This design comes from an exercise in tuning for small area and a short achievable clock period on the open sky130 flow, not from production work.
RTL that was checked went through simulation tests only; none was proved equivalent to the original.
Not every run is shown, and edits may drop behaviour that the tests do not exercise.
Function not checked in runs 3, 4 and 14: the RTL went through the layout flow alone.

`flow/config.mk`:
```
export PLATFORM = sky130hd
export DESIGN_NAME = cpu
export DESIGN_NICKNAME = cpu
export VERILOG_FILES = /design/flow/design.v
export SDC_FILE = /design/flow/constraint.sdc
export NUM_CORES = 4
export LEC_CHECK = 0
export CAP_MARGIN = 20
export CORE_MARGIN = 2
export CORE_UTILIZATION = 40
export PLACE_DENSITY = 0.6
export SLEW_MARGIN = 20
```
`flow/constraint.sdc`:
```
create_clock -name core_clock -period 11.0 [get_ports {clk}]
set_input_delay 2.2000 -clock core_clock [delete_from_list [all_inputs] [get_ports {clk}]]
set_output_delay 2.2000 -clock core_clock [all_outputs]
set_load 0.01 [all_outputs]
```
`flow/design.v`:
```
parameter
    SYNC  = 6'd0,
    IMM0  = 6'd1,
    PHA0  = 6'd2,
    PLA0  = 6'd3,
    ZPG0  = 6'd4,
    DATA  = 6'd5,
    ABS0  = 6'd6,
    ABS1  = 6'd7,
    BRA0  = 6'd8,
    JSR0  = 6'd9,
    JSR1  = 6'd10,
    JSR2  = 6'd11,
    RTS0  = 6'd12,
    RTS1  = 6'd13,
    RTS2  = 6'd14,
    JMP0  = 6'd15,
    JMP1  = 6'd16,
    IDX0  = 6'd17,
    IDX1  = 6'd18,
    IDX2  = 6'd19,
    BRK0  = 6'd20,
    BRK1  = 6'd21,
    BRK2  = 6'd22,
    BRK3  = 6'd23,
    RTI0  = 6'd24,
    IND0  = 6'd25,
    IND1  = 6'd26,
    ZPW0  = 6'd27,
    ABW0  = 6'd28,
    ABW1  = 6'd29,
    RMW0  = 6'd30,
    RMW1  = 6'd31,
    BRK4  = 6'd32,
    JMPW  = 6'd33,
    INDW  = 6'd34,
    ABSW  = 6'd35,
    ABWW  = 6'd36,
    JSRW  = 6'd37,
    JSRH  = 6'd38,
    JSRL  = 6'd39,
    JSR3  = 6'd40,
    JSR4  = 6'd41,
    RTSW  = 6'd42,
    IMMR  = 6'd43,
    ABSR  = 6'd44,
    ZPGR  = 6'd45,
    IDXR  = 6'd46,
    PHAR  = 6'd47,
    PHAS  = 6'd48,
    PLAR  = 6'd49;
parameter
    NOP   = 2'b00,
    LDA   = 2'b01,
    STA   = 2'b10,
    RMW   = 2'b11;
parameter
    DST__ = 2'b00,
    DST_X = 2'b01,
    DST_Y = 2'b10,
    DST_A = 2'b11;
parameter
    SRC__ = 2'b00,
    SRC_Z = 2'b00,
    SRC_X = 2'b01,
    SRC_Y = 2'b10,
    SRC_A = 2'b11;
parameter
    SEL_Z = 2'b00,
    SEL_X = 2'b01,
    SEL_Y = 2'b10,
    SEL_A = 2'b11;
parameter
    FLAG____ = 2'b00,
    FLAG_ADD = 2'b01,
    FLAG_CMP = 2'b10,
    FLAG_BIT = 2'b11;
parameter
    IZ = SEL_Z,
    IX = SEL_X,
    IY = SEL_Y;
parameter
    IDX___ = 2'b00,      
    IDX_X_ = 2'b01,      
    IDX__Y = 2'b10,      
    IDX_XY = 2'b11;      
parameter  
    ALU_____ = 9'b00_000_00_00,
    ALU_REG  = 9'b00_000_00_00,  
    ALU_INCA = 9'b00_000_00_01,  
    ALU_DECA = 9'b00_000_10_00,  
    ALU_LDA  = 9'b00_001_00_00,  
    ALU_INCM = 9'b00_001_00_01,  
    ALU_DECM = 9'b00_001_10_00,  
    ALU_ADC  = 9'b00_000_01_10,  
    ALU_CMP  = 9'b00_000_11_01,  
    ALU_SBC  = 9'b00_000_11_10,  
    ALU_ORA  = 9'b00_100_00_00,  
    ALU_AND  = 9'b00_101_00_00,  
    ALU_EOR  = 9'b00_110_00_00,  
    ALU_TSX  = 9'b00_111_00_00,  
    ALU_PLA  = 9'b01_000_00_00,  
    ALU_ASLA = 9'b10_000_00_00,  
    ALU_ROLA = 9'b10_000_00_11,  
    ALU_LSRA = 9'b11_000_00_00,  
    ALU_RORA = 9'b11_000_00_11,  
    ALU_ASLM = 9'b10_001_00_00,  
    ALU_ROLM = 9'b10_001_00_11,  
    ALU_LSRM = 9'b11_001_00_00,  
    ALU_RORM = 9'b11_001_00_11;  
parameter
    AB_ZPGX = 11'b00_1_00_100_11_0,   
    AB_ABSX = 11'b10_1_00_010_01_0,   
    AB_PUSH = 11'b01_0_00_000_00_0,   
    AB_PULL = 11'b01_0_00_000_00_1,   
    AB_HOLD = 11'b10_0_00_011_00_0,   
    AB_NEXT = 11'b10_0_00_011_00_1,   
    AB_INCR = 11'b10_1_00_011_00_1,   
    AB_OPER = 11'b00_0_01_001_00_0,   
    AB_FWRD = 11'b10_0_01_001_10_0,   
    AB_JMP1 = 11'b10_0_01_010_00_1,   
    AB_JMP0 = 11'b10_0_01_010_01_0,   
    AB_BACK = 11'b11_0_01_001_10_0,   
    AB_NMIV = 11'b01_0_10_000_00_0,   
    AB_IRQV = 11'b01_0_11_000_00_0;   
parameter
    WE___ = 2'b00,                   
    WE_1_ = 2'b01,                   
    WE_ST = 2'b10;                   
parameter
    DR___ = 1'b0,                    
    DR_DI = 1'b1;                    
parameter
    DO____ = 3'b000,
    DO_ALU = 3'b000,
    DO_PCL = 3'b001,
    DO_PCH = 3'b010,
    DO_PHP = 3'b011,
    DO_PC3 = 3'b100;
parameter
    S____  = 2'b00,
    S_INC  = 2'b01,
    S_DEC  = 2'b10;
parameter
    AB_16  = 2'b00,
    AB_24  = 2'b01,
    AB_32  = 2'b10,
    AB_48  = 2'b11;
parameter
    R_08  = 2'b00,
    R_16  = 2'b01,
    R_24  = 2'b10,
    R_32  = 2'b11;
module alu(
    input [8:0] alu_op,              
    input [23:0] R,
    input [15:0] S,
    input [7:0] DI,
    input [7:0] DR,
    input [7:0] D3,
    input [7:0] D4,
    input C,
    input [1:0] RWDTH,
    output reg [23:0] alu_out,
    output reg alu_C,
    output alu_Z,
    output reg alu_N,
    output reg alu_V );
 parameter
    SYNC  = 6'd0,
    IMM0  = 6'd1,
    PHA0  = 6'd2,
    PLA0  = 6'd3,
    ZPG0  = 6'd4,
    DATA  = 6'd5,
    ABS0  = 6'd6,
    ABS1  = 6'd7,
    BRA0  = 6'd8,
    JSR0  = 6'd9,
    JSR1  = 6'd10,
    JSR2  = 6'd11,
    RTS0  = 6'd12,
    RTS1  = 6'd13,
    RTS2  = 6'd14,
    JMP0  = 6'd15,
    JMP1  = 6'd16,
    IDX0  = 6'd17,
    IDX1  = 6'd18,
    IDX2  = 6'd19,
    BRK0  = 6'd20,
    BRK1  = 6'd21,
    BRK2  = 6'd22,
    BRK3  = 6'd23,
    RTI0  = 6'd24,
    IND0  = 6'd25,
    IND1  = 6'd26,
    ZPW0  = 6'd27,
    ABW0  = 6'd28,
    ABW1  = 6'd29,
    RMW0  = 6'd30,
    RMW1  = 6'd31,
    BRK4  = 6'd32,
    JMPW  = 6'd33,
    INDW  = 6'd34,
    ABSW  = 6'd35,
    ABWW  = 6'd36,
    JSRW  = 6'd37,
    JSRH  = 6'd38,
    JSRL  = 6'd39,
    JSR3  = 6'd40,
    JSR4  = 6'd41,
    RTSW  = 6'd42,
    IMMR  = 6'd43,
    ABSR  = 6'd44,
    ZPGR  = 6'd45,
    IDXR  = 6'd46,
    PHAR  = 6'd47,
    PHAS  = 6'd48,
    PLAR  = 6'd49;
parameter
    NOP   = 2'b00,
    LDA   = 2'b01,
    STA   = 2'b10,
    RMW   = 2'b11;
parameter
    DST__ = 2'b00,
    DST_X = 2'b01,
    DST_Y = 2'b10,
    DST_A = 2'b11;
parameter
    SRC__ = 2'b00,
    SRC_Z = 2'b00,
    SRC_X = 2'b01,
    SRC_Y = 2'b10,
    SRC_A = 2'b11;
parameter
    SEL_Z = 2'b00,
    SEL_X = 2'b01,
    SEL_Y = 2'b10,
    SEL_A = 2'b11;
parameter
    FLAG____ = 2'b00,
    FLAG_ADD = 2'b01,
    FLAG_CMP = 2'b10,
    FLAG_BIT = 2'b11;
parameter
    IZ = SEL_Z,
    IX = SEL_X,
    IY = SEL_Y;
parameter
    IDX___ = 2'b00,      
    IDX_X_ = 2'b01,      
    IDX__Y = 2'b10,      
    IDX_XY = 2'b11;      
parameter  
    ALU_____ = 9'b00_000_00_00,
    ALU_REG  = 9'b00_000_00_00,  
    ALU_INCA = 9'b00_000_00_01,  
    ALU_DECA = 9'b00_000_10_00,  
    ALU_LDA  = 9'b00_001_00_00,  
    ALU_INCM = 9'b00_001_00_01,  
    ALU_DECM = 9'b00_001_10_00,  
    ALU_ADC  = 9'b00_000_01_10,  
    ALU_CMP  = 9'b00_000_11_01,  
    ALU_SBC  = 9'b00_000_11_10,  
    ALU_ORA  = 9'b00_100_00_00,  
    ALU_AND  = 9'b00_101_00_00,  
    ALU_EOR  = 9'b00_110_00_00,  
    ALU_TSX  = 9'b00_111_00_00,  
    ALU_PLA  = 9'b01_000_00_00,  
    ALU_ASLA = 9'b10_000_00_00,  
    ALU_ROLA = 9'b10_000_00_11,  
    ALU_LSRA = 9'b11_000_00_00,  
    ALU_RORA = 9'b11_000_00_11,  
    ALU_ASLM = 9'b10_001_00_00,  
    ALU_ROLM = 9'b10_001_00_11,  
    ALU_LSRM = 9'b11_001_00_00,  
    ALU_RORM = 9'b11_001_00_11;  
parameter
    AB_ZPGX = 11'b00_1_00_100_11_0,   
    AB_ABSX = 11'b10_1_00_010_01_0,   
    AB_PUSH = 11'b01_0_00_000_00_0,   
    AB_PULL = 11'b01_0_00_000_00_1,   
    AB_HOLD = 11'b10_0_00_011_00_0,   
    AB_NEXT = 11'b10_0_00_011_00_1,   
    AB_INCR = 11'b10_1_00_011_00_1,   
    AB_OPER = 11'b00_0_01_001_00_0,   
    AB_FWRD = 11'b10_0_01_001_10_0,   
    AB_JMP1 = 11'b10_0_01_010_00_1,   
    AB_JMP0 = 11'b10_0_01_010_01_0,   
    AB_BACK = 11'b11_0_01_001_10_0,   
    AB_NMIV = 11'b01_0_10_000_00_0,   
    AB_IRQV = 11'b01_0_11_000_00_0;   
parameter
    WE___ = 2'b00,                   
    WE_1_ = 2'b01,                   
    WE_ST = 2'b10;                   
parameter
    DR___ = 1'b0,                    
    DR_DI = 1'b1;                    
parameter
    DO____ = 3'b000,
    DO_ALU = 3'b000,
    DO_PCL = 3'b001,
    DO_PCH = 3'b010,
    DO_PHP = 3'b011,
    DO_PC3 = 3'b100;
parameter
    S____  = 2'b00,
    S_INC  = 2'b01,
    S_DEC  = 2'b10;
parameter
    AB_16  = 2'b00,
    AB_24  = 2'b01,
    AB_32  = 2'b10,
    AB_48  = 2'b11;
parameter
    R_08  = 2'b00,
    R_16  = 2'b01,
    R_24  = 2'b10,
    R_32  = 2'b11;
wire shift = alu_op[8];              
wire right = alu_op[7];              
reg [23:0] alu_ai;
reg [23:0] alu_bi;
reg alu_ci;
reg alu_si;
assign alu_Z = (alu_out == 8'b00);
reg [23:0] MEM;                      
reg [23:0] R_IN;                     
always @* begin
    case( RWDTH )
        R_08: R_IN = { 16'h0000, R[7:0] };
        R_16: R_IN = { 8'h00, R[15:0] };
        default: R_IN = R;
    endcase
    case( RWDTH )
        R_24: MEM = { DR, D3, D4 };
        R_16: MEM = { 8'h00, DR, D3 };
        default: MEM = { 8'h00, 8'h00, DR };
    endcase
    casez( alu_op[6:4] )                 
        3'b0?0: alu_ai = R_IN;           
        3'b0?1: alu_ai = MEM;            
        3'b100: alu_ai = R_IN | MEM;     
        3'b101: alu_ai = R_IN & MEM;     
        3'b110: alu_ai = R_IN ^ MEM;     
        3'b111: alu_ai = S;              
    endcase
    casez( alu_op[3:2] )             
        2'b00: alu_bi = 0;           
        2'b01: alu_bi = MEM;         
        2'b10: alu_bi = ~0;          
        2'b11: alu_bi = ~MEM;        
    endcase
    casez( alu_op[1:0] )             
        2'b00: alu_ci = 0;           
        2'b01: alu_ci = 1;           
        2'b10: alu_ci = C;           
        2'b11: alu_ci = 0;           
    endcase
    {alu_C, alu_out} = alu_ai + alu_bi + alu_ci;
    alu_si = C & alu_op[0];          
    if( shift )
        if( right )
            {alu_out, alu_C} = {alu_si, alu_out};
        else
            {alu_C, alu_out} = {alu_out, alu_si};
    else if( right )
        alu_out = DI;
    alu_N = (RWDTH == R_24) ? alu_out[23] : (RWDTH == R_16) ? alu_out[15] : alu_out[7];
    alu_V = (RWDTH == R_24) ? (alu_ai[23] ^  alu_bi[23] ^ alu_C ^ alu_N) :
             (RWDTH == R_16) ? (alu_ai[15] ^  alu_bi[15] ^ alu_C ^ alu_N) :
              (alu_ai[7] ^  alu_bi[7] ^ alu_C ^ alu_N); 
end
endmodule
module ab(
    input clk,
    input RST,
    input [10:0] ab_op,              
    input [15:0] S,
    input [7:0] DI,
    input [7:0] DR,
    input [7:0] D3,
    input [23:0] XY,
    input ABWDTH,                    
    output [23:0] AB,
    output reg [23:0] PC );
reg [7:0] AB3;
reg [7:0] ABH;
reg [7:0] ABL;
assign AB = { AB3, ABH, ABL };
reg [23:0] ab_hold;
always @(posedge clk)
    if( ab_op[8] )                   
        ab_hold <= AB;
always @(posedge clk)
    if( RST )
        PC <= 24'hfffffa;
    else case( ab_op[7:6] )          
        2'b01: PC <= AB + 1'b1;
        2'b10: PC <= 24'hfffff7;
        2'b11: PC <= 24'hfffffd;
      default:;  
    endcase
reg [23:0] base;
always @* begin
    if (ab_op[5]) base = 16'h0000;
    else case( ab_op[4:3] )          
       2'b00: base = {8'h00, S};
       2'b01: base = PC;
       2'b10: if (ABWDTH == 1'b1) base = { DI, DR, D3 };
              else base = { 8'h00, DI, DR };
       2'b11: base = ab_hold;
    endcase
end
wire abl_ci = ab_op[0];      
reg abl_co;                  
reg abh_co;                  
always @* begin
    case( ab_op[2:1] )               
        2'b00: {abl_co, ABL} = base[7:0] + 00 + abl_ci;
        2'b01: {abl_co, ABL} = base[7:0] + XY + abl_ci;
        2'b10: {abl_co, ABL} = base[7:0] + DI + abl_ci;
        2'b11: {abl_co, ABL} = XY        + DI + abl_ci;
    endcase
end
wire abh_ci = ab_op[10] & abl_co;     
always @* begin
    case( ab_op[10:9] )               
        2'b00: {abh_co, ABH} = base[15:8] + 8'h00 + abh_ci;                 
        2'b01: {abh_co, ABH} = base[15:8] + 8'h01 + abh_ci;    
        2'b10: {abh_co, ABH} = base[15:8] + 8'h00 + abh_ci;    
        2'b11: {abh_co, ABH} = base[15:8] + 8'hff + abh_ci;    
    endcase
end
always @* begin
    case( ab_op[10:9] )               
        2'b11: AB3 = base[23:16] + 8'hff + abh_co;   
        default: AB3 = base[23:16] + abh_co;         
    endcase    
end
endmodule
module regfile(
    input clk,
    input reg_we,
    input [1:0] reg_src,
    input [1:0] reg_dst,
    input [1:0] reg_idx,
    output [23:0] src,
    output [23:0] idx,
    input [23:0] dst,
    output reg [15:0] S,
    input txs,
    input push,
    input pull,
    input variation );
 parameter
    SYNC  = 6'd0,
    IMM0  = 6'd1,
    PHA0  = 6'd2,
    PLA0  = 6'd3,
    ZPG0  = 6'd4,
    DATA  = 6'd5,
    ABS0  = 6'd6,
    ABS1  = 6'd7,
    BRA0  = 6'd8,
    JSR0  = 6'd9,
    JSR1  = 6'd10,
    JSR2  = 6'd11,
    RTS0  = 6'd12,
    RTS1  = 6'd13,
    RTS2  = 6'd14,
    JMP0  = 6'd15,
    JMP1  = 6'd16,
    IDX0  = 6'd17,
    IDX1  = 6'd18,
    IDX2  = 6'd19,
    BRK0  = 6'd20,
    BRK1  = 6'd21,
    BRK2  = 6'd22,
    BRK3  = 6'd23,
    RTI0  = 6'd24,
    IND0  = 6'd25,
    IND1  = 6'd26,
    ZPW0  = 6'd27,
    ABW0  = 6'd28,
    ABW1  = 6'd29,
    RMW0  = 6'd30,
    RMW1  = 6'd31,
    BRK4  = 6'd32,
    JMPW  = 6'd33,
    INDW  = 6'd34,
    ABSW  = 6'd35,
    ABWW  = 6'd36,
    JSRW  = 6'd37,
    JSRH  = 6'd38,
    JSRL  = 6'd39,
    JSR3  = 6'd40,
    JSR4  = 6'd41,
    RTSW  = 6'd42,
    IMMR  = 6'd43,
    ABSR  = 6'd44,
    ZPGR  = 6'd45,
    IDXR  = 6'd46,
    PHAR  = 6'd47,
    PHAS  = 6'd48,
    PLAR  = 6'd49;
parameter
    NOP   = 2'b00,
    LDA   = 2'b01,
    STA   = 2'b10,
    RMW   = 2'b11;
parameter
    DST__ = 2'b00,
    DST_X = 2'b01,
    DST_Y = 2'b10,
    DST_A = 2'b11;
parameter
    SRC__ = 2'b00,
    SRC_Z = 2'b00,
    SRC_X = 2'b01,
    SRC_Y = 2'b10,
    SRC_A = 2'b11;
parameter
    SEL_Z = 2'b00,
    SEL_X = 2'b01,
    SEL_Y = 2'b10,
    SEL_A = 2'b11;
parameter
    FLAG____ = 2'b00,
    FLAG_ADD = 2'b01,
    FLAG_CMP = 2'b10,
    FLAG_BIT = 2'b11;
parameter
    IZ = SEL_Z,
    IX = SEL_X,
    IY = SEL_Y;
parameter
    IDX___ = 2'b00,      
    IDX_X_ = 2'b01,      
    IDX__Y = 2'b10,      
    IDX_XY = 2'b11;      
parameter  
    ALU_____ = 9'b00_000_00_00,
    ALU_REG  = 9'b00_000_00_00,  
    ALU_INCA = 9'b00_000_00_01,  
    ALU_DECA = 9'b00_000_10_00,  
    ALU_LDA  = 9'b00_001_00_00,  
    ALU_INCM = 9'b00_001_00_01,  
    ALU_DECM = 9'b00_001_10_00,  
    ALU_ADC  = 9'b00_000_01_10,  
    ALU_CMP  = 9'b00_000_11_01,  
    ALU_SBC  = 9'b00_000_11_10,  
    ALU_ORA  = 9'b00_100_00_00,  
    ALU_AND  = 9'b00_101_00_00,  
    ALU_EOR  = 9'b00_110_00_00,  
    ALU_TSX  = 9'b00_111_00_00,  
    ALU_PLA  = 9'b01_000_00_00,  
    ALU_ASLA = 9'b10_000_00_00,  
    ALU_ROLA = 9'b10_000_00_11,  
    ALU_LSRA = 9'b11_000_00_00,  
    ALU_RORA = 9'b11_000_00_11,  
    ALU_ASLM = 9'b10_001_00_00,  
    ALU_ROLM = 9'b10_001_00_11,  
    ALU_LSRM = 9'b11_001_00_00,  
    ALU_RORM = 9'b11_001_00_11;  
parameter
    AB_ZPGX = 11'b00_1_00_100_11_0,   
    AB_ABSX = 11'b10_1_00_010_01_0,   
    AB_PUSH = 11'b01_0_00_000_00_0,   
    AB_PULL = 11'b01_0_00_000_00_1,   
    AB_HOLD = 11'b10_0_00_011_00_0,   
    AB_NEXT = 11'b10_0_00_011_00_1,   
    AB_INCR = 11'b10_1_00_011_00_1,   
    AB_OPER = 11'b00_0_01_001_00_0,   
    AB_FWRD = 11'b10_0_01_001_10_0,   
    AB_JMP1 = 11'b10_0_01_010_00_1,   
    AB_JMP0 = 11'b10_0_01_010_01_0,   
    AB_BACK = 11'b11_0_01_001_10_0,   
    AB_NMIV = 11'b01_0_10_000_00_0,   
    AB_IRQV = 11'b01_0_11_000_00_0;   
parameter
    WE___ = 2'b00,                   
    WE_1_ = 2'b01,                   
    WE_ST = 2'b10;                   
parameter
    DR___ = 1'b0,                    
    DR_DI = 1'b1;                    
parameter
    DO____ = 3'b000,
    DO_ALU = 3'b000,
    DO_PCL = 3'b001,
    DO_PCH = 3'b010,
    DO_PHP = 3'b011,
    DO_PC3 = 3'b100;
parameter
    S____  = 2'b00,
    S_INC  = 2'b01,
    S_DEC  = 2'b10;
parameter
    AB_16  = 2'b00,
    AB_24  = 2'b01,
    AB_32  = 2'b10,
    AB_48  = 2'b11;
parameter
    R_08  = 2'b00,
    R_16  = 2'b01,
    R_24  = 2'b10,
    R_32  = 2'b11;
reg [23:0] regs[3:1];                     
assign src = (reg_src == SEL_Z) ? 24'h000000 : regs[reg_src];
assign idx = (reg_idx == SEL_Z) ? 24'h000000 : regs[reg_idx];
always @(posedge clk)
    if( reg_we && reg_dst != SEL_Z )
        regs[reg_dst] <= dst;
    else if( variation )
        regs[SEL_A] <= {16'h6502, R_16, AB_24, 4'h0};     
always @(posedge clk)
    if( txs )       S <= src[15:0];
    else if( push ) S <= S - 1;
    else if( pull ) S <= S + 1;
endmodule
module cpu( 
    input clk,                           
    input RST,                           
    output [23:0] AB,                    
    output sync,                         
    input [7:0] DI,                      
    output reg [7:0] DO,                 
    output WE,                           
    input IRQ,                           
    input NMI,                           
    input RDY,                           
    input debug );                       
 parameter
    SYNC  = 6'd0,
    IMM0  = 6'd1,
    PHA0  = 6'd2,
    PLA0  = 6'd3,
    ZPG0  = 6'd4,
    DATA  = 6'd5,
    ABS0  = 6'd6,
    ABS1  = 6'd7,
    BRA0  = 6'd8,
    JSR0  = 6'd9,
    JSR1  = 6'd10,
    JSR2  = 6'd11,
    RTS0  = 6'd12,
    RTS1  = 6'd13,
    RTS2  = 6'd14,
    JMP0  = 6'd15,
    JMP1  = 6'd16,
    IDX0  = 6'd17,
    IDX1  = 6'd18,
    IDX2  = 6'd19,
    BRK0  = 6'd20,
    BRK1  = 6'd21,
    BRK2  = 6'd22,
    BRK3  = 6'd23,
    RTI0  = 6'd24,
    IND0  = 6'd25,
    IND1  = 6'd26,
    ZPW0  = 6'd27,
    ABW0  = 6'd28,
    ABW1  = 6'd29,
    RMW0  = 6'd30,
    RMW1  = 6'd31,
    BRK4  = 6'd32,
    JMPW  = 6'd33,
    INDW  = 6'd34,
    ABSW  = 6'd35,
    ABWW  = 6'd36,
    JSRW  = 6'd37,
    JSRH  = 6'd38,
    JSRL  = 6'd39,
    JSR3  = 6'd40,
    JSR4  = 6'd41,
    RTSW  = 6'd42,
    IMMR  = 6'd43,
    ABSR  = 6'd44,
    ZPGR  = 6'd45,
    IDXR  = 6'd46,
    PHAR  = 6'd47,
    PHAS  = 6'd48,
    PLAR  = 6'd49;
parameter
    NOP   = 2'b00,
    LDA   = 2'b01,
    STA   = 2'b10,
    RMW   = 2'b11;
parameter
    DST__ = 2'b00,
    DST_X = 2'b01,
    DST_Y = 2'b10,
    DST_A = 2'b11;
parameter
    SRC__ = 2'b00,
    SRC_Z = 2'b00,
    SRC_X = 2'b01,
    SRC_Y = 2'b10,
    SRC_A = 2'b11;
parameter
    SEL_Z = 2'b00,
    SEL_X = 2'b01,
    SEL_Y = 2'b10,
    SEL_A = 2'b11;
parameter
    FLAG____ = 2'b00,
    FLAG_ADD = 2'b01,
    FLAG_CMP = 2'b10,
    FLAG_BIT = 2'b11;
parameter
    IZ = SEL_Z,
    IX = SEL_X,
    IY = SEL_Y;
parameter
    IDX___ = 2'b00,      
    IDX_X_ = 2'b01,      
    IDX__Y = 2'b10,      
    IDX_XY = 2'b11;      
parameter  
    ALU_____ = 9'b00_000_00_00,
    ALU_REG  = 9'b00_000_00_00,  
    ALU_INCA = 9'b00_000_00_01,  
    ALU_DECA = 9'b00_000_10_00,  
    ALU_LDA  = 9'b00_001_00_00,  
    ALU_INCM = 9'b00_001_00_01,  
    ALU_DECM = 9'b00_001_10_00,  
    ALU_ADC  = 9'b00_000_01_10,  
    ALU_CMP  = 9'b00_000_11_01,  
    ALU_SBC  = 9'b00_000_11_10,  
    ALU_ORA  = 9'b00_100_00_00,  
    ALU_AND  = 9'b00_101_00_00,  
    ALU_EOR  = 9'b00_110_00_00,  
    ALU_TSX  = 9'b00_111_00_00,  
    ALU_PLA  = 9'b01_000_00_00,  
    ALU_ASLA = 9'b10_000_00_00,  
    ALU_ROLA = 9'b10_000_00_11,  
    ALU_LSRA = 9'b11_000_00_00,  
    ALU_RORA = 9'b11_000_00_11,  
    ALU_ASLM = 9'b10_001_00_00,  
    ALU_ROLM = 9'b10_001_00_11,  
    ALU_LSRM = 9'b11_001_00_00,  
    ALU_RORM = 9'b11_001_00_11;  
parameter
    AB_ZPGX = 11'b00_1_00_100_11_0,   
    AB_ABSX = 11'b10_1_00_010_01_0,   
    AB_PUSH = 11'b01_0_00_000_00_0,   
    AB_PULL = 11'b01_0_00_000_00_1,   
    AB_HOLD = 11'b10_0_00_011_00_0,   
    AB_NEXT = 11'b10_0_00_011_00_1,   
    AB_INCR = 11'b10_1_00_011_00_1,   
    AB_OPER = 11'b00_0_01_001_00_0,   
    AB_FWRD = 11'b10_0_01_001_10_0,   
    AB_JMP1 = 11'b10_0_01_010_00_1,   
    AB_JMP0 = 11'b10_0_01_010_01_0,   
    AB_BACK = 11'b11_0_01_001_10_0,   
    AB_NMIV = 11'b01_0_10_000_00_0,   
    AB_IRQV = 11'b01_0_11_000_00_0;   
parameter
    WE___ = 2'b00,                   
    WE_1_ = 2'b01,                   
    WE_ST = 2'b10;                   
parameter
    DR___ = 1'b0,                    
    DR_DI = 1'b1;                    
parameter
    DO____ = 3'b000,
    DO_ALU = 3'b000,
    DO_PCL = 3'b001,
    DO_PCH = 3'b010,
    DO_PHP = 3'b011,
    DO_PC3 = 3'b100;
parameter
    S____  = 2'b00,
    S_INC  = 2'b01,
    S_DEC  = 2'b10;
parameter
    AB_16  = 2'b00,
    AB_24  = 2'b01,
    AB_32  = 2'b10,
    AB_48  = 2'b11;
parameter
    R_08  = 2'b00,
    R_16  = 2'b01,
    R_24  = 2'b10,
    R_32  = 2'b11;
wire [23:0] PC;                          
reg [7:0] D4;                            
reg [7:0] D3;                            
reg [7:0] DR;                            
wire [7:0] IR;                           
reg [2:0] PREFIX;                        
reg ABWDTH;                              
reg [1:0] RWDTH;                         
reg [1:0] RBYTES;                        
wire B = 1;
reg N, V, D, I, Z, C;                    
wire [7:0] P = { N, V, 1'b1, B, D, I, Z, C };
wire alu_C, alu_Z, alu_V, alu_N;
wire [23:0] alu_out;
reg [5:0] state;
wire [5:0] init_state;
assign sync = (state == SYNC);
reg [18:0] control;
wire [1:0] ins_type = control[18:17];
wire adc_sbc = (ins_type == FLAG_ADD);
wire cmp     = (ins_type == FLAG_CMP);
wire bit_isn = (ins_type == FLAG_BIT);
reg clc, sec, cld, sed, cli, sei, clv, plp, php, rti, txs, variation;
wire store = control[16];
wire load = control[15];
wire [8:0] alu_op = control[10:2];
wire shift = alu_op[8];
reg [3:0] cond_code;
reg cond;
reg [21:0] bus_op;
wire [10:0] ab_op = bus_op[10:0];
wire [1:0] we_op = bus_op[12:11];
wire dr_di = bus_op[13];
wire [2:0] do_op = bus_op[16:14];
wire pull = bus_op[19];
wire push = bus_op[20];
wire [15:0] S;                         
wire [23:0] R;                         
wire [23:0] XY;                        
regfile regfile( 
    .clk(clk),
    .reg_idx(control[1:0] & bus_op[18:17]),    
    .reg_src(control[14:13]),                  
    .reg_dst(control[12:11]),                  
    .reg_we(load & ~store & sync),             
    .src(R),
    .idx(XY),
    .dst(alu_out),
    .S(S),
    .txs(txs),
    .push(push),
    .pull(pull),
    .variation(variation) );
alu alu(
    .alu_op(alu_op),         
    .R(R),
    .S(S),
    .D4(D4),
    .D3(D3),
    .DR(DR),
    .DI(DI),
    .C(C),
    .RWDTH(RWDTH),
    .alu_out(alu_out),
    .alu_C(alu_C), 
    .alu_Z(alu_Z), 
    .alu_N(alu_N), 
    .alu_V(alu_V) );
ab ab(
    .clk(clk),
    .RST(RST),
    .ab_op(ab_op),           
    .S(S),
    .DI(DI),
    .DR(DR),
    .D3(D3),
    .XY(XY),
    .ABWDTH(ABWDTH),
    .AB(AB),
    .PC(PC) );
assign WE = we_op[0] | (we_op[1] & store);   
always @(posedge clk)
    if( dr_di ) begin
        D4 <= D3;
        D3 <= DR;
        DR <= DI;
    end
always @*
    case( do_op )
        DO_ALU: if (~store || (RWDTH == R_08)) DO = alu_out;
                else if (RWDTH == R_16) begin
                    if (RBYTES == 1) DO = alu_out[7:0];
                    else DO = alu_out[15:8];
                end
                else begin  
                    if (RBYTES == 2) DO = alu_out[7:0];
                    else if (RBYTES == 1) DO = alu_out[15:8];
                    else DO = alu_out[23:16];
                end
        DO_PHP: if (php) DO = P;
                else if (RWDTH == R_08) DO = alu_out[7:0];
                else if (RWDTH == R_16) begin
                    if (RBYTES == 1) DO = alu_out[7:0];
                    else DO = alu_out[15:8];
                end
                else begin  
                    if (RBYTES == 2) DO = alu_out[7:0];
                    else if (RBYTES == 1) DO = alu_out[15:8];
                    else DO = alu_out[23:16];
                end
        DO_PCL: DO = { 8'h00, PC[7:0] };
        DO_PCH: DO = { 8'h00, PC[15:8] };
        DO_PC3: DO = { 8'h00, PC[23:16] };
        default: DO = alu_out[7:0];
    endcase
always @(posedge clk)
    case( state )
        RTS0: if( rti )                         N <= DI[7];
        SYNC: if( plp )                         N <= DI[7];
              else if( bit_isn )                N <= DI[7];
              else if( load | cmp )             N <= alu_N;
     default:;  
    endcase
always @(posedge clk)
    case( state )
        RTS0: if( rti )                         V <= DI[6];
        SYNC: if( plp )                         V <= DI[6];
              else if( clv )                    V <= 0;
              else if( bit_isn )                V <= DI[6];
              else if( adc_sbc )                V <= alu_V;
     default:;  
    endcase
always @(posedge clk)
    case( state )
        RTS0: if( rti )                         D <= DI[3];
        SYNC: if( plp )                         D <= DI[3];
              else if( cld )                    D <= 0;
              else if( sed )                    D <= 1;
     default:;  
    endcase
always @(posedge clk)
    case( state )
        BRK4:                                   I <= 1;
        RTS0: if( rti )                         I <= DI[2];
        SYNC: if( plp )                         I <= DI[2]; 
              else if( cli )                    I <= 0;
              else if( sei )                    I <= 1;
     default:;  
    endcase
always @(posedge clk)
    case( state )
        RTS0: if( rti )                         Z <= DI[1];
        SYNC: if( plp )                         Z <= DI[1]; 
              else if( load | cmp | bit_isn )   Z <= alu_Z;
     default:;  
    endcase
always @(posedge clk) begin
    case( state )
        RTS0: if( rti )                         C <= DI[0];
        SYNC: if( plp )                         C <= DI[0];
              else if( clc )                    C <= 0;
              else if( sec )                    C <= 1;
              else if( cmp | shift | adc_sbc )  C <= alu_C;
     default:;  
    endcase
end
reg [8:0] DIHOLD;
always @(posedge clk)
    case( state )
        PLA0: DIHOLD <= {1'b1, DI[7:0]};
        PHA0: DIHOLD <= {1'b1, DI[7:0]};
        RMW1: DIHOLD <= {1'b1, DI[7:0]};
     default: DIHOLD <= {1'b0, DI[7:0]};
    endcase
assign IR = DIHOLD[8] ? DIHOLD[7:0] : DI[7:0];
always @(posedge clk) 
    cond_code <= IR[7:4];
always @*
    casez( cond_code )
        4'b000?: cond = ~N;
        4'b001?: cond =  N;
        4'b010?: cond = ~V;
        4'b011?: cond =  V;
        4'b1000: cond =  1;
        4'b1001: cond = ~C;
        4'b101?: cond =  C;
        4'b110?: cond = ~Z;
        4'b111?: cond =  Z;
    endcase
always @(posedge clk)
    if( RST ) begin
        ABWDTH <= 1'b1;                
        RWDTH <= R_08;                 
        RBYTES <= R_08;
        PREFIX <= { R_08, 1'b1 };
        state <= BRK4;
    end
    else begin
    if( sync ) begin
        ABWDTH <= PREFIX[0];                 
        RWDTH <= PREFIX[2:1];                
        RBYTES <= PREFIX[2:1];               
        if (IR[3:0] == 4'hF)                 
            PREFIX <= { IR[7:6], IR[4] };    
        else if (IR == 8'h40) begin          
            ABWDTH <= 1'b1;
            RWDTH <= R_08;
            PREFIX <= { R_08, 1'b1 };
        end
        else                                 
            PREFIX <= { R_08, 1'b0 };
    end
    case( state )
        SYNC:  state <= init_state;
        ABSW:  state <= ABS0;
        ABS0:  state <= ABS1;
        ABS1:  if (RBYTES == 0) state <= DATA;
               else begin
                   RBYTES <= RBYTES - 1'b1;
                   state <= ABSR;
               end
        ABSR:  if (RBYTES == 0) state <= DATA;
               else RBYTES <= RBYTES - 1'b1;
        ABWW:  state <= ABWW;
        ABW0:  state <= ABW1;
        ABW1:  state <= RMW0;
        BRA0:  state <= SYNC;
        BRK0:  state <= BRK1;
        BRK1:  state <= BRK2;
        BRK2:  state <= BRK3;
        BRK3:  state <= JMP0;
        BRK4:  state <= BRK3;
        DATA:  state <= SYNC;
        IDX0:  state <= IDX1;
        IDX1:  state <= IDX2;
        IDX2:  if (RBYTES == 0) state <= DATA;
               else begin
                   RBYTES <= RBYTES - 1'b1;
                   state <= IDXR;
               end
        IDXR:  if (RBYTES == 0) state <= DATA;
               else RBYTES <= RBYTES - 1'b1;
        IMM0:  if (RBYTES == 0) state <= SYNC;
               else begin
                   RBYTES <= RBYTES - 1'b1;
                   state <= IMMR;
               end
        IMMR:  if (RBYTES == 0) state <= SYNC;
               else RBYTES <= RBYTES - 1'b1;
        INDW:  state <= IND0;
        IND0:  state <= IND1;
        IND1:  state <= (ABWDTH == 1'b0) ? JMP0 : JMPW;
        JMPW:  state <= JMP0;
        JMP0:  state <= JMP1;
        JMP1:  state <= SYNC;
        JSRW:  state <= JSRH;
        JSRH:  state <= JSR3;
        JSR3:  state <= JSRL;
        JSRL:  state <= JSR4;
        JSR4:  state <= JMP1;
        JSR0:  state <= JSR1;
        JSR1:  state <= JSR2;
        JSR2:  state <= JMP1;
        PHA0:  if (RBYTES == 0) state <= SYNC;
               else begin
                   RBYTES <= RBYTES - 1'b1;
                   state <= PHAR;
               end
        PHAR:  if (RBYTES == 0) state <= PHAS;
               else RBYTES <= RBYTES - 1'b1;
        PHAS:  state <= SYNC;
        PLA0:  if (RBYTES == 0) state <= SYNC;
               else begin
                   RBYTES <= RBYTES - 1'b1;
                   state <= PLAR;
               end
        PLAR:  if (RBYTES == 0) state <= SYNC;
               else RBYTES <= RBYTES - 1'b1;
        RMW0:  state <= RMW1;
        RMW1:  state <= SYNC;
        RTI0:  state <= RTS0;
        RTS0:  state <= (ABWDTH == 1'b0) ? RTS1 : RTSW;
        RTSW:  state <= RTS1;
        RTS1:  state <= RTS2;
        RTS2:  state <= SYNC;
        ZPG0:  if (RBYTES == 0) state <= DATA;
               else begin
                   RBYTES <= RBYTES - 1'b1;
                   state <= ZPGR;
               end
        ZPGR:  if (RBYTES == 0) state <= DATA;
               else RBYTES <= RBYTES - 1'b1;
        ZPW0:  state <= RMW0;
        default:  state <= SYNC;
    endcase
    end
reg [24:0] decode;
assign init_state = decode[5:0];
always @* begin
    case( state )
       ABSW:                    bus_op = { S____, IDX___, DO____, DR_DI, WE___, AB_OPER };          
       ABS0:                    bus_op = { S____, IDX___, DO____, DR_DI, WE___, AB_OPER };          
       ABS1:                    bus_op = { S____, IDX_XY, DO_ALU, DR___, WE_ST, AB_ABSX };      
       ABSR:                    bus_op = { S____, IDX_XY, DO_ALU, DR_DI, WE_ST, AB_INCR };      
       ABWW:                    bus_op = { S____, IDX___, DO____, DR_DI, WE___, AB_OPER };          
       ABW0:                    bus_op = { S____, IDX___, DO____, DR_DI, WE___, AB_OPER };          
       ABW1:                    bus_op = { S____, IDX_XY, DO____, DR___, WE___, AB_ABSX };			
       BRA0: if( cond & DI[7] ) bus_op = { S____, IDX___, DO____, DR___, WE___, AB_BACK };
             else if( cond )    bus_op = { S____, IDX___, DO____, DR___, WE___, AB_FWRD };
             else               bus_op = { S____, IDX___, DO____, DR___, WE___, AB_OPER };
       BRK0:                    bus_op = { S_DEC, IDX___, DO_PCH, DR___, WE_1_, AB_PUSH };			
       BRK1:                    bus_op = { S_DEC, IDX___, DO_PCL, DR___, WE_1_, AB_PUSH };			
       BRK2:                    bus_op = { S_DEC, IDX___, DO_PHP, DR___, WE_1_, AB_IRQV };			
       BRK3:                    bus_op = { S____, IDX___, DO____, DR_DI, WE___, AB_OPER };          
       BRK4:                    bus_op = { S____, IDX___, DO____, DR___, WE___, AB_OPER };          
       DATA:                    bus_op = { S____, IDX___, DO____, DR_DI, WE___, AB_OPER };			
       IDX0:                    bus_op = { S____, IDX_X_, DO____, DR_DI, WE___, AB_ZPGX };			
       IDX1:                    bus_op = { S____, IDX___, DO____, DR_DI, WE___, AB_NEXT };			
       IDX2:                    bus_op = { S____, IDX__Y, DO_ALU, DR___, WE_ST, AB_ABSX };      
       IDXR:                    bus_op = { S____, IDX__Y, DO_ALU, DR_DI, WE_ST, AB_INCR };      
       IMM0:                    bus_op = { S____, IDX___, DO____, DR_DI, WE___, AB_OPER };          
       IMMR:                    bus_op = { S____, IDX___, DO____, DR_DI, WE___, AB_OPER };          
       INDW:                    bus_op = { S____, IDX___, DO____, DR_DI, WE___, AB_OPER };          
       IND0:                    bus_op = { S____, IDX___, DO____, DR_DI, WE___, AB_OPER };          
       IND1:                    bus_op = { S____, IDX_X_, DO____, DR___, WE___, AB_JMP0 };          
       JMPW:                    bus_op = { S____, IDX___, DO____, DR_DI, WE___, AB_OPER };          
       JMP0:                    bus_op = { S____, IDX___, DO____, DR_DI, WE___, AB_OPER };   
       JMP1:                    bus_op = { S____, IDX___, DO____, DR___, WE___, AB_JMP0 };          
       JSRW:                    bus_op = { S_DEC, IDX___, DO_PC3, DR_DI, WE_1_, AB_PUSH };          
       JSRH:                    bus_op = { S_DEC, IDX___, DO_PCH, DR___, WE_1_, AB_PUSH };          
       JSR3:                    bus_op = { S____, IDX___, DO____, DR___, WE___, AB_OPER };          
       JSR4:                    bus_op = { S____, IDX___, DO____, DR___, WE___, AB_OPER };          
       JSRL:                    bus_op = { S_DEC, IDX___, DO_PCL, DR_DI, WE_1_, AB_PUSH };          
       JSR0:                    bus_op = { S_DEC, IDX___, DO_PCH, DR_DI, WE_1_, AB_PUSH };          
       JSR1:                    bus_op = { S_DEC, IDX___, DO_PCL, DR___, WE_1_, AB_PUSH };			
       JSR2:                    bus_op = { S____, IDX___, DO____, DR___, WE___, AB_OPER };          
       PHA0:                    bus_op = { S_DEC, IDX___, DO_PHP, DR___, WE_1_, AB_PUSH };      
       PHAR:                    bus_op = { S_DEC, IDX___, DO_PHP, DR___, WE_1_, AB_PUSH };      
       PHAS:                    bus_op = { S____, IDX___, DO____, DR___, WE___, AB_OPER };  
       PLA0:                    bus_op = { S_INC, IDX___, DO____, DR_DI, WE___, AB_PULL };      
       PLAR:                    bus_op = { S_INC, IDX___, DO____, DR_DI, WE___, AB_PULL };      
       RMW0:                    bus_op = { S____, IDX___, DO____, DR_DI, WE___, AB_OPER };			
       RMW1:                    bus_op = { S____, IDX___, DO_ALU, DR___, WE_1_, AB_HOLD };			
       RTI0:                    bus_op = { S_INC, IDX___, DO____, DR___, WE___, AB_PULL };          
       RTS0:                    bus_op = { S_INC, IDX___, DO____, DR___, WE___, AB_PULL };          
       RTS1:                    bus_op = { S_INC, IDX___, DO____, DR_DI, WE___, AB_PULL };          
       RTSW:                    bus_op = { S_INC, IDX___, DO____, DR_DI, WE___, AB_PULL };          
       RTS2: if( rti )          bus_op = { S____, IDX___, DO____, DR___, WE___, AB_JMP0 };
             else               bus_op = { S____, IDX___, DO____, DR___, WE___, AB_JMP1 };
       SYNC:                    bus_op = { S____, IDX___, DO____, DR___, WE___, AB_OPER };	
       ZPG0:                    bus_op = { S____, IDX_XY, DO_ALU, DR___, WE_ST, AB_ZPGX };      
       ZPGR:                    bus_op = { S____, IDX_XY, DO_ALU, DR_DI, WE_ST, AB_INCR };      
       ZPW0:                    bus_op = { S____, IDX_XY, DO____, DR___, WE___, AB_ZPGX };			
       default:                 bus_op = { S____, IDX___, DO____, DR___, WE___, AB_OPER };           
    endcase
end
always @(posedge clk)
    if( sync ) begin
        control <= decode[24:6];
        clc <= (IR == 8'h18);
        sec <= (IR == 8'h38);
        cld <= (IR == 8'hD8);
        sed <= (IR == 8'hF8);
        cli <= (IR == 8'h58);
        sei <= (IR == 8'h78);
        rti <= (IR == 8'h40);
        clv <= (IR == 8'hB8);
        php <= (IR == 8'h08) || (IR == 8'h00);
        plp <= (IR == 8'h28);
        txs <= (IR == 8'h9A);
        variation <= (IR == 8'h0F);
    end
always @* begin
    case( IR )
         8'h6D: decode = { FLAG_ADD, LDA, SRC_A, DST_A, ALU_ADC , IZ, (PREFIX[0] == 1'b1) ? ABSW : ABS0 };  
         8'h7D: decode = { FLAG_ADD, LDA, SRC_A, DST_A, ALU_ADC , IX, (PREFIX[0] == 1'b1) ? ABSW : ABS0 };  
         8'h79: decode = { FLAG_ADD, LDA, SRC_A, DST_A, ALU_ADC , IY, (PREFIX[0] == 1'b1) ? ABSW : ABS0 };  
         8'h69: decode = { FLAG_ADD, LDA, SRC_A, DST_A, ALU_ADC , IZ, IMM0 };  
         8'h65: decode = { FLAG_ADD, LDA, SRC_A, DST_A, ALU_ADC , IZ, ZPG0 };  
         8'h72: decode = { FLAG_ADD, LDA, SRC_A, DST_A, ALU_ADC , IZ, IDX0 };  
         8'h61: decode = { FLAG_ADD, LDA, SRC_A, DST_A, ALU_ADC , IX, IDX0 };  
         8'h75: decode = { FLAG_ADD, LDA, SRC_A, DST_A, ALU_ADC , IX, ZPG0 };  
         8'h71: decode = { FLAG_ADD, LDA, SRC_A, DST_A, ALU_ADC , IY, IDX0 };  
         8'hED: decode = { FLAG_ADD, LDA, SRC_A, DST_A, ALU_SBC , IZ, (PREFIX[0] == 1'b1) ? ABSW : ABS0 };  
         8'hFD: decode = { FLAG_ADD, LDA, SRC_A, DST_A, ALU_SBC , IX, (PREFIX[0] == 1'b1) ? ABSW : ABS0 };  
         8'hF9: decode = { FLAG_ADD, LDA, SRC_A, DST_A, ALU_SBC , IY, (PREFIX[0] == 1'b1) ? ABSW : ABS0 };  
         8'hE9: decode = { FLAG_ADD, LDA, SRC_A, DST_A, ALU_SBC , IZ, IMM0 };  
         8'hE5: decode = { FLAG_ADD, LDA, SRC_A, DST_A, ALU_SBC , IZ, ZPG0 };  
         8'hF2: decode = { FLAG_ADD, LDA, SRC_A, DST_A, ALU_SBC , IZ, IDX0 };  
         8'hE1: decode = { FLAG_ADD, LDA, SRC_A, DST_A, ALU_SBC , IX, IDX0 };  
         8'hF5: decode = { FLAG_ADD, LDA, SRC_A, DST_A, ALU_SBC , IX, ZPG0 };  
         8'hF1: decode = { FLAG_ADD, LDA, SRC_A, DST_A, ALU_SBC , IY, IDX0 };  
         8'h2D: decode = { FLAG____, LDA, SRC_A, DST_A, ALU_AND , IZ, (PREFIX[0] == 1'b1) ? ABSW : ABS0 };  
         8'h3D: decode = { FLAG____, LDA, SRC_A, DST_A, ALU_AND , IX, (PREFIX[0] == 1'b1) ? ABSW : ABS0 };  
         8'h39: decode = { FLAG____, LDA, SRC_A, DST_A, ALU_AND , IY, (PREFIX[0] == 1'b1) ? ABSW : ABS0 };  
         8'h29: decode = { FLAG____, LDA, SRC_A, DST_A, ALU_AND , IZ, IMM0 };  
         8'h25: decode = { FLAG____, LDA, SRC_A, DST_A, ALU_AND , IZ, ZPG0 };  
         8'h32: decode = { FLAG____, LDA, SRC_A, DST_A, ALU_AND , IZ, IDX0 };  
         8'h21: decode = { FLAG____, LDA, SRC_A, DST_A, ALU_AND , IX, IDX0 };  
         8'h35: decode = { FLAG____, LDA, SRC_A, DST_A, ALU_AND , IX, ZPG0 };  
         8'h31: decode = { FLAG____, LDA, SRC_A, DST_A, ALU_AND , IY, IDX0 };  
         8'h0D: decode = { FLAG____, LDA, SRC_A, DST_A, ALU_ORA , IZ, (PREFIX[0] == 1'b1) ? ABSW : ABS0 };  
         8'h1D: decode = { FLAG____, LDA, SRC_A, DST_A, ALU_ORA , IX, (PREFIX[0] == 1'b1) ? ABSW : ABS0 };  
         8'h19: decode = { FLAG____, LDA, SRC_A, DST_A, ALU_ORA , IY, (PREFIX[0] == 1'b1) ? ABSW : ABS0 };  
         8'h09: decode = { FLAG____, LDA, SRC_A, DST_A, ALU_ORA , IZ, IMM0 };  
         8'h05: decode = { FLAG____, LDA, SRC_A, DST_A, ALU_ORA , IZ, ZPG0 };  
         8'h12: decode = { FLAG____, LDA, SRC_A, DST_A, ALU_ORA , IZ, IDX0 };  
         8'h01: decode = { FLAG____, LDA, SRC_A, DST_A, ALU_ORA , IX, IDX0 };  
         8'h15: decode = { FLAG____, LDA, SRC_A, DST_A, ALU_ORA , IX, ZPG0 };  
         8'h11: decode = { FLAG____, LDA, SRC_A, DST_A, ALU_ORA , IY, IDX0 };  
         8'hAD: decode = { FLAG____, LDA, SRC_A, DST_A, ALU_LDA , IZ, (PREFIX[0] == 1'b1) ? ABSW : ABS0 };  
         8'hBD: decode = { FLAG____, LDA, SRC_A, DST_A, ALU_LDA , IX, (PREFIX[0] == 1'b1) ? ABSW : ABS0 };  
         8'hB9: decode = { FLAG____, LDA, SRC_A, DST_A, ALU_LDA , IY, (PREFIX[0] == 1'b1) ? ABSW : ABS0 };  
         8'hA9: decode = { FLAG____, LDA, SRC_A, DST_A, ALU_LDA , IZ, IMM0 };  
         8'hA5: decode = { FLAG____, LDA, SRC_A, DST_A, ALU_LDA , IZ, ZPG0 };  
         8'hB2: decode = { FLAG____, LDA, SRC_A, DST_A, ALU_LDA , IZ, IDX0 };  
         8'hA1: decode = { FLAG____, LDA, SRC_A, DST_A, ALU_LDA , IX, IDX0 };  
         8'hB5: decode = { FLAG____, LDA, SRC_A, DST_A, ALU_LDA , IX, ZPG0 };  
         8'hB1: decode = { FLAG____, LDA, SRC_A, DST_A, ALU_LDA , IY, IDX0 };  
         8'hCD: decode = { FLAG_CMP, NOP, SRC_A, DST__, ALU_CMP , IZ, (PREFIX[0] == 1'b1) ? ABSW : ABS0 };  
         8'hDD: decode = { FLAG_CMP, NOP, SRC_A, DST__, ALU_CMP , IX, (PREFIX[0] == 1'b1) ? ABSW : ABS0 };  
         8'hD9: decode = { FLAG_CMP, NOP, SRC_A, DST__, ALU_CMP , IY, (PREFIX[0] == 1'b1) ? ABSW : ABS0 };  
         8'hC9: decode = { FLAG_CMP, NOP, SRC_A, DST__, ALU_CMP , IZ, IMM0 };  
         8'hC5: decode = { FLAG_CMP, NOP, SRC_A, DST__, ALU_CMP , IZ, ZPG0 };  
         8'hD2: decode = { FLAG_CMP, NOP, SRC_A, DST__, ALU_CMP , IZ, IDX0 };  
         8'hC1: decode = { FLAG_CMP, NOP, SRC_A, DST__, ALU_CMP , IX, IDX0 };  
         8'hD5: decode = { FLAG_CMP, NOP, SRC_A, DST__, ALU_CMP , IX, ZPG0 };  
         8'hD1: decode = { FLAG_CMP, NOP, SRC_A, DST__, ALU_CMP , IY, IDX0 };  
         8'h4D: decode = { FLAG____, LDA, SRC_A, DST_A, ALU_EOR , IZ, (PREFIX[0] == 1'b1) ? ABSW : ABS0 };  
         8'h5D: decode = { FLAG____, LDA, SRC_A, DST_A, ALU_EOR , IX, (PREFIX[0] == 1'b1) ? ABSW : ABS0 };  
         8'h59: decode = { FLAG____, LDA, SRC_A, DST_A, ALU_EOR , IY, (PREFIX[0] == 1'b1) ? ABSW : ABS0 };  
         8'h49: decode = { FLAG____, LDA, SRC_A, DST_A, ALU_EOR , IZ, IMM0 };  
         8'h45: decode = { FLAG____, LDA, SRC_A, DST_A, ALU_EOR , IZ, ZPG0 };  
         8'h52: decode = { FLAG____, LDA, SRC_A, DST_A, ALU_EOR , IZ, IDX0 };  
         8'h41: decode = { FLAG____, LDA, SRC_A, DST_A, ALU_EOR , IX, IDX0 };  
         8'h55: decode = { FLAG____, LDA, SRC_A, DST_A, ALU_EOR , IX, ZPG0 };  
         8'h51: decode = { FLAG____, LDA, SRC_A, DST_A, ALU_EOR , IY, IDX0 };  
         8'h8D: decode = { FLAG____, STA, SRC_A, DST__, ALU_REG , IZ, (PREFIX[0] == 1'b1) ? ABSW : ABS0 };  
         8'h9D: decode = { FLAG____, STA, SRC_A, DST__, ALU_REG , IX, (PREFIX[0] == 1'b1) ? ABSW : ABS0 };  
         8'h99: decode = { FLAG____, STA, SRC_A, DST__, ALU_REG , IY, (PREFIX[0] == 1'b1) ? ABSW : ABS0 };  
         8'h85: decode = { FLAG____, STA, SRC_A, DST__, ALU_REG , IZ, ZPG0 };  
         8'h92: decode = { FLAG____, STA, SRC_A, DST__, ALU_REG , IZ, IDX0 };  
         8'h81: decode = { FLAG____, STA, SRC_A, DST__, ALU_REG , IX, IDX0 };  
         8'h95: decode = { FLAG____, STA, SRC_A, DST__, ALU_REG , IX, ZPG0 };  
         8'h91: decode = { FLAG____, STA, SRC_A, DST__, ALU_REG , IY, IDX0 };  
         8'h0A: decode = { FLAG____, LDA, SRC_A, DST_A, ALU_ASLA, IZ, SYNC };  
         8'h4A: decode = { FLAG____, LDA, SRC_A, DST_A, ALU_LSRA, IZ, SYNC };  
         8'h2A: decode = { FLAG____, LDA, SRC_A, DST_A, ALU_ROLA, IZ, SYNC };  
         8'h6A: decode = { FLAG____, LDA, SRC_A, DST_A, ALU_RORA, IZ, SYNC };  
         8'h0E: decode = { FLAG____, RMW, SRC__, DST__, ALU_ASLM, IZ, (PREFIX[0] == 1'b1) ? ABWW : ABW0 };  
         8'h1E: decode = { FLAG____, RMW, SRC__, DST__, ALU_ASLM, IX, (PREFIX[0] == 1'b1) ? ABWW : ABW0 };  
         8'h06: decode = { FLAG____, RMW, SRC__, DST__, ALU_ASLM, IZ, ZPW0 };  
         8'h16: decode = { FLAG____, RMW, SRC__, DST__, ALU_ASLM, IX, ZPW0 };  
         8'h4E: decode = { FLAG____, RMW, SRC__, DST__, ALU_LSRM, IZ, (PREFIX[0] == 1'b1) ? ABWW : ABW0 };  
         8'h5E: decode = { FLAG____, RMW, SRC__, DST__, ALU_LSRM, IX, (PREFIX[0] == 1'b1) ? ABWW : ABW0 };  
         8'h46: decode = { FLAG____, RMW, SRC__, DST__, ALU_LSRM, IZ, ZPW0 };  
         8'h56: decode = { FLAG____, RMW, SRC__, DST__, ALU_LSRM, IX, ZPW0 };  
         8'h2E: decode = { FLAG____, RMW, SRC__, DST__, ALU_ROLM, IZ, (PREFIX[0] == 1'b1) ? ABWW : ABW0 };  
         8'h3E: decode = { FLAG____, RMW, SRC__, DST__, ALU_ROLM, IX, (PREFIX[0] == 1'b1) ? ABWW : ABW0 };  
         8'h26: decode = { FLAG____, RMW, SRC__, DST__, ALU_ROLM, IZ, ZPW0 };  
         8'h36: decode = { FLAG____, RMW, SRC__, DST__, ALU_ROLM, IX, ZPW0 };  
         8'h6E: decode = { FLAG____, RMW, SRC__, DST__, ALU_RORM, IZ, (PREFIX[0] == 1'b1) ? ABWW : ABW0 };  
         8'h7E: decode = { FLAG____, RMW, SRC__, DST__, ALU_RORM, IX, (PREFIX[0] == 1'b1) ? ABWW : ABW0 };  
         8'h66: decode = { FLAG____, RMW, SRC__, DST__, ALU_RORM, IZ, ZPW0 };  
         8'h76: decode = { FLAG____, RMW, SRC__, DST__, ALU_RORM, IX, ZPW0 };  
         8'h90: decode = { FLAG____, NOP, SRC__, DST__, ALU_____, IZ, BRA0 };  
         8'hB0: decode = { FLAG____, NOP, SRC__, DST__, ALU_____, IZ, BRA0 };  
         8'hF0: decode = { FLAG____, NOP, SRC__, DST__, ALU_____, IZ, BRA0 };  
         8'h30: decode = { FLAG____, NOP, SRC__, DST__, ALU_____, IZ, BRA0 };  
         8'hD0: decode = { FLAG____, NOP, SRC__, DST__, ALU_____, IZ, BRA0 };  
         8'h10: decode = { FLAG____, NOP, SRC__, DST__, ALU_____, IZ, BRA0 };  
         8'h80: decode = { FLAG____, NOP, SRC__, DST__, ALU_____, IZ, BRA0 };  
         8'h50: decode = { FLAG____, NOP, SRC__, DST__, ALU_____, IZ, BRA0 };  
         8'h70: decode = { FLAG____, NOP, SRC__, DST__, ALU_____, IZ, BRA0 };  
         8'h2C: decode = { FLAG_BIT, NOP, SRC_A, DST__, ALU_AND , IZ, (PREFIX[0] == 1'b1) ? ABSW : ABS0 };  
         8'h3C: decode = { FLAG_BIT, NOP, SRC_A, DST__, ALU_AND , IX, (PREFIX[0] == 1'b1) ? ABSW : ABS0 };  
         8'h89: decode = { FLAG_BIT, NOP, SRC_A, DST__, ALU_AND , IZ, IMM0 };  
         8'h24: decode = { FLAG_BIT, NOP, SRC_A, DST__, ALU_AND , IZ, ZPG0 };  
         8'h34: decode = { FLAG_BIT, NOP, SRC_A, DST__, ALU_AND , IX, ZPG0 };  
         8'h18: decode = { FLAG____, NOP, SRC__, DST__, ALU_____, IZ, SYNC };  
         8'hD8: decode = { FLAG____, NOP, SRC__, DST__, ALU_____, IZ, SYNC };  
         8'h58: decode = { FLAG____, NOP, SRC__, DST__, ALU_____, IZ, SYNC };  
         8'hB8: decode = { FLAG____, NOP, SRC__, DST__, ALU_____, IZ, SYNC };  
         8'h38: decode = { FLAG____, NOP, SRC__, DST__, ALU_____, IZ, SYNC };  
         8'hF8: decode = { FLAG____, NOP, SRC__, DST__, ALU_____, IZ, SYNC };  
         8'h78: decode = { FLAG____, NOP, SRC__, DST__, ALU_____, IZ, SYNC };  
         8'hEA: decode = { FLAG____, NOP, SRC__, DST__, ALU_____, IZ, SYNC };  
         8'hEC: decode = { FLAG_CMP, NOP, SRC_X, DST__, ALU_CMP , IZ, (PREFIX[0] == 1'b1) ? ABSW : ABS0 };  
         8'hE0: decode = { FLAG_CMP, NOP, SRC_X, DST__, ALU_CMP , IZ, IMM0 };  
         8'hE4: decode = { FLAG_CMP, NOP, SRC_X, DST__, ALU_CMP , IZ, ZPG0 };  
         8'hCC: decode = { FLAG_CMP, NOP, SRC_Y, DST__, ALU_CMP , IZ, (PREFIX[0] == 1'b1) ? ABSW : ABS0 };  
         8'hC0: decode = { FLAG_CMP, NOP, SRC_Y, DST__, ALU_CMP , IZ, IMM0 };  
         8'hC4: decode = { FLAG_CMP, NOP, SRC_Y, DST__, ALU_CMP , IZ, ZPG0 };  
         8'hCE: decode = { FLAG____, RMW, SRC__, DST__, ALU_DECM, IZ, (PREFIX[0] == 1'b1) ? ABWW : ABW0 };  
         8'hDE: decode = { FLAG____, RMW, SRC__, DST__, ALU_DECM, IX, (PREFIX[0] == 1'b1) ? ABWW : ABW0 };  
         8'hC6: decode = { FLAG____, RMW, SRC__, DST__, ALU_DECM, IZ, ZPW0 };  
         8'hD6: decode = { FLAG____, RMW, SRC__, DST__, ALU_DECM, IX, ZPW0 };  
         8'hEE: decode = { FLAG____, RMW, SRC__, DST__, ALU_INCM, IZ, (PREFIX[0] == 1'b1) ? ABWW : ABW0 };  
         8'hFE: decode = { FLAG____, RMW, SRC__, DST__, ALU_INCM, IX, (PREFIX[0] == 1'b1) ? ABWW : ABW0 };  
         8'hE6: decode = { FLAG____, RMW, SRC__, DST__, ALU_INCM, IZ, ZPW0 };  
         8'hF6: decode = { FLAG____, RMW, SRC__, DST__, ALU_INCM, IX, ZPW0 };  
         8'h3A: decode = { FLAG____, LDA, SRC_A, DST_A, ALU_DECA, IZ, SYNC };  
         8'hCA: decode = { FLAG____, LDA, SRC_X, DST_X, ALU_DECA, IZ, SYNC };  
         8'h88: decode = { FLAG____, LDA, SRC_Y, DST_Y, ALU_DECA, IZ, SYNC };  
         8'h1A: decode = { FLAG____, LDA, SRC_A, DST_A, ALU_INCA, IZ, SYNC };  
         8'hE8: decode = { FLAG____, LDA, SRC_X, DST_X, ALU_INCA, IZ, SYNC };  
         8'hC8: decode = { FLAG____, LDA, SRC_Y, DST_Y, ALU_INCA, IZ, SYNC };  
         8'hAA: decode = { FLAG____, LDA, SRC_A, DST_X, ALU_REG , IZ, SYNC };  
         8'hA8: decode = { FLAG____, LDA, SRC_A, DST_Y, ALU_REG , IZ, SYNC };  
         8'hBA: decode = { FLAG____, LDA, SRC__, DST_X, ALU_TSX , IZ, SYNC };  
         8'h8A: decode = { FLAG____, LDA, SRC_X, DST_A, ALU_REG , IZ, SYNC };  
         8'h9A: decode = { FLAG____, NOP, SRC_X, DST__, ALU_REG , IZ, SYNC };  
         8'h98: decode = { FLAG____, LDA, SRC_Y, DST_A, ALU_REG , IZ, SYNC };  
         8'h00: decode = { FLAG____, NOP, SRC__, DST__, ALU_____, IZ, BRK0 };  
         8'h4C: decode = { FLAG____, NOP, SRC__, DST__, ALU_____, IZ, (PREFIX[0] == 1'b1) ? JMPW : JMP0 };  
         8'h6C: decode = { FLAG____, NOP, SRC__, DST__, ALU_____, IZ, (PREFIX[0] == 1'b1) ? INDW : IND0 };  
         8'h7C: decode = { FLAG____, NOP, SRC__, DST__, ALU_____, IX, (PREFIX[0] == 1'b1) ? INDW : IND0 };  
         8'h20: decode = { FLAG____, NOP, SRC__, DST__, ALU_____, IZ, (PREFIX[0] == 1'b1) ? JSRW : JSR0 };  
         8'h40: decode = { FLAG____, NOP, SRC__, DST__, ALU_____, IZ, RTI0 };  
         8'h60: decode = { FLAG____, NOP, SRC__, DST__, ALU_____, IZ, RTS0 };  
         8'hAE: decode = { FLAG____, LDA, SRC__, DST_X, ALU_LDA , IZ, (PREFIX[0] == 1'b1) ? ABSW : ABS0 };  
         8'hBE: decode = { FLAG____, LDA, SRC__, DST_X, ALU_LDA , IY, (PREFIX[0] == 1'b1) ? ABSW : ABS0 };  
         8'hA2: decode = { FLAG____, LDA, SRC__, DST_X, ALU_LDA , IZ, IMM0 };  
         8'hA6: decode = { FLAG____, LDA, SRC__, DST_X, ALU_LDA , IZ, ZPG0 };  
         8'hB6: decode = { FLAG____, LDA, SRC__, DST_X, ALU_LDA , IY, ZPG0 };  
         8'hAC: decode = { FLAG____, LDA, SRC__, DST_Y, ALU_LDA , IZ, (PREFIX[0] == 1'b1) ? ABSW : ABS0 };  
         8'hBC: decode = { FLAG____, LDA, SRC__, DST_Y, ALU_LDA , IX, (PREFIX[0] == 1'b1) ? ABSW : ABS0 };  
         8'hA0: decode = { FLAG____, LDA, SRC__, DST_Y, ALU_LDA , IZ, IMM0 };  
         8'hA4: decode = { FLAG____, LDA, SRC__, DST_Y, ALU_LDA , IZ, ZPG0 };  
         8'hB4: decode = { FLAG____, LDA, SRC__, DST_Y, ALU_LDA , IX, ZPG0 };  
         8'h48: decode = { FLAG____, NOP, SRC_A, DST__, ALU_REG , IZ, PHA0 };  
         8'hDA: decode = { FLAG____, NOP, SRC_X, DST__, ALU_REG , IZ, PHA0 };  
         8'h5A: decode = { FLAG____, NOP, SRC_Y, DST__, ALU_REG , IZ, PHA0 };  
         8'h68: decode = { FLAG____, LDA, SRC__, DST_A, ALU_PLA , IZ, PLA0 };  
         8'hFA: decode = { FLAG____, LDA, SRC__, DST_X, ALU_PLA , IZ, PLA0 };  
         8'h7A: decode = { FLAG____, LDA, SRC__, DST_Y, ALU_PLA , IZ, PLA0 };  
         8'h08: decode = { FLAG____, NOP, SRC__, DST__, ALU_REG , IZ, PHA0 };  
         8'h28: decode = { FLAG____, NOP, SRC__, DST__, ALU_____, IZ, PLA0 };  
         8'h8E: decode = { FLAG____, STA, SRC_X, DST__, ALU_REG , IZ, (PREFIX[0] == 1'b1) ? ABSW : ABS0 };  
         8'h86: decode = { FLAG____, STA, SRC_X, DST__, ALU_REG , IZ, ZPG0 };  
         8'h96: decode = { FLAG____, STA, SRC_X, DST__, ALU_REG , IY, ZPG0 };  
         8'h8C: decode = { FLAG____, STA, SRC_Y, DST__, ALU_REG , IZ, (PREFIX[0] == 1'b1) ? ABSW : ABS0 };  
         8'h84: decode = { FLAG____, STA, SRC_Y, DST__, ALU_REG , IZ, ZPG0 };  
         8'h94: decode = { FLAG____, STA, SRC_Y, DST__, ALU_REG , IX, ZPG0 };  
         8'h9C: decode = { FLAG____, STA, SRC_Z, DST__, ALU_REG , IZ, (PREFIX[0] == 1'b1) ? ABSW : ABS0 };  
         8'h9E: decode = { FLAG____, STA, SRC_Z, DST__, ALU_REG , IX, (PREFIX[0] == 1'b1) ? ABSW : ABS0 };  
         8'h64: decode = { FLAG____, STA, SRC_Z, DST__, ALU_REG , IZ, ZPG0 };  
         8'h74: decode = { FLAG____, STA, SRC_Z, DST__, ALU_REG , IX, ZPG0 };  
         8'h0F: decode = { FLAG____, NOP, SRC__, DST__, ALU_____, IZ, SYNC };  
         8'h1F: decode = { FLAG____, NOP, SRC__, DST__, ALU_____, IZ, SYNC };  
         8'h4F: decode = { FLAG____, NOP, SRC__, DST__, ALU_____, IZ, SYNC };  
         8'h8F: decode = { FLAG____, NOP, SRC__, DST__, ALU_____, IZ, SYNC };  
         8'h5F: decode = { FLAG____, NOP, SRC__, DST__, ALU_____, IZ, SYNC };  
         8'h9F: decode = { FLAG____, NOP, SRC__, DST__, ALU_____, IZ, SYNC };  
         8'h1C: decode = { 21'b00_00_00_00_00_000000000_00, (PREFIX[0] == 1'b1) ? ABSW : ABS0 };  
         8'h14: decode = { 21'b00_00_00_00_00_000000000_00, ZPG0 };  
         8'h0C: decode = { 21'b00_00_00_00_00_000000000_00, (PREFIX[0] == 1'b1) ? ABSW : ABS0 };  
         8'h04: decode = { 21'b00_00_00_00_00_000000000_00, ZPG0 };  
       default: decode = { 21'b00_00_00_00_00_000000000_00, SYNC }; 
    endcase
end
endmodule
```
`flow/run.sh`:
```
#!/bin/bash
# synth_recipe.tcl (not shown) runs the flow's synth.tcl, then flattens the netlist and writes it again
# the make line also repeats each setting of config.mk as NAME=value (left out here)
make -C /OpenROAD-flow-scripts/flow DESIGN_CONFIG=/design/flow/config.mk WORK_HOME=/design/flow/orfs CLKGATE_MAP_FILE= SYNTH_SCRIPT=/design/flow/synth_recipe.tcl finish
```
==> out/qor.yml, run 1 <==
avgSynthCellArea_um2: 8.165
top_register: "regfile.regs"
dpl_cell_area_mm2: 0.02335
cpMaxStageDelayCell: "clkdlybuf4s50_1"
clock_path_buffers: 3
max_freq_mhz: 94.43
largest_reg_flops: 72
htree_num_levels: 1
synth_cell_type_count: 120
synth_ff_type: "edfxtp_1"
io_pins: 48
die_h_um: 238.9
dp_cells: 3377
cts_buffers: 28
cts_tree: "done"
layout_setup_ws_ns: 0.4099
final_cell_mix: "nand2_1, nor2_1, a21oi_1"
design_area_mm2: 0.02436
wl_per_cell_um: 24.95
cp-start-kind: "flip-flop"
track_usage: 0.2934
cts.sinks: 226
grt_pass1_vias: 20387
nets: 2855
worstMarginPinSlew_ns: 1.213
arrival_ns: 8.39
largestRegisters: "regfile.regs x72, ab.PC x24, ab.ab_hold x24"
status: "no timing/DRC/antenna violations"
reg2reg_from: "state[5]"
synth-edff-count: 173
setup_tns_ns: 0
drv_slew: 0
synth_fp_nets: 2850
path_max_fanout: 28
fp.dieW_um: 238.9
place_congestion: 0.9652
crit_path_end_kind: "output port"
synth-simple-area-share: 0.2166
yosysTopAreaCell: "edfxtp_1"
rr_endpoint: "ab.PC[23]"
start_util: 0.4023
syn2layout_area_growth_pct: 10.34
whs_endpoint: "PREFIX[2]"
maxCapViolCount: 0
required_ns: 8.80
path_clk_slew_ns: 0.06
r2r_slack_ns: 2.38
synth_compound_area_frac: 0.2558
hp-class: "flip-flop to flip-flop"
post_cts_resize_count: 1
min_period_over_period: 0.9627
yosys_warnings: 4
clock_latency_ns: 0.60
crit_type: "flip-flop to output port"
dr.pass1.iters: 8
vias_per_cell: 6.397
fin_skew_ns: 0.04033
cts_setup_buffers: 0
core_mm2: 0.05488
hold_depth: 2
synthArstFlopShare: 0
muxShareOfSynthArea: 0.06024
## run 1: area by class of cell
class                      count  area, µm²
timing repair buffer         144       1192
sequential                   226       6266
clock inverter                13      105.1
clock buffer                  39      825.8
tap                          704      880.8
fill                        5493      30520
multi-input combinational   2177      14600
inverter                     132      495.5
## run 1: critical path, delay by kind of cell, from the launching register on
| family | cells | cell delay (ns) |
|---|---|---|
| simple gates | 4 | 0.69 |
| mux | 1 | 0.24 |
| fa+ha+maj | 6 | 1.64 |
| xor+xnor | 3 | 0.51 |
| buf+inv | 4 | 1.11 |
| compound gates | 14 | 3.13 |
| flops | 1 | 0.47 |
## run 1: layer usage
metal / track usage / share of wire
met2: 0.4664 / 0.45
met4: 0.1144 / 0.044
met3: 0.04550 / 0.082
met1: 0.3995 / 0.43
met5: 0 / 0.00058
## run 1: cell families after synthesis
kind of cell	after synthesis
AO/OA/AOI/OAI	840
flip-flops	226
buffers and inverters	301
adder cells (fa/ha/maj)	132
XOR/XNOR	119
multiplexers	105
AND/OR/NAND/NOR	981
Fig. 1: run 1, signal routing as the flow saved it
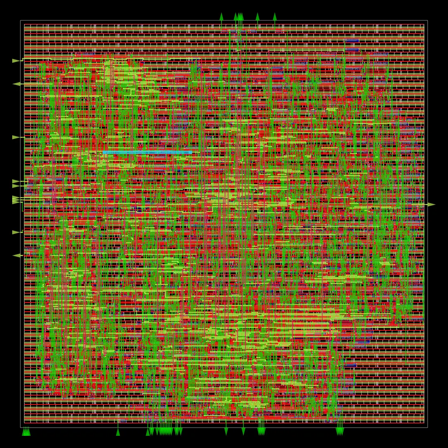
DR top layer: met5
metal2 WL: 38.48 mm
Via Count: 21.97k

Fig. 2: run 1, clock nets
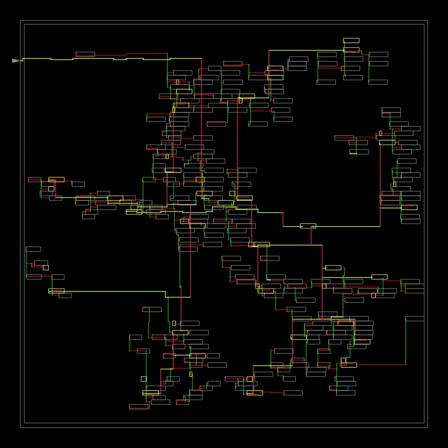
num sequential: 226

Fig. 3: run 1, hierarchy map of the flops
Scale: 2 px per µm. Other sequential cells in the stronger gray, the rest of the logic in the fainter gray.
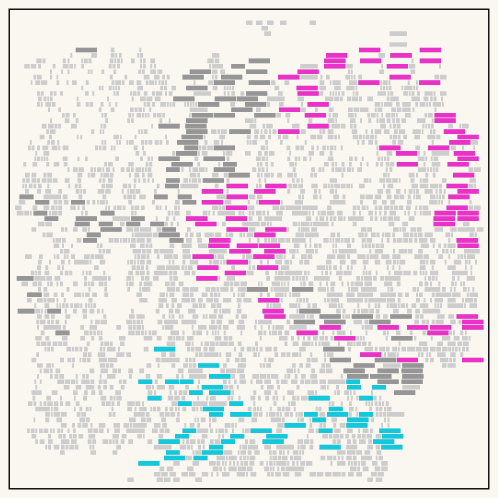
- ab: cyan (sequential cells 48; where south)
- regfile: magenta (sequential cells 88)
- not colored: 90
Non-Filler Instances: 3,435
die area: 0.05709 mm²
final cell utilization of the core: 0.4439

Fig. 4: run 1, clock wires, drivers and flops
Scale: 2 px per µm.
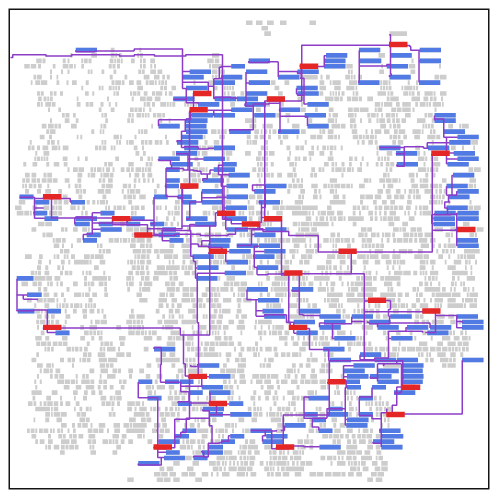
- clock wires: purple (length 3,580 µm)
- flip-flops: blue (count 226)
- clock-net drivers: red (count 28)
- flops lie: spread over the die

Fig. 5: run 1, logic cells by family
Scale: 2 px per µm.
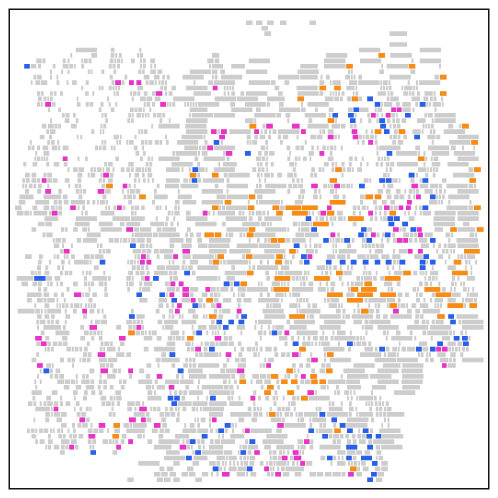

==> inputs of run 2 (changes only) <==
--- a/flow/config.mk
+++ b/flow/config.mk
@@ -7,2 +7,3 @@
 export LEC_CHECK = 0
+export ABC_CLOCK_PERIOD_IN_PS = 6000
 export CAP_MARGIN = 20
@@ -11,2 +12,3 @@
 export PLACE_DENSITY = 0.6
+export SETUP_SLACK_MARGIN = 4
 export SLEW_MARGIN = 20
Fig. 6: run 2, logic cells by family
Scale: 2 px per µm.
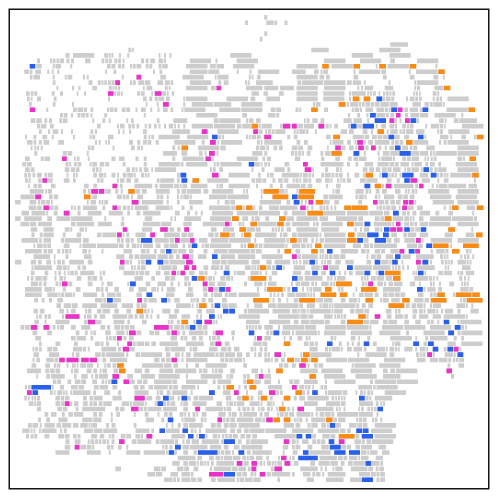
- xor and xnor cells: blue (cells 119)
- non-inverting ao/oa cells: magenta (cells 128; where spread over the die)
- mux cells: orange (cells 105)

==> run 2 against run 1 <==
Compared with the run above: clock skew is 0.0090 ns lower; first-iteration DRC count is 7.1% higher; setup slack better by 1.6 ns; synthesized area stayed put; critical endpoint is now AB[23]; sequential share of layout area fell by 3.3 points; highest routed layer is now met4; die area did not move; largest cell class unchanged; final cell count up 6.6%; clock-buffer cell count shrank 7.
==> out/qor.yml, run 2 <==
dp_hpwl_mm: 64.03
fp.dieW_um: 238.9  # unchanged
path_max_fanout: 10  # -64%
yosys_warnings: 4  # unchanged
cts_buffers: 28  # unchanged
dr.pass1.iters: 6  # -2
htree_num_levels: 1  # unchanged
yosysTopAreaCellShare: 0.2353
clock_latency_ns: 0.58  # -0.02 ns
setup_tns_ns: 0  # unchanged
design_area_mm2: 0.02809  # +15%
diodes: 0
dpl_cell_area_mm2: 0.02353  # +0.79%
grt_overflow_total: 0
whs_ns: 0.4814
nets: 3083  # +8.0%
rr_worst_depth: 39
antenna_found_initial: 0
seq_area_frac_synth: 0.2834
io_pins: 48  # unchanged
cts.sinks: 226  # unchanged
synth_fp_nets: 2850  # unchanged
layout_min_cycle_time_ns: 9.026
drv_slew: 0  # unchanged
synth-edff-count: 173  # unchanged
ys_seq_elements: 226
synth.most_common_cell: "nand2_1"
min_period_over_period: 0.8206  # -0.1422
start_util: 0.4023  # unchanged
max_freq_mhz: 110.8  # +17%
grt_pass1_vias: 22222  # +9.0%
ant_nets: 0
clock_path_buffers: 3  # unchanged
final_cell_mix: "nand2_1, nor2_1, buf_4"
largestRegisters: "regfile.regs x72, ab.PC x24, ab.ab_hold x24"
core_mm2: 0.05488  # unchanged
final_hold_viol_count: 0
required_ns: 8.80  # about the same
finalNonFillerCells: 3663  # +6.6%
path_clk_slew_ns: 0.06  # about the same
rr_endpoint: "ab.PC[23]"
cts_setup_buffers: 166  # +166
final_common_cell: "nand2_1"
num_vias: 23253  # +5.8%
yosys-top-cells-count: "nand2_1, nor2_1, a21oi_1, edfxtp_1, o21ai_0"
worstMarginPinSlew_ns: 1.139  # -0.07480 ns
yosysTopAreaCell: "edfxtp_1"
synthArstFlopShare: 0  # unchanged
place_congestion: 1.019  # +5.6%
startpoint: "state[3]"
cts_hold_buf: 0
maxCapViolCount: 0  # unchanged
fin_skew_ns: 0.03136  # -0.008970 ns
portBuffers: 43
critPathMostFrequentCell: "a21o_1"
crit_type: "flip-flop to output port"
cpMaxStageDelayCell: "dfxtp_4"
clockRootBuffer: "clkbuf_16"
syn-cell-area_mm2: 0.02208
track_usage: 0.3094  # +0.01604
die-area_mm2: 0.05709  # unchanged
largest_reg_flops: 72  # unchanged
synthTopCellsByArea: "edfxtp_1, ha_1, nand2_1"
rsz0062_at_grt: "yes"
die_h_um: 238.9  # unchanged
row_count: 86
avgSynthCellArea_um2: 8.165  # unchanged
place_ws_ns: 0.7839
top_register: "regfile.regs"
cp_slowest_stage_delay_ns: 0.41
netlist_instances: 2704
crit_path_end: "AB[23]"
grt_pass1_wl_mm: 136.0
status: "no timing/DRC/antenna violations"
synth_ff_type: "edfxtp_1"
hold_depth: 2  # unchanged
wl_per_cell_um: 25.05  # +0.38%
layout_setup_ws_ns: 1.974  # +1.564 ns
vias_per_cell: 6.348  # -0.76%
whs_endpoint: "PREFIX[1]"
final_util: 0.5119  # +0.06801
remaining_drc_errors: 0
reg2reg_from: "state[3]"
post_cts_resize_count: 370  # +369
dp_cells: 3361  # -0.47%
syn2layout_area_growth_pct: 27.25
routed_wl_mm: 91.75
grt_max_degree: 54
synth_cell_type_count: 120  # unchanged
maxSlewHeadroom: 0.2410
final_layout_size_suffix_gt1_frac: 0.2511
hp-class: "flip-flop to flip-flop"
drt_iter0_drc: 2745
arrival_ns: 6.83  # -1.56 ns
cp-start-kind: "flip-flop"
cts_tree: "done"
crit_path_end_kind: "output port"
r2r_slack_ns: 3.52  # +1.14 ns
min_from: "PREFIX[1]"
finalSetupViolCount: 0
Fig. 7: run 2, clock wires, drivers and flops
Scale: 2 px per µm.
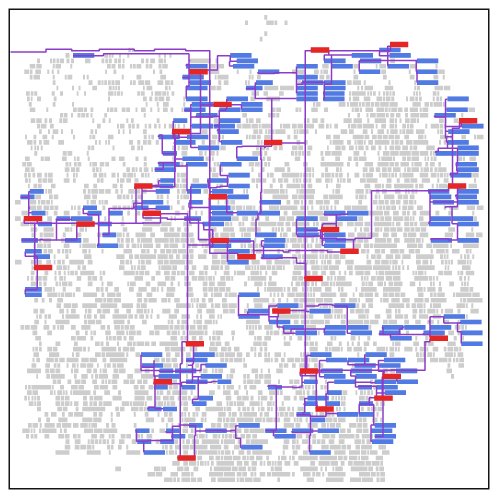
- clock-net drivers: red (count 28)
- flip-flops: blue (count 226)
- clock wires: purple (length 3,380 µm)
- flops lie: spread over the die

## run 2: cell counts after synthesis
Identical to the previous run, type by type.
## run 2: routing by layer
metal  wire length (µm)  global-route usage  share of wire  vias to the layer above
li1                   -                   -              -                    10477
met1              37190              0.4072           0.41                    11259
met2              41640              0.4937           0.45                     1241
met3               7897             0.05081          0.086                      276
met4               5029              0.1498          0.055                        0
met5                  0                   0              0                        -
## run 2: cell families (layout without fill, tap and decap cells)
group,Yosys count,in the layout,synth area share
fa+ha+maj,132,132,0.07718
xor+xnor,119,119,0.04755
mux,105,105,0.06024
compound gates,840,840,0.2558
buf+inv,301,556,0.05928
flops,226,226,0.2834
simple gates,981,981,0.2166
## run 2: final cells by class
cell class	count	area [µm²]
Fill cell	5077	26780
Clock inverter	20	211.5
Clock buffer	32	737.0
Multi-Input combinational cell	2177	16060
Timing Repair Buffer	372	3402
Tap cell	704	880.8
Inverter	132	514.2
Sequential cell	226	6294
## run 2: worst max-delay path: cells and delay by family (launching register included)
kind | cells | cell delay, ns
compound gates | 15 | 2.94
flops | 1 | 0.41
buf+inv | 4 | 0.53
simple gates | 5 | 0.81
xor+xnor | 3 | 0.45
fa+ha+maj | 5 | 1.11
Fig. 8: run 2, signal routing as the flow saved it
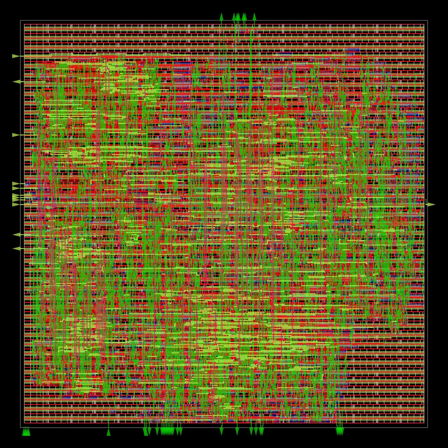

==> run 3: a larger rewrite; changed files in full <==
==> flow/design.v <==
parameter
    SYNC  = 6'd0,
    IMM0  = 6'd1,
    PHA0  = 6'd2,
    PLA0  = 6'd3,
    ZPG0  = 6'd4,
    DATA  = 6'd5,
    ABS0  = 6'd6,
    ABS1  = 6'd7,
    BRA0  = 6'd8,
    JSR0  = 6'd9,
    JSR1  = 6'd10,
    JSR2  = 6'd11,
    RTS0  = 6'd12,
    RTS1  = 6'd13,
    RTS2  = 6'd14,
    JMP0  = 6'd15,
    JMP1  = 6'd16,
    IDX0  = 6'd17,
    IDX1  = 6'd18,
    IDX2  = 6'd19,
    BRK0  = 6'd20,
    BRK1  = 6'd21,
    BRK2  = 6'd22,
    BRK3  = 6'd23,
    RTI0  = 6'd24,
    IND0  = 6'd25,
    IND1  = 6'd26,
    ZPW0  = 6'd27,
    ABW0  = 6'd28,
    ABW1  = 6'd29,
    RMW0  = 6'd30,
    RMW1  = 6'd31,
    BRK4  = 6'd32,
    JMPW  = 6'd33,
    INDW  = 6'd34,
    ABSW  = 6'd35,
    ABWW  = 6'd36,
    JSRW  = 6'd37,
    JSRH  = 6'd38,
    JSRL  = 6'd39,
    JSR3  = 6'd40,
    JSR4  = 6'd41,
    RTSW  = 6'd42,
    IMMR  = 6'd43,
    ABSR  = 6'd44,
    ZPGR  = 6'd45,
    IDXR  = 6'd46,
    PHAR  = 6'd47,
    PHAS  = 6'd48,
    PLAR  = 6'd49;
parameter
    NOP   = 2'b00,
    LDA   = 2'b01,
    STA   = 2'b10,
    RMW   = 2'b11;
parameter
    DST__ = 2'b00,
    DST_X = 2'b01,
    DST_Y = 2'b10,
    DST_A = 2'b11;
parameter
    SRC__ = 2'b00,
    SRC_Z = 2'b00,
    SRC_X = 2'b01,
    SRC_Y = 2'b10,
    SRC_A = 2'b11;
parameter
    SEL_Z = 2'b00,
    SEL_X = 2'b01,
    SEL_Y = 2'b10,
    SEL_A = 2'b11;
parameter
    FLAG____ = 2'b00,
    FLAG_ADD = 2'b01,
    FLAG_CMP = 2'b10,
    FLAG_BIT = 2'b11;
parameter
    IZ = SEL_Z,
    IX = SEL_X,
    IY = SEL_Y;
parameter
    IDX___ = 2'b00,      
    IDX_X_ = 2'b01,      
    IDX__Y = 2'b10,      
    IDX_XY = 2'b11;      
parameter  
    ALU_____ = 9'b00_000_00_00,
    ALU_REG  = 9'b00_000_00_00,  
    ALU_INCA = 9'b00_000_00_01,  
    ALU_DECA = 9'b00_000_10_00,  
    ALU_LDA  = 9'b00_001_00_00,  
    ALU_INCM = 9'b00_001_00_01,  
    ALU_DECM = 9'b00_001_10_00,  
    ALU_ADC  = 9'b00_000_01_10,  
    ALU_CMP  = 9'b00_000_11_01,  
    ALU_SBC  = 9'b00_000_11_10,  
    ALU_ORA  = 9'b00_100_00_00,  
    ALU_AND  = 9'b00_101_00_00,  
    ALU_EOR  = 9'b00_110_00_00,  
    ALU_TSX  = 9'b00_111_00_00,  
    ALU_PLA  = 9'b01_000_00_00,  
    ALU_ASLA = 9'b10_000_00_00,  
    ALU_ROLA = 9'b10_000_00_11,  
    ALU_LSRA = 9'b11_000_00_00,  
    ALU_RORA = 9'b11_000_00_11,  
    ALU_ASLM = 9'b10_001_00_00,  
    ALU_ROLM = 9'b10_001_00_11,  
    ALU_LSRM = 9'b11_001_00_00,  
    ALU_RORM = 9'b11_001_00_11;  
parameter
    AB_ZPGX = 11'b00_1_00_100_11_0,   
    AB_ABSX = 11'b10_1_00_010_01_0,   
    AB_PUSH = 11'b01_0_00_000_00_0,   
    AB_PULL = 11'b01_0_00_000_00_1,   
    AB_HOLD = 11'b10_0_00_011_00_0,   
    AB_NEXT = 11'b10_0_00_011_00_1,   
    AB_INCR = 11'b10_1_00_011_00_1,   
    AB_OPER = 11'b00_0_01_001_00_0,   
    AB_FWRD = 11'b10_0_01_001_10_0,   
    AB_JMP1 = 11'b10_0_01_010_00_1,   
    AB_JMP0 = 11'b10_0_01_010_01_0,   
    AB_BACK = 11'b11_0_01_001_10_0,   
    AB_NMIV = 11'b01_0_10_000_00_0,   
    AB_IRQV = 11'b01_0_11_000_00_0;   
parameter
    WE___ = 2'b00,                   
    WE_1_ = 2'b01,                   
    WE_ST = 2'b10;                   
parameter
    DR___ = 1'b0,                    
    DR_DI = 1'b1;                    
parameter
    DO____ = 3'b000,
    DO_ALU = 3'b000,
    DO_PCL = 3'b001,
    DO_PCH = 3'b010,
    DO_PHP = 3'b011,
    DO_PC3 = 3'b100;
parameter
    S____  = 2'b00,
    S_INC  = 2'b01,
    S_DEC  = 2'b10;
parameter
    AB_16  = 2'b00,
    AB_24  = 2'b01,
    AB_32  = 2'b10,
    AB_48  = 2'b11;
parameter
    R_08  = 2'b00,
    R_16  = 2'b01,
    R_24  = 2'b10,
    R_32  = 2'b11;
module cpu( 
    input clk,                           
    input RST,                           
    output [23:0] AB,                    
    output sync,                         
    input [7:0] DI,                      
    output reg [7:0] DO,                 
    output WE,                           
    input IRQ,                           
    input NMI,                           
    input RDY,                           
    input debug );                       
 parameter
    SYNC  = 6'd0,
    IMM0  = 6'd1,
    PHA0  = 6'd2,
    PLA0  = 6'd3,
    ZPG0  = 6'd4,
    DATA  = 6'd5,
    ABS0  = 6'd6,
    ABS1  = 6'd7,
    BRA0  = 6'd8,
    JSR0  = 6'd9,
    JSR1  = 6'd10,
    JSR2  = 6'd11,
    RTS0  = 6'd12,
    RTS1  = 6'd13,
    RTS2  = 6'd14,
    JMP0  = 6'd15,
    JMP1  = 6'd16,
    IDX0  = 6'd17,
    IDX1  = 6'd18,
    IDX2  = 6'd19,
    BRK0  = 6'd20,
    BRK1  = 6'd21,
    BRK2  = 6'd22,
    BRK3  = 6'd23,
    RTI0  = 6'd24,
    IND0  = 6'd25,
    IND1  = 6'd26,
    ZPW0  = 6'd27,
    ABW0  = 6'd28,
    ABW1  = 6'd29,
    RMW0  = 6'd30,
    RMW1  = 6'd31,
    BRK4  = 6'd32,
    JMPW  = 6'd33,
    INDW  = 6'd34,
    ABSW  = 6'd35,
    ABWW  = 6'd36,
    JSRW  = 6'd37,
    JSRH  = 6'd38,
    JSRL  = 6'd39,
    JSR3  = 6'd40,
    JSR4  = 6'd41,
    RTSW  = 6'd42,
    IMMR  = 6'd43,
    ABSR  = 6'd44,
    ZPGR  = 6'd45,
    IDXR  = 6'd46,
    PHAR  = 6'd47,
    PHAS  = 6'd48,
    PLAR  = 6'd49;
parameter
    NOP   = 2'b00,
    LDA   = 2'b01,
    STA   = 2'b10,
    RMW   = 2'b11;
parameter
    DST__ = 2'b00,
    DST_X = 2'b01,
    DST_Y = 2'b10,
    DST_A = 2'b11;
parameter
    SRC__ = 2'b00,
    SRC_Z = 2'b00,
    SRC_X = 2'b01,
    SRC_Y = 2'b10,
    SRC_A = 2'b11;
parameter
    SEL_Z = 2'b00,
    SEL_X = 2'b01,
    SEL_Y = 2'b10,
    SEL_A = 2'b11;
parameter
    FLAG____ = 2'b00,
    FLAG_ADD = 2'b01,
    FLAG_CMP = 2'b10,
    FLAG_BIT = 2'b11;
parameter
    IZ = SEL_Z,
    IX = SEL_X,
    IY = SEL_Y;
parameter
    IDX___ = 2'b00,      
    IDX_X_ = 2'b01,      
    IDX__Y = 2'b10,      
    IDX_XY = 2'b11;      
parameter  
    ALU_____ = 9'b00_000_00_00,
    ALU_REG  = 9'b00_000_00_00,  
    ALU_INCA = 9'b00_000_00_01,  
    ALU_DECA = 9'b00_000_10_00,  
    ALU_LDA  = 9'b00_001_00_00,  
    ALU_INCM = 9'b00_001_00_01,  
    ALU_DECM = 9'b00_001_10_00,  
    ALU_ADC  = 9'b00_000_01_10,  
    ALU_CMP  = 9'b00_000_11_01,  
    ALU_SBC  = 9'b00_000_11_10,  
    ALU_ORA  = 9'b00_100_00_00,  
    ALU_AND  = 9'b00_101_00_00,  
    ALU_EOR  = 9'b00_110_00_00,  
    ALU_TSX  = 9'b00_111_00_00,  
    ALU_PLA  = 9'b01_000_00_00,  
    ALU_ASLA = 9'b10_000_00_00,  
    ALU_ROLA = 9'b10_000_00_11,  
    ALU_LSRA = 9'b11_000_00_00,  
    ALU_RORA = 9'b11_000_00_11,  
    ALU_ASLM = 9'b10_001_00_00,  
    ALU_ROLM = 9'b10_001_00_11,  
    ALU_LSRM = 9'b11_001_00_00,  
    ALU_RORM = 9'b11_001_00_11;  
parameter
    AB_ZPGX = 11'b00_1_00_100_11_0,   
    AB_ABSX = 11'b10_1_00_010_01_0,   
    AB_PUSH = 11'b01_0_00_000_00_0,   
    AB_PULL = 11'b01_0_00_000_00_1,   
    AB_HOLD = 11'b10_0_00_011_00_0,   
    AB_NEXT = 11'b10_0_00_011_00_1,   
    AB_INCR = 11'b10_1_00_011_00_1,   
    AB_OPER = 11'b00_0_01_001_00_0,   
    AB_FWRD = 11'b10_0_01_001_10_0,   
    AB_JMP1 = 11'b10_0_01_010_00_1,   
    AB_JMP0 = 11'b10_0_01_010_01_0,   
    AB_BACK = 11'b11_0_01_001_10_0,   
    AB_NMIV = 11'b01_0_10_000_00_0,   
    AB_IRQV = 11'b01_0_11_000_00_0;   
parameter
    WE___ = 2'b00,                   
    WE_1_ = 2'b01,                   
    WE_ST = 2'b10;                   
parameter
    DR___ = 1'b0,                    
    DR_DI = 1'b1;                    
parameter
    DO____ = 3'b000,
    DO_ALU = 3'b000,
    DO_PCL = 3'b001,
    DO_PCH = 3'b010,
    DO_PHP = 3'b011,
    DO_PC3 = 3'b100;
parameter
    S____  = 2'b00,
    S_INC  = 2'b01,
    S_DEC  = 2'b10;
parameter
    AB_16  = 2'b00,
    AB_24  = 2'b01,
    AB_32  = 2'b10,
    AB_48  = 2'b11;
parameter
    R_08  = 2'b00,
    R_16  = 2'b01,
    R_24  = 2'b10,
    R_32  = 2'b11;
function [24:0] dec;
    input [7:0] op;
    input p0;
    case( op )
         8'h6D: dec = { FLAG_ADD, LDA, SRC_A, DST_A, ALU_ADC , IZ, (p0) ? ABSW : ABS0 };  
         8'h7D: dec = { FLAG_ADD, LDA, SRC_A, DST_A, ALU_ADC , IX, (p0) ? ABSW : ABS0 };  
         8'h79: dec = { FLAG_ADD, LDA, SRC_A, DST_A, ALU_ADC , IY, (p0) ? ABSW : ABS0 };  
         8'h69: dec = { FLAG_ADD, LDA, SRC_A, DST_A, ALU_ADC , IZ, IMM0 };  
         8'h65: dec = { FLAG_ADD, LDA, SRC_A, DST_A, ALU_ADC , IZ, ZPG0 };  
         8'h72: dec = { FLAG_ADD, LDA, SRC_A, DST_A, ALU_ADC , IZ, IDX0 };  
         8'h61: dec = { FLAG_ADD, LDA, SRC_A, DST_A, ALU_ADC , IX, IDX0 };  
         8'h75: dec = { FLAG_ADD, LDA, SRC_A, DST_A, ALU_ADC , IX, ZPG0 };  
         8'h71: dec = { FLAG_ADD, LDA, SRC_A, DST_A, ALU_ADC , IY, IDX0 };  
         8'hED: dec = { FLAG_ADD, LDA, SRC_A, DST_A, ALU_SBC , IZ, (p0) ? ABSW : ABS0 };  
         8'hFD: dec = { FLAG_ADD, LDA, SRC_A, DST_A, ALU_SBC , IX, (p0) ? ABSW : ABS0 };  
         8'hF9: dec = { FLAG_ADD, LDA, SRC_A, DST_A, ALU_SBC , IY, (p0) ? ABSW : ABS0 };  
         8'hE9: dec = { FLAG_ADD, LDA, SRC_A, DST_A, ALU_SBC , IZ, IMM0 };  
         8'hE5: dec = { FLAG_ADD, LDA, SRC_A, DST_A, ALU_SBC , IZ, ZPG0 };  
         8'hF2: dec = { FLAG_ADD, LDA, SRC_A, DST_A, ALU_SBC , IZ, IDX0 };  
         8'hE1: dec = { FLAG_ADD, LDA, SRC_A, DST_A, ALU_SBC , IX, IDX0 };  
         8'hF5: dec = { FLAG_ADD, LDA, SRC_A, DST_A, ALU_SBC , IX, ZPG0 };  
         8'hF1: dec = { FLAG_ADD, LDA, SRC_A, DST_A, ALU_SBC , IY, IDX0 };  
         8'h2D: dec = { FLAG____, LDA, SRC_A, DST_A, ALU_AND , IZ, (p0) ? ABSW : ABS0 };  
         8'h3D: dec = { FLAG____, LDA, SRC_A, DST_A, ALU_AND , IX, (p0) ? ABSW : ABS0 };  
         8'h39: dec = { FLAG____, LDA, SRC_A, DST_A, ALU_AND , IY, (p0) ? ABSW : ABS0 };  
         8'h29: dec = { FLAG____, LDA, SRC_A, DST_A, ALU_AND , IZ, IMM0 };  
         8'h25: dec = { FLAG____, LDA, SRC_A, DST_A, ALU_AND , IZ, ZPG0 };  
         8'h32: dec = { FLAG____, LDA, SRC_A, DST_A, ALU_AND , IZ, IDX0 };  
         8'h21: dec = { FLAG____, LDA, SRC_A, DST_A, ALU_AND , IX, IDX0 };  
         8'h35: dec = { FLAG____, LDA, SRC_A, DST_A, ALU_AND , IX, ZPG0 };  
         8'h31: dec = { FLAG____, LDA, SRC_A, DST_A, ALU_AND , IY, IDX0 };  
         8'h0D: dec = { FLAG____, LDA, SRC_A, DST_A, ALU_ORA , IZ, (p0) ? ABSW : ABS0 };  
         8'h1D: dec = { FLAG____, LDA, SRC_A, DST_A, ALU_ORA , IX, (p0) ? ABSW : ABS0 };  
         8'h19: dec = { FLAG____, LDA, SRC_A, DST_A, ALU_ORA , IY, (p0) ? ABSW : ABS0 };  
         8'h09: dec = { FLAG____, LDA, SRC_A, DST_A, ALU_ORA , IZ, IMM0 };  
         8'h05: dec = { FLAG____, LDA, SRC_A, DST_A, ALU_ORA , IZ, ZPG0 };  
         8'h12: dec = { FLAG____, LDA, SRC_A, DST_A, ALU_ORA , IZ, IDX0 };  
         8'h01: dec = { FLAG____, LDA, SRC_A, DST_A, ALU_ORA , IX, IDX0 };  
         8'h15: dec = { FLAG____, LDA, SRC_A, DST_A, ALU_ORA , IX, ZPG0 };  
         8'h11: dec = { FLAG____, LDA, SRC_A, DST_A, ALU_ORA , IY, IDX0 };  
         8'hAD: dec = { FLAG____, LDA, SRC_A, DST_A, ALU_LDA , IZ, (p0) ? ABSW : ABS0 };  
         8'hBD: dec = { FLAG____, LDA, SRC_A, DST_A, ALU_LDA , IX, (p0) ? ABSW : ABS0 };  
         8'hB9: dec = { FLAG____, LDA, SRC_A, DST_A, ALU_LDA , IY, (p0) ? ABSW : ABS0 };  
         8'hA9: dec = { FLAG____, LDA, SRC_A, DST_A, ALU_LDA , IZ, IMM0 };  
         8'hA5: dec = { FLAG____, LDA, SRC_A, DST_A, ALU_LDA , IZ, ZPG0 };  
         8'hB2: dec = { FLAG____, LDA, SRC_A, DST_A, ALU_LDA , IZ, IDX0 };  
         8'hA1: dec = { FLAG____, LDA, SRC_A, DST_A, ALU_LDA , IX, IDX0 };  
         8'hB5: dec = { FLAG____, LDA, SRC_A, DST_A, ALU_LDA , IX, ZPG0 };  
         8'hB1: dec = { FLAG____, LDA, SRC_A, DST_A, ALU_LDA , IY, IDX0 };  
         8'hCD: dec = { FLAG_CMP, NOP, SRC_A, DST__, ALU_CMP , IZ, (p0) ? ABSW : ABS0 };  
         8'hDD: dec = { FLAG_CMP, NOP, SRC_A, DST__, ALU_CMP , IX, (p0) ? ABSW : ABS0 };  
         8'hD9: dec = { FLAG_CMP, NOP, SRC_A, DST__, ALU_CMP , IY, (p0) ? ABSW : ABS0 };  
         8'hC9: dec = { FLAG_CMP, NOP, SRC_A, DST__, ALU_CMP , IZ, IMM0 };  
         8'hC5: dec = { FLAG_CMP, NOP, SRC_A, DST__, ALU_CMP , IZ, ZPG0 };  
         8'hD2: dec = { FLAG_CMP, NOP, SRC_A, DST__, ALU_CMP , IZ, IDX0 };  
         8'hC1: dec = { FLAG_CMP, NOP, SRC_A, DST__, ALU_CMP , IX, IDX0 };  
         8'hD5: dec = { FLAG_CMP, NOP, SRC_A, DST__, ALU_CMP , IX, ZPG0 };  
         8'hD1: dec = { FLAG_CMP, NOP, SRC_A, DST__, ALU_CMP , IY, IDX0 };  
         8'h4D: dec = { FLAG____, LDA, SRC_A, DST_A, ALU_EOR , IZ, (p0) ? ABSW : ABS0 };  
         8'h5D: dec = { FLAG____, LDA, SRC_A, DST_A, ALU_EOR , IX, (p0) ? ABSW : ABS0 };  
         8'h59: dec = { FLAG____, LDA, SRC_A, DST_A, ALU_EOR , IY, (p0) ? ABSW : ABS0 };  
         8'h49: dec = { FLAG____, LDA, SRC_A, DST_A, ALU_EOR , IZ, IMM0 };  
         8'h45: dec = { FLAG____, LDA, SRC_A, DST_A, ALU_EOR , IZ, ZPG0 };  
         8'h52: dec = { FLAG____, LDA, SRC_A, DST_A, ALU_EOR , IZ, IDX0 };  
         8'h41: dec = { FLAG____, LDA, SRC_A, DST_A, ALU_EOR , IX, IDX0 };  
         8'h55: dec = { FLAG____, LDA, SRC_A, DST_A, ALU_EOR , IX, ZPG0 };  
         8'h51: dec = { FLAG____, LDA, SRC_A, DST_A, ALU_EOR , IY, IDX0 };  
         8'h8D: dec = { FLAG____, STA, SRC_A, DST__, ALU_REG , IZ, (p0) ? ABSW : ABS0 };  
         8'h9D: dec = { FLAG____, STA, SRC_A, DST__, ALU_REG , IX, (p0) ? ABSW : ABS0 };  
         8'h99: dec = { FLAG____, STA, SRC_A, DST__, ALU_REG , IY, (p0) ? ABSW : ABS0 };  
         8'h85: dec = { FLAG____, STA, SRC_A, DST__, ALU_REG , IZ, ZPG0 };  
         8'h92: dec = { FLAG____, STA, SRC_A, DST__, ALU_REG , IZ, IDX0 };  
         8'h81: dec = { FLAG____, STA, SRC_A, DST__, ALU_REG , IX, IDX0 };  
         8'h95: dec = { FLAG____, STA, SRC_A, DST__, ALU_REG , IX, ZPG0 };  
         8'h91: dec = { FLAG____, STA, SRC_A, DST__, ALU_REG , IY, IDX0 };  
         8'h0A: dec = { FLAG____, LDA, SRC_A, DST_A, ALU_ASLA, IZ, SYNC };  
         8'h4A: dec = { FLAG____, LDA, SRC_A, DST_A, ALU_LSRA, IZ, SYNC };  
         8'h2A: dec = { FLAG____, LDA, SRC_A, DST_A, ALU_ROLA, IZ, SYNC };  
         8'h6A: dec = { FLAG____, LDA, SRC_A, DST_A, ALU_RORA, IZ, SYNC };  
         8'h0E: dec = { FLAG____, RMW, SRC__, DST__, ALU_ASLM, IZ, (p0) ? ABWW : ABW0 };  
         8'h1E: dec = { FLAG____, RMW, SRC__, DST__, ALU_ASLM, IX, (p0) ? ABWW : ABW0 };  
         8'h06: dec = { FLAG____, RMW, SRC__, DST__, ALU_ASLM, IZ, ZPW0 };  
         8'h16: dec = { FLAG____, RMW, SRC__, DST__, ALU_ASLM, IX, ZPW0 };  
         8'h4E: dec = { FLAG____, RMW, SRC__, DST__, ALU_LSRM, IZ, (p0) ? ABWW : ABW0 };  
         8'h5E: dec = { FLAG____, RMW, SRC__, DST__, ALU_LSRM, IX, (p0) ? ABWW : ABW0 };  
         8'h46: dec = { FLAG____, RMW, SRC__, DST__, ALU_LSRM, IZ, ZPW0 };  
         8'h56: dec = { FLAG____, RMW, SRC__, DST__, ALU_LSRM, IX, ZPW0 };  
         8'h2E: dec = { FLAG____, RMW, SRC__, DST__, ALU_ROLM, IZ, (p0) ? ABWW : ABW0 };  
         8'h3E: dec = { FLAG____, RMW, SRC__, DST__, ALU_ROLM, IX, (p0) ? ABWW : ABW0 };  
         8'h26: dec = { FLAG____, RMW, SRC__, DST__, ALU_ROLM, IZ, ZPW0 };  
         8'h36: dec = { FLAG____, RMW, SRC__, DST__, ALU_ROLM, IX, ZPW0 };  
         8'h6E: dec = { FLAG____, RMW, SRC__, DST__, ALU_RORM, IZ, (p0) ? ABWW : ABW0 };  
         8'h7E: dec = { FLAG____, RMW, SRC__, DST__, ALU_RORM, IX, (p0) ? ABWW : ABW0 };  
         8'h66: dec = { FLAG____, RMW, SRC__, DST__, ALU_RORM, IZ, ZPW0 };  
         8'h76: dec = { FLAG____, RMW, SRC__, DST__, ALU_RORM, IX, ZPW0 };  
         8'h90: dec = { FLAG____, NOP, SRC__, DST__, ALU_____, IZ, BRA0 };  
         8'hB0: dec = { FLAG____, NOP, SRC__, DST__, ALU_____, IZ, BRA0 };  
         8'hF0: dec = { FLAG____, NOP, SRC__, DST__, ALU_____, IZ, BRA0 };  
         8'h30: dec = { FLAG____, NOP, SRC__, DST__, ALU_____, IZ, BRA0 };  
         8'hD0: dec = { FLAG____, NOP, SRC__, DST__, ALU_____, IZ, BRA0 };  
         8'h10: dec = { FLAG____, NOP, SRC__, DST__, ALU_____, IZ, BRA0 };  
         8'h80: dec = { FLAG____, NOP, SRC__, DST__, ALU_____, IZ, BRA0 };  
         8'h50: dec = { FLAG____, NOP, SRC__, DST__, ALU_____, IZ, BRA0 };  
         8'h70: dec = { FLAG____, NOP, SRC__, DST__, ALU_____, IZ, BRA0 };  
         8'h2C: dec = { FLAG_BIT, NOP, SRC_A, DST__, ALU_AND , IZ, (p0) ? ABSW : ABS0 };  
         8'h3C: dec = { FLAG_BIT, NOP, SRC_A, DST__, ALU_AND , IX, (p0) ? ABSW : ABS0 };  
         8'h89: dec = { FLAG_BIT, NOP, SRC_A, DST__, ALU_AND , IZ, IMM0 };  
         8'h24: dec = { FLAG_BIT, NOP, SRC_A, DST__, ALU_AND , IZ, ZPG0 };  
         8'h34: dec = { FLAG_BIT, NOP, SRC_A, DST__, ALU_AND , IX, ZPG0 };  
         8'h18: dec = { FLAG____, NOP, SRC__, DST__, ALU_____, IZ, SYNC };  
         8'hD8: dec = { FLAG____, NOP, SRC__, DST__, ALU_____, IZ, SYNC };  
         8'h58: dec = { FLAG____, NOP, SRC__, DST__, ALU_____, IZ, SYNC };  
         8'hB8: dec = { FLAG____, NOP, SRC__, DST__, ALU_____, IZ, SYNC };  
         8'h38: dec = { FLAG____, NOP, SRC__, DST__, ALU_____, IZ, SYNC };  
         8'hF8: dec = { FLAG____, NOP, SRC__, DST__, ALU_____, IZ, SYNC };  
         8'h78: dec = { FLAG____, NOP, SRC__, DST__, ALU_____, IZ, SYNC };  
         8'hEA: dec = { FLAG____, NOP, SRC__, DST__, ALU_____, IZ, SYNC };  
         8'hEC: dec = { FLAG_CMP, NOP, SRC_X, DST__, ALU_CMP , IZ, (p0) ? ABSW : ABS0 };  
         8'hE0: dec = { FLAG_CMP, NOP, SRC_X, DST__, ALU_CMP , IZ, IMM0 };  
         8'hE4: dec = { FLAG_CMP, NOP, SRC_X, DST__, ALU_CMP , IZ, ZPG0 };  
         8'hCC: dec = { FLAG_CMP, NOP, SRC_Y, DST__, ALU_CMP , IZ, (p0) ? ABSW : ABS0 };  
         8'hC0: dec = { FLAG_CMP, NOP, SRC_Y, DST__, ALU_CMP , IZ, IMM0 };  
         8'hC4: dec = { FLAG_CMP, NOP, SRC_Y, DST__, ALU_CMP , IZ, ZPG0 };  
         8'hCE: dec = { FLAG____, RMW, SRC__, DST__, ALU_DECM, IZ, (p0) ? ABWW : ABW0 };  
         8'hDE: dec = { FLAG____, RMW, SRC__, DST__, ALU_DECM, IX, (p0) ? ABWW : ABW0 };  
         8'hC6: dec = { FLAG____, RMW, SRC__, DST__, ALU_DECM, IZ, ZPW0 };  
         8'hD6: dec = { FLAG____, RMW, SRC__, DST__, ALU_DECM, IX, ZPW0 };  
         8'hEE: dec = { FLAG____, RMW, SRC__, DST__, ALU_INCM, IZ, (p0) ? ABWW : ABW0 };  
         8'hFE: dec = { FLAG____, RMW, SRC__, DST__, ALU_INCM, IX, (p0) ? ABWW : ABW0 };  
         8'hE6: dec = { FLAG____, RMW, SRC__, DST__, ALU_INCM, IZ, ZPW0 };  
         8'hF6: dec = { FLAG____, RMW, SRC__, DST__, ALU_INCM, IX, ZPW0 };  
         8'h3A: dec = { FLAG____, LDA, SRC_A, DST_A, ALU_DECA, IZ, SYNC };  
         8'hCA: dec = { FLAG____, LDA, SRC_X, DST_X, ALU_DECA, IZ, SYNC };  
         8'h88: dec = { FLAG____, LDA, SRC_Y, DST_Y, ALU_DECA, IZ, SYNC };  
         8'h1A: dec = { FLAG____, LDA, SRC_A, DST_A, ALU_INCA, IZ, SYNC };  
         8'hE8: dec = { FLAG____, LDA, SRC_X, DST_X, ALU_INCA, IZ, SYNC };  
         8'hC8: dec = { FLAG____, LDA, SRC_Y, DST_Y, ALU_INCA, IZ, SYNC };  
         8'hAA: dec = { FLAG____, LDA, SRC_A, DST_X, ALU_REG , IZ, SYNC };  
         8'hA8: dec = { FLAG____, LDA, SRC_A, DST_Y, ALU_REG , IZ, SYNC };  
         8'hBA: dec = { FLAG____, LDA, SRC__, DST_X, ALU_TSX , IZ, SYNC };  
         8'h8A: dec = { FLAG____, LDA, SRC_X, DST_A, ALU_REG , IZ, SYNC };  
         8'h9A: dec = { FLAG____, NOP, SRC_X, DST__, ALU_REG , IZ, SYNC };  
         8'h98: dec = { FLAG____, LDA, SRC_Y, DST_A, ALU_REG , IZ, SYNC };  
         8'h00: dec = { FLAG____, NOP, SRC__, DST__, ALU_____, IZ, BRK0 };  
         8'h4C: dec = { FLAG____, NOP, SRC__, DST__, ALU_____, IZ, (p0) ? JMPW : JMP0 };  
         8'h6C: dec = { FLAG____, NOP, SRC__, DST__, ALU_____, IZ, (p0) ? INDW : IND0 };  
         8'h7C: dec = { FLAG____, NOP, SRC__, DST__, ALU_____, IX, (p0) ? INDW : IND0 };  
         8'h20: dec = { FLAG____, NOP, SRC__, DST__, ALU_____, IZ, (p0) ? JSRW : JSR0 };  
         8'h40: dec = { FLAG____, NOP, SRC__, DST__, ALU_____, IZ, RTI0 };  
         8'h60: dec = { FLAG____, NOP, SRC__, DST__, ALU_____, IZ, RTS0 };  
         8'hAE: dec = { FLAG____, LDA, SRC__, DST_X, ALU_LDA , IZ, (p0) ? ABSW : ABS0 };  
         8'hBE: dec = { FLAG____, LDA, SRC__, DST_X, ALU_LDA , IY, (p0) ? ABSW : ABS0 };  
         8'hA2: dec = { FLAG____, LDA, SRC__, DST_X, ALU_LDA , IZ, IMM0 };  
         8'hA6: dec = { FLAG____, LDA, SRC__, DST_X, ALU_LDA , IZ, ZPG0 };  
         8'hB6: dec = { FLAG____, LDA, SRC__, DST_X, ALU_LDA , IY, ZPG0 };  
         8'hAC: dec = { FLAG____, LDA, SRC__, DST_Y, ALU_LDA , IZ, (p0) ? ABSW : ABS0 };  
         8'hBC: dec = { FLAG____, LDA, SRC__, DST_Y, ALU_LDA , IX, (p0) ? ABSW : ABS0 };  
         8'hA0: dec = { FLAG____, LDA, SRC__, DST_Y, ALU_LDA , IZ, IMM0 };  
         8'hA4: dec = { FLAG____, LDA, SRC__, DST_Y, ALU_LDA , IZ, ZPG0 };  
         8'hB4: dec = { FLAG____, LDA, SRC__, DST_Y, ALU_LDA , IX, ZPG0 };  
         8'h48: dec = { FLAG____, NOP, SRC_A, DST__, ALU_REG , IZ, PHA0 };  
         8'hDA: dec = { FLAG____, NOP, SRC_X, DST__, ALU_REG , IZ, PHA0 };  
         8'h5A: dec = { FLAG____, NOP, SRC_Y, DST__, ALU_REG , IZ, PHA0 };  
         8'h68: dec = { FLAG____, LDA, SRC__, DST_A, ALU_PLA , IZ, PLA0 };  
         8'hFA: dec = { FLAG____, LDA, SRC__, DST_X, ALU_PLA , IZ, PLA0 };  
         8'h7A: dec = { FLAG____, LDA, SRC__, DST_Y, ALU_PLA , IZ, PLA0 };  
         8'h08: dec = { FLAG____, NOP, SRC__, DST__, ALU_REG , IZ, PHA0 };  
         8'h28: dec = { FLAG____, NOP, SRC__, DST__, ALU_____, IZ, PLA0 };  
         8'h8E: dec = { FLAG____, STA, SRC_X, DST__, ALU_REG , IZ, (p0) ? ABSW : ABS0 };  
         8'h86: dec = { FLAG____, STA, SRC_X, DST__, ALU_REG , IZ, ZPG0 };  
         8'h96: dec = { FLAG____, STA, SRC_X, DST__, ALU_REG , IY, ZPG0 };  
         8'h8C: dec = { FLAG____, STA, SRC_Y, DST__, ALU_REG , IZ, (p0) ? ABSW : ABS0 };  
         8'h84: dec = { FLAG____, STA, SRC_Y, DST__, ALU_REG , IZ, ZPG0 };  
         8'h94: dec = { FLAG____, STA, SRC_Y, DST__, ALU_REG , IX, ZPG0 };  
         8'h9C: dec = { FLAG____, STA, SRC_Z, DST__, ALU_REG , IZ, (p0) ? ABSW : ABS0 };  
         8'h9E: dec = { FLAG____, STA, SRC_Z, DST__, ALU_REG , IX, (p0) ? ABSW : ABS0 };  
         8'h64: dec = { FLAG____, STA, SRC_Z, DST__, ALU_REG , IZ, ZPG0 };  
         8'h74: dec = { FLAG____, STA, SRC_Z, DST__, ALU_REG , IX, ZPG0 };  
         8'h0F: dec = { FLAG____, NOP, SRC__, DST__, ALU_____, IZ, SYNC };  
         8'h1F: dec = { FLAG____, NOP, SRC__, DST__, ALU_____, IZ, SYNC };  
         8'h4F: dec = { FLAG____, NOP, SRC__, DST__, ALU_____, IZ, SYNC };  
         8'h8F: dec = { FLAG____, NOP, SRC__, DST__, ALU_____, IZ, SYNC };  
         8'h5F: dec = { FLAG____, NOP, SRC__, DST__, ALU_____, IZ, SYNC };  
         8'h9F: dec = { FLAG____, NOP, SRC__, DST__, ALU_____, IZ, SYNC };  
         8'h1C: dec = { 21'b00_00_00_00_00_000000000_00, (p0) ? ABSW : ABS0 };  
         8'h14: dec = { 21'b00_00_00_00_00_000000000_00, ZPG0 };  
         8'h0C: dec = { 21'b00_00_00_00_00_000000000_00, (p0) ? ABSW : ABS0 };  
         8'h04: dec = { 21'b00_00_00_00_00_000000000_00, ZPG0 };  
       default: dec = { 19'b0, IZ, SYNC };
    endcase
endfunction
function [24:0] padd24;                  
    input [23:0] a;
    input [23:0] b;
    input c;
    reg [24:0] G, P, Gn, Pn;
    integer i, l;
    begin
        G = { a & b, c };
        P = { a ^ b, 1'b0 };
        for( l = 1; l < 25; l = l * 2 ) begin
            Gn = G;
            Pn = P;
            for( i = l; i < 25; i = i + 1 ) begin
                Gn[i] = G[i] | (P[i] & G[i - l]);
                Pn[i] = P[i] & P[i - l];
            end
            G = Gn;
            P = Pn;
        end
        padd24 = { G[24], (a ^ b) ^ G[23:0] };
    end
endfunction
function [8:0] padd8;                    
    input [7:0] a;
    input [7:0] b;
    input c;
    reg [8:0] G, P, Gn, Pn;
    integer i, l;
    begin
        G = { a & b, c };
        P = { a ^ b, 1'b0 };
        for( l = 1; l < 9; l = l * 2 ) begin
            Gn = G;
            Pn = P;
            for( i = l; i < 9; i = i + 1 ) begin
                Gn[i] = G[i] | (P[i] & G[i - l]);
                Pn[i] = P[i] & P[i - l];
            end
            G = Gn;
            P = Pn;
        end
        padd8 = { G[8], (a ^ b) ^ G[7:0] };
    end
endfunction
function [23:0] allones;                 
    input [23:0] x;
    reg [23:0] P, Pn;
    integer i, l;
    begin
        P = { x[22:0], 1'b1 };
        for( l = 1; l < 24; l = l * 2 ) begin
            Pn = P;
            for( i = l; i < 24; i = i + 1 )
                Pn[i] = P[i] & P[i - l];
            P = Pn;
        end
        allones = P;
    end
endfunction
reg [23:0] PC;                           
reg [23:0] ab_hold;                      
reg [7:0] D4;                            
reg [7:0] D3;                            
reg [7:0] DR;                            
wire [7:0] IR;                           
reg [7:0] OP;                            
reg [2:0] PREFIX;                        
reg ABWDTH;                              
reg [1:0] RWDTH;                         
reg [1:0] RBYTES;                        
reg N, V, D, I, Z, C;                    
wire [7:0] P = { N, V, 1'b1, 1'b1, D, I, Z, C };
reg [23:0] XR, YR, AR;                   
reg [15:0] S;                            
reg [5:0] state;
assign sync = (state == SYNC);
wire [24:0] op_dec = dec( OP, PREFIX[0] );      
wire [18:0] control = op_dec[24:6];
wire [1:0] ins_type = control[18:17];
wire adc_sbc = (ins_type == FLAG_ADD);
wire cmp     = (ins_type == FLAG_CMP);
wire bit_isn = (ins_type == FLAG_BIT);
wire store = control[16];
wire load = control[15];
wire [1:0] reg_src = control[14:13];
wire [1:0] reg_dst = control[12:11];
wire [8:0] alu_op = control[10:2];
wire shift = alu_op[8];
wire clc = (OP == 8'h18);
wire sec = (OP == 8'h38);
wire cld = (OP == 8'hD8);
wire sed = (OP == 8'hF8);
wire cli = (OP == 8'h58);
wire sei = (OP == 8'h78);
wire rti = (OP == 8'h40);
wire clv = (OP == 8'hB8);
wire php = (OP == 8'h08) || (OP == 8'h00);
wire plp = (OP == 8'h28);
wire txs = (OP == 8'h9A);
wire variation = (OP == 8'h0F);
reg [21:0] bus_op;
wire [10:0] ab_op = bus_op[10:0];
wire [1:0] we_op = bus_op[12:11];
wire dr_di = bus_op[13];
wire [2:0] do_op = bus_op[16:14];
wire pull = bus_op[19];
wire push = bus_op[20];
reg [23:0] R;                            
always @*
    case( reg_src )
        SEL_X: R = XR;
        SEL_Y: R = YR;
        SEL_A: R = AR;
        default: R = 24'h000000;
    endcase
wire [1:0] reg_idx = control[1:0] & bus_op[18:17];
wire [23:0] XY = ({24{reg_idx == SEL_X}} & XR) | ({24{reg_idx == SEL_Y}} & YR) | ({24{reg_idx == SEL_A}} & AR);
reg [23:0] R_IN;
reg [23:0] MEM;
reg [23:0] alu_ai;
reg [23:0] alu_bi;
reg alu_ci;
reg alu_si;
reg [23:0] alu_out;
reg alu_C, alu_N, alu_V;
wire alu_Z = (alu_out == 24'h000000);
always @* begin
    case( RWDTH )
        R_08: R_IN = { 16'h0000, R[7:0] };
        R_16: R_IN = { 8'h00, R[15:0] };
        default: R_IN = R;
    endcase
    case( RWDTH )
        R_24: MEM = { DR, D3, D4 };
        R_16: MEM = { 8'h00, DR, D3 };
        default: MEM = { 8'h00, 8'h00, DR };
    endcase
    casez( alu_op[6:4] )
        3'b0?0: alu_ai = R_IN;
        3'b0?1: alu_ai = MEM;
        3'b100: alu_ai = R_IN | MEM;
        3'b101: alu_ai = R_IN & MEM;
        3'b110: alu_ai = R_IN ^ MEM;
        3'b111: alu_ai = { 8'h00, S };
    endcase
    case( alu_op[3:2] )
        2'b00: alu_bi = 24'h000000;
        2'b01: alu_bi = MEM;
        2'b10: alu_bi = 24'hffffff;
        2'b11: alu_bi = ~MEM;
    endcase
    case( alu_op[1:0] )
        2'b01: alu_ci = 1'b1;
        2'b10: alu_ci = C;
        default: alu_ci = 1'b0;
    endcase
    {alu_C, alu_out} = padd24( alu_ai, alu_bi, alu_ci );
    alu_si = C & alu_op[0];
    if( alu_op[8] )
        if( alu_op[7] )
            {alu_out, alu_C} = {alu_si, alu_out};
        else
            {alu_C, alu_out} = {alu_out, alu_si};
    else if( alu_op[7] )
        alu_out = { 16'h0000, DI };
    alu_N = (RWDTH == R_24) ? alu_out[23] : (RWDTH == R_16) ? alu_out[15] : alu_out[7];
    alu_V = (RWDTH == R_24) ? (alu_ai[23] ^ alu_bi[23] ^ alu_C ^ alu_N) :
            (RWDTH == R_16) ? (alu_ai[15] ^ alu_bi[15] ^ alu_C ^ alu_N) :
                              (alu_ai[7]  ^ alu_bi[7]  ^ alu_C ^ alu_N);
end
wire reg_we = load & ~store & sync;
always @(posedge clk)
    if( reg_we && reg_dst == SEL_X )
        XR <= alu_out;
always @(posedge clk)
    if( reg_we && reg_dst == SEL_Y )
        YR <= alu_out;
always @(posedge clk)
    if( reg_we && reg_dst == SEL_A )
        AR <= alu_out;
    else if( variation && !(reg_we && reg_dst != SEL_Z) )
        AR <= {16'h6502, R_16, AB_24, 4'h0};
always @(posedge clk)
    if( txs )       S <= R[15:0];
    else if( push ) S <= S - 1'b1;
    else if( pull ) S <= S + 1'b1;
reg [23:0] base;
always @* begin
    if( ab_op[5] ) base = 24'h000000;
    else case( ab_op[4:3] )
       2'b00: base = { 8'h00, S };
       2'b01: base = PC;
       2'b10: base = ABWDTH ? { DI, DR, D3 } : { 8'h00, DI, DR };
       2'b11: base = ab_hold;
    endcase
end
wire [7:0] abl_a = (ab_op[2:1] == 2'b11) ? XY[7:0] : base[7:0];
wire [7:0] abl_b = ((ab_op[2:1] == 2'b01) ? XY[7:0] : 8'h00) | (ab_op[2] ? DI : 8'h00);
wire [8:0] abl_sum = padd8( abl_a, abl_b, ab_op[0] );
wire abl_co = abl_sum[8] ^ (ab_op[1] & XY[8]);
wire [15:0] abh_base = base[23:8];
wire [23:0] abh_ones = allones( { 8'h00, abh_base } );
wire [23:0] abh_zeros = allones( { 8'h00, ~abh_base } );
wire [15:0] abh_p1 = abh_base ^ abh_ones[15:0];
wire [15:0] abh_m1 = abh_base ^ abh_zeros[15:0];
wire [15:0] abh_c0 = (ab_op[10:9] == 2'b01) ? abh_p1 : (ab_op[10:9] == 2'b11) ? abh_m1 : abh_base;
wire [15:0] abh_c1 = ab_op[10] ^ ab_op[9] ? abh_p1 : abh_base;
wire [15:0] abh = abl_co ? abh_c1 : abh_c0;
assign AB = { abh, abl_sum[7:0] };
always @(posedge clk)
    if( ab_op[8] )
        ab_hold <= AB;
always @(posedge clk)
    if( RST )
        PC <= 24'hfffffa;
    else case( ab_op[7:6] )
        2'b01: PC <= AB ^ allones( AB );
        2'b10: PC <= 24'hfffff7;
        2'b11: PC <= 24'hfffffd;
      default:;
    endcase
assign WE = we_op[0] | (we_op[1] & store);
always @(posedge clk)
    if( dr_di ) begin
        D4 <= D3;
        D3 <= DR;
        DR <= DI;
    end
function [7:0] bytesel;
    input [23:0] x;
    input [1:0] w;
    input [1:0] n;
    if( w == R_08 ) bytesel = x[7:0];
    else if( w == R_16 ) bytesel = (n == 2'd1) ? x[7:0] : x[15:8];
    else bytesel = (n == 2'd2) ? x[7:0] : (n == 2'd1) ? x[15:8] : x[23:16];
endfunction
reg [8:0] rmw_in;
always @*
    case( RWDTH )
        R_16: rmw_in = { DR[0], D3 };
        R_24: rmw_in = { D3[0], D4 };
        default: rmw_in = { 1'b0, DR };
    endcase
wire rmw_si = C & alu_op[0];
wire [7:0] rmw_sum = rmw_in[7:0] + ((alu_op[3:2] == 2'b10) ? 8'hff : 8'h00) + (alu_op[1:0] == 2'b01);
reg [7:0] rmw_lo;                        
reg [7:0] rmw_hi;                        
always @* begin
    if( alu_op[8] ) begin
        rmw_lo = alu_op[7] ? rmw_in[8:1] : { rmw_in[6:0], rmw_si };
        rmw_hi = alu_op[7] ? { rmw_si, 7'h00 } : 8'h00;
    end
    else begin
        rmw_lo = rmw_sum;
        rmw_hi = ((alu_op[3:2] == 2'b10) && (alu_op[1:0] != 2'b01) && (DR == 8'h00)) ? 8'hff : 8'h00;
    end
end
wire [7:0] do_reg = bytesel( R, RWDTH, RBYTES );
wire [7:0] do_rmw = (RWDTH == R_32) ? rmw_hi : rmw_lo;
always @*
    case( do_op )
        DO_PCL: DO = PC[7:0];
        DO_PCH: DO = PC[15:8];
        DO_PC3: DO = PC[23:16];
        DO_PHP: DO = php ? P : do_reg;
        default: DO = (state == RMW1) ? do_rmw : do_reg;
    endcase
always @(posedge clk)
    case( state )
        RTS0: if( rti )                         N <= DI[7];
        SYNC: if( plp )                         N <= DI[7];
              else if( bit_isn )                N <= DI[7];
              else if( load | cmp )             N <= alu_N;
     default:;
    endcase
always @(posedge clk)
    case( state )
        RTS0: if( rti )                         V <= DI[6];
        SYNC: if( plp )                         V <= DI[6];
              else if( clv )                    V <= 0;
              else if( bit_isn )                V <= DI[6];
              else if( adc_sbc )                V <= alu_V;
     default:;
    endcase
always @(posedge clk)
    case( state )
        RTS0: if( rti )                         D <= DI[3];
        SYNC: if( plp )                         D <= DI[3];
              else if( cld )                    D <= 0;
              else if( sed )                    D <= 1;
     default:;
    endcase
always @(posedge clk)
    case( state )
        BRK4:                                   I <= 1;
        RTS0: if( rti )                         I <= DI[2];
        SYNC: if( plp )                         I <= DI[2]; 
              else if( cli )                    I <= 0;
              else if( sei )                    I <= 1;
     default:;
    endcase
always @(posedge clk)
    case( state )
        RTS0: if( rti )                         Z <= DI[1];
        SYNC: if( plp )                         Z <= DI[1]; 
              else if( load | cmp | bit_isn )   Z <= alu_Z;
     default:;
    endcase
always @(posedge clk)
    case( state )
        RTS0: if( rti )                         C <= DI[0];
        SYNC: if( plp )                         C <= DI[0];
              else if( clc )                    C <= 0;
              else if( sec )                    C <= 1;
              else if( cmp | shift | adc_sbc )  C <= alu_C;
     default:;
    endcase
reg [8:0] DIHOLD;
always @(posedge clk)
    case( state )
        PLA0: DIHOLD <= {1'b1, DI[7:0]};
        PHA0: DIHOLD <= {1'b1, DI[7:0]};
        RMW1: DIHOLD <= {1'b1, DI[7:0]};
     default: DIHOLD <= {1'b0, DI[7:0]};
    endcase
assign IR = DIHOLD[8] ? DIHOLD[7:0] : DI[7:0];
reg cond;
always @*
    casez( OP[7:4] )
        4'b000?: cond = ~N;
        4'b001?: cond =  N;
        4'b010?: cond = ~V;
        4'b011?: cond =  V;
        4'b1000: cond =  1;
        4'b1001: cond = ~C;
        4'b101?: cond =  C;
        4'b110?: cond = ~Z;
        4'b111?: cond =  Z;
    endcase
wire [24:0] ir_dec = dec( IR, PREFIX[0] );
wire [5:0] init_state = ir_dec[5:0];
always @(posedge clk)
    if( sync )
        OP <= IR;
always @(posedge clk)
    if( RST ) begin
        ABWDTH <= 1'b1;
        RWDTH <= R_08;
        RBYTES <= R_08;
        PREFIX <= { R_08, 1'b1 };
        state <= BRK4;
    end
    else begin
    if( sync ) begin
        ABWDTH <= PREFIX[0];
        RWDTH <= PREFIX[2:1];
        RBYTES <= PREFIX[2:1];
        if (IR[3:0] == 4'hF)
            PREFIX <= { IR[7:6], IR[4] };
        else if (IR == 8'h40) begin
            ABWDTH <= 1'b1;
            RWDTH <= R_08;
            PREFIX <= { R_08, 1'b1 };
        end
        else
            PREFIX <= { R_08, 1'b0 };
    end
    case( state )
        SYNC:  state <= init_state;
        ABSW:  state <= ABS0;
        ABS0:  state <= ABS1;
        ABS1:  if (RBYTES == 0) state <= DATA;
               else begin
                   RBYTES <= RBYTES - 1'b1;
                   state <= ABSR;
               end
        ABSR:  if (RBYTES == 0) state <= DATA;
               else RBYTES <= RBYTES - 1'b1;
        ABWW:  state <= ABWW;
        ABW0:  state <= ABW1;
        ABW1:  state <= RMW0;
        BRA0:  state <= SYNC;
        BRK0:  state <= BRK1;
        BRK1:  state <= BRK2;
        BRK2:  state <= BRK3;
        BRK3:  state <= JMP0;
        BRK4:  state <= BRK3;
        DATA:  state <= SYNC;
        IDX0:  state <= IDX1;
        IDX1:  state <= IDX2;
        IDX2:  if (RBYTES == 0) state <= DATA;
               else begin
                   RBYTES <= RBYTES - 1'b1;
                   state <= IDXR;
               end
        IDXR:  if (RBYTES == 0) state <= DATA;
               else RBYTES <= RBYTES - 1'b1;
        IMM0:  if (RBYTES == 0) state <= SYNC;
               else begin
                   RBYTES <= RBYTES - 1'b1;
                   state <= IMMR;
               end
        IMMR:  if (RBYTES == 0) state <= SYNC;
               else RBYTES <= RBYTES - 1'b1;
        INDW:  state <= IND0;
        IND0:  state <= IND1;
        IND1:  state <= (ABWDTH == 1'b0) ? JMP0 : JMPW;
        JMPW:  state <= JMP0;
        JMP0:  state <= JMP1;
        JMP1:  state <= SYNC;
        JSRW:  state <= JSRH;
        JSRH:  state <= JSR3;
        JSR3:  state <= JSRL;
        JSRL:  state <= JSR4;
        JSR4:  state <= JMP1;
        JSR0:  state <= JSR1;
        JSR1:  state <= JSR2;
        JSR2:  state <= JMP1;
        PHA0:  if (RBYTES == 0) state <= SYNC;
               else begin
                   RBYTES <= RBYTES - 1'b1;
                   state <= PHAR;
               end
        PHAR:  if (RBYTES == 0) state <= PHAS;
               else RBYTES <= RBYTES - 1'b1;
        PHAS:  state <= SYNC;
        PLA0:  if (RBYTES == 0) state <= SYNC;
               else begin
                   RBYTES <= RBYTES - 1'b1;
                   state <= PLAR;
               end
        PLAR:  if (RBYTES == 0) state <= SYNC;
               else RBYTES <= RBYTES - 1'b1;
        RMW0:  state <= RMW1;
        RMW1:  state <= SYNC;
        RTI0:  state <= RTS0;
        RTS0:  state <= (ABWDTH == 1'b0) ? RTS1 : RTSW;
        RTSW:  state <= RTS1;
        RTS1:  state <= RTS2;
        RTS2:  state <= SYNC;
        ZPG0:  if (RBYTES == 0) state <= DATA;
               else begin
                   RBYTES <= RBYTES - 1'b1;
                   state <= ZPGR;
               end
        ZPGR:  if (RBYTES == 0) state <= DATA;
               else RBYTES <= RBYTES - 1'b1;
        ZPW0:  state <= RMW0;
        default:  state <= SYNC;
    endcase
    end
always @* begin
    case( state )
       ABSW:                    bus_op = { S____, IDX___, DO____, DR_DI, WE___, AB_OPER };          
       ABS0:                    bus_op = { S____, IDX___, DO____, DR_DI, WE___, AB_OPER };          
       ABS1:                    bus_op = { S____, IDX_XY, DO_ALU, DR___, WE_ST, AB_ABSX };      
       ABSR:                    bus_op = { S____, IDX_XY, DO_ALU, DR_DI, WE_ST, AB_INCR };      
       ABWW:                    bus_op = { S____, IDX___, DO____, DR_DI, WE___, AB_OPER };          
       ABW0:                    bus_op = { S____, IDX___, DO____, DR_DI, WE___, AB_OPER };          
       ABW1:                    bus_op = { S____, IDX_XY, DO____, DR___, WE___, AB_ABSX };			
       BRA0: if( cond & DI[7] ) bus_op = { S____, IDX___, DO____, DR___, WE___, AB_BACK };
             else if( cond )    bus_op = { S____, IDX___, DO____, DR___, WE___, AB_FWRD };
             else               bus_op = { S____, IDX___, DO____, DR___, WE___, AB_OPER };
       BRK0:                    bus_op = { S_DEC, IDX___, DO_PCH, DR___, WE_1_, AB_PUSH };			
       BRK1:                    bus_op = { S_DEC, IDX___, DO_PCL, DR___, WE_1_, AB_PUSH };			
       BRK2:                    bus_op = { S_DEC, IDX___, DO_PHP, DR___, WE_1_, AB_IRQV };			
       BRK3:                    bus_op = { S____, IDX___, DO____, DR_DI, WE___, AB_OPER };          
       BRK4:                    bus_op = { S____, IDX___, DO____, DR___, WE___, AB_OPER };          
       DATA:                    bus_op = { S____, IDX___, DO____, DR_DI, WE___, AB_OPER };			
       IDX0:                    bus_op = { S____, IDX_X_, DO____, DR_DI, WE___, AB_ZPGX };			
       IDX1:                    bus_op = { S____, IDX___, DO____, DR_DI, WE___, AB_NEXT };			
       IDX2:                    bus_op = { S____, IDX__Y, DO_ALU, DR___, WE_ST, AB_ABSX };      
       IDXR:                    bus_op = { S____, IDX__Y, DO_ALU, DR_DI, WE_ST, AB_INCR };      
       IMM0:                    bus_op = { S____, IDX___, DO____, DR_DI, WE___, AB_OPER };          
       IMMR:                    bus_op = { S____, IDX___, DO____, DR_DI, WE___, AB_OPER };          
       INDW:                    bus_op = { S____, IDX___, DO____, DR_DI, WE___, AB_OPER };          
       IND0:                    bus_op = { S____, IDX___, DO____, DR_DI, WE___, AB_OPER };          
       IND1:                    bus_op = { S____, IDX_X_, DO____, DR___, WE___, AB_JMP0 };          
       JMPW:                    bus_op = { S____, IDX___, DO____, DR_DI, WE___, AB_OPER };          
       JMP0:                    bus_op = { S____, IDX___, DO____, DR_DI, WE___, AB_OPER };   
       JMP1:                    bus_op = { S____, IDX___, DO____, DR___, WE___, AB_JMP0 };          
       JSRW:                    bus_op = { S_DEC, IDX___, DO_PC3, DR_DI, WE_1_, AB_PUSH };          
       JSRH:                    bus_op = { S_DEC, IDX___, DO_PCH, DR___, WE_1_, AB_PUSH };          
       JSR3:                    bus_op = { S____, IDX___, DO____, DR___, WE___, AB_OPER };          
       JSR4:                    bus_op = { S____, IDX___, DO____, DR___, WE___, AB_OPER };          
       JSRL:                    bus_op = { S_DEC, IDX___, DO_PCL, DR_DI, WE_1_, AB_PUSH };          
       JSR0:                    bus_op = { S_DEC, IDX___, DO_PCH, DR_DI, WE_1_, AB_PUSH };          
       JSR1:                    bus_op = { S_DEC, IDX___, DO_PCL, DR___, WE_1_, AB_PUSH };			
       JSR2:                    bus_op = { S____, IDX___, DO____, DR___, WE___, AB_OPER };          
       PHA0:                    bus_op = { S_DEC, IDX___, DO_PHP, DR___, WE_1_, AB_PUSH };      
       PHAR:                    bus_op = { S_DEC, IDX___, DO_PHP, DR___, WE_1_, AB_PUSH };      
       PHAS:                    bus_op = { S____, IDX___, DO____, DR___, WE___, AB_OPER };  
       PLA0:                    bus_op = { S_INC, IDX___, DO____, DR_DI, WE___, AB_PULL };      
       PLAR:                    bus_op = { S_INC, IDX___, DO____, DR_DI, WE___, AB_PULL };      
       RMW0:                    bus_op = { S____, IDX___, DO____, DR_DI, WE___, AB_OPER };			
       RMW1:                    bus_op = { S____, IDX___, DO_ALU, DR___, WE_1_, AB_HOLD };			
       RTI0:                    bus_op = { S_INC, IDX___, DO____, DR___, WE___, AB_PULL };          
       RTS0:                    bus_op = { S_INC, IDX___, DO____, DR___, WE___, AB_PULL };          
       RTS1:                    bus_op = { S_INC, IDX___, DO____, DR_DI, WE___, AB_PULL };          
       RTSW:                    bus_op = { S_INC, IDX___, DO____, DR_DI, WE___, AB_PULL };          
       RTS2: if( rti )          bus_op = { S____, IDX___, DO____, DR___, WE___, AB_JMP0 };
             else               bus_op = { S____, IDX___, DO____, DR___, WE___, AB_JMP1 };
       SYNC:                    bus_op = { S____, IDX___, DO____, DR___, WE___, AB_OPER };	
       ZPG0:                    bus_op = { S____, IDX_XY, DO_ALU, DR___, WE_ST, AB_ZPGX };      
       ZPGR:                    bus_op = { S____, IDX_XY, DO_ALU, DR_DI, WE_ST, AB_INCR };      
       ZPW0:                    bus_op = { S____, IDX_XY, DO____, DR___, WE___, AB_ZPGX };			
       default:                 bus_op = { S____, IDX___, DO____, DR___, WE___, AB_OPER };           
    endcase
end
endmodule
==> flow/config.mk <==
export PLATFORM = sky130hd
export DESIGN_NAME = cpu
export DESIGN_NICKNAME = cpu
export VERILOG_FILES = /design/flow/design.v
export SDC_FILE = /design/flow/constraint.sdc
export NUM_CORES = 4
export LEC_CHECK = 0
export CAP_MARGIN = 20
export CORE_MARGIN = 2
export CORE_UTILIZATION = 40
export PLACE_DENSITY = 0.6
export SETUP_SLACK_MARGIN = 3
export SLEW_MARGIN = 20
Fig. 9: run 3, signal routing as the flow saved it
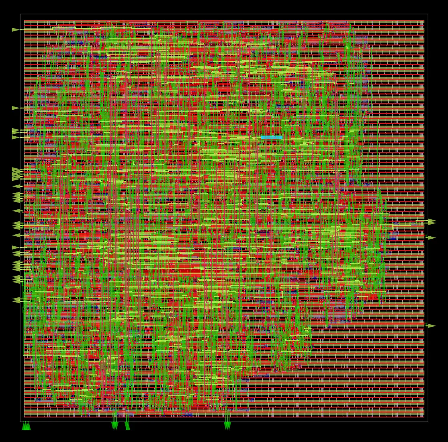
final WL: 80.31 mm
length of routed wiring on met1: 33.14 mm
Total GRT Usage: 0.3100
met3 wire len: 7.739 mm
metal2 WL: 35.28 mm

==> run 3 against run 2 <==
Compared with the run above: global-route usage is 0.059 points higher; synthesized area is 10% lower; die area is 10% lower; clock-buffer cell count is 15 lower; critical path depth is 12 lower; final cell count is 12% lower; setup slack better by 1.0 ns; sequential cell count is 29 lower; critical endpoint is now AB[20].
==> out/qor.yml, run 3 <==
dp_hpwl_mm: 58.14  # -9.2%
whs_ns: 0.4876  # +0.006234 ns
cp.depth: 20  # -38%
grt_max_degree: 63  # +17%
htree_num_levels: 4  # +3
timing.critical_path.cells: "buf_4, nor2b_2, nand4_1, o32ai_1, nand2b_1, a22o_1, ha_4, a21o_1, a21o_1, a21o_1, a21o_1, a21oi_2, o21ai_4, mux2_4, buf_4, buf_4, o41ai_4, xnor2_1, inv_1, clkdlybuf4s15_2"
remaining_drc_errors: 0  # unchanged
multi_input_area_mm2: 0.01379  # -14%
antenna_found_initial: 3  # +3
worst-path-buf-inv: 5  # +1
drv_slew: 0  # unchanged
die-area_mm2: 0.05139  # -10%
dp_cells: 3104  # -7.6%
reg2reg_from: "OP[0]"
synth-edff-count: 150  # -13%
min_from: "PREFIX[1]"
gr-usage-met2: 0.4815  # -0.01215
busiest_layer: "met2"
ant_nets: 0  # unchanged
worstMarginPinSlew_ns: 1.098  # -0.04027 ns
hold_depth: 2  # unchanged
startpoint: "OP[6]"
drt_iter0_drc: 2897  # +5.5%
clock_path_buffers: 2  # -1
synthTopCellsByArea: "edfxtp_1, ha_1, nor2_1"
yosys_warnings: 1  # -3
synth_cell_type_count: 112  # -6.7%
r2r_slack_ns: 3.15  # -0.37 ns
hp-class: "flip-flop to flip-flop"
whs_endpoint: "PREFIX[1]"
regArea_mm2: 0.005465  # -13%
dr.pass1.iters: 9  # +3
arrival_ns: 5.83  # -1.00 ns
finalNonFillerCells: 3218  # -12%
cp_slowest_stage_delay_ns: 0.50  # +0.09 ns
portBuffers: 43  # unchanged
final_common_cell: "nor2_1"
grt_overflow_total: 0  # unchanged
grt_pass1_vias: 19540  # -12%
synth_ff_type: "edfxtp_1"
clockRootBuffer: "clkbuf_16"
finalSetupViolCount: 0  # unchanged
vias_per_cell: 6.549  # +3.2%
fin_skew_ns: 0.01569  # -0.01567 ns
clock_latency_ns: 0.48  # -0.10 ns
die_h_um: 226.7  # -5.1%
dpl_cell_area_mm2: 0.02094  # -11%
final_hold_viol_count: 0  # unchanged
maxSlewHeadroom: 0.2634  # +0.02243
row_count: 81  # -5.8%
layout_setup_ws_ns: 2.972  # +0.9981 ns
cts_tree: "done"
synth_fp_nets: 2629  # -7.8%
min_period_over_period: 0.7298  # -0.09074
grt_pass1_wl_mm: 120.8  # -11%
layout_min_cycle_time_ns: 8.028  # -0.9981 ns
place_congestion: 0.9720  # -4.6%
crit_family: "compound AO/OA/AOI/OAI gates"
rr_worst_depth: 31  # -21%
max_freq_mhz: 124.6  # +12%
crit_path_end: "AB[20]"
cts.sinks: 197  # -13%
top_layer: "met5"
syn-cell-area_mm2: 0.01984  # -10%
path_max_fanout: 16  # +6
status: "no timing/DRC/antenna violations"
wl_per_cell_um: 24.95  # -0.37%
required_ns: 8.80  # about the same
critPathMostFrequentCell: "a21o_1"
seq_area_frac_synth: 0.2745  # -0.008845
rsz0062_at_grt: "yes"
fillerInstances: 4850  # -4.5%
yosys-top-cells-count: "nor2_1, nand2_1, a21oi_1, o21ai_0, edfxtp_1"
final_cell_mix: "nor2_1, nand2_1, a21oi_1"
netlist_instances: 2499  # -7.6%
rr_endpoint: "Z"
crit_type: "flip-flop to output port"
diodes: 0  # unchanged
gr-usage-met3: 0.04937  # -0.001437
syn2layout_area_growth_pct: 15.28
synthArstFlopShare: 0  # unchanged
yosysTopAreaCellShare: 0.2271  # -0.008222
cp-start-kind: "flip-flop"
place_ws_ns: 1.634  # +0.8504 ns
core_mm2: 0.04895  # -11%
start_util: 0.4052  # +0.002909
yosysTopAreaCell: "edfxtp_1"
grtUsageMet1: 0.4224  # +0.01522
cts_buffers: 17  # -39%
fp.dieW_um: 226.7  # -5.1%
design_area_mm2: 0.02287  # -19%
ys_seq_elements: 197  # -13%
avgSynthCellArea_um2: 7.938  # -2.8%
crit_path_end_kind: "output port"
num_vias: 21076  # -9.4%
final_layout_size_suffix_gt1_frac: 0.1398  # -0.1113
io_pins: 48  # unchanged
path_clk_slew_ns: 0.08  # +0.02 ns
setup_tns_ns: 0  # unchanged
final_util: 0.4672  # -0.04478
maxCapViolCount: 0  # unchanged
synth.most_common_cell: "nor2_1"
nets: 2671  # -13%
cpMaxStageDelayCell: "nand2b_1"
Fig. 10: run 3, wiring heat map
Scale: 1.5 px per µm. The die is cut into 23 by 23 equal tiles; dark purple is low, yellow is high, scaled to the fullest tile. Values are wire area over tile area, all layers added.
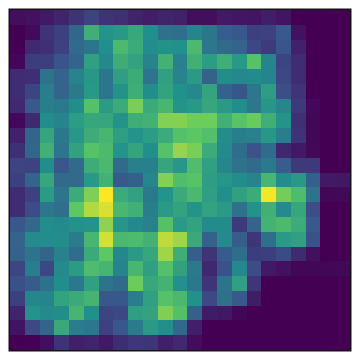
- emptiest ninth of the die: south-east
- densest ninth of the die: center
- tiles over half the peak: 33%

-- run 3: cell types whose count changed in the layout (fill, tap and decap cells not counted), sizes merged, moves of 20 or more --
cell / previous run / this run
edfxtp: 173 / 150
buf: 349 / 155
mux4: 21 / 1
nand2: 313 / 219
a21oi: 216 / 186
nand3: 68 / 47
a22o: 3 / 30
-- run 3: repair_timing --
action,CTS,global route
gates cloned,2,0
pin swaps,17,15
endpoints found under the hold margin,0,0
hold buffers,0,0
endpoints found under the setup margin,65,39
buffers inserted,65,15
resized for setup,120,77
-- run 3: logic make-up (layout without fill, tap and decap cells) --
kind of cell / count (synthesis) / in the layout / synth area share
AND/OR/NAND/NOR: 896 / 896 / 0.2231
AO/OA/AOI/OAI: 819 / 819 / 0.2806
buffers and inverters: 292 / 347 / 0.06024
flip-flops: 197 / 197 / 0.2745
adder cells (fa/ha/maj): 117 / 117 / 0.07556
XOR/XNOR: 103 / 103 / 0.04680
multiplexers: 75 / 75 / 0.03923
-- run 3: layout make-up --
type,instances,share of cell area
flip-flops and latches,197,0.2390
multi-input cells,2010,0.6030
inverters,117,0.01970
well taps,664,0.03633
repair buffers,198,0.07578
clock buffers,17,0.01860
clock inverters,15,0.007605
Fig. 11: run 3, clock nets
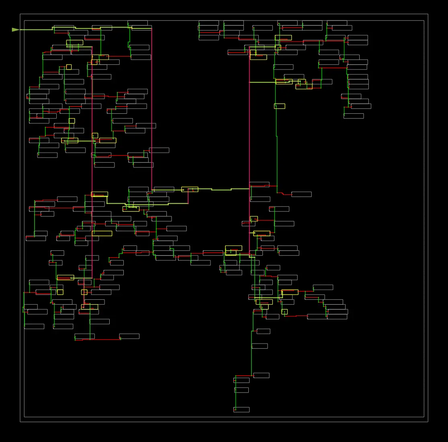

==> inputs of run 4 (changes only) <==
--- a/flow/design.v
+++ b/flow/design.v
@@ -509,2 +509,64 @@
 endfunction
+function [20:0] busop;
+    input [5:0] st;
+    input r;                             
+    input c;                             
+    input d7;                            
+    case( st )
+        ABSW:                    busop = { S____, IDX___, DO____, DR_DI, WE___, AB_OPER };
+        ABS0:                    busop = { S____, IDX___, DO____, DR_DI, WE___, AB_OPER };
+        ABS1:                    busop = { S____, IDX_XY, DO_ALU, DR___, WE_ST, AB_ABSX };
+        ABSR:                    busop = { S____, IDX_XY, DO_ALU, DR_DI, WE_ST, AB_INCR };
+        ABWW:                    busop = { S____, IDX___, DO____, DR_DI, WE___, AB_OPER };
+        ABW0:                    busop = { S____, IDX___, DO____, DR_DI, WE___, AB_OPER };
+        ABW1:                    busop = { S____, IDX_XY, DO____, DR___, WE___, AB_ABSX };
+        BRA0: if( c & d7 ) busop = { S____, IDX___, DO____, DR___, WE___, AB_BACK };
+             else if( c )    busop = { S____, IDX___, DO____, DR___, WE___, AB_FWRD };
+             else               busop = { S____, IDX___, DO____, DR___, WE___, AB_OPER };
+        BRK0:                    busop = { S_DEC, IDX___, DO_PCH, DR___, WE_1_, AB_PUSH };
+        BRK1:                    busop = { S_DEC, IDX___, DO_PCL, DR___, WE_1_, AB_PUSH };
+        BRK2:                    busop = { S_DEC, IDX___, DO_PHP, DR___, WE_1_, AB_IRQV };
+        BRK3:                    busop = { S____, IDX___, DO____, DR_DI, WE___, AB_OPER };
+        BRK4:                    busop = { S____, IDX___, DO____, DR___, WE___, AB_OPER };
+        DATA:                    busop = { S____, IDX___, DO____, DR_DI, WE___, AB_OPER };
+        IDX0:                    busop = { S____, IDX_X_, DO____, DR_DI, WE___, AB_ZPGX };
+        IDX1:                    busop = { S____, IDX___, DO____, DR_DI, WE___, AB_NEXT };
+        IDX2:                    busop = { S____, IDX__Y, DO_ALU, DR___, WE_ST, AB_ABSX };
+        IDXR:                    busop = { S____, IDX__Y, DO_ALU, DR_DI, WE_ST, AB_INCR };
+        IMM0:                    busop = { S____, IDX___, DO____, DR_DI, WE___, AB_OPER };
+        IMMR:                    busop = { S____, IDX___, DO____, DR_DI, WE___, AB_OPER };
+        INDW:                    busop = { S____, IDX___, DO____, DR_DI, WE___, AB_OPER };
+        IND0:                    busop = { S____, IDX___, DO____, DR_DI, WE___, AB_OPER };
+        IND1:                    busop = { S____, IDX_X_, DO____, DR___, WE___, AB_JMP0 };
+        JMPW:                    busop = { S____, IDX___, DO____, DR_DI, WE___, AB_OPER };
+        JMP0:                    busop = { S____, IDX___, DO____, DR_DI, WE___, AB_OPER };
+        JMP1:                    busop = { S____, IDX___, DO____, DR___, WE___, AB_JMP0 };
+        JSRW:                    busop = { S_DEC, IDX___, DO_PC3, DR_DI, WE_1_, AB_PUSH };
+        JSRH:                    busop = { S_DEC, IDX___, DO_PCH, DR___, WE_1_, AB_PUSH };
+        JSR3:                    busop = { S____, IDX___, DO____, DR___, WE___, AB_OPER };
+        JSR4:                    busop = { S____, IDX___, DO____, DR___, WE___, AB_OPER };
+        JSRL:                    busop = { S_DEC, IDX___, DO_PCL, DR_DI, WE_1_, AB_PUSH };
+        JSR0:                    busop = { S_DEC, IDX___, DO_PCH, DR_DI, WE_1_, AB_PUSH };
+        JSR1:                    busop = { S_DEC, IDX___, DO_PCL, DR___, WE_1_, AB_PUSH };
+        JSR2:                    busop = { S____, IDX___, DO____, DR___, WE___, AB_OPER };
+        PHA0:                    busop = { S_DEC, IDX___, DO_PHP, DR___, WE_1_, AB_PUSH };
+        PHAR:                    busop = { S_DEC, IDX___, DO_PHP, DR___, WE_1_, AB_PUSH };
+        PHAS:                    busop = { S____, IDX___, DO____, DR___, WE___, AB_OPER };
+        PLA0:                    busop = { S_INC, IDX___, DO____, DR_DI, WE___, AB_PULL };
+        PLAR:                    busop = { S_INC, IDX___, DO____, DR_DI, WE___, AB_PULL };
+        RMW0:                    busop = { S____, IDX___, DO____, DR_DI, WE___, AB_OPER };
+        RMW1:                    busop = { S____, IDX___, DO_ALU, DR___, WE_1_, AB_HOLD };
+        RTI0:                    busop = { S_INC, IDX___, DO____, DR___, WE___, AB_PULL };
+        RTS0:                    busop = { S_INC, IDX___, DO____, DR___, WE___, AB_PULL };
+        RTS1:                    busop = { S_INC, IDX___, DO____, DR_DI, WE___, AB_PULL };
+        RTSW:                    busop = { S_INC, IDX___, DO____, DR_DI, WE___, AB_PULL };
+        RTS2: if( r )          busop = { S____, IDX___, DO____, DR___, WE___, AB_JMP0 };
+             else               busop = { S____, IDX___, DO____, DR___, WE___, AB_JMP1 };
+        SYNC:                    busop = { S____, IDX___, DO____, DR___, WE___, AB_OPER };
+        ZPG0:                    busop = { S____, IDX_XY, DO_ALU, DR___, WE_ST, AB_ZPGX };
+        ZPGR:                    busop = { S____, IDX_XY, DO_ALU, DR_DI, WE_ST, AB_INCR };
+        ZPW0:                    busop = { S____, IDX_XY, DO____, DR___, WE___, AB_ZPGX };
+       default:                 busop = { S____, IDX___, DO____, DR___, WE___, AB_OPER };           
+    endcase
+endfunction
 function [24:0] padd24;                  
@@ -584,3 +646,16 @@
 reg [5:0] state;
+reg [5:0] next_state;
 assign sync = (state == SYNC);
+reg [8:0] DIHOLD;
+always @(posedge clk)
+    case( state )
+        PLA0: DIHOLD <= {1'b1, DI[7:0]};
+        PHA0: DIHOLD <= {1'b1, DI[7:0]};
+        RMW1: DIHOLD <= {1'b1, DI[7:0]};
+     default: DIHOLD <= {1'b0, DI[7:0]};
+    endcase
+assign IR = DIHOLD[8] ? DIHOLD[7:0] : DI[7:0];
+wire [7:0] OP_next = sync ? IR : OP;
+always @(posedge clk)
+    OP <= OP_next;
 wire [24:0] op_dec = dec( OP, PREFIX[0] );      
@@ -593,3 +668,2 @@
 wire load = control[15];
-wire [1:0] reg_src = control[14:13];
 wire [1:0] reg_dst = control[12:11];
@@ -609,3 +683,16 @@
 wire variation = (OP == 8'h0F);
-reg [21:0] bus_op;
+reg cond;
+always @*
+    casez( OP[7:4] )
+        4'b000?: cond = ~N;
+        4'b001?: cond =  N;
+        4'b010?: cond = ~V;
+        4'b011?: cond =  V;
+        4'b1000: cond =  1;
+        4'b1001: cond = ~C;
+        4'b101?: cond =  C;
+        4'b110?: cond = ~Z;
+        4'b111?: cond =  Z;
+    endcase
+wire [20:0] bus_op = busop( state, rti, cond, DI[7] );
 wire [10:0] ab_op = bus_op[10:0];
@@ -616,12 +703,132 @@
 wire push = bus_op[20];
-reg [23:0] R;                            
+wire [24:0] ir_dec = dec( IR, PREFIX[0] );
+wire [5:0] init_state = ir_dec[5:0];
+always @* begin
+    next_state = state;
+    if( RST )
+        next_state = BRK4;
+    else case( state )
+        SYNC:  next_state = init_state;
+        ABSW:  next_state = ABS0;
+        ABS0:  next_state = ABS1;
+        ABS1:  if (RBYTES == 0) next_state = DATA;
+               else next_state = ABSR;
+        ABSR:  if (RBYTES == 0) next_state = DATA;
+        ABWW:  next_state = ABWW;
+        ABW0:  next_state = ABW1;
+        ABW1:  next_state = RMW0;
+        BRA0:  next_state = SYNC;
+        BRK0:  next_state = BRK1;
+        BRK1:  next_state = BRK2;
+        BRK2:  next_state = BRK3;
+        BRK3:  next_state = JMP0;
+        BRK4:  next_state = BRK3;
+        DATA:  next_state = SYNC;
+        IDX0:  next_state = IDX1;
+        IDX1:  next_state = IDX2;
+        IDX2:  if (RBYTES == 0) next_state = DATA;
+               else next_state = IDXR;
+        IDXR:  if (RBYTES == 0) next_state = DATA;
+        IMM0:  if (RBYTES == 0) next_state = SYNC;
+               else next_state = IMMR;
+        IMMR:  if (RBYTES == 0) next_state = SYNC;
+        INDW:  next_state = IND0;
+        IND0:  next_state = IND1;
+        IND1:  next_state = (ABWDTH == 1'b0) ? JMP0 : JMPW;
+        JMPW:  next_state = JMP0;
+        JMP0:  next_state = JMP1;
+        JMP1:  next_state = SYNC;
+        JSRW:  next_state = JSRH;
+        JSRH:  next_state = JSR3;
+        JSR3:  next_state = JSRL;
+        JSRL:  next_state = JSR4;
+        JSR4:  next_state = JMP1;
+        JSR0:  next_state = JSR1;
+        JSR1:  next_state = JSR2;
+        JSR2:  next_state = JMP1;
+        PHA0:  if (RBYTES == 0) next_state = SYNC;
+               else next_state = PHAR;
+        PHAR:  if (RBYTES == 0) next_state = PHAS;
+        PHAS:  next_state = SYNC;
+        PLA0:  if (RBYTES == 0) next_state = SYNC;
+               else next_state = PLAR;
+        PLAR:  if (RBYTES == 0) next_state = SYNC;
+        RMW0:  next_state = RMW1;
+        RMW1:  next_state = SYNC;
+        RTI0:  next_state = RTS0;
+        RTS0:  next_state = (ABWDTH == 1'b0) ? RTS1 : RTSW;
+        RTSW:  next_state = RTS1;
+        RTS1:  next_state = RTS2;
+        RTS2:  next_state = SYNC;
+        ZPG0:  if (RBYTES == 0) next_state = DATA;
+               else next_state = ZPGR;
+        ZPGR:  if (RBYTES == 0) next_state = DATA;
+        ZPW0:  next_state = RMW0;
+        default:  next_state = SYNC;
+    endcase
+end
+reg count;
 always @*
-    case( reg_src )
-        SEL_X: R = XR;
-        SEL_Y: R = YR;
-        SEL_A: R = AR;
-        default: R = 24'h000000;
+    case( state )
+        ABS1, ABSR, IDX2, IDXR, IMM0, IMMR, PHA0, PHAR, PLA0, PLAR, ZPG0, ZPGR:
+            count = 1'b1;
+        default:
+            count = 1'b0;
     endcase
-wire [1:0] reg_idx = control[1:0] & bus_op[18:17];
-wire [23:0] XY = ({24{reg_idx == SEL_X}} & XR) | ({24{reg_idx == SEL_Y}} & YR) | ({24{reg_idx == SEL_A}} & AR);
+always @(posedge clk)
+    state <= next_state;
+always @(posedge clk)
+    if( RST ) begin
+        ABWDTH <= 1'b1;
+        RWDTH <= R_08;
+        RBYTES <= R_08;
+        PREFIX <= { R_08, 1'b1 };
+    end
+    else begin
+        if( sync ) begin
+            ABWDTH <= PREFIX[0];
+            RWDTH <= PREFIX[2:1];
+            RBYTES <= PREFIX[2:1];
+            if (IR[3:0] == 4'hF)
+                PREFIX <= { IR[7:6], IR[4] };
+            else if (IR == 8'h40) begin
+                ABWDTH <= 1'b1;
+                RWDTH <= R_08;
+                PREFIX <= { R_08, 1'b1 };
+            end
+            else
+                PREFIX <= { R_08, 1'b0 };
+        end
+        if( count && RBYTES != 0 )
+            RBYTES <= RBYTES - 1'b1;
+    end
+wire [24:0] nop_dec = dec( OP_next, PREFIX[0] );
+wire [20:0] nbus_op = busop( next_state, OP_next == 8'h40, 1'b0, 1'b0 );
+wire nABWDTH = RST ? 1'b1 : (sync ? ((IR == 8'h40) ? 1'b1 : PREFIX[0]) : ABWDTH);
+wire [1:0] nidx = nop_dec[7:6] & nbus_op[18:17];
+reg bs_S, bs_PC, bs_D24, bs_D16, bs_H;   
+reg [1:0] ab_x;                          
+reg [1:0] ab_h;                          
+reg ab_ci;
+reg ab_bra;                              
+reg ix_X, ix_Y;                          
+reg src_X, src_Y, src_A;                 
+always @(posedge clk) begin
+    bs_S   <= ~nbus_op[5] & (nbus_op[4:3] == 2'b00);
+    bs_PC  <= ~nbus_op[5] & (nbus_op[4:3] == 2'b01);
+    bs_D24 <= ~nbus_op[5] & (nbus_op[4:3] == 2'b10) & nABWDTH;
+    bs_D16 <= ~nbus_op[5] & (nbus_op[4:3] == 2'b10) & ~nABWDTH;
+    bs_H   <= ~nbus_op[5] & (nbus_op[4:3] == 2'b11);
+    ab_x   <= nbus_op[2:1];
+    ab_h   <= nbus_op[10:9];
+    ab_ci  <= nbus_op[0];
+    ab_bra <= (next_state == BRA0);
+    ix_X   <= (nidx == SEL_X);
+    ix_Y   <= (nidx == SEL_Y);
+    src_X  <= (nop_dec[20:19] == SEL_X);
+    src_Y  <= (nop_dec[20:19] == SEL_Y);
+    src_A  <= (nop_dec[20:19] == SEL_A);
+end
+wire [23:0] R = ({24{src_X}} & XR) | ({24{src_Y}} & YR) | ({24{src_A}} & AR);
+wire [8:0] XY = ({9{ix_X}} & XR[8:0]) | ({9{ix_Y}} & YR[8:0]);
 reg [23:0] R_IN;
@@ -689,3 +896,3 @@
         AR <= alu_out;
-    else if( variation && !(reg_we && reg_dst != SEL_Z) )
+    else if( variation )                 
         AR <= {16'h6502, R_16, AB_24, 4'h0};
@@ -695,16 +902,13 @@
     else if( pull ) S <= S + 1'b1;
-reg [23:0] base;
-always @* begin
-    if( ab_op[5] ) base = 24'h000000;
-    else case( ab_op[4:3] )
-       2'b00: base = { 8'h00, S };
-       2'b01: base = PC;
-       2'b10: base = ABWDTH ? { DI, DR, D3 } : { 8'h00, DI, DR };
-       2'b11: base = ab_hold;
-    endcase
-end
-wire [7:0] abl_a = (ab_op[2:1] == 2'b11) ? XY[7:0] : base[7:0];
-wire [7:0] abl_b = ((ab_op[2:1] == 2'b01) ? XY[7:0] : 8'h00) | (ab_op[2] ? DI : 8'h00);
-wire [8:0] abl_sum = padd8( abl_a, abl_b, ab_op[0] );
-wire abl_co = abl_sum[8] ^ (ab_op[1] & XY[8]);
+wire [23:0] base = ({24{bs_S}} & { 8'h00, S })
+                 | ({24{bs_PC}} & PC)
+                 | ({24{bs_D24}} & { DI, DR, D3 })
+                 | ({24{bs_D16}} & { 8'h00, DI, DR })
+                 | ({24{bs_H}} & ab_hold);
+wire [1:0] x_op = ab_bra ? { cond, 1'b0 } : ab_x;
+wire [1:0] h_op = ab_bra ? { cond, cond & DI[7] } : ab_h;
+wire [7:0] abl_a = (x_op == 2'b11) ? XY[7:0] : base[7:0];
+wire [7:0] abl_b = ((x_op == 2'b01) ? XY[7:0] : 8'h00) | (x_op[1] ? DI : 8'h00);
+wire [8:0] abl_sum = padd8( abl_a, abl_b, ab_ci );
+wire abl_co = abl_sum[8] ^ (x_op[0] & XY[8]);
 wire [15:0] abh_base = base[23:8];
@@ -714,4 +918,4 @@
 wire [15:0] abh_m1 = abh_base ^ abh_zeros[15:0];
-wire [15:0] abh_c0 = (ab_op[10:9] == 2'b01) ? abh_p1 : (ab_op[10:9] == 2'b11) ? abh_m1 : abh_base;
-wire [15:0] abh_c1 = ab_op[10] ^ ab_op[9] ? abh_p1 : abh_base;
+wire [15:0] abh_c0 = (h_op == 2'b01) ? abh_p1 : (h_op == 2'b11) ? abh_m1 : abh_base;
+wire [15:0] abh_c1 = (h_op[1] ^ h_op[0]) ? abh_p1 : abh_base;
 wire [15:0] abh = abl_co ? abh_c1 : abh_c0;
@@ -826,194 +1030,2 @@
     endcase
-reg [8:0] DIHOLD;
-always @(posedge clk)
-    case( state )
-        PLA0: DIHOLD <= {1'b1, DI[7:0]};
-        PHA0: DIHOLD <= {1'b1, DI[7:0]};
-        RMW1: DIHOLD <= {1'b1, DI[7:0]};
-     default: DIHOLD <= {1'b0, DI[7:0]};
-    endcase
-assign IR = DIHOLD[8] ? DIHOLD[7:0] : DI[7:0];
-reg cond;
-always @*
-    casez( OP[7:4] )
-        4'b000?: cond = ~N;
-        4'b001?: cond =  N;
-        4'b010?: cond = ~V;
-        4'b011?: cond =  V;
-        4'b1000: cond =  1;
-        4'b1001: cond = ~C;
-        4'b101?: cond =  C;
-        4'b110?: cond = ~Z;
-        4'b111?: cond =  Z;
-    endcase
-wire [24:0] ir_dec = dec( IR, PREFIX[0] );
-wire [5:0] init_state = ir_dec[5:0];
-always @(posedge clk)
-    if( sync )
-        OP <= IR;
-always @(posedge clk)
-    if( RST ) begin
-        ABWDTH <= 1'b1;
-        RWDTH <= R_08;
-        RBYTES <= R_08;
-        PREFIX <= { R_08, 1'b1 };
-        state <= BRK4;
-    end
-    else begin
-    if( sync ) begin
-        ABWDTH <= PREFIX[0];
-        RWDTH <= PREFIX[2:1];
-        RBYTES <= PREFIX[2:1];
-        if (IR[3:0] == 4'hF)
-            PREFIX <= { IR[7:6], IR[4] };
-        else if (IR == 8'h40) begin
-            ABWDTH <= 1'b1;
-            RWDTH <= R_08;
-            PREFIX <= { R_08, 1'b1 };
-        end
-        else
-            PREFIX <= { R_08, 1'b0 };
-    end
-    case( state )
-        SYNC:  state <= init_state;
-        ABSW:  state <= ABS0;
-        ABS0:  state <= ABS1;
-        ABS1:  if (RBYTES == 0) state <= DATA;
-               else begin
-                   RBYTES <= RBYTES - 1'b1;
-                   state <= ABSR;
-               end
-        ABSR:  if (RBYTES == 0) state <= DATA;
-               else RBYTES <= RBYTES - 1'b1;
-        ABWW:  state <= ABWW;
-        ABW0:  state <= ABW1;
-        ABW1:  state <= RMW0;
-        BRA0:  state <= SYNC;
-        BRK0:  state <= BRK1;
-        BRK1:  state <= BRK2;
-        BRK2:  state <= BRK3;
-        BRK3:  state <= JMP0;
-        BRK4:  state <= BRK3;
-        DATA:  state <= SYNC;
-        IDX0:  state <= IDX1;
-        IDX1:  state <= IDX2;
-        IDX2:  if (RBYTES == 0) state <= DATA;
-               else begin
-                   RBYTES <= RBYTES - 1'b1;
-                   state <= IDXR;
-               end
-        IDXR:  if (RBYTES == 0) state <= DATA;
-               else RBYTES <= RBYTES - 1'b1;
-        IMM0:  if (RBYTES == 0) state <= SYNC;
-               else begin
-                   RBYTES <= RBYTES - 1'b1;
-                   state <= IMMR;
-               end
-        IMMR:  if (RBYTES == 0) state <= SYNC;
-               else RBYTES <= RBYTES - 1'b1;
-        INDW:  state <= IND0;
-        IND0:  state <= IND1;
-        IND1:  state <= (ABWDTH == 1'b0) ? JMP0 : JMPW;
-        JMPW:  state <= JMP0;
-        JMP0:  state <= JMP1;
-        JMP1:  state <= SYNC;
-        JSRW:  state <= JSRH;
-        JSRH:  state <= JSR3;
-        JSR3:  state <= JSRL;
-        JSRL:  state <= JSR4;
-        JSR4:  state <= JMP1;
-        JSR0:  state <= JSR1;
-        JSR1:  state <= JSR2;
-        JSR2:  state <= JMP1;
-        PHA0:  if (RBYTES == 0) state <= SYNC;
-               else begin
-                   RBYTES <= RBYTES - 1'b1;
-                   state <= PHAR;
-               end
-        PHAR:  if (RBYTES == 0) state <= PHAS;
-               else RBYTES <= RBYTES - 1'b1;
-        PHAS:  state <= SYNC;
-        PLA0:  if (RBYTES == 0) state <= SYNC;
-               else begin
-                   RBYTES <= RBYTES - 1'b1;
-                   state <= PLAR;
-               end
-        PLAR:  if (RBYTES == 0) state <= SYNC;
-               else RBYTES <= RBYTES - 1'b1;
-        RMW0:  state <= RMW1;
-        RMW1:  state <= SYNC;
-        RTI0:  state <= RTS0;
-        RTS0:  state <= (ABWDTH == 1'b0) ? RTS1 : RTSW;
-        RTSW:  state <= RTS1;
-        RTS1:  state <= RTS2;
-        RTS2:  state <= SYNC;
-        ZPG0:  if (RBYTES == 0) state <= DATA;
-               else begin
-                   RBYTES <= RBYTES - 1'b1;
-                   state <= ZPGR;
-               end
-        ZPGR:  if (RBYTES == 0) state <= DATA;
-               else RBYTES <= RBYTES - 1'b1;
-        ZPW0:  state <= RMW0;
-        default:  state <= SYNC;
-    endcase
-    end
-always @* begin
-    case( state )
-       ABSW:                    bus_op = { S____, IDX___, DO____, DR_DI, WE___, AB_OPER };          
-       ABS0:                    bus_op = { S____, IDX___, DO____, DR_DI, WE___, AB_OPER };          
-       ABS1:                    bus_op = { S____, IDX_XY, DO_ALU, DR___, WE_ST, AB_ABSX };      
-       ABSR:                    bus_op = { S____, IDX_XY, DO_ALU, DR_DI, WE_ST, AB_INCR };      
-       ABWW:                    bus_op = { S____, IDX___, DO____, DR_DI, WE___, AB_OPER };          
-       ABW0:                    bus_op = { S____, IDX___, DO____, DR_DI, WE___, AB_OPER };          
-       ABW1:                    bus_op = { S____, IDX_XY, DO____, DR___, WE___, AB_ABSX };			
-       BRA0: if( cond & DI[7] ) bus_op = { S____, IDX___, DO____, DR___, WE___, AB_BACK };
-             else if( cond )    bus_op = { S____, IDX___, DO____, DR___, WE___, AB_FWRD };
-             else               bus_op = { S____, IDX___, DO____, DR___, WE___, AB_OPER };
-       BRK0:                    bus_op = { S_DEC, IDX___, DO_PCH, DR___, WE_1_, AB_PUSH };			
-       BRK1:                    bus_op = { S_DEC, IDX___, DO_PCL, DR___, WE_1_, AB_PUSH };			
-       BRK2:                    bus_op = { S_DEC, IDX___, DO_PHP, DR___, WE_1_, AB_IRQV };			
-       BRK3:                    bus_op = { S____, IDX___, DO____, DR_DI, WE___, AB_OPER };          
-       BRK4:                    bus_op = { S____, IDX___, DO____, DR___, WE___, AB_OPER };          
-       DATA:                    bus_op = { S____, IDX___, DO____, DR_DI, WE___, AB_OPER };			
-       IDX0:                    bus_op = { S____, IDX_X_, DO____, DR_DI, WE___, AB_ZPGX };			
-       IDX1:                    bus_op = { S____, IDX___, DO____, DR_DI, WE___, AB_NEXT };			
-       IDX2:                    bus_op = { S____, IDX__Y, DO_ALU, DR___, WE_ST, AB_ABSX };      
-       IDXR:                    bus_op = { S____, IDX__Y, DO_ALU, DR_DI, WE_ST, AB_INCR };      
-       IMM0:                    bus_op = { S____, IDX___, DO____, DR_DI, WE___, AB_OPER };          
-       IMMR:                    bus_op = { S____, IDX___, DO____, DR_DI, WE___, AB_OPER };          
-       INDW:                    bus_op = { S____, IDX___, DO____, DR_DI, WE___, AB_OPER };          
-       IND0:                    bus_op = { S____, IDX___, DO____, DR_DI, WE___, AB_OPER };          
-       IND1:                    bus_op = { S____, IDX_X_, DO____, DR___, WE___, AB_JMP0 };          
-       JMPW:                    bus_op = { S____, IDX___, DO____, DR_DI, WE___, AB_OPER };          
-       JMP0:                    bus_op = { S____, IDX___, DO____, DR_DI, WE___, AB_OPER };   
-       JMP1:                    bus_op = { S____, IDX___, DO____, DR___, WE___, AB_JMP0 };          
-       JSRW:                    bus_op = { S_DEC, IDX___, DO_PC3, DR_DI, WE_1_, AB_PUSH };          
-       JSRH:                    bus_op = { S_DEC, IDX___, DO_PCH, DR___, WE_1_, AB_PUSH };          
-       JSR3:                    bus_op = { S____, IDX___, DO____, DR___, WE___, AB_OPER };          
-       JSR4:                    bus_op = { S____, IDX___, DO____, DR___, WE___, AB_OPER };          
-       JSRL:                    bus_op = { S_DEC, IDX___, DO_PCL, DR_DI, WE_1_, AB_PUSH };          
-       JSR0:                    bus_op = { S_DEC, IDX___, DO_PCH, DR_DI, WE_1_, AB_PUSH };          
-       JSR1:                    bus_op = { S_DEC, IDX___, DO_PCL, DR___, WE_1_, AB_PUSH };			
-       JSR2:                    bus_op = { S____, IDX___, DO____, DR___, WE___, AB_OPER };          
-       PHA0:                    bus_op = { S_DEC, IDX___, DO_PHP, DR___, WE_1_, AB_PUSH };      
-       PHAR:                    bus_op = { S_DEC, IDX___, DO_PHP, DR___, WE_1_, AB_PUSH };      
-       PHAS:                    bus_op = { S____, IDX___, DO____, DR___, WE___, AB_OPER };  
-       PLA0:                    bus_op = { S_INC, IDX___, DO____, DR_DI, WE___, AB_PULL };      
-       PLAR:                    bus_op = { S_INC, IDX___, DO____, DR_DI, WE___, AB_PULL };      
-       RMW0:                    bus_op = { S____, IDX___, DO____, DR_DI, WE___, AB_OPER };			
-       RMW1:                    bus_op = { S____, IDX___, DO_ALU, DR___, WE_1_, AB_HOLD };			
-       RTI0:                    bus_op = { S_INC, IDX___, DO____, DR___, WE___, AB_PULL };          
-       RTS0:                    bus_op = { S_INC, IDX___, DO____, DR___, WE___, AB_PULL };          
-       RTS1:                    bus_op = { S_INC, IDX___, DO____, DR_DI, WE___, AB_PULL };          
-       RTSW:                    bus_op = { S_INC, IDX___, DO____, DR_DI, WE___, AB_PULL };          
-       RTS2: if( rti )          bus_op = { S____, IDX___, DO____, DR___, WE___, AB_JMP0 };
-             else               bus_op = { S____, IDX___, DO____, DR___, WE___, AB_JMP1 };
-       SYNC:                    bus_op = { S____, IDX___, DO____, DR___, WE___, AB_OPER };	
-       ZPG0:                    bus_op = { S____, IDX_XY, DO_ALU, DR___, WE_ST, AB_ZPGX };      
-       ZPGR:                    bus_op = { S____, IDX_XY, DO_ALU, DR_DI, WE_ST, AB_INCR };      
-       ZPW0:                    bus_op = { S____, IDX_XY, DO____, DR___, WE___, AB_ZPGX };			
-       default:                 bus_op = { S____, IDX___, DO____, DR___, WE___, AB_OPER };           
-    endcase
-end
 endmodule
--- a/flow/config.mk
+++ b/flow/config.mk
@@ -11,3 +11,3 @@
 export PLACE_DENSITY = 0.6
-export SETUP_SLACK_MARGIN = 3
+export SETUP_SLACK_MARGIN = 4
 export SLEW_MARGIN = 20
Fig. 12: run 4, clock nets
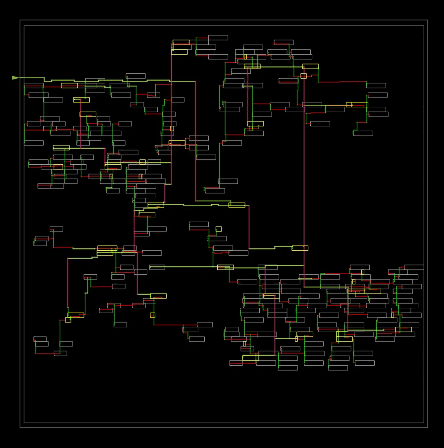
layout clock buffer count: 35
clk_skew: 0.02575 ns
clock net sink count: 213

Fig. 13: run 4, clock wires, drivers and flops
Scale: 2 px per µm.
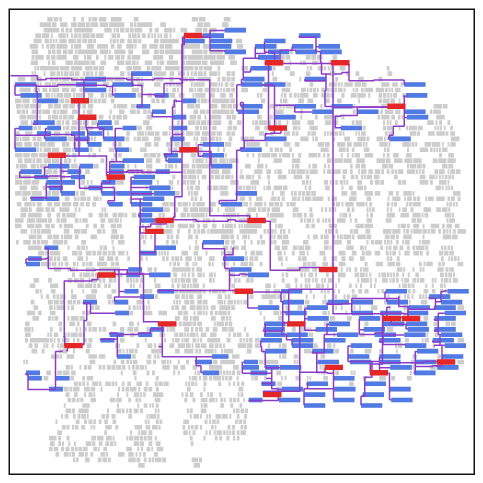
- clock wires: purple (length 3,320 µm)
- clock-net drivers: red (count 25)
- flip-flops: blue (count 213)
- routed clock nets: 26

==> run 4 against run 3 <==
Compared with the run above: final cell count increased by 7.9%; hold slack improved by 0.0014 ns; clock skew rose by 0.010 ns; critical endpoint is now AB[10]; largest cell class unchanged.
==> out/qor.yml, run 4 <==
top_layer: "met5"
timing.critical_path.cells: "buf_6, buf_6, nand2_4, o21ai_2, ha_1, and2_4, buf_6, a22oi_2, and3b_2, o31a_1, buf_4, a2111oi_4, a311oi_2, a311oi_2, inv_1, buf_2"
whs_ns: 0.4890  # +0.001395 ns
remaining_drc_errors: 0  # unchanged
required_ns: 8.80  # about the same
worst-path-buf-inv: 6  # +1
finalSetupViolCount: 0  # unchanged
layout_min_cycle_time_ns: 7.314  # -0.7144 ns
wl_per_cell_um: 24.84  # -0.45%
routed_wl_mm: 86.23  # +7.4%
yosys_warnings: 1  # unchanged
synth-edff-count: 142  # -5.3%
io_pins: 48  # unchanged
cts_buffers: 25  # +8
fillerInstances: 4940  # +1.9%
drt-met1-wl_mm: 34.60  # +4.4%
synth_fp_nets: 2793  # +6.2%
ys_seq_elements: 213  # +8.1%
synthTopCellsByArea: "edfxtp_1, ha_1, dfxtp_1"
grt_pass1_wl_mm: 127.2  # +5.4%
netlist_instances: 2660  # +6.4%
final_util: 0.4845  # +0.01730
cpMaxStageDelayCell: "a311oi_2"
crit_family: "compound AO/OA/AOI/OAI gates"
final_hold_viol_count: 0  # unchanged
drt_iter0_drc: 3190  # +10%
route.met3.wl_mm: 8.819  # +14%
path_clk_slew_ns: 0.07  # about the same
drv_slew: 0  # unchanged
vias_per_cell: 6.577  # +0.42%
multi_input_area_mm2: 0.01459  # +5.8%
cp_slowest_stage_delay_ns: 0.42  # -0.08 ns
muxShareOfSynthArea: 0.01990  # -0.01933
worstMarginPinSlew_ns: 1.049  # -0.04911 ns
row_count: 83  # +2.5%
die_h_um: 231.7  # +2.2%
place_congestion: 0.9955  # +2.4%
portBuffers: 43  # unchanged
layout_setup_ws_ns: 3.686  # +0.7144 ns
critPathMostFrequentCell: "buf_6"
antenna_found_initial: 1  # -2
clock_latency_ns: 0.56  # +0.08 ns
start_util: 0.4044  # -0.0008399
dp_hpwl_mm: 59.70  # +2.7%
grt_pass1_vias: 20630  # +5.6%
maxSlewHeadroom: 0.3006  # +0.03716
path_max_fanout: 3  # -13
final_layout_size_suffix_gt1_frac: 0.1741  # +0.03435
final_common_cell: "nand2_1"
synth_top_family_by_area: "compound AO/OA/AOI/OAI gates"
dp_cells: 3266  # +5.2%
clock_path_buffers: 3  # +1
synth_compound_area_frac: 0.2968  # +0.01623
yosysTopAreaCellShare: 0.2055  # -0.02154
yosys-top-cells-count: "nand2_1, nor2_1, a21oi_1, o21ai_0, edfxtp_1"
grt_overflow_total: 0  # unchanged
syn-cell-area_mm2: 0.02075  # +4.6%
synthAdderAreaFrac: 0.07358  # -0.001986
finalNonFillerCells: 3471  # +7.9%
rsz0062_at_grt: "yes"
core_mm2: 0.05130  # +4.8%
maxCapViolCount: 0  # unchanged
diodes: 0  # unchanged
dr.pass1.iters: 7  # -2
cts_hold_buf: 0  # unchanged
cp-start-kind: "input pin"
dpl_cell_area_mm2: 0.02177  # +4.0%
status: "no timing/DRC/antenna violations"
fp.dieW_um: 231.7  # +2.2%
htree_num_levels: 1  # -3
clockRootBuffer: "clkbuf_16"
track_usage: 0.3054  # -0.004599
yosysTopAreaCell: "edfxtp_1"
cts_tree: "done"
gr-usage-met3: 0.05415  # +0.004779
nets: 2905  # +8.8%
regArea_mm2: 0.005712  # +4.5%
hp-class: "flip-flop to flip-flop"
seq_area_frac_synth: 0.2740  # -0.0004562
num_vias: 22828  # +8.3%
synthXorXnorAreaFrac: 0.03504  # -0.01176
synth_cell_type_count: 113  # +0.89%
die-area_mm2: 0.05370  # +4.5%
place_ws_ns: 2.255  # +0.6210 ns
gr-usage-met2: 0.4907  # +0.009168
avgSynthCellArea_um2: 7.799  # -1.7%
final_cell_mix: "nand2_1, nor2_1, a21oi_1"
grt_max_degree: 54  # -14%
max_freq_mhz: 136.7  # +9.8%
busiest_layer: "met2"
synth_ff_type: "edfxtp_1"
dr_wl_met2_mm: 38.92  # +10%
syn2layout_area_growth_pct: 19.80
grtUsageMet1: 0.4089  # -0.01349
ant_nets: 0  # unchanged
synth-simple-area-share: 0.2399  # +0.01681
==> run 4: cell count changes after synthesis, sizes merged, moves of 15 or more <==
| cell | delta |
|---|---|
| a211oi | +23 |
| a21o | -15 |
| a222oi | +31 |
| a22oi | +44 |
| dfxtp | +24 |
| inv | +18 |
| mux2i | -41 |
| nand2 | +80 |
| nand3 | +38 |
| nor3 | +17 |
| o211ai | +16 |
| o21ai | -18 |
| xnor2 | -33 |
==> run 4: worst paths after layout <==
path / start / endpoint / slack, ns / cells after the start
worst min register to register: PREFIX[2] / PREFIX[2] / 0.49 / 2
worst min-delay path: PREFIX[2] / PREFIX[2] / 0.49 / 2
worst max register to register: OP[5] / PC[20] / 3.92 / 40
worst max-delay path: DI[2] / AB[10] / 3.69 / 16
==> run 4: timing repair <==
action | 4_1_cts | 5_1_grt
gates resized for setup | 223 | 124
pin swaps | 50 | 51
buffers inserted | 107 | 48
setup endpoints to repair | 45 | 37
cloned | 4 | 0
==> run 4: area by class of cell <==
class | count | share of cell area
multi-input combinational | 2138 | 0.5872
clock inverter | 11 | 0.003977
inverter | 134 | 0.02039
sequential | 213 | 0.2298
tap | 680 | 0.03423
timing repair buffer | 260 | 0.09560
clock buffer | 35 | 0.02880
Fig. 14: run 4, signal routing as the flow saved it
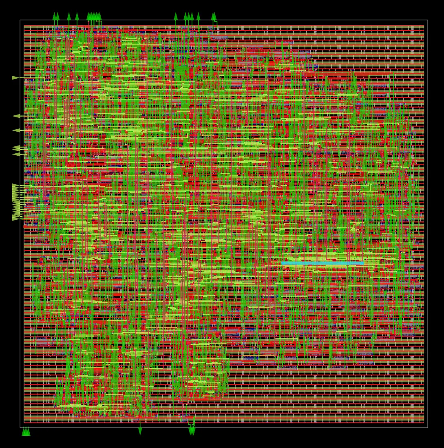

==> inputs of run 5 (changes only) <==
--- a/flow/design.v
+++ b/flow/design.v
@@ -571,24 +571,2 @@
 endfunction
-function [24:0] padd24;                  
-    input [23:0] a;
-    input [23:0] b;
-    input c;
-    reg [24:0] G, P, Gn, Pn;
-    integer i, l;
-    begin
-        G = { a & b, c };
-        P = { a ^ b, 1'b0 };
-        for( l = 1; l < 25; l = l * 2 ) begin
-            Gn = G;
-            Pn = P;
-            for( i = l; i < 25; i = i + 1 ) begin
-                Gn[i] = G[i] | (P[i] & G[i - l]);
-                Pn[i] = P[i] & P[i - l];
-            end
-            G = Gn;
-            P = Pn;
-        end
-        padd24 = { G[24], (a ^ b) ^ G[23:0] };
-    end
-endfunction
 function [8:0] padd8;                    
@@ -872,3 +850,3 @@
     endcase
-    {alu_C, alu_out} = padd24( alu_ai, alu_bi, alu_ci );
+    {alu_C, alu_out} = alu_ai + alu_bi + alu_ci;
     alu_si = C & alu_op[0];
@@ -914,9 +892,6 @@
 wire [15:0] abh_base = base[23:8];
-wire [23:0] abh_ones = allones( { 8'h00, abh_base } );
-wire [23:0] abh_zeros = allones( { 8'h00, ~abh_base } );
-wire [15:0] abh_p1 = abh_base ^ abh_ones[15:0];
-wire [15:0] abh_m1 = abh_base ^ abh_zeros[15:0];
-wire [15:0] abh_c0 = (h_op == 2'b01) ? abh_p1 : (h_op == 2'b11) ? abh_m1 : abh_base;
-wire [15:0] abh_c1 = (h_op[1] ^ h_op[0]) ? abh_p1 : abh_base;
-wire [15:0] abh = abl_co ? abh_c1 : abh_c0;
+wire abh_down = (h_op == 2'b11);
+wire [23:0] abh_run = allones( { 8'h00, abh_base ^ {16{abh_down}} } );
+wire abh_flip = h_op[0] ^ (h_op[1] & abl_co);
+wire [15:0] abh = abh_base ^ ({16{abh_flip}} & abh_run[15:0]);
 assign AB = { abh, abl_sum[7:0] };
@@ -929,3 +904,3 @@
     else case( ab_op[7:6] )
-        2'b01: PC <= AB ^ allones( AB );
+        2'b01: PC <= AB + 1'b1;
         2'b10: PC <= 24'hfffff7;
--- a/flow/config.mk
+++ b/flow/config.mk
@@ -11,3 +11,3 @@
 export PLACE_DENSITY = 0.6
-export SETUP_SLACK_MARGIN = 4
+export SETUP_SLACK_MARGIN = 2.5
 export SLEW_MARGIN = 20
Fig. 15: run 5, signal routing as the flow saved it
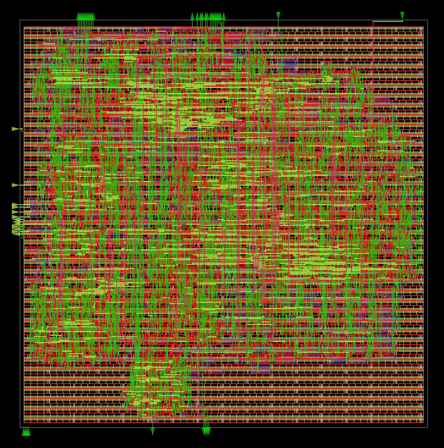
Via Count: 20.74k
DR top layer: met4
met3 wire len: 6.771 mm
WL per Instance: 24.19 µm

==> run 5 against run 4 <==
Compared with the run above: non-clock buffer count decreased by 144; via count fell by 9.2%; synthesized cell count fell by 6.4%; global-route usage decreased by 1.7 points; maximum frequency down 12%; highest routed layer is now met4; final area is 11% lower; critical endpoint is now AB[13]; still clean on timing, DRC and antenna.
==> out/qor.yml, run 5 <==
synthAdderAreaFrac: 0.07467  # +0.001093
cts.sinks: 213  # unchanged
nClkBuffers: 32  # -8.6%
cts_buffers: 26  # +4.0%
final_hold_viol_count: 0  # unchanged
synthXorXnorAreaFrac: 0.04495  # +0.009914
rr_endpoint: "V"
regArea_mm2: 0.005685  # -0.46%
yosysTopAreaCell: "edfxtp_1"
cp-start-kind: "input pin"
antenna_found_initial: 0  # -1
grt_max_degree: 49  # -9.3%
dpl_cell_area_mm2: 0.02103  # -3.4%
netlist_instances: 2490  # -6.4%
clock_latency_ns: 0.56  # about the same
inv_count: 123  # -8.2%
seq_area_frac_synth: 0.2861  # +0.01204
yosysTopAreaCellShare: 0.2146  # +0.009033
post_cts_resize_count: 4  # -98%
grt_pass1_vias: 18860  # -8.6%
dp_hpwl_mm: 55.52  # -7.0%
seq_cells: 213  # unchanged
gr-usage-met3: 0.03693  # -0.01722
ys_seq_elements: 213  # unchanged
rsz0062_at_grt: "yes"
routed_wl_mm: 76.28  # -12%
layout_setup_ws_ns: 2.692  # -0.9941 ns
bufAreaShareNonClock: 0.04439  # -0.05121
place_congestion: 0.9423  # -5.3%
synth_ff_type: "edfxtp_1"
drv_slew: 0  # unchanged
row_count: 81  # -2.4%
dr.pass1.iters: 8  # +1
max_freq_mhz: 120.4  # -12%
core_mm2: 0.04895  # -4.6%
critPathMostFrequentCell: "buf_4"
layout_min_cycle_time_ns: 8.308  # +0.9941 ns
die_h_um: 226.9  # -2.1%
maxSlewHeadroom: 0.1538  # -0.1468
busiest_layer: "met2"
grt_pass1_wl_mm: 114.6  # -9.9%
cp.depth: 16  # unchanged
nMultiInputCombCells: 1990  # -6.9%
multi_input_area_mm2: 0.01325  # -9.2%
worst-path-buf-inv: 5  # -1
cpMaxStageDelayCell: "clkdlybuf4s50_1"
muxShareOfSynthArea: 0.02386  # +0.003960
final_util: 0.4520  # -0.03245
synth_fp_nets: 2619  # -6.2%
drt_iter0_drc: 2739  # -14%
grt_overflow_total: 0  # unchanged
whs_ns: 0.5153  # +0.02628 ns
yosys_warnings: 1  # unchanged
io_pins: 48  # unchanged
r2r_slack_ns: 3.26  # -0.66 ns
path_max_fanout: 13  # +10
tap_cells: 664  # -2.4%
synth_compound_area_frac: 0.2876  # -0.009182
synth-simple-area-share: 0.2268  # -0.01307
track_usage: 0.2881  # -0.01732
synth_top_family_by_area: "compound AO/OA/AOI/OAI gates"
fp.dieW_um: 226.9  # -2.1%
synthTopCellsByArea: "edfxtp_1, dfxtp_1, ha_1"
clock_path_buffers: 3  # unchanged
gr-usage-met2: 0.4617  # -0.02900
final_layout_size_suffix_gt1_frac: 0.08397  # -0.09016
path_clk_slew_ns: 0.07  # about the same
htree_num_levels: 1  # unchanged
hp-class: "flip-flop to flip-flop"
seq_area_frac: 0.2570  # +0.02714
cts_hold_buf: 0  # unchanged
cts_setup_buffers: 3  # -97%
finalSetupViolCount: 0  # unchanged
remaining_drc_errors: 0  # unchanged
final_cell_mix: "nor2_1, nand2_1, a21oi_1"
multi_input_area_share: 0.5990  # +0.01177
diodes: 0  # unchanged
fillerInstances: 4911  # -0.59%
clock_area_frac: 0.04128  # +0.008507
required_ns: 8.80  # about the same
crit_path_end: "AB[13]"
nets: 2599  # -11%
ant_nets: 0  # unchanged
start_util: 0.4060  # +0.001581
yosys-top-cells-count: "nor2_1, nand2_1, a21oi_1, o21ai_0, edfxtp_1"
cp_slowest_stage_delay_ns: 0.59  # +0.17 ns
place_ws_ns: 2.274  # +0.01823 ns
startpoint: "DI[3]"
fin_skew_ns: 0.01691  # -0.008839 ns
crit_family: "buffers and inverters"
vias_per_cell: 6.577  # about the same
syn-cell-area_mm2: 0.01987  # -4.2%
rr_worst_depth: 21  # -48%
die-area_mm2: 0.05148  # -4.1%
min_from: "PREFIX[1]"
reg2reg_from: "OP[4]"
finalNonFillerCells: 3153  # -9.2%
status: "no timing/DRC/antenna violations"
Fig. 16: run 5, port wiring
Scale: 2 px per µm.
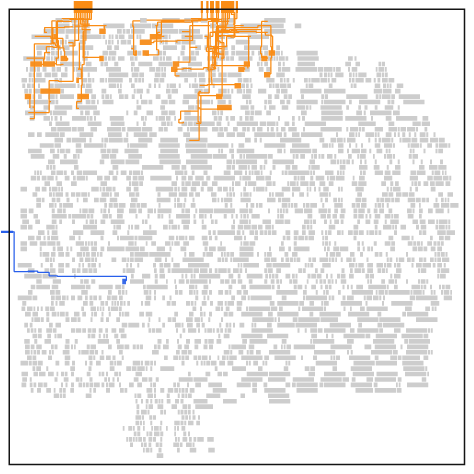
- WE: blue (bits 1; direction output; end cells 1; buffers 1; wire 86.5 µm)
- AB: orange (bits 24; direction output; end cells 24; buffers 26; wire 1,500 µm)

run 5: changes by cell type after synthesis, moves of 14 or more:
cell	delta
a211oi_1	-29
nand2_1	-35
nor3_1	-21
xnor2_1	+31
a21oi_1	-37
nand2b_1	-14
nand3_1	-27
a221oi_1	+20
run 5: worst min-delay path by stage:
| stage | endpoint | slack (ns) | cells after the start |
|---|---|---|---|
| after floorplan | RBYTES[0] | 0.47 | 2 |
| after global placement | PREFIX[1] | 0.49 | 2 |
| after detailed placement | RBYTES[1] | 0.50 | 2 |
| after CTS | RBYTES[1] | 0.51 | 2 |
| after global routing | RBYTES[1] | 0.54 | 2 |
| final | PREFIX[1] | 0.52 | 2 |
run 5: layer usage:
layer,up-vias,share of wire
met2,1114,0.45
met3,207,0.089
met4,0,0.051
met5,-,0
li1,9382,-
met1,10033,0.41
Fig. 17: run 5, clock nets
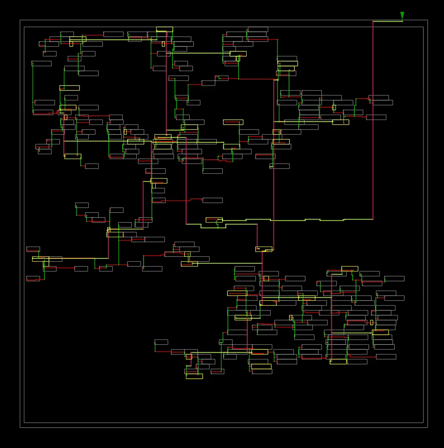

==> inputs of run 6 (changes only) <==
--- a/flow/config.mk
+++ b/flow/config.mk
@@ -10,4 +10,5 @@
 export CORE_UTILIZATION = 40
+export CTS_BUF_LIST = sky130_fd_sc_hd__clkbuf_8
 export PLACE_DENSITY = 0.6
-export SETUP_SLACK_MARGIN = 2.5
+export SETUP_SLACK_MARGIN = 4
 export SLEW_MARGIN = 20
Fig. 18: run 6, clock nets
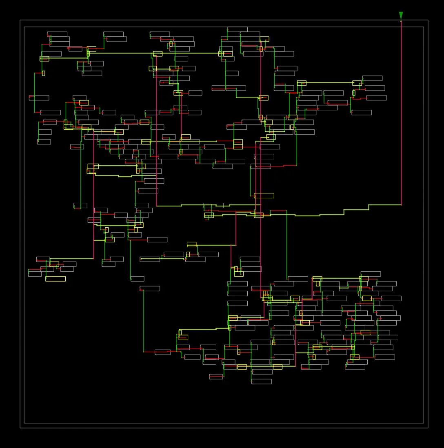
clk_skew: 0.02907 ns
Clock Latency Late Sink: 0.63 ns

Fig. 19: run 6, signal routing as the flow saved it
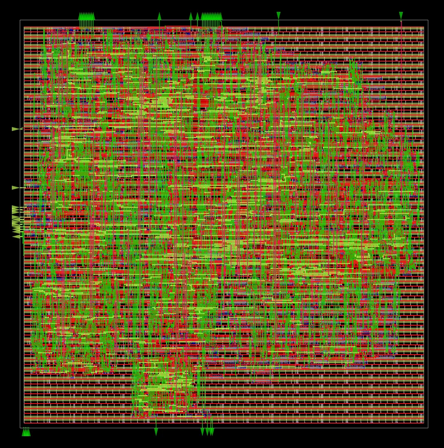
final WL: 79.62 mm
length of routed wiring on met1: 32.54 mm
metal2 WL: 36.55 mm
Via Count: 21.25k
Total GRT Usage: 0.3000

==> run 6 against run 5 <==
Compared with the run above: still clean on timing, DRC and antenna; register-to-register slack better by 0.97 ns; clock skew rose by 0.012 ns; critical endpoint is now AB[23].
==> out/qor.yml, run 6 <==
crit_type: "input pin to output port"
final_util: 0.4695  # +0.01748
synthTopCellsByArea: "edfxtp_1, dfxtp_1, ha_1"
crit_path_end_kind: "output port"
setup_tns_ns: 0
syn2layout_area_growth_pct: 15.65
synthArstFlopShare: 0
diodes: 1  # +1
hp-class: "flip-flop to flip-flop"
fillerInstances: 4796  # -2.3%
finalSetupViolCount: 0  # unchanged
nets: 2670  # +2.7%
tap_cells: 664  # unchanged
synth_cell_type_count: 98
synth.most_common_cell: "nor2_1"
dpl_cell_area_mm2: 0.02104  # about the same
cts.sinks: 213  # unchanged
place_congestion: 0.9534  # +1.2%
fp.dieW_um: 226.9  # unchanged
inv_count: 123  # unchanged
whs_ns: 0.5183  # +0.002994 ns
multi_input_area_mm2: 0.01370  # +3.4%
max_freq_mhz: 139.8  # +16%
critPathMostFrequentCell: "buf_6"
final_layout_size_suffix_gt1_frac: 0.1427  # +0.05872
drv_slew: 0  # unchanged
clock_area_frac: 0.03457  # -0.006709
nMultiInputCombCells: 1991  # +0.050%
drt_iter0_drc: 2849  # +4.0%
htree_num_levels: 2  # +1
worstMarginPinSlew_ns: 1.126
cts_setup_buffers: 50  # +47
finalNonFillerCells: 3237  # +2.7%
core_mm2: 0.04895  # unchanged
row_count: 81  # unchanged
synth-edff-count: 142
nClkBuffers: 43  # +34%
wl_per_cell_um: 24.60  # +1.7%
io_pins: 48  # unchanged
gr-usage-met2: 0.4805  # +0.01884
final_hold_viol_count: 0  # unchanged
design_area_mm2: 0.02298
cts_buffers: 40  # +54%
place_ws_ns: 2.038  # -0.2361 ns
grt_overflow_total: 0  # unchanged
seq_area_frac: 0.2482  # -0.008752
post_cts_resize_count: 209  # +205
r2r_slack_ns: 4.23  # +0.97 ns
final_common_cell: "nor2_1"
netlist_instances: 2490  # unchanged
yosysTopAreaCell: "edfxtp_1"
timing.critical_path.cells: "buf_6, buf_8, nand2_4, o21ai_2, ha_1, a211oi_2, o31a_1, a211o_1, o211ai_1, buf_4, and2_4, nor4_4, buf_6, nand2_8, a21oi_4, xnor2_2, buf_2"
arrival_ns: 4.95
synth_fp_nets: 2619  # unchanged
crit_family: "compound AO/OA/AOI/OAI gates"
grt_pass1_vias: 19400  # +2.9%
dr.pass1.iters: 7  # -1
antenna_found_initial: 0  # unchanged
cp-start-kind: "input pin"
busiest_layer: "met2"
required_ns: 8.80  # about the same
path_clk_slew_ns: 0.06  # about the same
min_period_over_period: 0.6504
n_all_buffers: 172
cts_hold_buf: 0  # unchanged
path_max_fanout: 5  # -8
avgSynthCellArea_um2: 7.981
ant_nets: 0  # unchanged
seq_cells: 213  # unchanged
grt_pass1_wl_mm: 118.4  # +3.3%
bufAreaShareNonClock: 0.06457  # +0.02018
start_util: 0.4060  # unchanged
yosys_warnings: 1  # unchanged
die_h_um: 226.9  # unchanged
ys_seq_elements: 213  # unchanged
clock_path_buffers: 3  # unchanged
die-area_mm2: 0.05148  # unchanged
grt_max_degree: 53  # +8.2%
gr-usage-met3: 0.04406  # +0.007127
vias_per_cell: 6.565  # -0.17%
cpMaxStageDelayCell: "ha_1"
remaining_drc_errors: 0  # unchanged
maxCapViolCount: 0
synth_ff_type: "edfxtp_1"
maxSlewHeadroom: 0.2486  # +0.09483
final_cell_mix: "nor2_1, nand2_1, a21oi_1"
worst-path-buf-inv: 5  # unchanged
cts_tree: "done"
yosysTopAreaCellShare: 0.2146  # unchanged
multi_input_area_share: 0.5963  # -0.002706
regArea_mm2: 0.005704  # +0.33%
status: "no timing/DRC/antenna violations"
cp_slowest_stage_delay_ns: 0.33  # -0.26 ns
portBuffers: 43
grtUsageMet1: 0.3953
dp_cells: 3095
dp_hpwl_mm: 55.82  # +0.54%
layout_min_cycle_time_ns: 7.154  # -1.154 ns
rsz0062_at_grt: "yes"
layout_setup_ws_ns: 3.846  # +1.154 ns
yosys-top-cells-count: "nor2_1, nand2_1, a21oi_1, o21ai_0, edfxtp_1"
clockRootBuffer: "clkbuf_8"
syn-cell-area_mm2: 0.01987  # unchanged
largest_class: "multi-input gates"
seq_area_frac_synth: 0.2861  # unchanged
[run 6: cell counts after synthesis]
No cell type changed its count.
[run 6: metal layers]
metal / wire [µm] / vias up
li1: - / 9554
met1: 32540 / 10362
met2: 36550 / 1146
met3: 6661 / 190
met4: 3864 / 0
met5: 0 / -
[run 6: worst paths after layout]
check,from,end,depth (start not counted)
max,DI[0],AB[23],17
max reg2reg,OP[2],V,23
min,PC[12],PC[12],2
min reg2reg,PC[12],PC[12],2
[run 6: cell families after synthesis]
family                   after synthesis  synth area share
AO/OA/AOI/OAI                        813            0.2876
XOR/XNOR                             102           0.04495
adder cells (fa/ha/maj)              115           0.07467
buffers and inverters                287           0.05597
flip-flops                           213            0.2861
multiplexers                          41           0.02386
AND/OR/NAND/NOR                      919            0.2268
Fig. 20: run 6, wiring heat map
Scale: 1.5 px per µm. The die is cut into 23 by 23 equal tiles; dark purple is low, yellow is high, scaled to the fullest tile. Values are wire area over tile area, all layers added.
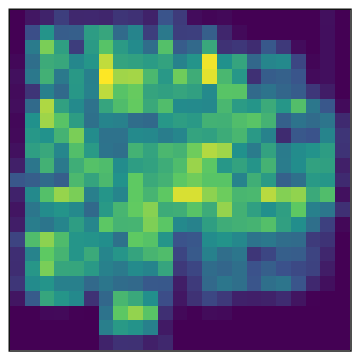

==> inputs of run 7 (changes only) <==
--- a/flow/config.mk
+++ b/flow/config.mk
@@ -7,2 +7,3 @@
 export LEC_CHECK = 0
+export ABC_AREA = 1
 export CAP_MARGIN = 20
Fig. 21: run 7, wiring heat map
Scale: 1.5 px per µm. The die is cut into 23 by 23 equal tiles; dark purple is low, yellow is high, scaled to the fullest tile. Values are wire area over tile area, all layers added.
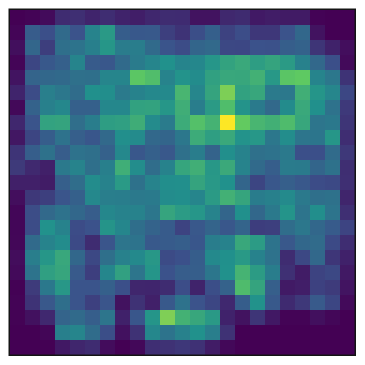
- mean over tiles: 0.27
- nearly empty tiles: 7.9%
- emptiest ninth of the die: south-east
- fullest tile: 0.85
- tiles over half the peak: 18%
WL per Instance: 21.73 µm
Total GRT Usage: 0.3140
Via Count: 23.03k

==> run 7 against run 6 <==
Compared with the run above: maximum frequency grew 2.1%; non-clock buffer count shrank 40; synthesized area grew 2.6%; setup slack gained 0.15 ns; sequential cell count is the same; critical path depth grew 3; die area grew 2.5%; global-route usage grew 1.4 points; largest cell class unchanged.
==> out/qor.yml, run 7 <==
start_util: 0.4054  # -0.0005753
crit_path_end_kind: "output port"
path_clk_slew_ns: 0.06  # about the same
muxShareOfSynthArea: 0.001473  # -0.02239
cp_slowest_stage_delay_ns: 0.32  # about the same
rsz0062_at_grt: "yes"
drt-met1-wl_mm: 36.54  # +12%
final_layout_size_suffix_gt1_frac: 0.1140  # -0.02873
vias_per_cell: 5.839  # -11%
route.met3.wl_mm: 7.285  # +9.4%
maxSlewHeadroom: 0.2959  # +0.04730
clockRootBuffer: "clkbuf_8"
arrival_ns: 4.81  # -0.14 ns
synth.most_common_cell: "nand2_1"
grt_pass1_vias: 21113  # +8.8%
synth_top_family_by_area: "simple AND/OR/NAND/NOR gates"
status: "no timing/DRC/antenna violations"
synth-simple-area-share: 0.3343  # +0.1074
netlist_instances: 3162  # +27%
core_mm2: 0.05027  # +2.7%
cp-start-kind: "input pin"
post_cts_resize_count: 192  # -8.1%
worst-path-buf-inv: 5  # unchanged
io_pins: 48  # unchanged
htree_num_levels: 2  # unchanged
synthArstFlopShare: 0  # unchanged
crit_type: "input pin to output port"
seq_area_frac_synth: 0.2790  # -0.007131
avgSynthCellArea_um2: 6.446  # -19%
final_hold_viol_count: 0  # unchanged
ys_seq_elements: 213  # unchanged
cts_tree: "done"
drv_slew: 0  # unchanged
die_h_um: 229.7  # +1.2%
grt_overflow_total: 0  # unchanged
synth_fp_nets: 3291  # +26%
dp_cells: 3811  # +23%
diodes: 0  # -1
crit_family: "simple AND/OR/NAND/NOR gates"
top_layer: "met5"
routed_wl_mm: 85.74  # +7.7%
drt_iter0_drc: 2680  # -5.9%
max_freq_mhz: 142.7  # +2.1%
layout_min_cycle_time_ns: 7.006  # -0.1476 ns
cts_setup_buffers: 29  # -42%
maxCapViolCount: 0  # unchanged
nets: 3370  # +26%
synthXorXnorAreaFrac: 0.02278  # -0.02218
finalNonFillerCells: 3945  # +22%
cpMaxStageDelayCell: "ha_1"
yosysTopAreaCellShare: 0.2092  # -0.005348
place_congestion: 0.9617  # +0.87%
dpl_cell_area_mm2: 0.02145  # +2.0%
required_ns: 8.80  # about the same
yosys-top-cells-count: "nand2_1, inv_1, nor2_1, o21ai_0, nand3_1"
portBuffers: 43  # unchanged
die-area_mm2: 0.05277  # +2.5%
place_ws_ns: 2.331  # +0.2938 ns
synthTopCellsByArea: "edfxtp_1, nand2_1, inv_1"
min_period_over_period: 0.6369  # -0.01342
clock_path_buffers: 3  # unchanged
hp-class: "flip-flop to flip-flop"
syn-cell-area_mm2: 0.02038  # +2.6%
cts_hold_buf: 0  # unchanged
cts.sinks: 213  # unchanged
path_max_fanout: 5  # unchanged
yosysTopAreaCell: "edfxtp_1"
final_common_cell: "nand2_1"
syn2layout_area_growth_pct: 14.29
remaining_drc_errors: 0  # unchanged
design_area_mm2: 0.02329  # +1.4%
fp.dieW_um: 229.7  # +1.2%
worstMarginPinSlew_ns: 1.048  # -0.07748 ns
ant_nets: 0  # unchanged
timing.critical_path.cells: "buf_2, inv_2, o21ai_1, ha_1, inv_2, o21ai_2, a21boi_2, nand3_1, nand2_1, nand2_2, nand3_2, nand2_2, nand2_2, nand2_4, nor2_4, nand3_2, or2_4, xor2_4, inv_2, buf_6"
fin_skew_ns: 0.05300  # +0.02393 ns
final_cell_mix: "nand2_1, inv_1, nor2_1"
finalSetupViolCount: 0  # unchanged
dr_wl_met2_mm: 38.43  # +5.1%
row_count: 82  # +1.2%
dp_hpwl_mm: 65.68  # +18%
grt_pass1_wl_mm: 127.8  # +7.9%
setup_tns_ns: 0  # unchanged
synth_cell_type_count: 69  # -30%
synth_compound_area_frac: 0.1888  # -0.09883
synth-edff-count: 142  # unchanged
grt_max_degree: 43  # -19%
synthAdderAreaFrac: 0.07281  # -0.001861
whs_ns: 0.4924  # -0.02595 ns
yosys_warnings: 1  # unchanged
dr.pass1.iters: 6  # -1
antenna_found_initial: 2  # +2
layout_setup_ws_ns: 3.994  # +0.1476 ns
cts_buffers: 41  # +2.5%
synth_ff_type: "edfxtp_1"
final_util: 0.4633  # -0.006154
Fig. 22: run 7, clock nets
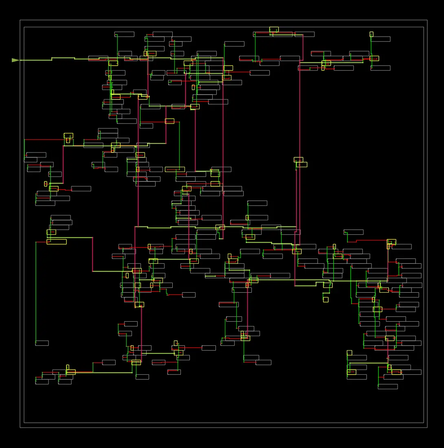
Clock Latency Late Sink: 0.64 ns
layout clock buffer count: 43

-- run 7: cell types whose count changed after synthesis, sizes merged, moves of 45 or more --
cell	before	now
a222oi	45	0
a22oi	70	9
clkbuf	121	73
nor2	267	335
o21ai	149	265
xnor2	73	16
nand3	58	246
inv	118	420
nand2	267	880
-- run 7: logic make-up (layout without fill, tap and decap cells) --
family	after synthesis	in the layout
AOI/OAI and AO/OA	652	652
xor gates and xnor gates	53	53
adders and majority gates	115	115
buffers and inverters	522	633
DFF	213	213
muxes	3	3
and+or+nand+nor	1604	1604
-- run 7: path summary, 6_finish.rpt --
kind	start	slack, ns	end	depth (start not counted)
worst min register to register	PC[8]	0.49	PC[8]	2
worst min-delay path	PC[8]	0.49	PC[8]	2
worst max register to register	OP[5]	4.32	Z	31
worst max-delay path	DI[5]	3.99	AB[23]	20
-- run 7: area by class of cell --
class	instances	area, µm²
clock buffer	43	591.8
clock inverter	32	203.9
fill	5328	26980
inverter	426	1639
multi-input combinational	2427	13250
sequential	213	5709
tap	672	840.8
timing repair buffer	132	1060
-- run 7: metal layers --
layer  vias to the layer above  global-route usage
met5                         -                   0
met4                         4              0.1270
met3                       191             0.04477
met2                      1193              0.4988
met1                     10813              0.4291
li1                      10833                   -
Fig. 23: run 7, signal routing as the flow saved it
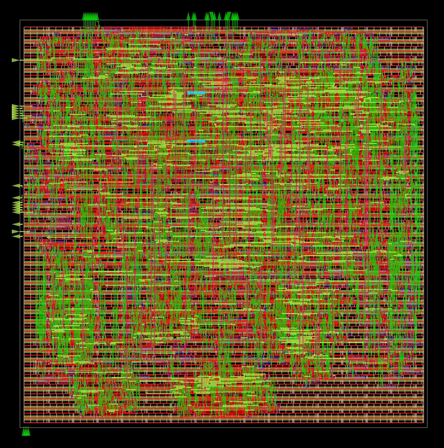

==> inputs of run 8 (changes only) <==
--- a/flow/config.mk
+++ b/flow/config.mk
@@ -13,3 +13,3 @@
 export PLACE_DENSITY = 0.6
-export SETUP_SLACK_MARGIN = 4
+export SETUP_SLACK_MARGIN = 5
 export SLEW_MARGIN = 20
Fig. 24: run 8, signal routing as the flow saved it
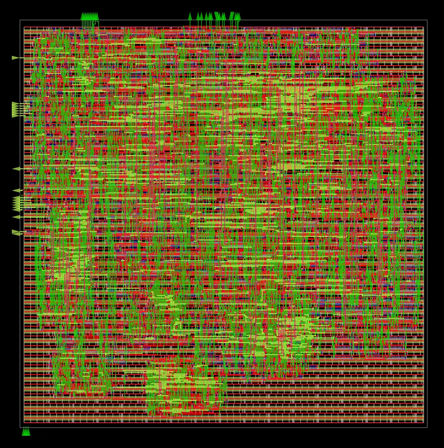
final WL: 86.55 mm
WL per Instance: 21.47 µm
metal2 WL: 39.21 mm
Via Count: 23.72k
length of routed wiring on met1: 34.93 mm

==> run 8 against run 7 <==
Compared with the run above: first-iteration DRC count decreased by 3.3%; maximum frequency up 2.7%; register-to-register slack improved by 0.71 ns; die area unchanged; sequential cell count did not move; hold slack got worse by 0.0049 ns.
==> out/qor.yml, run 8 <==
cts.sinks: 213  # unchanged
yosys-top-cells-count: "nand2_1, inv_1, nor2_1, o21ai_0, nand3_1"
nets: 3458  # +2.6%
hp-class: "flip-flop to flip-flop"
grt_overflow_total: 0  # unchanged
cpMaxStageDelayCell: "ha_2"
maxSlewHeadroom: 0.2601  # -0.03582
path_max_fanout: 5  # unchanged
synth_ff_type: "edfxtp_1"
grt_pass1_wl_mm: 128.8  # +0.80%
drv_slew: 0  # unchanged
die-area_mm2: 0.05277  # unchanged
synth.most_common_cell: "nand2_1"
status: "no timing/DRC/antenna violations"
vias_per_cell: 5.883  # +0.76%
max_freq_mhz: 146.5  # +2.7%
design_area_mm2: 0.02493  # +7.0%
cts_tree: "done"
avgSynthCellArea_um2: 6.446  # unchanged
cp_slowest_stage_delay_ns: 0.31  # about the same
drt_iter0_drc: 2592  # -3.3%
grt_pass1_vias: 21836  # +3.4%
cp-start-kind: "input pin"
required_ns: 8.80  # about the same
yosysTopAreaCellShare: 0.2092  # unchanged
path_clk_slew_ns: 0.06  # about the same
syn2layout_area_growth_pct: 22.33
route.met3.wl_mm: 8.062  # +11%
grt_max_degree: 43  # unchanged
final_util: 0.4959  # +0.03258
arrival_ns: 4.62  # -0.19 ns
portBuffers: 43  # unchanged
ys_seq_elements: 213  # unchanged
yosys_warnings: 1  # unchanged
dr.pass1.iters: 7  # +1
netlist_instances: 3162  # unchanged
layout_min_cycle_time_ns: 6.824  # -0.1821 ns
dpl_cell_area_mm2: 0.02169  # +1.1%
worst-path-buf-inv: 4  # -1
antenna_found_initial: 1  # -1
busiest_layer: "met2"
final_cell_mix: "nand2_1, inv_1, nor2_1"
whs_ns: 0.4875  # -0.004891 ns
post_cts_resize_count: 383  # +99%
finalSetupViolCount: 0  # unchanged
gr-usage-met3: 0.05469  # +0.009921
io_pins: 48  # unchanged
synth-edff-count: 142  # unchanged
synth_fp_nets: 3291  # unchanged
clock_latency_ns: 0.63  # about the same
crit_path_end_kind: "output port"
rsz0062_at_grt: "yes"
place_ws_ns: 2.735  # +0.4032 ns
maxCapViolCount: 0  # unchanged
track_usage: 0.3141  # about the same
fin_skew_ns: 0.03825  # -0.01475 ns
start_util: 0.4054  # unchanged
core_mm2: 0.05027  # unchanged
clock_path_buffers: 3  # unchanged
ant_nets: 0  # unchanged
crit_family: "simple AND/OR/NAND/NOR gates"
synthArstFlopShare: 0  # unchanged
dp_hpwl_mm: 63.45  # -3.4%
timing.critical_path.cells: "clkbuf_4, inv_2, o21ai_4, ha_2, nand2_1, nor2_1, nand3_1, nand4_1, nand2_2, nand3_2, nand2_4, nand2_4, nor2_4, nand3_2, or2_4, xor2_2, inv_2, buf_6"
synth_cell_type_count: 69  # unchanged
synthTopCellsByArea: "edfxtp_1, nand2_1, inv_1"
seq_area_frac_synth: 0.2790  # unchanged
remaining_drc_errors: 0  # unchanged
die_h_um: 229.7  # unchanged
finalNonFillerCells: 4032  # +2.2%
gr-usage-met2: 0.5076  # +0.008875
cts_hold_buf: 0  # unchanged
place_congestion: 0.9780  # +1.7%
setup_tns_ns: 0  # unchanged
worstMarginPinSlew_ns: 1.101  # +0.05332 ns
syn-cell-area_mm2: 0.02038  # unchanged
cts_buffers: 42  # +2.4%
final_common_cell: "nand2_1"
cts_setup_buffers: 92  # +220%
layout_setup_ws_ns: 4.176  # +0.1821 ns
crit_type: "input pin to output port"
min_period_over_period: 0.6204  # -0.01656
final_layout_size_suffix_gt1_frac: 0.1691  # +0.05514
htree_num_levels: 2  # unchanged
yosysTopAreaCell: "edfxtp_1"
clockRootBuffer: "clkbuf_8"
fp.dieW_um: 229.7  # unchanged
grtUsageMet1: 0.4114  # -0.01771
final_hold_viol_count: 0  # unchanged
dp_cells: 3810  # -0.026%
top_layer: "met4"
row_count: 82  # unchanged
Fig. 25: run 8, wiring heat map
Scale: 1.5 px per µm. The die is cut into 23 by 23 equal tiles; dark purple is low, yellow is high, scaled to the fullest tile. Values are wire area over tile area, all layers added.
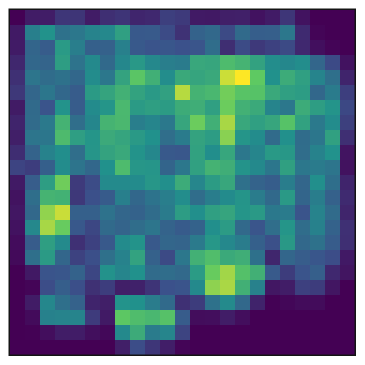
- fullest tile: 0.81
- mean over tiles: 0.28
- emptiest ninth of the die: south-east

-- run 8: cells by family after synthesis --
group / share of synthesized area
XOR/XNOR: 0.02278
AND/OR/NAND/NOR: 0.3343
multiplexers: 0.001473
flip-flops: 0.2790
AO/OA/AOI/OAI: 0.1888
adder cells (fa/ha/maj): 0.07281
buffers and inverters: 0.1009
-- run 8: final timing paths --
check | slack (ns) | depth (start not counted) | startpoint | to
worst min register to register | 0.49 | 2 | PC[12] | PC[12]
worst min-delay path | 0.49 | 2 | PC[12] | PC[12]
worst max-delay path | 4.18 | 18 | DI[0] | AB[23]
worst max register to register | 5.03 | 31 | OP[0] | V
-- run 8: area by class of cell --
| type | count | area (µm²) |
|---|---|---|
| fillers | 5139 | 25340 |
| multi-input cells | 2427 | 13820 |
| flip-flops and latches | 213 | 5718 |
| repair buffers | 218 | 1939 |
| inverters | 426 | 1738 |
| well taps | 672 | 840.8 |
| clock buffers | 48 | 660.6 |
| clock inverters | 26 | 203.9 |
| repair inverters | 1 | 5.005 |
| diodes | 1 | 2.502 |
Fig. 26: run 8, port wiring
Scale: 2 px per µm.
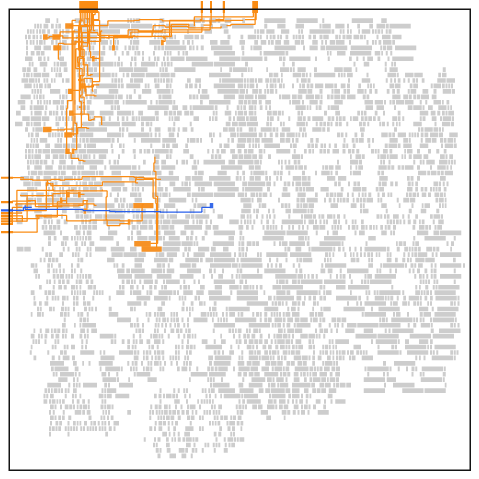

==> inputs of run 9 (changes only) <==
--- a/flow/config.mk
+++ b/flow/config.mk
@@ -8,3 +8,3 @@
 export ABC_AREA = 1
-export CAP_MARGIN = 20
+export CAP_MARGIN = 5
 export CORE_MARGIN = 2
@@ -13,3 +13,3 @@
 export PLACE_DENSITY = 0.6
-export SETUP_SLACK_MARGIN = 5
-export SLEW_MARGIN = 20
+export SETUP_SLACK_MARGIN = 4
+export SLEW_MARGIN = 5
Fig. 27: run 9, port wiring
Scale: 2 px per µm.
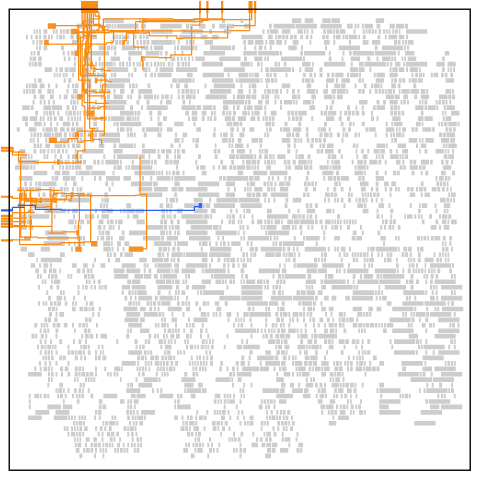
- AB: orange (bits 24; direction output; end cells 24; buffers 24; wire 1,860 µm)
- WE: blue (bits 1; direction output; end cells 1; buffers 1; wire 104 µm)

Fig. 28: run 9, signal routing as the flow saved it
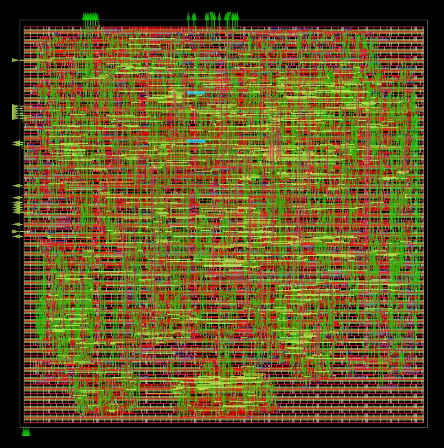
final WL: 85.71 mm
met3 wire len: 7.326 mm
WL per Instance: 21.73 µm

==> run 9 against run 8 <==
Compared with the run above: die area unchanged; setup slack worse by 0.18 ns; final cell count decreased by 2.2%; synthesized cell count is the same; wire length down 0.98%; first-iteration DRC count increased by 3.8%.
==> out/qor.yml, run 9 <==
status: "no timing/DRC/antenna violations"
clock_path_buffers: 3  # unchanged
remaining_drc_errors: 0  # unchanged
syn2layout_area_growth_pct: 14.26
place_congestion: 0.9617  # -1.7%
synth_cell_type_count: 69  # unchanged
io_pins: 48  # unchanged
synth.most_common_cell: "nand2_1"
rsz0062_at_grt: "yes"
clockRootBuffer: "clkbuf_8"
track_usage: 0.3140  # about the same
crit_path_end: "AB[23]"
whs_endpoint: "PC[8]"
crit_family: "simple AND/OR/NAND/NOR gates"
nets: 3370  # -2.5%
synth-simple-area-share: 0.3343  # unchanged
synthTopCellsByArea: "edfxtp_1, nand2_1, inv_1"
dp_cells: 3811  # +0.026%
dpl_cell_area_mm2: 0.02145  # -1.1%
finalNonFillerCells: 3945  # -2.2%
min_period_over_period: 0.6367  # +0.01630
reg2reg_from: "OP[5]"
synth-edff-count: 142  # unchanged
cts.sinks: 213  # unchanged
path_clk_slew_ns: 0.06  # about the same
place_ws_ns: 2.331  # -0.4032 ns
fp.dieW_um: 229.7  # unchanged
diodes: 0  # -1
layout_setup_ws_ns: 3.997  # -0.1793 ns
seq_area_frac_synth: 0.2790  # unchanged
final_layout_size_suffix_gt1_frac: 0.1140  # -0.05514
crit_path_end_kind: "output port"
grt_max_degree: 43  # unchanged
avgSynthCellArea_um2: 6.446  # unchanged
ys_seq_elements: 213  # unchanged
drt-met1-wl_mm: 36.49  # +4.5%
hold_depth: 2  # unchanged
whs_ns: 0.4923  # +0.004880 ns
grt_pass1_wl_mm: 127.8  # -0.79%
cts_setup_buffers: 29  # -68%
cp-start-kind: "input pin"
syn-cell-area_mm2: 0.02038  # unchanged
htree_num_levels: 2  # unchanged
gr-usage-met3: 0.04477  # -0.009921
yosysTopAreaCellShare: 0.2092  # unchanged
grt_overflow_total: 0  # unchanged
rr_worst_depth: 31  # unchanged
maxCapViolCount: 0  # unchanged
portBuffers: 43  # unchanged
antenna_found_initial: 2  # +1
final_util: 0.4632  # -0.03270
cp.depth: 20  # +2
maxSlewHeadroom: 0.2517  # -0.008391
dr_wl_met2_mm: 38.42  # -2.0%
ant_nets: 0  # unchanged
finalSetupViolCount: 0  # unchanged
top_layer: "met5"
synth_top_family_by_area: "simple AND/OR/NAND/NOR gates"
cts_tree: "done"
die_h_um: 229.7  # unchanged
design_area_mm2: 0.02329  # -6.6%
required_ns: 8.80  # about the same
final_common_cell: "nand2_1"
busiest_layer: "met2"
die-area_mm2: 0.05277  # unchanged
layout_min_cycle_time_ns: 7.003  # +0.1793 ns
startpoint: "DI[5]"
path_max_fanout: 5  # unchanged
setup_tns_ns: 0  # unchanged
grtUsageMet1: 0.4291  # +0.01771
dr.pass1.iters: 6  # -1
worstMarginPinSlew_ns: 1.116  # +0.01498 ns
cts_buffers: 41  # -2.4%
drv_slew: 0  # unchanged
synthAdderAreaFrac: 0.07281  # unchanged
vias_per_cell: 5.846  # -0.63%
final_cell_mix: "nand2_1, inv_1, nor2_1"
timing.critical_path.cells: "buf_2, inv_2, o21ai_1, ha_1, inv_2, o21ai_2, a21boi_2, nand3_1, nand2_1, nand2_2, nand3_2, nand2_2, nand2_2, nand2_4, nor2_4, nand3_2, or2_4, xor2_4, inv_2, buf_6"
dp_hpwl_mm: 65.68  # +3.5%
rr_endpoint: "Z"
netlist_instances: 3162  # unchanged
start_util: 0.4054  # unchanged
max_freq_mhz: 142.8  # -2.6%
arrival_ns: 4.80  # +0.18 ns
clock_latency_ns: 0.64  # about the same
yosysTopAreaCell: "edfxtp_1"
drt_iter0_drc: 2691  # +3.8%
cp_slowest_stage_delay_ns: 0.32  # about the same
row_count: 82  # unchanged
cpMaxStageDelayCell: "ha_1"
synth_ff_type: "edfxtp_1"
synthXorXnorAreaFrac: 0.02278  # unchanged
num_vias: 23064  # -2.8%
worst-path-buf-inv: 5  # +1
synth_compound_area_frac: 0.1888  # unchanged
post_cts_resize_count: 192  # -50%
synth_fp_nets: 3291  # unchanged
crit_type: "input pin to output port"
final_hold_viol_count: 0  # unchanged
gr-usage-met2: 0.4988  # -0.008875
core_mm2: 0.05027  # unchanged
synthArstFlopShare: 0  # unchanged
r2r_slack_ns: 4.30  # -0.73 ns
yosys_warnings: 1  # unchanged
yosys-top-cells-count: "nand2_1, inv_1, nor2_1, o21ai_0, nand3_1"
==> run 9: cell types whose count changed in the layout (fill, tap and decap cells not counted), moves of 11 or more <==
| cell | before | now |
|---|---|---|
| nand3_1 | 224 | 235 |
| clkdlybuf4s50_1 | 5 | 16 |
| nand2_1 | 812 | 833 |
| o21ai_0 | 214 | 236 |
| buf_6 | 47 | 6 |
| o21ai_1 | 27 | 13 |
| buf_4 | 129 | 81 |
| nand2_2 | 44 | 33 |
==> run 9: final cells by class <==
class,instances,area (µm²)
Clock buffer,43,591.8
Clock inverter,32,203.9
Fill cell,5327,26990
Inverter,426,1639
Multi-Input combinational cell,2427,13240
Sequential cell,213,5709
Tap cell,672,840.8
Timing Repair Buffer,132,1060
==> run 9: kinds of logic (layout without fill, tap and decap cells) <==
family                   count (synthesis)  count (layout)
AND/OR/NAND/NOR                       1604            1604
AO/OA/AOI/OAI                          652             652
buffers and inverters                  522             633
flip-flops                             213             213
adder cells (fa/ha/maj)                115             115
XOR/XNOR                                53              53
multiplexers                             3               3
==> run 9: tightest hold or removal path, delay by kind of cell (launching register included) <==
| family | cells | cell delay, ns |
|---|---|---|
| simple gates | 1 | 0.05 |
| compound gates | 1 | 0.08 |
| flops | 1 | 0.33 |
Fig. 29: run 9, wiring heat map
Scale: 1.5 px per µm. The die is cut into 23 by 23 equal tiles; dark purple is low, yellow is high, scaled to the fullest tile. Values are wire area over tile area, all layers added.
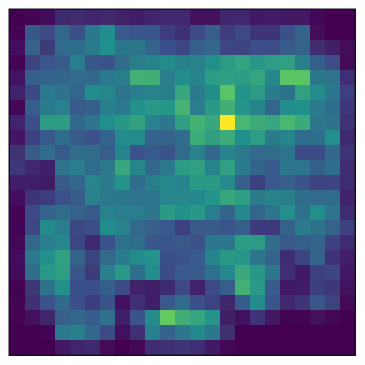

==> inputs of run 10 (changes only) <==
--- a/flow/config.mk
+++ b/flow/config.mk
@@ -7,9 +7,7 @@
 export LEC_CHECK = 0
-export ABC_AREA = 1
-export CAP_MARGIN = 5
+export CAP_MARGIN = 20
 export CORE_MARGIN = 2
 export CORE_UTILIZATION = 40
-export CTS_BUF_LIST = sky130_fd_sc_hd__clkbuf_8
 export PLACE_DENSITY = 0.6
 export SETUP_SLACK_MARGIN = 4
-export SLEW_MARGIN = 5
+export SLEW_MARGIN = 20
Fig. 30: run 10, wiring heat map
Scale: 1.5 px per µm. The die is cut into 23 by 23 equal tiles; dark purple is low, yellow is high, scaled to the fullest tile. Values are wire area over tile area, all layers added.
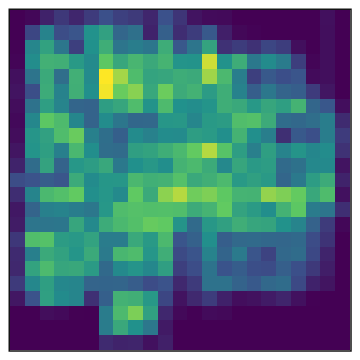
- fullest tile: 0.72
- mean over tiles: 0.26
- nearly empty tiles: 15%
- densest ninth of the die: center
- tiles over half the peak: 36%
- emptiest ninth of the die: south-east

Fig. 31: run 10, signal routing as the flow saved it
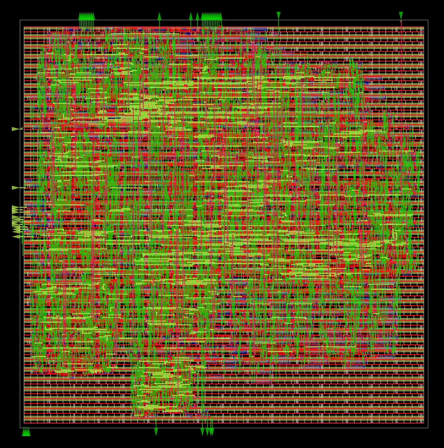
WL per Instance: 24.47 µm
Via Count: 21.13k
metal2 WL: 36.64 mm

==> run 10 against run 9 <==
Compared with the run above: critical endpoint is now AB[16]; via count shrank 8.4%; still clean; die area shrank 2.4%; utilization grew 1.1 points; synthesized cell count shrank 21%; non-clock buffer count grew 52; setup slack lost 0.20 ns.
==> out/qor.yml, run 10 <==
status: "no timing/DRC/antenna violations"
yosys-top-cells-count: "nor2_1, nand2_1, a21oi_1, o21ai_0, edfxtp_1"
drv_slew: 0  # unchanged
synth_ff_type: "edfxtp_1"
ys_seq_elements: 213  # unchanged
top_layer: "met4"
synthTopCellsByArea: "edfxtp_1, dfxtp_1, ha_1"
netlist_instances: 2490  # -21%
nets: 2669  # -21%
cts_tree: "done"
clock_area_frac: 0.03843  # +0.004259
max_freq_mhz: 138.7  # -2.8%
setup_tns_ns: 0  # unchanged
bufAreaShareNonClock: 0.06829  # +0.02278
diodes: 1  # +1
ant_nets: 0  # unchanged
crit_path_end_kind: "output port"
start_util: 0.4060  # +0.0005753
dp_hpwl_mm: 55.82  # -15%
rr_endpoint: "V"
layout_min_cycle_time_ns: 7.208  # +0.2041 ns
clock_path_buffers: 3  # unchanged
nMultiInputCombCells: 1991  # -18%
dpl_cell_area_mm2: 0.02104  # -1.9%
cts_buffers: 27  # -34%
multi_input_area_share: 0.5917  # +0.02305
min_period_over_period: 0.6552  # +0.01856
arrival_ns: 5.01  # +0.21 ns
tap_cells: 664  # -1.2%
n_all_buffers: 184  # +39%
finalNonFillerCells: 3226  # -18%
yosys_warnings: 1  # unchanged
cpMaxStageDelayCell: "clkdlybuf4s15_2"
dr.pass1.iters: 7  # +1
path_clk_slew_ns: 0.06  # about the same
startpoint: "DI[5]"
whs_endpoint: "PC[12]"
cp_slowest_stage_delay_ns: 0.38  # +0.06 ns
dp_cells: 3095  # -19%
routed_wl_mm: 78.95  # -7.9%
grt_pass1_wl_mm: 117.8  # -7.8%
drt-met1-wl_mm: 31.74  # -13%
htree_num_levels: 1  # -1
fp.dieW_um: 226.9  # -1.2%
path_max_fanout: 10  # +5
portBuffers: 43  # unchanged
vias_per_cell: 6.551  # +12%
grt_overflow_total: 0  # unchanged
seq_cells: 213  # unchanged
remaining_drc_errors: 0  # unchanged
seq_area_frac: 0.2457  # +0.0005636
design_area_mm2: 0.02321  # -0.32%
row_count: 81  # -1.2%
worst-path-buf-inv: 5  # unchanged
synth.most_common_cell: "nor2_1"
inv_count: 123  # -71%
core_mm2: 0.04895  # -2.6%
route.met3.wl_mm: 7.013  # -4.3%
place_ws_ns: 2.038  # -0.2938 ns
min_from: "PC[12]"
final_common_cell: "nor2_1"
crit_path_end: "AB[16]"
maxSlewHeadroom: 0.2285  # -0.02325
reg2reg_from: "OP[7]"
die-area_mm2: 0.05148  # -2.4%
maxCapViolCount: 0  # unchanged
rr_worst_depth: 24  # -23%
final_cell_mix: "nor2_1, nand2_1, a21oi_1"
crit_family: "buffers and inverters"
synth-edff-count: 142  # unchanged
final_layout_size_suffix_gt1_frac: 0.1421  # +0.02817
cp-start-kind: "input pin"
final_util: 0.4742  # +0.01101
crit_type: "input pin to output port"
hp-class: "flip-flop to flip-flop"
clockRootBuffer: "clkbuf_16"
regArea_mm2: 0.005704  # about the same
synth_fp_nets: 2619  # -20%
yosysTopAreaCellShare: 0.2146  # +0.005348
cts.sinks: 213  # unchanged
yosysTopAreaCell: "edfxtp_1"
avgSynthCellArea_um2: 7.981  # +24%
finalSetupViolCount: 0  # unchanged
worstMarginPinSlew_ns: 1.143  # +0.02645 ns
required_ns: 8.80  # about the same
cp.depth: 16  # -20%
drt_iter0_drc: 2705  # +0.52%
layout_setup_ws_ns: 3.792  # -0.2041 ns
fin_skew_ns: 0.01631
r2r_slack_ns: 4.11  # -0.19 ns
fillerInstances: 4750  # -11%
final_hold_viol_count: 0  # unchanged
seq_area_frac_synth: 0.2861  # +0.007131
nClkBuffers: 34  # -21%
synthArstFlopShare: 0  # unchanged
place_congestion: 0.9534  # -0.86%
clock_latency_ns: 0.57  # -0.07 ns
grt_max_degree: 53  # +23%
track_usage: 0.2968  # -0.01717
synth_cell_type_count: 98  # +42%
rsz0062_at_grt: "yes"
io_pins: 48  # unchanged
hold_depth: 2  # unchanged
grt_pass1_vias: 19226
whs_ns: 0.5189  # +0.02659 ns
largest_class: "multi-input gates"
syn2layout_area_growth_pct: 16.81
syn-cell-area_mm2: 0.01987  # -2.5%
die_h_um: 226.9  # -1.2%
antenna_found_initial: 0  # -2
timing.critical_path.cells: "clkdlybuf4s15_2, nand2_1, o21ai_0, ha_1, o21a_1, nor2_2, a211o_1, o211ai_1, buf_4, and2_4, nor4_4, buf_4, and2_4, xor2_4, inv_2, buf_6"
cts_hold_buf: 0
multi_input_area_mm2: 0.01374  # +3.7%
run 10: changes by cell type after synthesis, moves of 30 or more:
cell,change
nand2b_1,+31
nor2b_1,+30
nor2_1,-43
a222oi_1,+45
inv_1,-294
xnor2_1,+57
nand2_1,-604
clkbuf_1,+51
nand4_1,-38
nand3_1,-182
a22oi_1,+60
o21ai_0,-102
run 10: repair_timing:
item,CTS,global route
pin swaps,32,33
gates resized for setup,211,53
setup endpoints to repair,34,29
gates cloned,1,0
buffers inserted,52,25
run 10: cell families after synthesis:
family,Yosys count,share of synthesized area
AOI/OAI and AO/OA,813,0.2876
xor gates and xnor gates,102,0.04495
adders and majority gates,115,0.07467
buffers and inverters,287,0.05597
DFF,213,0.2861
muxes,41,0.02386
and+or+nand+nor,919,0.2268
run 10: layer usage:
| metal | vias up | track usage |
|---|---|---|
| met5 | - | 0 |
| met4 | 0 | 0.1248 |
| met3 | 185 | 0.04134 |
| met2 | 1196 | 0.4827 |
| met1 | 10206 | 0.3942 |
| li1 | 9546 | - |
Fig. 32: run 10, port wiring
Scale: 2 px per µm.
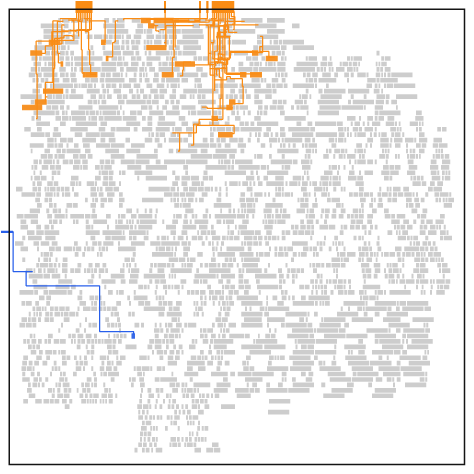

==> inputs of run 11 (changes only) <==
--- a/flow/config.mk
+++ b/flow/config.mk
@@ -9,4 +9,4 @@
 export CORE_MARGIN = 2
-export CORE_UTILIZATION = 40
-export PLACE_DENSITY = 0.6
+export CORE_UTILIZATION = 65
+export PLACE_DENSITY = 0.75
 export SETUP_SLACK_MARGIN = 4
Fig. 33: run 11, port wiring
Scale: 3 px per µm.
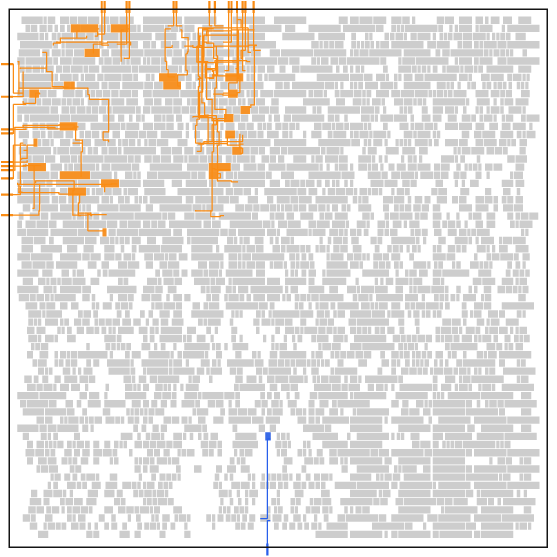
- WE: blue (bits 1; direction output; end cells 1; buffers 1; wire 39.0 µm)
- AB: orange (bits 24; direction output; end cells 24; buffers 25; wire 1,350 µm)

==> run 11 against run 10 <==
Compared with the run above: final area down 1.6%; synthesized area unchanged; non-clock buffer count rose by 4; register-to-register slack better by 0.13 ns; sequential cell count unchanged; via count is 5.7% higher; critical path depth shrank 1; sequential share of layout area grew 0.40 points; die area fell by 38%.
==> out/qor.yml, run 11 <==
grtUsageMet1: 0.5780  # +0.1838
synthAdderAreaFrac: 0.07467  # unchanged
startpoint: "DI[0]"
die-area_mm2: 0.03199  # -38%
final_hold_viol_count: 0  # unchanged
num_vias: 22340  # +5.7%
netlist_instances: 2490  # unchanged
design_area_mm2: 0.02285  # -1.6%
clock_path_buffers: 3  # unchanged
remaining_drc_errors: 0  # unchanged
reg2reg_from: "OP[7]"
fillerInstances: 2137  # -55%
multi_input_area_mm2: 0.01375  # about the same
yosys-top-cells-count: "nor2_1, nand2_1, a21oi_1, o21ai_0, edfxtp_1"
grt_pass1_vias: 19824  # +3.1%
seq_area_frac_synth: 0.2861  # unchanged
synth_cell_type_count: 98  # unchanged
syn-cell-area_mm2: 0.01987  # unchanged
dpl_cell_area_mm2: 0.02063  # -1.9%
yosysTopAreaCell: "edfxtp_1"
crit_family: "compound AO/OA/AOI/OAI gates"
synthArstFlopShare: 0  # unchanged
cpMaxStageDelayCell: "o211ai_1"
cts.sinks: 213  # unchanged
finalSetupViolCount: 0  # unchanged
row_count: 64  # -21%
drv_slew: 0  # unchanged
start_util: 0.6548  # +0.2488
rsz0062_at_grt: "yes"
final_cell_mix: "nor2_1, nand2_1, a21oi_1"
htree_num_levels: 1  # unchanged
antenna_found_initial: 1  # +1
busiest_layer: "met2"
nets: 2671  # +0.075%
gr-usage-met3: 0.09394  # +0.05260
route.met3.wl_mm: 10.49  # +50%
yosys_warnings: 1  # unchanged
cts_buffers: 25  # -7.4%
place_congestion: 1.030  # +8.0%
dr_wl_met2_mm: 33.65  # -8.1%
arrival_ns: 5.12  # +0.11 ns
maxCapViolCount: 0  # unchanged
vias_per_cell: 7.552  # +15%
synth-edff-count: 142  # unchanged
worst-path-buf-inv: 3  # -2
dp_hpwl_mm: 52.32  # -6.3%
status: "no timing/DRC/antenna violations"
synthXorXnorAreaFrac: 0.04495  # unchanged
core_mm2: 0.03035  # -38%
synthTopCellsByArea: "edfxtp_1, dfxtp_1, ha_1"
synth_ff_type: "edfxtp_1"
synth.most_common_cell: "nor2_1"
min_period_over_period: 0.6658  # +0.01056
crit_path_end_kind: "output port"
required_ns: 8.80  # about the same
path_clk_slew_ns: 0.07  # about the same
ant_nets: 0  # unchanged
syn2layout_area_growth_pct: 14.99
final_util: 0.7530  # +0.2787
Fig. 34: run 11, signal routing as the flow saved it
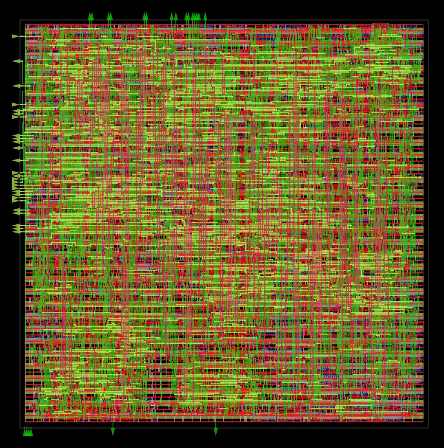
WL per Instance: 26.37 µm
length of routed wiring on met1: 27.01 mm

run 11: repair_timing:
item,in CTS,in global routing
endpoints found under the setup margin,43,31
resized for setup,201,88
buffers inserted,54,35
pin swaps,33,32
gates cloned,1,2
hold endpoints to repair,0,0
run 11: worst paths after layout:
check / to / slack (ns) / cells after the start
worst min register to register: OP[1] / 0.51 / 2
worst max-delay path: AB[23] / 3.68 / 15
worst max register to register: V / 4.24 / 22
worst min-delay path: OP[1] / 0.51 / 2
run 11: kinds of logic after synthesis:
family                     Yosys count
and+or+nand+nor                    919
AOI/OAI and AO/OA                  813
muxes                               41
xor gates and xnor gates           102
adders and majority gates          115
DFF                                213
buffers and inverters              287
run 11: worst register-to-register path, delay by kind of cell, from the launching register on:
kind	cells	cell delay [ns]
xor gates and xnor gates	1	0.18
AOI/OAI and AO/OA	9	2.79
adders and majority gates	1	0.42
DFF	1	0.54
and+or+nand+nor	8	1.81
buffers and inverters	3	0.80
run 11: cell type report:
class	instances	share of cell area
diodes	1	0.0001095
clock buffers	37	0.03203
clock inverters	9	0.003668
inverters	123	0.02031
multi-input cells	1991	0.6016
flip-flops and latches	213	0.2497
well taps	396	0.02168
repair buffers	188	0.07085
Fig. 35: run 11, clock nets
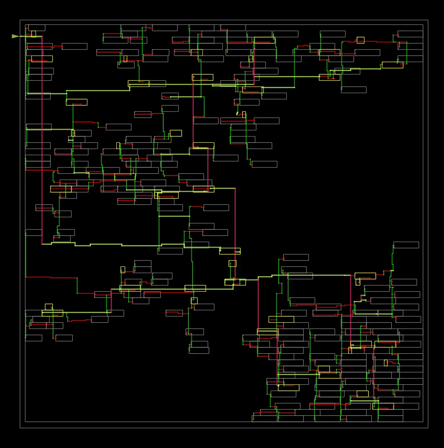

==> inputs of run 12 (changes only) <==
==> flow/flow/run.sh (new file) <==
#!/bin/bash
# The standard ORFS layout, but with gate resizing free to change a cell's
# footprint (the sky130hd platform default limits it to the same footprint).
set -euo pipefail
bash standard.sh MATCH_CELL_FOOTPRINT=0 finish > make_finish.log 2>&1
==> flow/standard.sh (new file) <==
#!/bin/bash
# synth_recipe.tcl (not shown) runs the flow's synth.tcl, then flattens the netlist and writes it again
# the make line also repeats each setting of config.mk as NAME=value (left out here)
make -C /OpenROAD-flow-scripts/flow DESIGN_CONFIG=/design/flow/config.mk WORK_HOME=/design/flow/orfs CLKGATE_MAP_FILE= SYNTH_SCRIPT=/design/flow/synth_recipe.tcl "${@:-finish}"
--- a/flow/config.mk
+++ b/flow/config.mk
@@ -9,4 +9,4 @@
 export CORE_MARGIN = 2
-export CORE_UTILIZATION = 65
-export PLACE_DENSITY = 0.75
+export CORE_UTILIZATION = 40
+export PLACE_DENSITY = 0.6
 export SETUP_SLACK_MARGIN = 4
removed: flow/run.sh
Fig. 36: run 12, clock nets
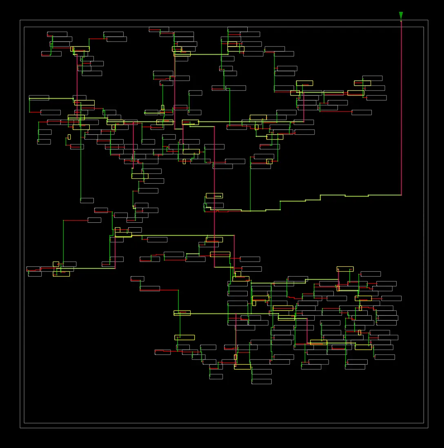
Clock Latency Late Sink: 0.56 ns
num sequential: 213
CTS buffer count: 27
layout clock buffer count: 36

==> run 12 against run 11 <==
Compared with the run above: synthesized area unchanged; global-route usage is 16 points lower; synthesized cell count unchanged; non-clock buffer count down 3; clock skew shrank 0.012 ns; critical endpoint is now AB[10].
==> out/qor.yml, run 12 <==
route.met3.wl_mm: 6.665  # -36%
path_clk_slew_ns: 0.06  # about the same
final_common_cell: "nor2_1"
finalSetupViolCount: 0  # unchanged
hold_depth: 2  # unchanged
drt_iter0_drc: 2668
final_util: 0.4744  # -0.2785
status: "no timing/DRC/antenna violations"
dr.pass1.iters: 7
yosys-top-cells-count: "nor2_1, nand2_1, a21oi_1, o21ai_0, edfxtp_1"
yosys_warnings: 1  # unchanged
synth_compound_area_frac: 0.2876
synth-edff-count: 142  # unchanged
timing.critical_path.cells: "buf_6, buf_6, nand2_2, o21ai_2, ha_1, a211oi_2, o31a_1, a211o_1, o211ai_1, buf_4, a211oi_4, buf_12, nor3_4, buf_4, buf_6, buf_4, xor2_4, buf_6"
grt_overflow_total: 0
cts_tree: "done"
synthArstFlopShare: 0  # unchanged
die-area_mm2: 0.05148  # +61%
ant_nets: 0  # unchanged
grt_max_degree: 53
grt_pass1_vias: 19276  # -2.8%
design_area_mm2: 0.02322  # +1.6%
rsz0062_at_grt: "yes"
synth_top_family_by_area: "compound AO/OA/AOI/OAI gates"
layout_setup_ws_ns: 3.796
cts.sinks: 213  # unchanged
synthXorXnorAreaFrac: 0.04495  # unchanged
worstMarginPinSlew_ns: 1.302
synth_cell_type_count: 98  # unchanged
yosysTopAreaCellShare: 0.2146
final_layout_size_suffix_gt1_frac: 0.1414
place_ws_ns: 2.028
final_hold_viol_count: 0  # unchanged
avgSynthCellArea_um2: 7.981
setup_tns_ns: 0
synthAdderAreaFrac: 0.07467  # unchanged
track_usage: 0.2972
top_layer: "met4"
finalNonFillerCells: 3225
drt-met1-wl_mm: 32.24  # +19%
muxShareOfSynthArea: 0.02386
maxCapViolCount: 0  # unchanged
clockRootBuffer: "clkbuf_16"
gr-usage-met3: 0.03913  # -0.05480
dp_cells: 3095
htree_num_levels: 1  # unchanged
syn-cell-area_mm2: 0.01987  # unchanged
maxSlewHeadroom: 0.1319
fin_skew_ns: 0.01164
cp-start-kind: "input pin"
grtUsageMet1: 0.3991  # -0.1789
portBuffers: 43
arrival_ns: 5.00  # -0.12 ns
required_ns: 8.80  # about the same
crit_type: "input pin to output port"
final_cell_mix: "nor2_1, nand2_1, a21oi_1"
syn2layout_area_growth_pct: 16.86
fillerInstances: 4721  # +120%
remaining_drc_errors: 0  # unchanged
synth_ff_type: "edfxtp_1"
clock_path_buffers: 3  # unchanged
busiest_layer: "met2"
hp-class: "flip-flop to flip-flop"
yosysTopAreaCell: "edfxtp_1"
start_util: 0.4060  # -0.2488
diodes: 0  # -1
io_pins: 48
dr_wl_met2_mm: 36.16  # +7.4%
path_max_fanout: 4
cp.depth: 18  # +3
drv_slew: 0  # unchanged
max_freq_mhz: 138.8
synthTopCellsByArea: "edfxtp_1, dfxtp_1, ha_1"
multi_input_area_mm2: 0.01370  # -0.33%
gr-usage-met2: 0.4776
nets: 2669  # -0.075%
num_vias: 21035  # -5.8%
rr_worst_depth: 24  # +9.1%
dpl_cell_area_mm2: 0.02104  # +2.0%
vias_per_cell: 6.522  # -14%
wl_per_cell_um: 24.46  # -7.2%
layout_min_cycle_time_ns: 7.204
netlist_instances: 2490  # unchanged
worst-path-buf-inv: 8  # +5
crit_family: "buffers and inverters"
min_period_over_period: 0.6549  # -0.01087
grt_pass1_wl_mm: 118.1
die_h_um: 226.9
fp.dieW_um: 226.9
synth_fp_nets: 2619
critPathMostFrequentCell: "buf_6"
dp_hpwl_mm: 55.91  # +6.9%
regArea_mm2: 0.005704
ys_seq_elements: 213
core_mm2: 0.04895  # +61%
routed_wl_mm: 78.89
cpMaxStageDelayCell: "ha_1"
place_congestion: 0.9534  # -7.4%
crit_path_end_kind: "output port"
row_count: 81  # +27%
synth-simple-area-share: 0.2268
antenna_found_initial: 0  # -1
synth.most_common_cell: "nor2_1"
whs_ns: 0.5146
seq_area_frac_synth: 0.2861  # unchanged
cp_slowest_stage_delay_ns: 0.34
Fig. 37: run 12, port wiring
Scale: 2 px per µm.
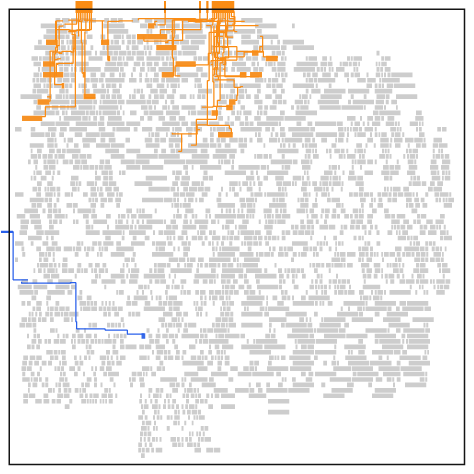
- WE: blue (bits 1; direction output; end cells 1; buffers 1; wire 121 µm)
- AB: orange (bits 24; direction output; end cells 24; buffers 24; wire 1,410 µm)

## run 12: cell counts after synthesis
Identical to the previous run, type by type.
## run 12: area by class of cell
type,instances,area share
Clock buffer,36,0.03276
Clock inverter,14,0.007758
Multi-Input combinational cell,1990,0.5901
Sequential cell,213,0.2456
Inverter,123,0.02004
Timing Repair Buffer,185,0.06799
Tap cell,664,0.03577
## run 12: logic make-up after synthesis
family                   count (synthesis)
AND/OR/NAND/NOR                        919
buffers and inverters                  287
flip-flops                             213
XOR/XNOR                               102
adder cells (fa/ha/maj)                115
AO/OA/AOI/OAI                          813
multiplexers                            41
## run 12: repair_timing
action | in CTS | in global routing
setup endpoints to repair | 34 | 31
pin swaps | 29 | 26
setup buffers | 51 | 28
resized for setup | 169 | 63
hold buffers | 0 | 0
## run 12: path summary, 6_finish.rpt
check,start,endpoint,slack [ns]
setup / recovery,DI[0],AB[10],3.80
hold / removal,RBYTES[1],RBYTES[1],0.51
setup reg to reg,OP[7],V,4.22
hold reg to reg,RBYTES[1],RBYTES[1],0.51
Fig. 38: run 12, clock wires, drivers and flops
Scale: 2 px per µm.
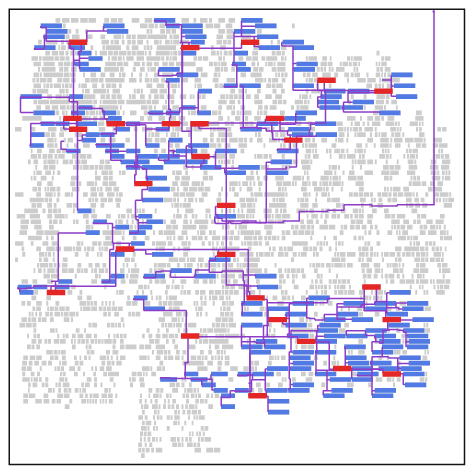

==> inputs of run 13 (changes only) <==
==> flow/flow/run.sh (replaced) <==
#!/bin/bash
# The standard ORFS layout, with the data pins placed together on one edge.
set -euo pipefail
bash standard.sh IO_CONSTRAINTS="$PWD/flow/io.tcl" finish > make_finish.log 2>&1
==> flow/flow/io.tcl (new file) <==
# keep the data pins together on the bottom edge, next to the address logic
set_io_pin_constraint -region bottom:* -pin_names {AB[0] AB[1] AB[2] AB[3] AB[4] AB[5] AB[6] AB[7] AB[8] AB[9] AB[10] AB[11] AB[12] AB[13] AB[14] AB[15] AB[16] AB[17] AB[18] AB[19] AB[20] AB[21] AB[22] AB[23] DI[0] DI[1] DI[2] DI[3] DI[4] DI[5] DI[6] DI[7] DO[0] DO[1] DO[2] DO[3] DO[4] DO[5] DO[6] DO[7] WE sync}
Fig. 39: run 13, clock wires, drivers and flops
Scale: 2 px per µm.
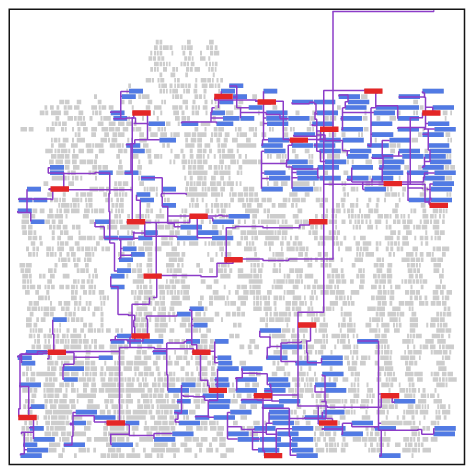
- clock-net drivers: red (count 26)
- flip-flops: blue (count 213)
- clock wires: purple (length 3,400 µm)
- flops lie: spread over the die
clk_skew: 0.03262 ns
Clock Latency Late Sink: 0.58 ns

==> run 13 against run 12 <==
Compared with the run above: still clean; clock-buffer cell count decreased by 4; wire length increased by 0.74%; first-iteration DRC count increased by 2.7%; final area increased by 0.72%; non-clock buffer count increased by 15.
==> out/qor.yml, run 13 <==
routed_wl_mm: 79.47  # +0.74%
grt_max_degree: 53  # unchanged
io_pins: 48  # unchanged
htree_num_levels: 1  # unchanged
crit_path_end_kind: "output port"
setup_tns_ns: 0  # unchanged
final_common_cell: "nor2_1"
synthTopCellsByArea: "edfxtp_1, dfxtp_1, ha_1"
yosysTopAreaCellShare: 0.2146  # unchanged
yosysTopAreaCell: "edfxtp_1"
nets: 2683  # +0.52%
diodes: 0  # unchanged
dpl_cell_area_mm2: 0.02106  # about the same
syn-cell-area_mm2: 0.01987  # unchanged
cts.sinks: 213  # unchanged
max_freq_mhz: 137.6  # -0.85%
required_ns: 8.80  # about the same
die-area_mm2: 0.05148  # unchanged
synthArstFlopShare: 0  # unchanged
clock_path_buffers: 3  # unchanged
cts_hold_buf: 0  # unchanged
synth_cell_type_count: 98  # unchanged
layout_setup_ws_ns: 3.734  # -0.06181 ns
r2r_slack_ns: 4.27  # +0.05 ns
final_cell_mix: "nor2_1, nand2_1, edfxtp_1, a21oi_1, o21ai_0"
dr.pass1.iters: 8  # +1
drt_iter0_drc: 2739  # +2.7%
synth_fp_nets: 2619  # unchanged
place_congestion: 0.9929  # +4.1%
path_clk_slew_ns: 0.06  # about the same
dp_cells: 3098  # +0.097%
timing.critical_path.cells: "buf_6, buf_6, nand2_4, o21ai_2, ha_1, nand2_1, o31a_1, a211o_1, o211ai_1, buf_4, a211oi_4, buf_6, buf_6, nor4_4, a21boi_4, xnor2_2, buf_2"
synthXorXnorAreaFrac: 0.04495  # unchanged
vias_per_cell: 6.537  # +0.22%
layout_min_cycle_time_ns: 7.266  # +0.06181 ns
cpMaxStageDelayCell: "nor4_4"
cp_slowest_stage_delay_ns: 0.37  # +0.03 ns
clockRootBuffer: "clkbuf_16"
muxShareOfSynthArea: 0.02386  # unchanged
cts_tree: "done"
cp.depth: 17  # -1
antenna_found_initial: 2  # +2
row_count: 81  # unchanged
wl_per_cell_um: 24.54  # +0.34%
status: "no timing/DRC/antenna violations"
synth_top_family_by_area: "compound AO/OA/AOI/OAI gates"
dp_hpwl_mm: 56.39  # +0.87%
place_ws_ns: 2.172  # +0.1439 ns
final_hold_viol_count: 0  # unchanged
cts_buffers: 26  # -3.7%
portBuffers: 43  # unchanged
die_h_um: 226.9  # unchanged
whs_ns: 0.5119  # -0.002681 ns
synth-edff-count: 142  # unchanged
remaining_drc_errors: 0  # unchanged
track_usage: 0.2994  # +0.002184
finalNonFillerCells: 3238  # +0.40%
crit_type: "input pin to output port"
cp-start-kind: "input pin"
arrival_ns: 5.07  # +0.07 ns
worstMarginPinSlew_ns: 1.269  # -0.03310 ns
yosys-top-cells-count: "nor2_1, nand2_1, a21oi_1, o21ai_0, edfxtp_1"
start_util: 0.4060  # unchanged
critPathMostFrequentCell: "buf_6"
crit_family: "compound AO/OA/AOI/OAI gates"
worst-path-buf-inv: 6  # -2
synth_ff_type: "edfxtp_1"
num_vias: 21167  # +0.63%
rsz0062_at_grt: "yes"
core_mm2: 0.04895  # unchanged
Fig. 40: run 13, port wiring
Scale: 2 px per µm.
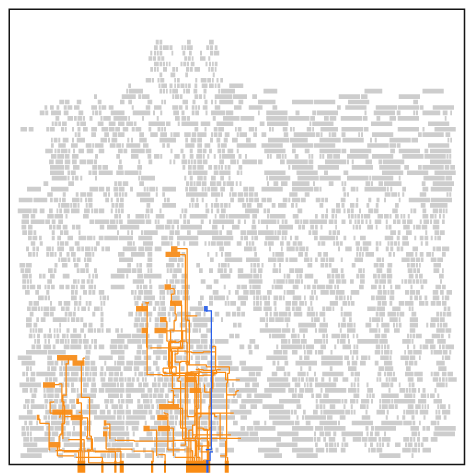
- AB: orange (bits 24; direction output; end cells 24; buffers 28; wire 1,830 µm)
- WE: blue (bits 1; direction output; end cells 1; buffers 1; wire 84.1 µm)

==> run 13: cell counts after synthesis <==
Identical to the previous run, type by type.
==> run 13: routing by layer <==
| metal | GRT usage | share of wire | up-vias |
|---|---|---|---|
| met5 | 0 | 0 | - |
| met4 | 0.1520 | 0.059 | 0 |
| met3 | 0.05313 | 0.085 | 240 |
| met2 | 0.4735 | 0.45 | 1120 |
| met1 | 0.3916 | 0.40 | 10248 |
| li1 | - | - | 9559 |
==> run 13: final timing paths <==
kind              startpoint         to
setup / recovery       DI[3]     AB[17]
hold / removal     RBYTES[1]  RBYTES[1]
setup reg to reg       OP[7]          Z
hold reg to reg    RBYTES[1]  RBYTES[1]
==> run 13: final cells by class <==
class / instances / area, µm²
fillers: 4730 / 25560
repair buffers: 200 / 1743
clock inverters: 16 / 236.5
flip-flops and latches: 213 / 5704
well taps: 664 / 830.8
clock buffers: 32 / 673.1
inverters: 123 / 464.2
multi-input cells: 1990 / 13740
==> run 13: what timing repair did <==
action / in CTS / in global routing
gates resized for setup: 201 / 80
pin swaps: 33 / 37
setup endpoints to repair: 37 / 30
buffers inserted: 57 / 34
cloned: 1 / 0
Fig. 41: run 13, wiring heat map
Scale: 1.5 px per µm. The die is cut into 23 by 23 equal tiles; dark purple is low, yellow is high, scaled to the fullest tile. Values are wire area over tile area, all layers added.
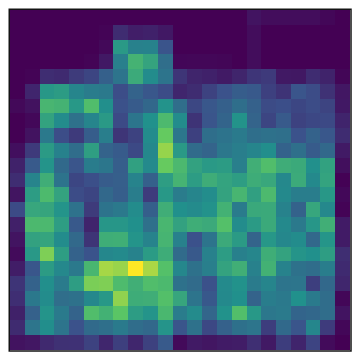

==> inputs of run 14 (changes only) <==
--- a/flow/design.v
+++ b/flow/design.v
@@ -876,6 +876,12 @@
         AR <= {16'h6502, R_16, AB_24, 4'h0};
+reg [15:0] s_run;
+integer si;
+always @* begin
+    s_run[0] = 1'b1;
+    for( si = 1; si < 16; si = si + 1 )
+        s_run[si] = s_run[si - 1] & (S[si - 1] ^ push);
+end
 always @(posedge clk)
-    if( txs )       S <= R[15:0];
-    else if( push ) S <= S - 1'b1;
-    else if( pull ) S <= S + 1'b1;
+    if( txs )              S <= R[15:0];
+    else if( push | pull ) S <= S ^ s_run;
 wire [23:0] base = ({24{bs_S}} & { 8'h00, S })
@@ -931,16 +937,15 @@
     endcase
-wire rmw_si = C & alu_op[0];
-wire [7:0] rmw_sum = rmw_in[7:0] + ((alu_op[3:2] == 2'b10) ? 8'hff : 8'h00) + (alu_op[1:0] == 2'b01);
+wire [7:0] rmw_inc = rmw_in[7:0] + 8'h01;
+wire [7:0] rmw_dec = rmw_in[7:0] - 8'h01;
 reg [7:0] rmw_lo;                        
 reg [7:0] rmw_hi;                        
-always @* begin
-    if( alu_op[8] ) begin
-        rmw_lo = alu_op[7] ? rmw_in[8:1] : { rmw_in[6:0], rmw_si };
-        rmw_hi = alu_op[7] ? { rmw_si, 7'h00 } : 8'h00;
-    end
-    else begin
-        rmw_lo = rmw_sum;
-        rmw_hi = ((alu_op[3:2] == 2'b10) && (alu_op[1:0] != 2'b01) && (DR == 8'h00)) ? 8'hff : 8'h00;
-    end
-end
+always @*
+    case( OP[7:5] )
+        3'b000:  begin rmw_lo = { rmw_in[6:0], 1'b0 }; rmw_hi = 8'h00; end      
+        3'b001:  begin rmw_lo = { rmw_in[6:0], C };    rmw_hi = 8'h00; end      
+        3'b010:  begin rmw_lo = rmw_in[8:1];           rmw_hi = 8'h00; end      
+        3'b011:  begin rmw_lo = rmw_in[8:1];           rmw_hi = { C, 7'h00 }; end   
+        3'b110:  begin rmw_lo = rmw_dec;               rmw_hi = (DR == 8'h00) ? 8'hff : 8'h00; end   
+        default: begin rmw_lo = rmw_inc;               rmw_hi = 8'h00; end      
+    endcase
 wire [7:0] do_reg = bytesel( R, RWDTH, RBYTES );
==> flow/run.sh (new file) <==
#!/bin/bash
# synth_recipe.tcl (not shown) runs the flow's synth.tcl, then flattens the netlist and writes it again
# the make line also repeats each setting of config.mk as NAME=value (left out here)
make -C /OpenROAD-flow-scripts/flow DESIGN_CONFIG=/design/flow/config.mk WORK_HOME=/design/flow/orfs CLKGATE_MAP_FILE= SYNTH_SCRIPT=/design/flow/synth_recipe.tcl finish
--- a/flow/config.mk
+++ b/flow/config.mk
@@ -7,2 +7,3 @@
 export LEC_CHECK = 0
+export ABC_AREA = 1
 export CAP_MARGIN = 20
@@ -10,2 +11,3 @@
 export CORE_UTILIZATION = 40
+export CTS_BUF_LIST = sky130_fd_sc_hd__clkbuf_8
 export PLACE_DENSITY = 0.6
removed: flow/flow/run.sh
removed: flow/flow/io.tcl
removed: flow/standard.sh
Fig. 42: run 14, wiring heat map
Scale: 1.5 px per µm. The die is cut into 23 by 23 equal tiles; dark purple is low, yellow is high, scaled to the fullest tile. Values are wire area over tile area, all layers added.
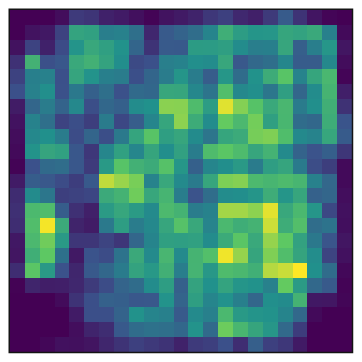
- densest ninth of the die: center
- mean over tiles: 0.27
- emptiest ninth of the die: south-west
- nearly empty tiles: 6.4%
- fullest tile: 0.68
- tiles over half the peak: 36%
Via Count: 22.48k
WL per Instance: 21.19 µm
final WL: 82.79 mm

Fig. 43: run 14, logic cells by family
Scale: 2 px per µm.
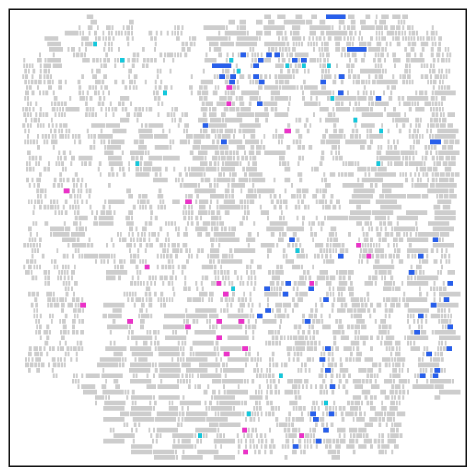
- xor and xnor cells: blue (cells 57)
- and/or cells: cyan (cells 19)
- non-inverting ao/oa cells: magenta (cells 22)

==> run 14 against run 13 <==
Compared with the run above: still clean; first-iteration DRC count shrank 8.5%; utilization shrank 1.1 points; sequential share of layout area grew 0.17 points; hold slack lost 0.026 ns; wire length grew 4.2%; global-route usage grew 0.60 points; final cell count grew 21%; register-to-register slack lost 0.17 ns; largest cell class unchanged; highest routed layer unchanged.
==> out/qor.yml, run 14 <==
core_mm2: 0.04976  # +1.7%
setup_tns_ns: 0  # unchanged
grtUsageMet1: 0.4124  # +0.02076
place_ws_ns: 1.966  # -0.2062 ns
die_h_um: 227.8  # +0.39%
route.met3.wl_mm: 6.971  # +3.6%
grt_max_degree: 39  # -26%
status: "no timing/DRC/antenna violations"
fp.dieW_um: 227.8
final_hold_viol_count: 0  # unchanged
cp-start-kind: "input pin"
path_clk_slew_ns: 0.06  # about the same
final_cell_mix: "nand2_1, inv_1, nor2_1"
synth.most_common_cell: "nand2_1"
yosysTopAreaCell: "edfxtp_1"
place_congestion: 0.9847  # -0.83%
arrival_ns: 7.51  # +2.44 ns
whs_ns: 0.4855  # -0.02638 ns
portBuffers: 43  # unchanged
cts_hold_buf: 0  # unchanged
final_common_cell: "nand2_1"
layout_min_cycle_time_ns: 7.012  # -0.2541 ns
rsz0062_at_grt: "yes"
synth_cell_type_count: 71  # -28%
top_layer: "met4"
drv_slew: 0
drt_iter0_drc: 2505  # -8.5%
crit_type: "input pin to flip-flop"
die-area_mm2: 0.05188  # +0.78%
cts.sinks: 213  # unchanged
cp_slowest_stage_delay_ns: 0.23  # -0.14 ns
synth_ff_type: "edfxtp_1"
clock_latency_ns: 0.63  # +0.05 ns
muxShareOfSynthArea: 0.0009994  # -0.02286
synthTopCellsByArea: "edfxtp_1, nand2_1, inv_1"
r2r_slack_ns: 4.10  # -0.17 ns
remaining_drc_errors: 0  # unchanged
clockRootBuffer: "clkbuf_8"
crit_path_end_kind: "flip-flop"
row_count: 82  # +1.2%
gr-usage-met3: 0.05150  # -0.001629
dpl_cell_area_mm2: 0.02108  # +0.14%
nets: 3313  # +23%
worst-path-buf-inv: 26  # +20
htree_num_levels: 2  # +1
antenna_found_initial: 1  # -1
dr_wl_met2_mm: 36.27  # +0.73%
dp_hpwl_mm: 62.93  # +12%
drt-met1-wl_mm: 35.35  # +10%
dr.pass1.iters: 6  # -2
layout_setup_ws_ns: 3.988  # +0.2541 ns
yosysTopAreaCellShare: 0.2129  # -0.001689
crit_family: "buffers and inverters"
clock_path_buffers: 3  # unchanged
max_freq_mhz: 142.6  # +3.6%
cpMaxStageDelayCell: "ha_4"
yosys-top-cells-count: "nand2_1, inv_1, nor2_1, nand3_1, o21ai_0"
synth_top_family_by_area: "simple AND/OR/NAND/NOR gates"
critPathMostFrequentCell: "buf_4"
synthXorXnorAreaFrac: 0.02499  # -0.01997
post_cts_resize_count: 131  # -35%
gr-usage-met2: 0.4747  # +0.001144
cts_buffers: 41  # +58%
required_ns: 11.50  # +2.70 ns
cts_setup_buffers: 58  # +1.8%
synthArstFlopShare: 0  # unchanged
cts_tree: "done"
syn-cell-area_mm2: 0.02003  # +0.79%
io_pins: 48  # unchanged
finalNonFillerCells: 3906  # +21%
run 14: changes by cell type after synthesis, sizes merged, moves of 24 or more:
| cell | previous run | this run |
|---|---|---|
| nand2 | 267 | 842 |
| inv | 118 | 430 |
| nand3 | 58 | 248 |
| o21ai | 149 | 241 |
| nor2 | 267 | 353 |
| a22oi | 70 | 3 |
| clkbuf | 121 | 58 |
| xnor2 | 73 | 10 |
| a222oi | 45 | 0 |
| nand2b | 31 | 0 |
| nor2b | 31 | 0 |
| nand4 | 21 | 51 |
| mux2i | 26 | 2 |
| or3 | 24 | 0 |
run 14: final cells by class:
cell class | instances | area (µm²)
clock buffers | 46 | 633.1
repair inverters | 1 | 5.005
diodes | 1 | 2.502
multi-input cells | 2347 | 12760
fillers | 5199 | 26540
inverters | 435 | 1702
repair buffers | 161 | 1385
well taps | 672 | 840.8
flip-flops and latches | 213 | 5703
clock inverters | 30 | 191.4
run 14: path summary, 6_finish.rpt:
path / start / endpoint / depth (start not counted)
min reg2reg: PC[15] / PC[15] / 2
max: DI[5] / PC[23] / 44
max reg2reg: OP[7] / PC[23] / 51
min: PC[15] / PC[15] / 2

## Gallery

Clock wires, drivers and flops.
image #1
Scale: 2 px per µm.
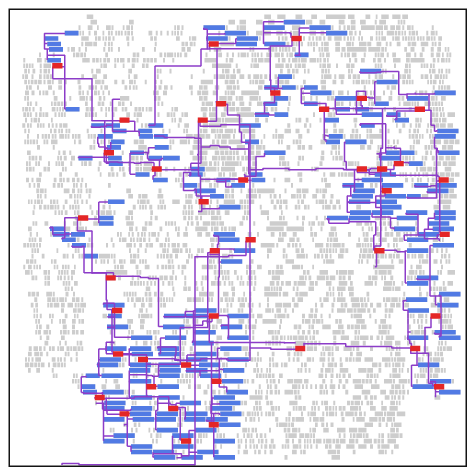
image #2
Scale: 2 px per µm.
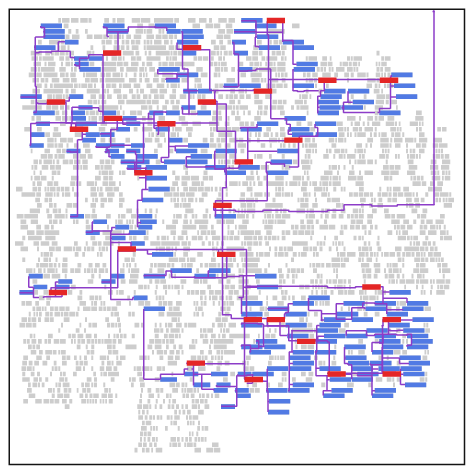
image #3
Scale: 2 px per µm.
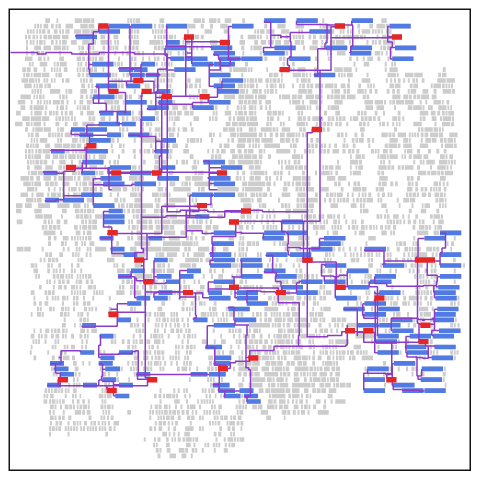
image #4
Scale: 2 px per µm.
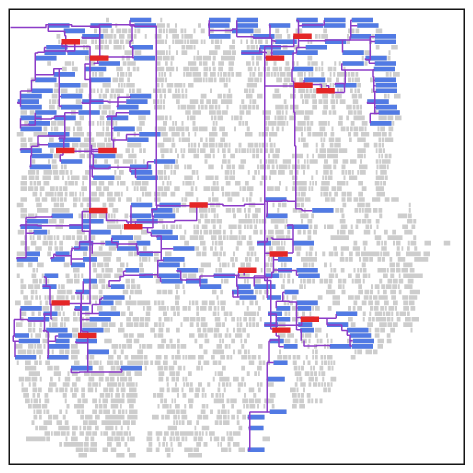
image #5
Scale: 3 px per µm.
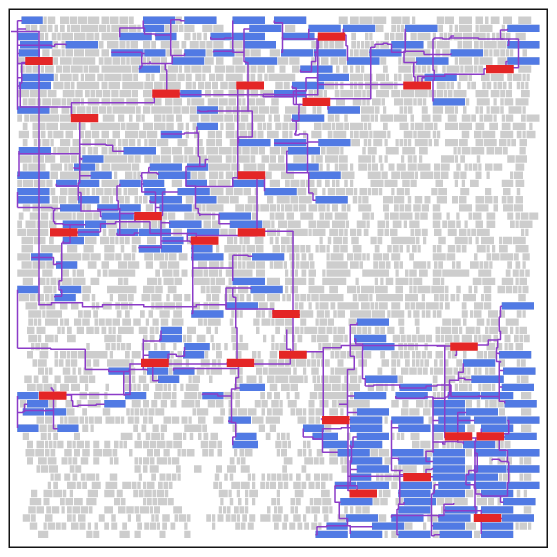
| from | picture |
|---|---|
| run 10 | image #2 |
| run 14 | image #1 |
| run 8 | image #3 |
| run 3 | image #4 |
| run 11 | image #5 |
- smallest die: image #5

Key to image #5:
- clock wires: purple (length 2,930 µm)
- flip-flops: blue (count 213)
- clock-net drivers: red (count 25)
- flops lie: spread over the die
- routed clock nets: 26


==> layout pictures side by side <==
Clock nets.
panel A
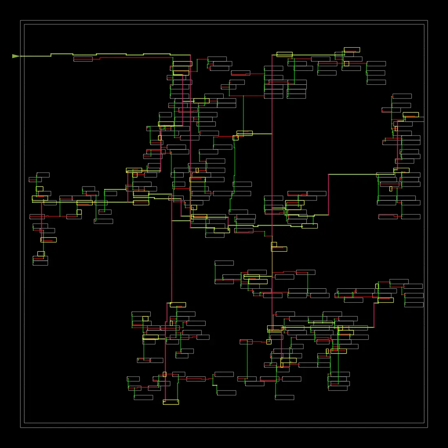
panel B
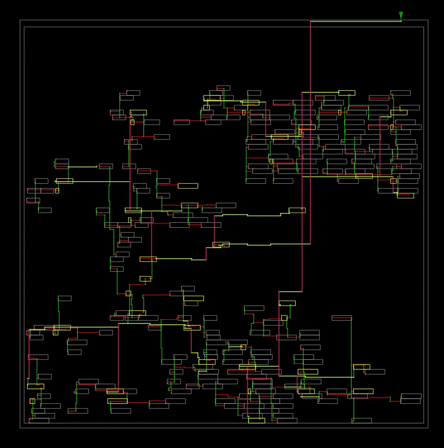
panel C
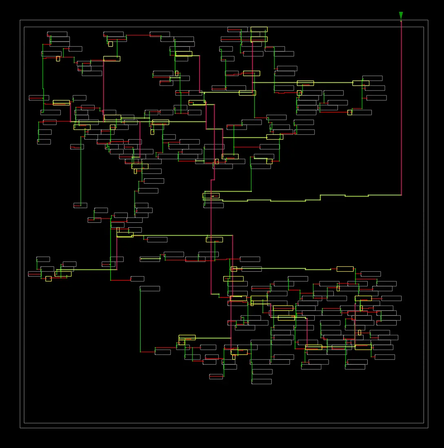
panel D
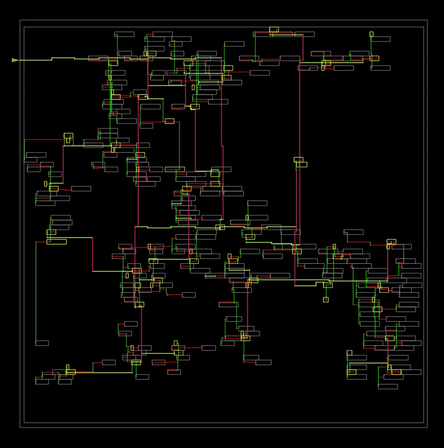
panel E
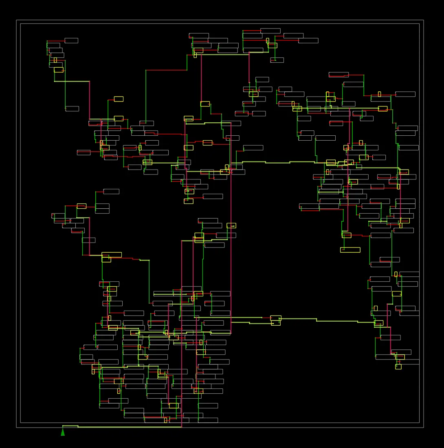
| picture | from |
|---|---|
| panel A | run 2 |
| panel E | run 14 |
| panel D | run 9 |
| panel C | run 10 |
| panel B | run 13 |

-- what the ideal ports hide --
Ports are ideal in the flow. The routed layouts listed here were re-timed in OpenROAD. Step 1, drivers: a clkbuf_16 drives clk and a buf_2 each remaining input, both assumed. Step 2 also shifts input and output timing later by t, the mid clock arrival at the registers, as if the neighbouring blocks saw the same clock. a / b / c = ideal ports / drivers / drivers and shift; a / b = the first two.
| run | t (ns) | setup slack, ns | worst hold slack (ns) |
|---|---|---|---|
| run 1 | 0.641 | 0.410 / 0.353 / 0.473 | 0.481 / 0.481 / 0.481 |
| run 2 | 0.629 | 1.974 / 1.914 / 2.191 | 0.481 / 0.481 / 0.481 |
| run 3 | 0.524 | 2.972 / 2.917 / 2.954 | 0.488 / 0.488 / 0.488 |
| run 4 | 0.611 | 3.686 / 3.654 / 3.228 | 0.489 / 0.489 / 0.489 |
| run 5 | 0.619 | 2.692 / 2.671 / 2.671 | 0.515 / 0.515 / 0.515 |
| run 6 | 0.679 | 3.846 / 3.815 / 3.815 | 0.518 / 0.518 / 0.518 |
| run 7 | 0.676 | 3.994 / 3.963 / 3.963 | 0.492 / 0.492 / 0.492 |
| run 8 | 0.663 | 4.176 / 4.144 / 4.144 | 0.487 / 0.487 / 0.487 |
| run 9 | 0.674 | 3.997 / 3.965 / 3.965 | 0.492 / 0.492 / 0.492 |
| run 10 | 0.621 | 3.792 / 3.770 / 3.770 | 0.519 / 0.519 / 0.519 |
| run 11 | 0.597 | 3.676 / 3.629 / 3.629 | 0.514 / 0.514 / 0.514 |
| run 12 | 0.615 | 3.796 / 3.764 / 3.764 | 0.515 / 0.515 / 0.515 |
| run 13 | 0.625 | 3.734 / 3.703 / 3.703 | 0.512 / 0.512 / 0.512 |
| run 14 | 0.655 | 3.988 / 3.969 / 3.313 | 0.486 / 0.486 / 0.486 |
After both steps setup and hold are still met in every run listed. The setup slack of run 14, which loses most, moves by -0.019 ns with the drivers and by -0.675 ns with both steps.
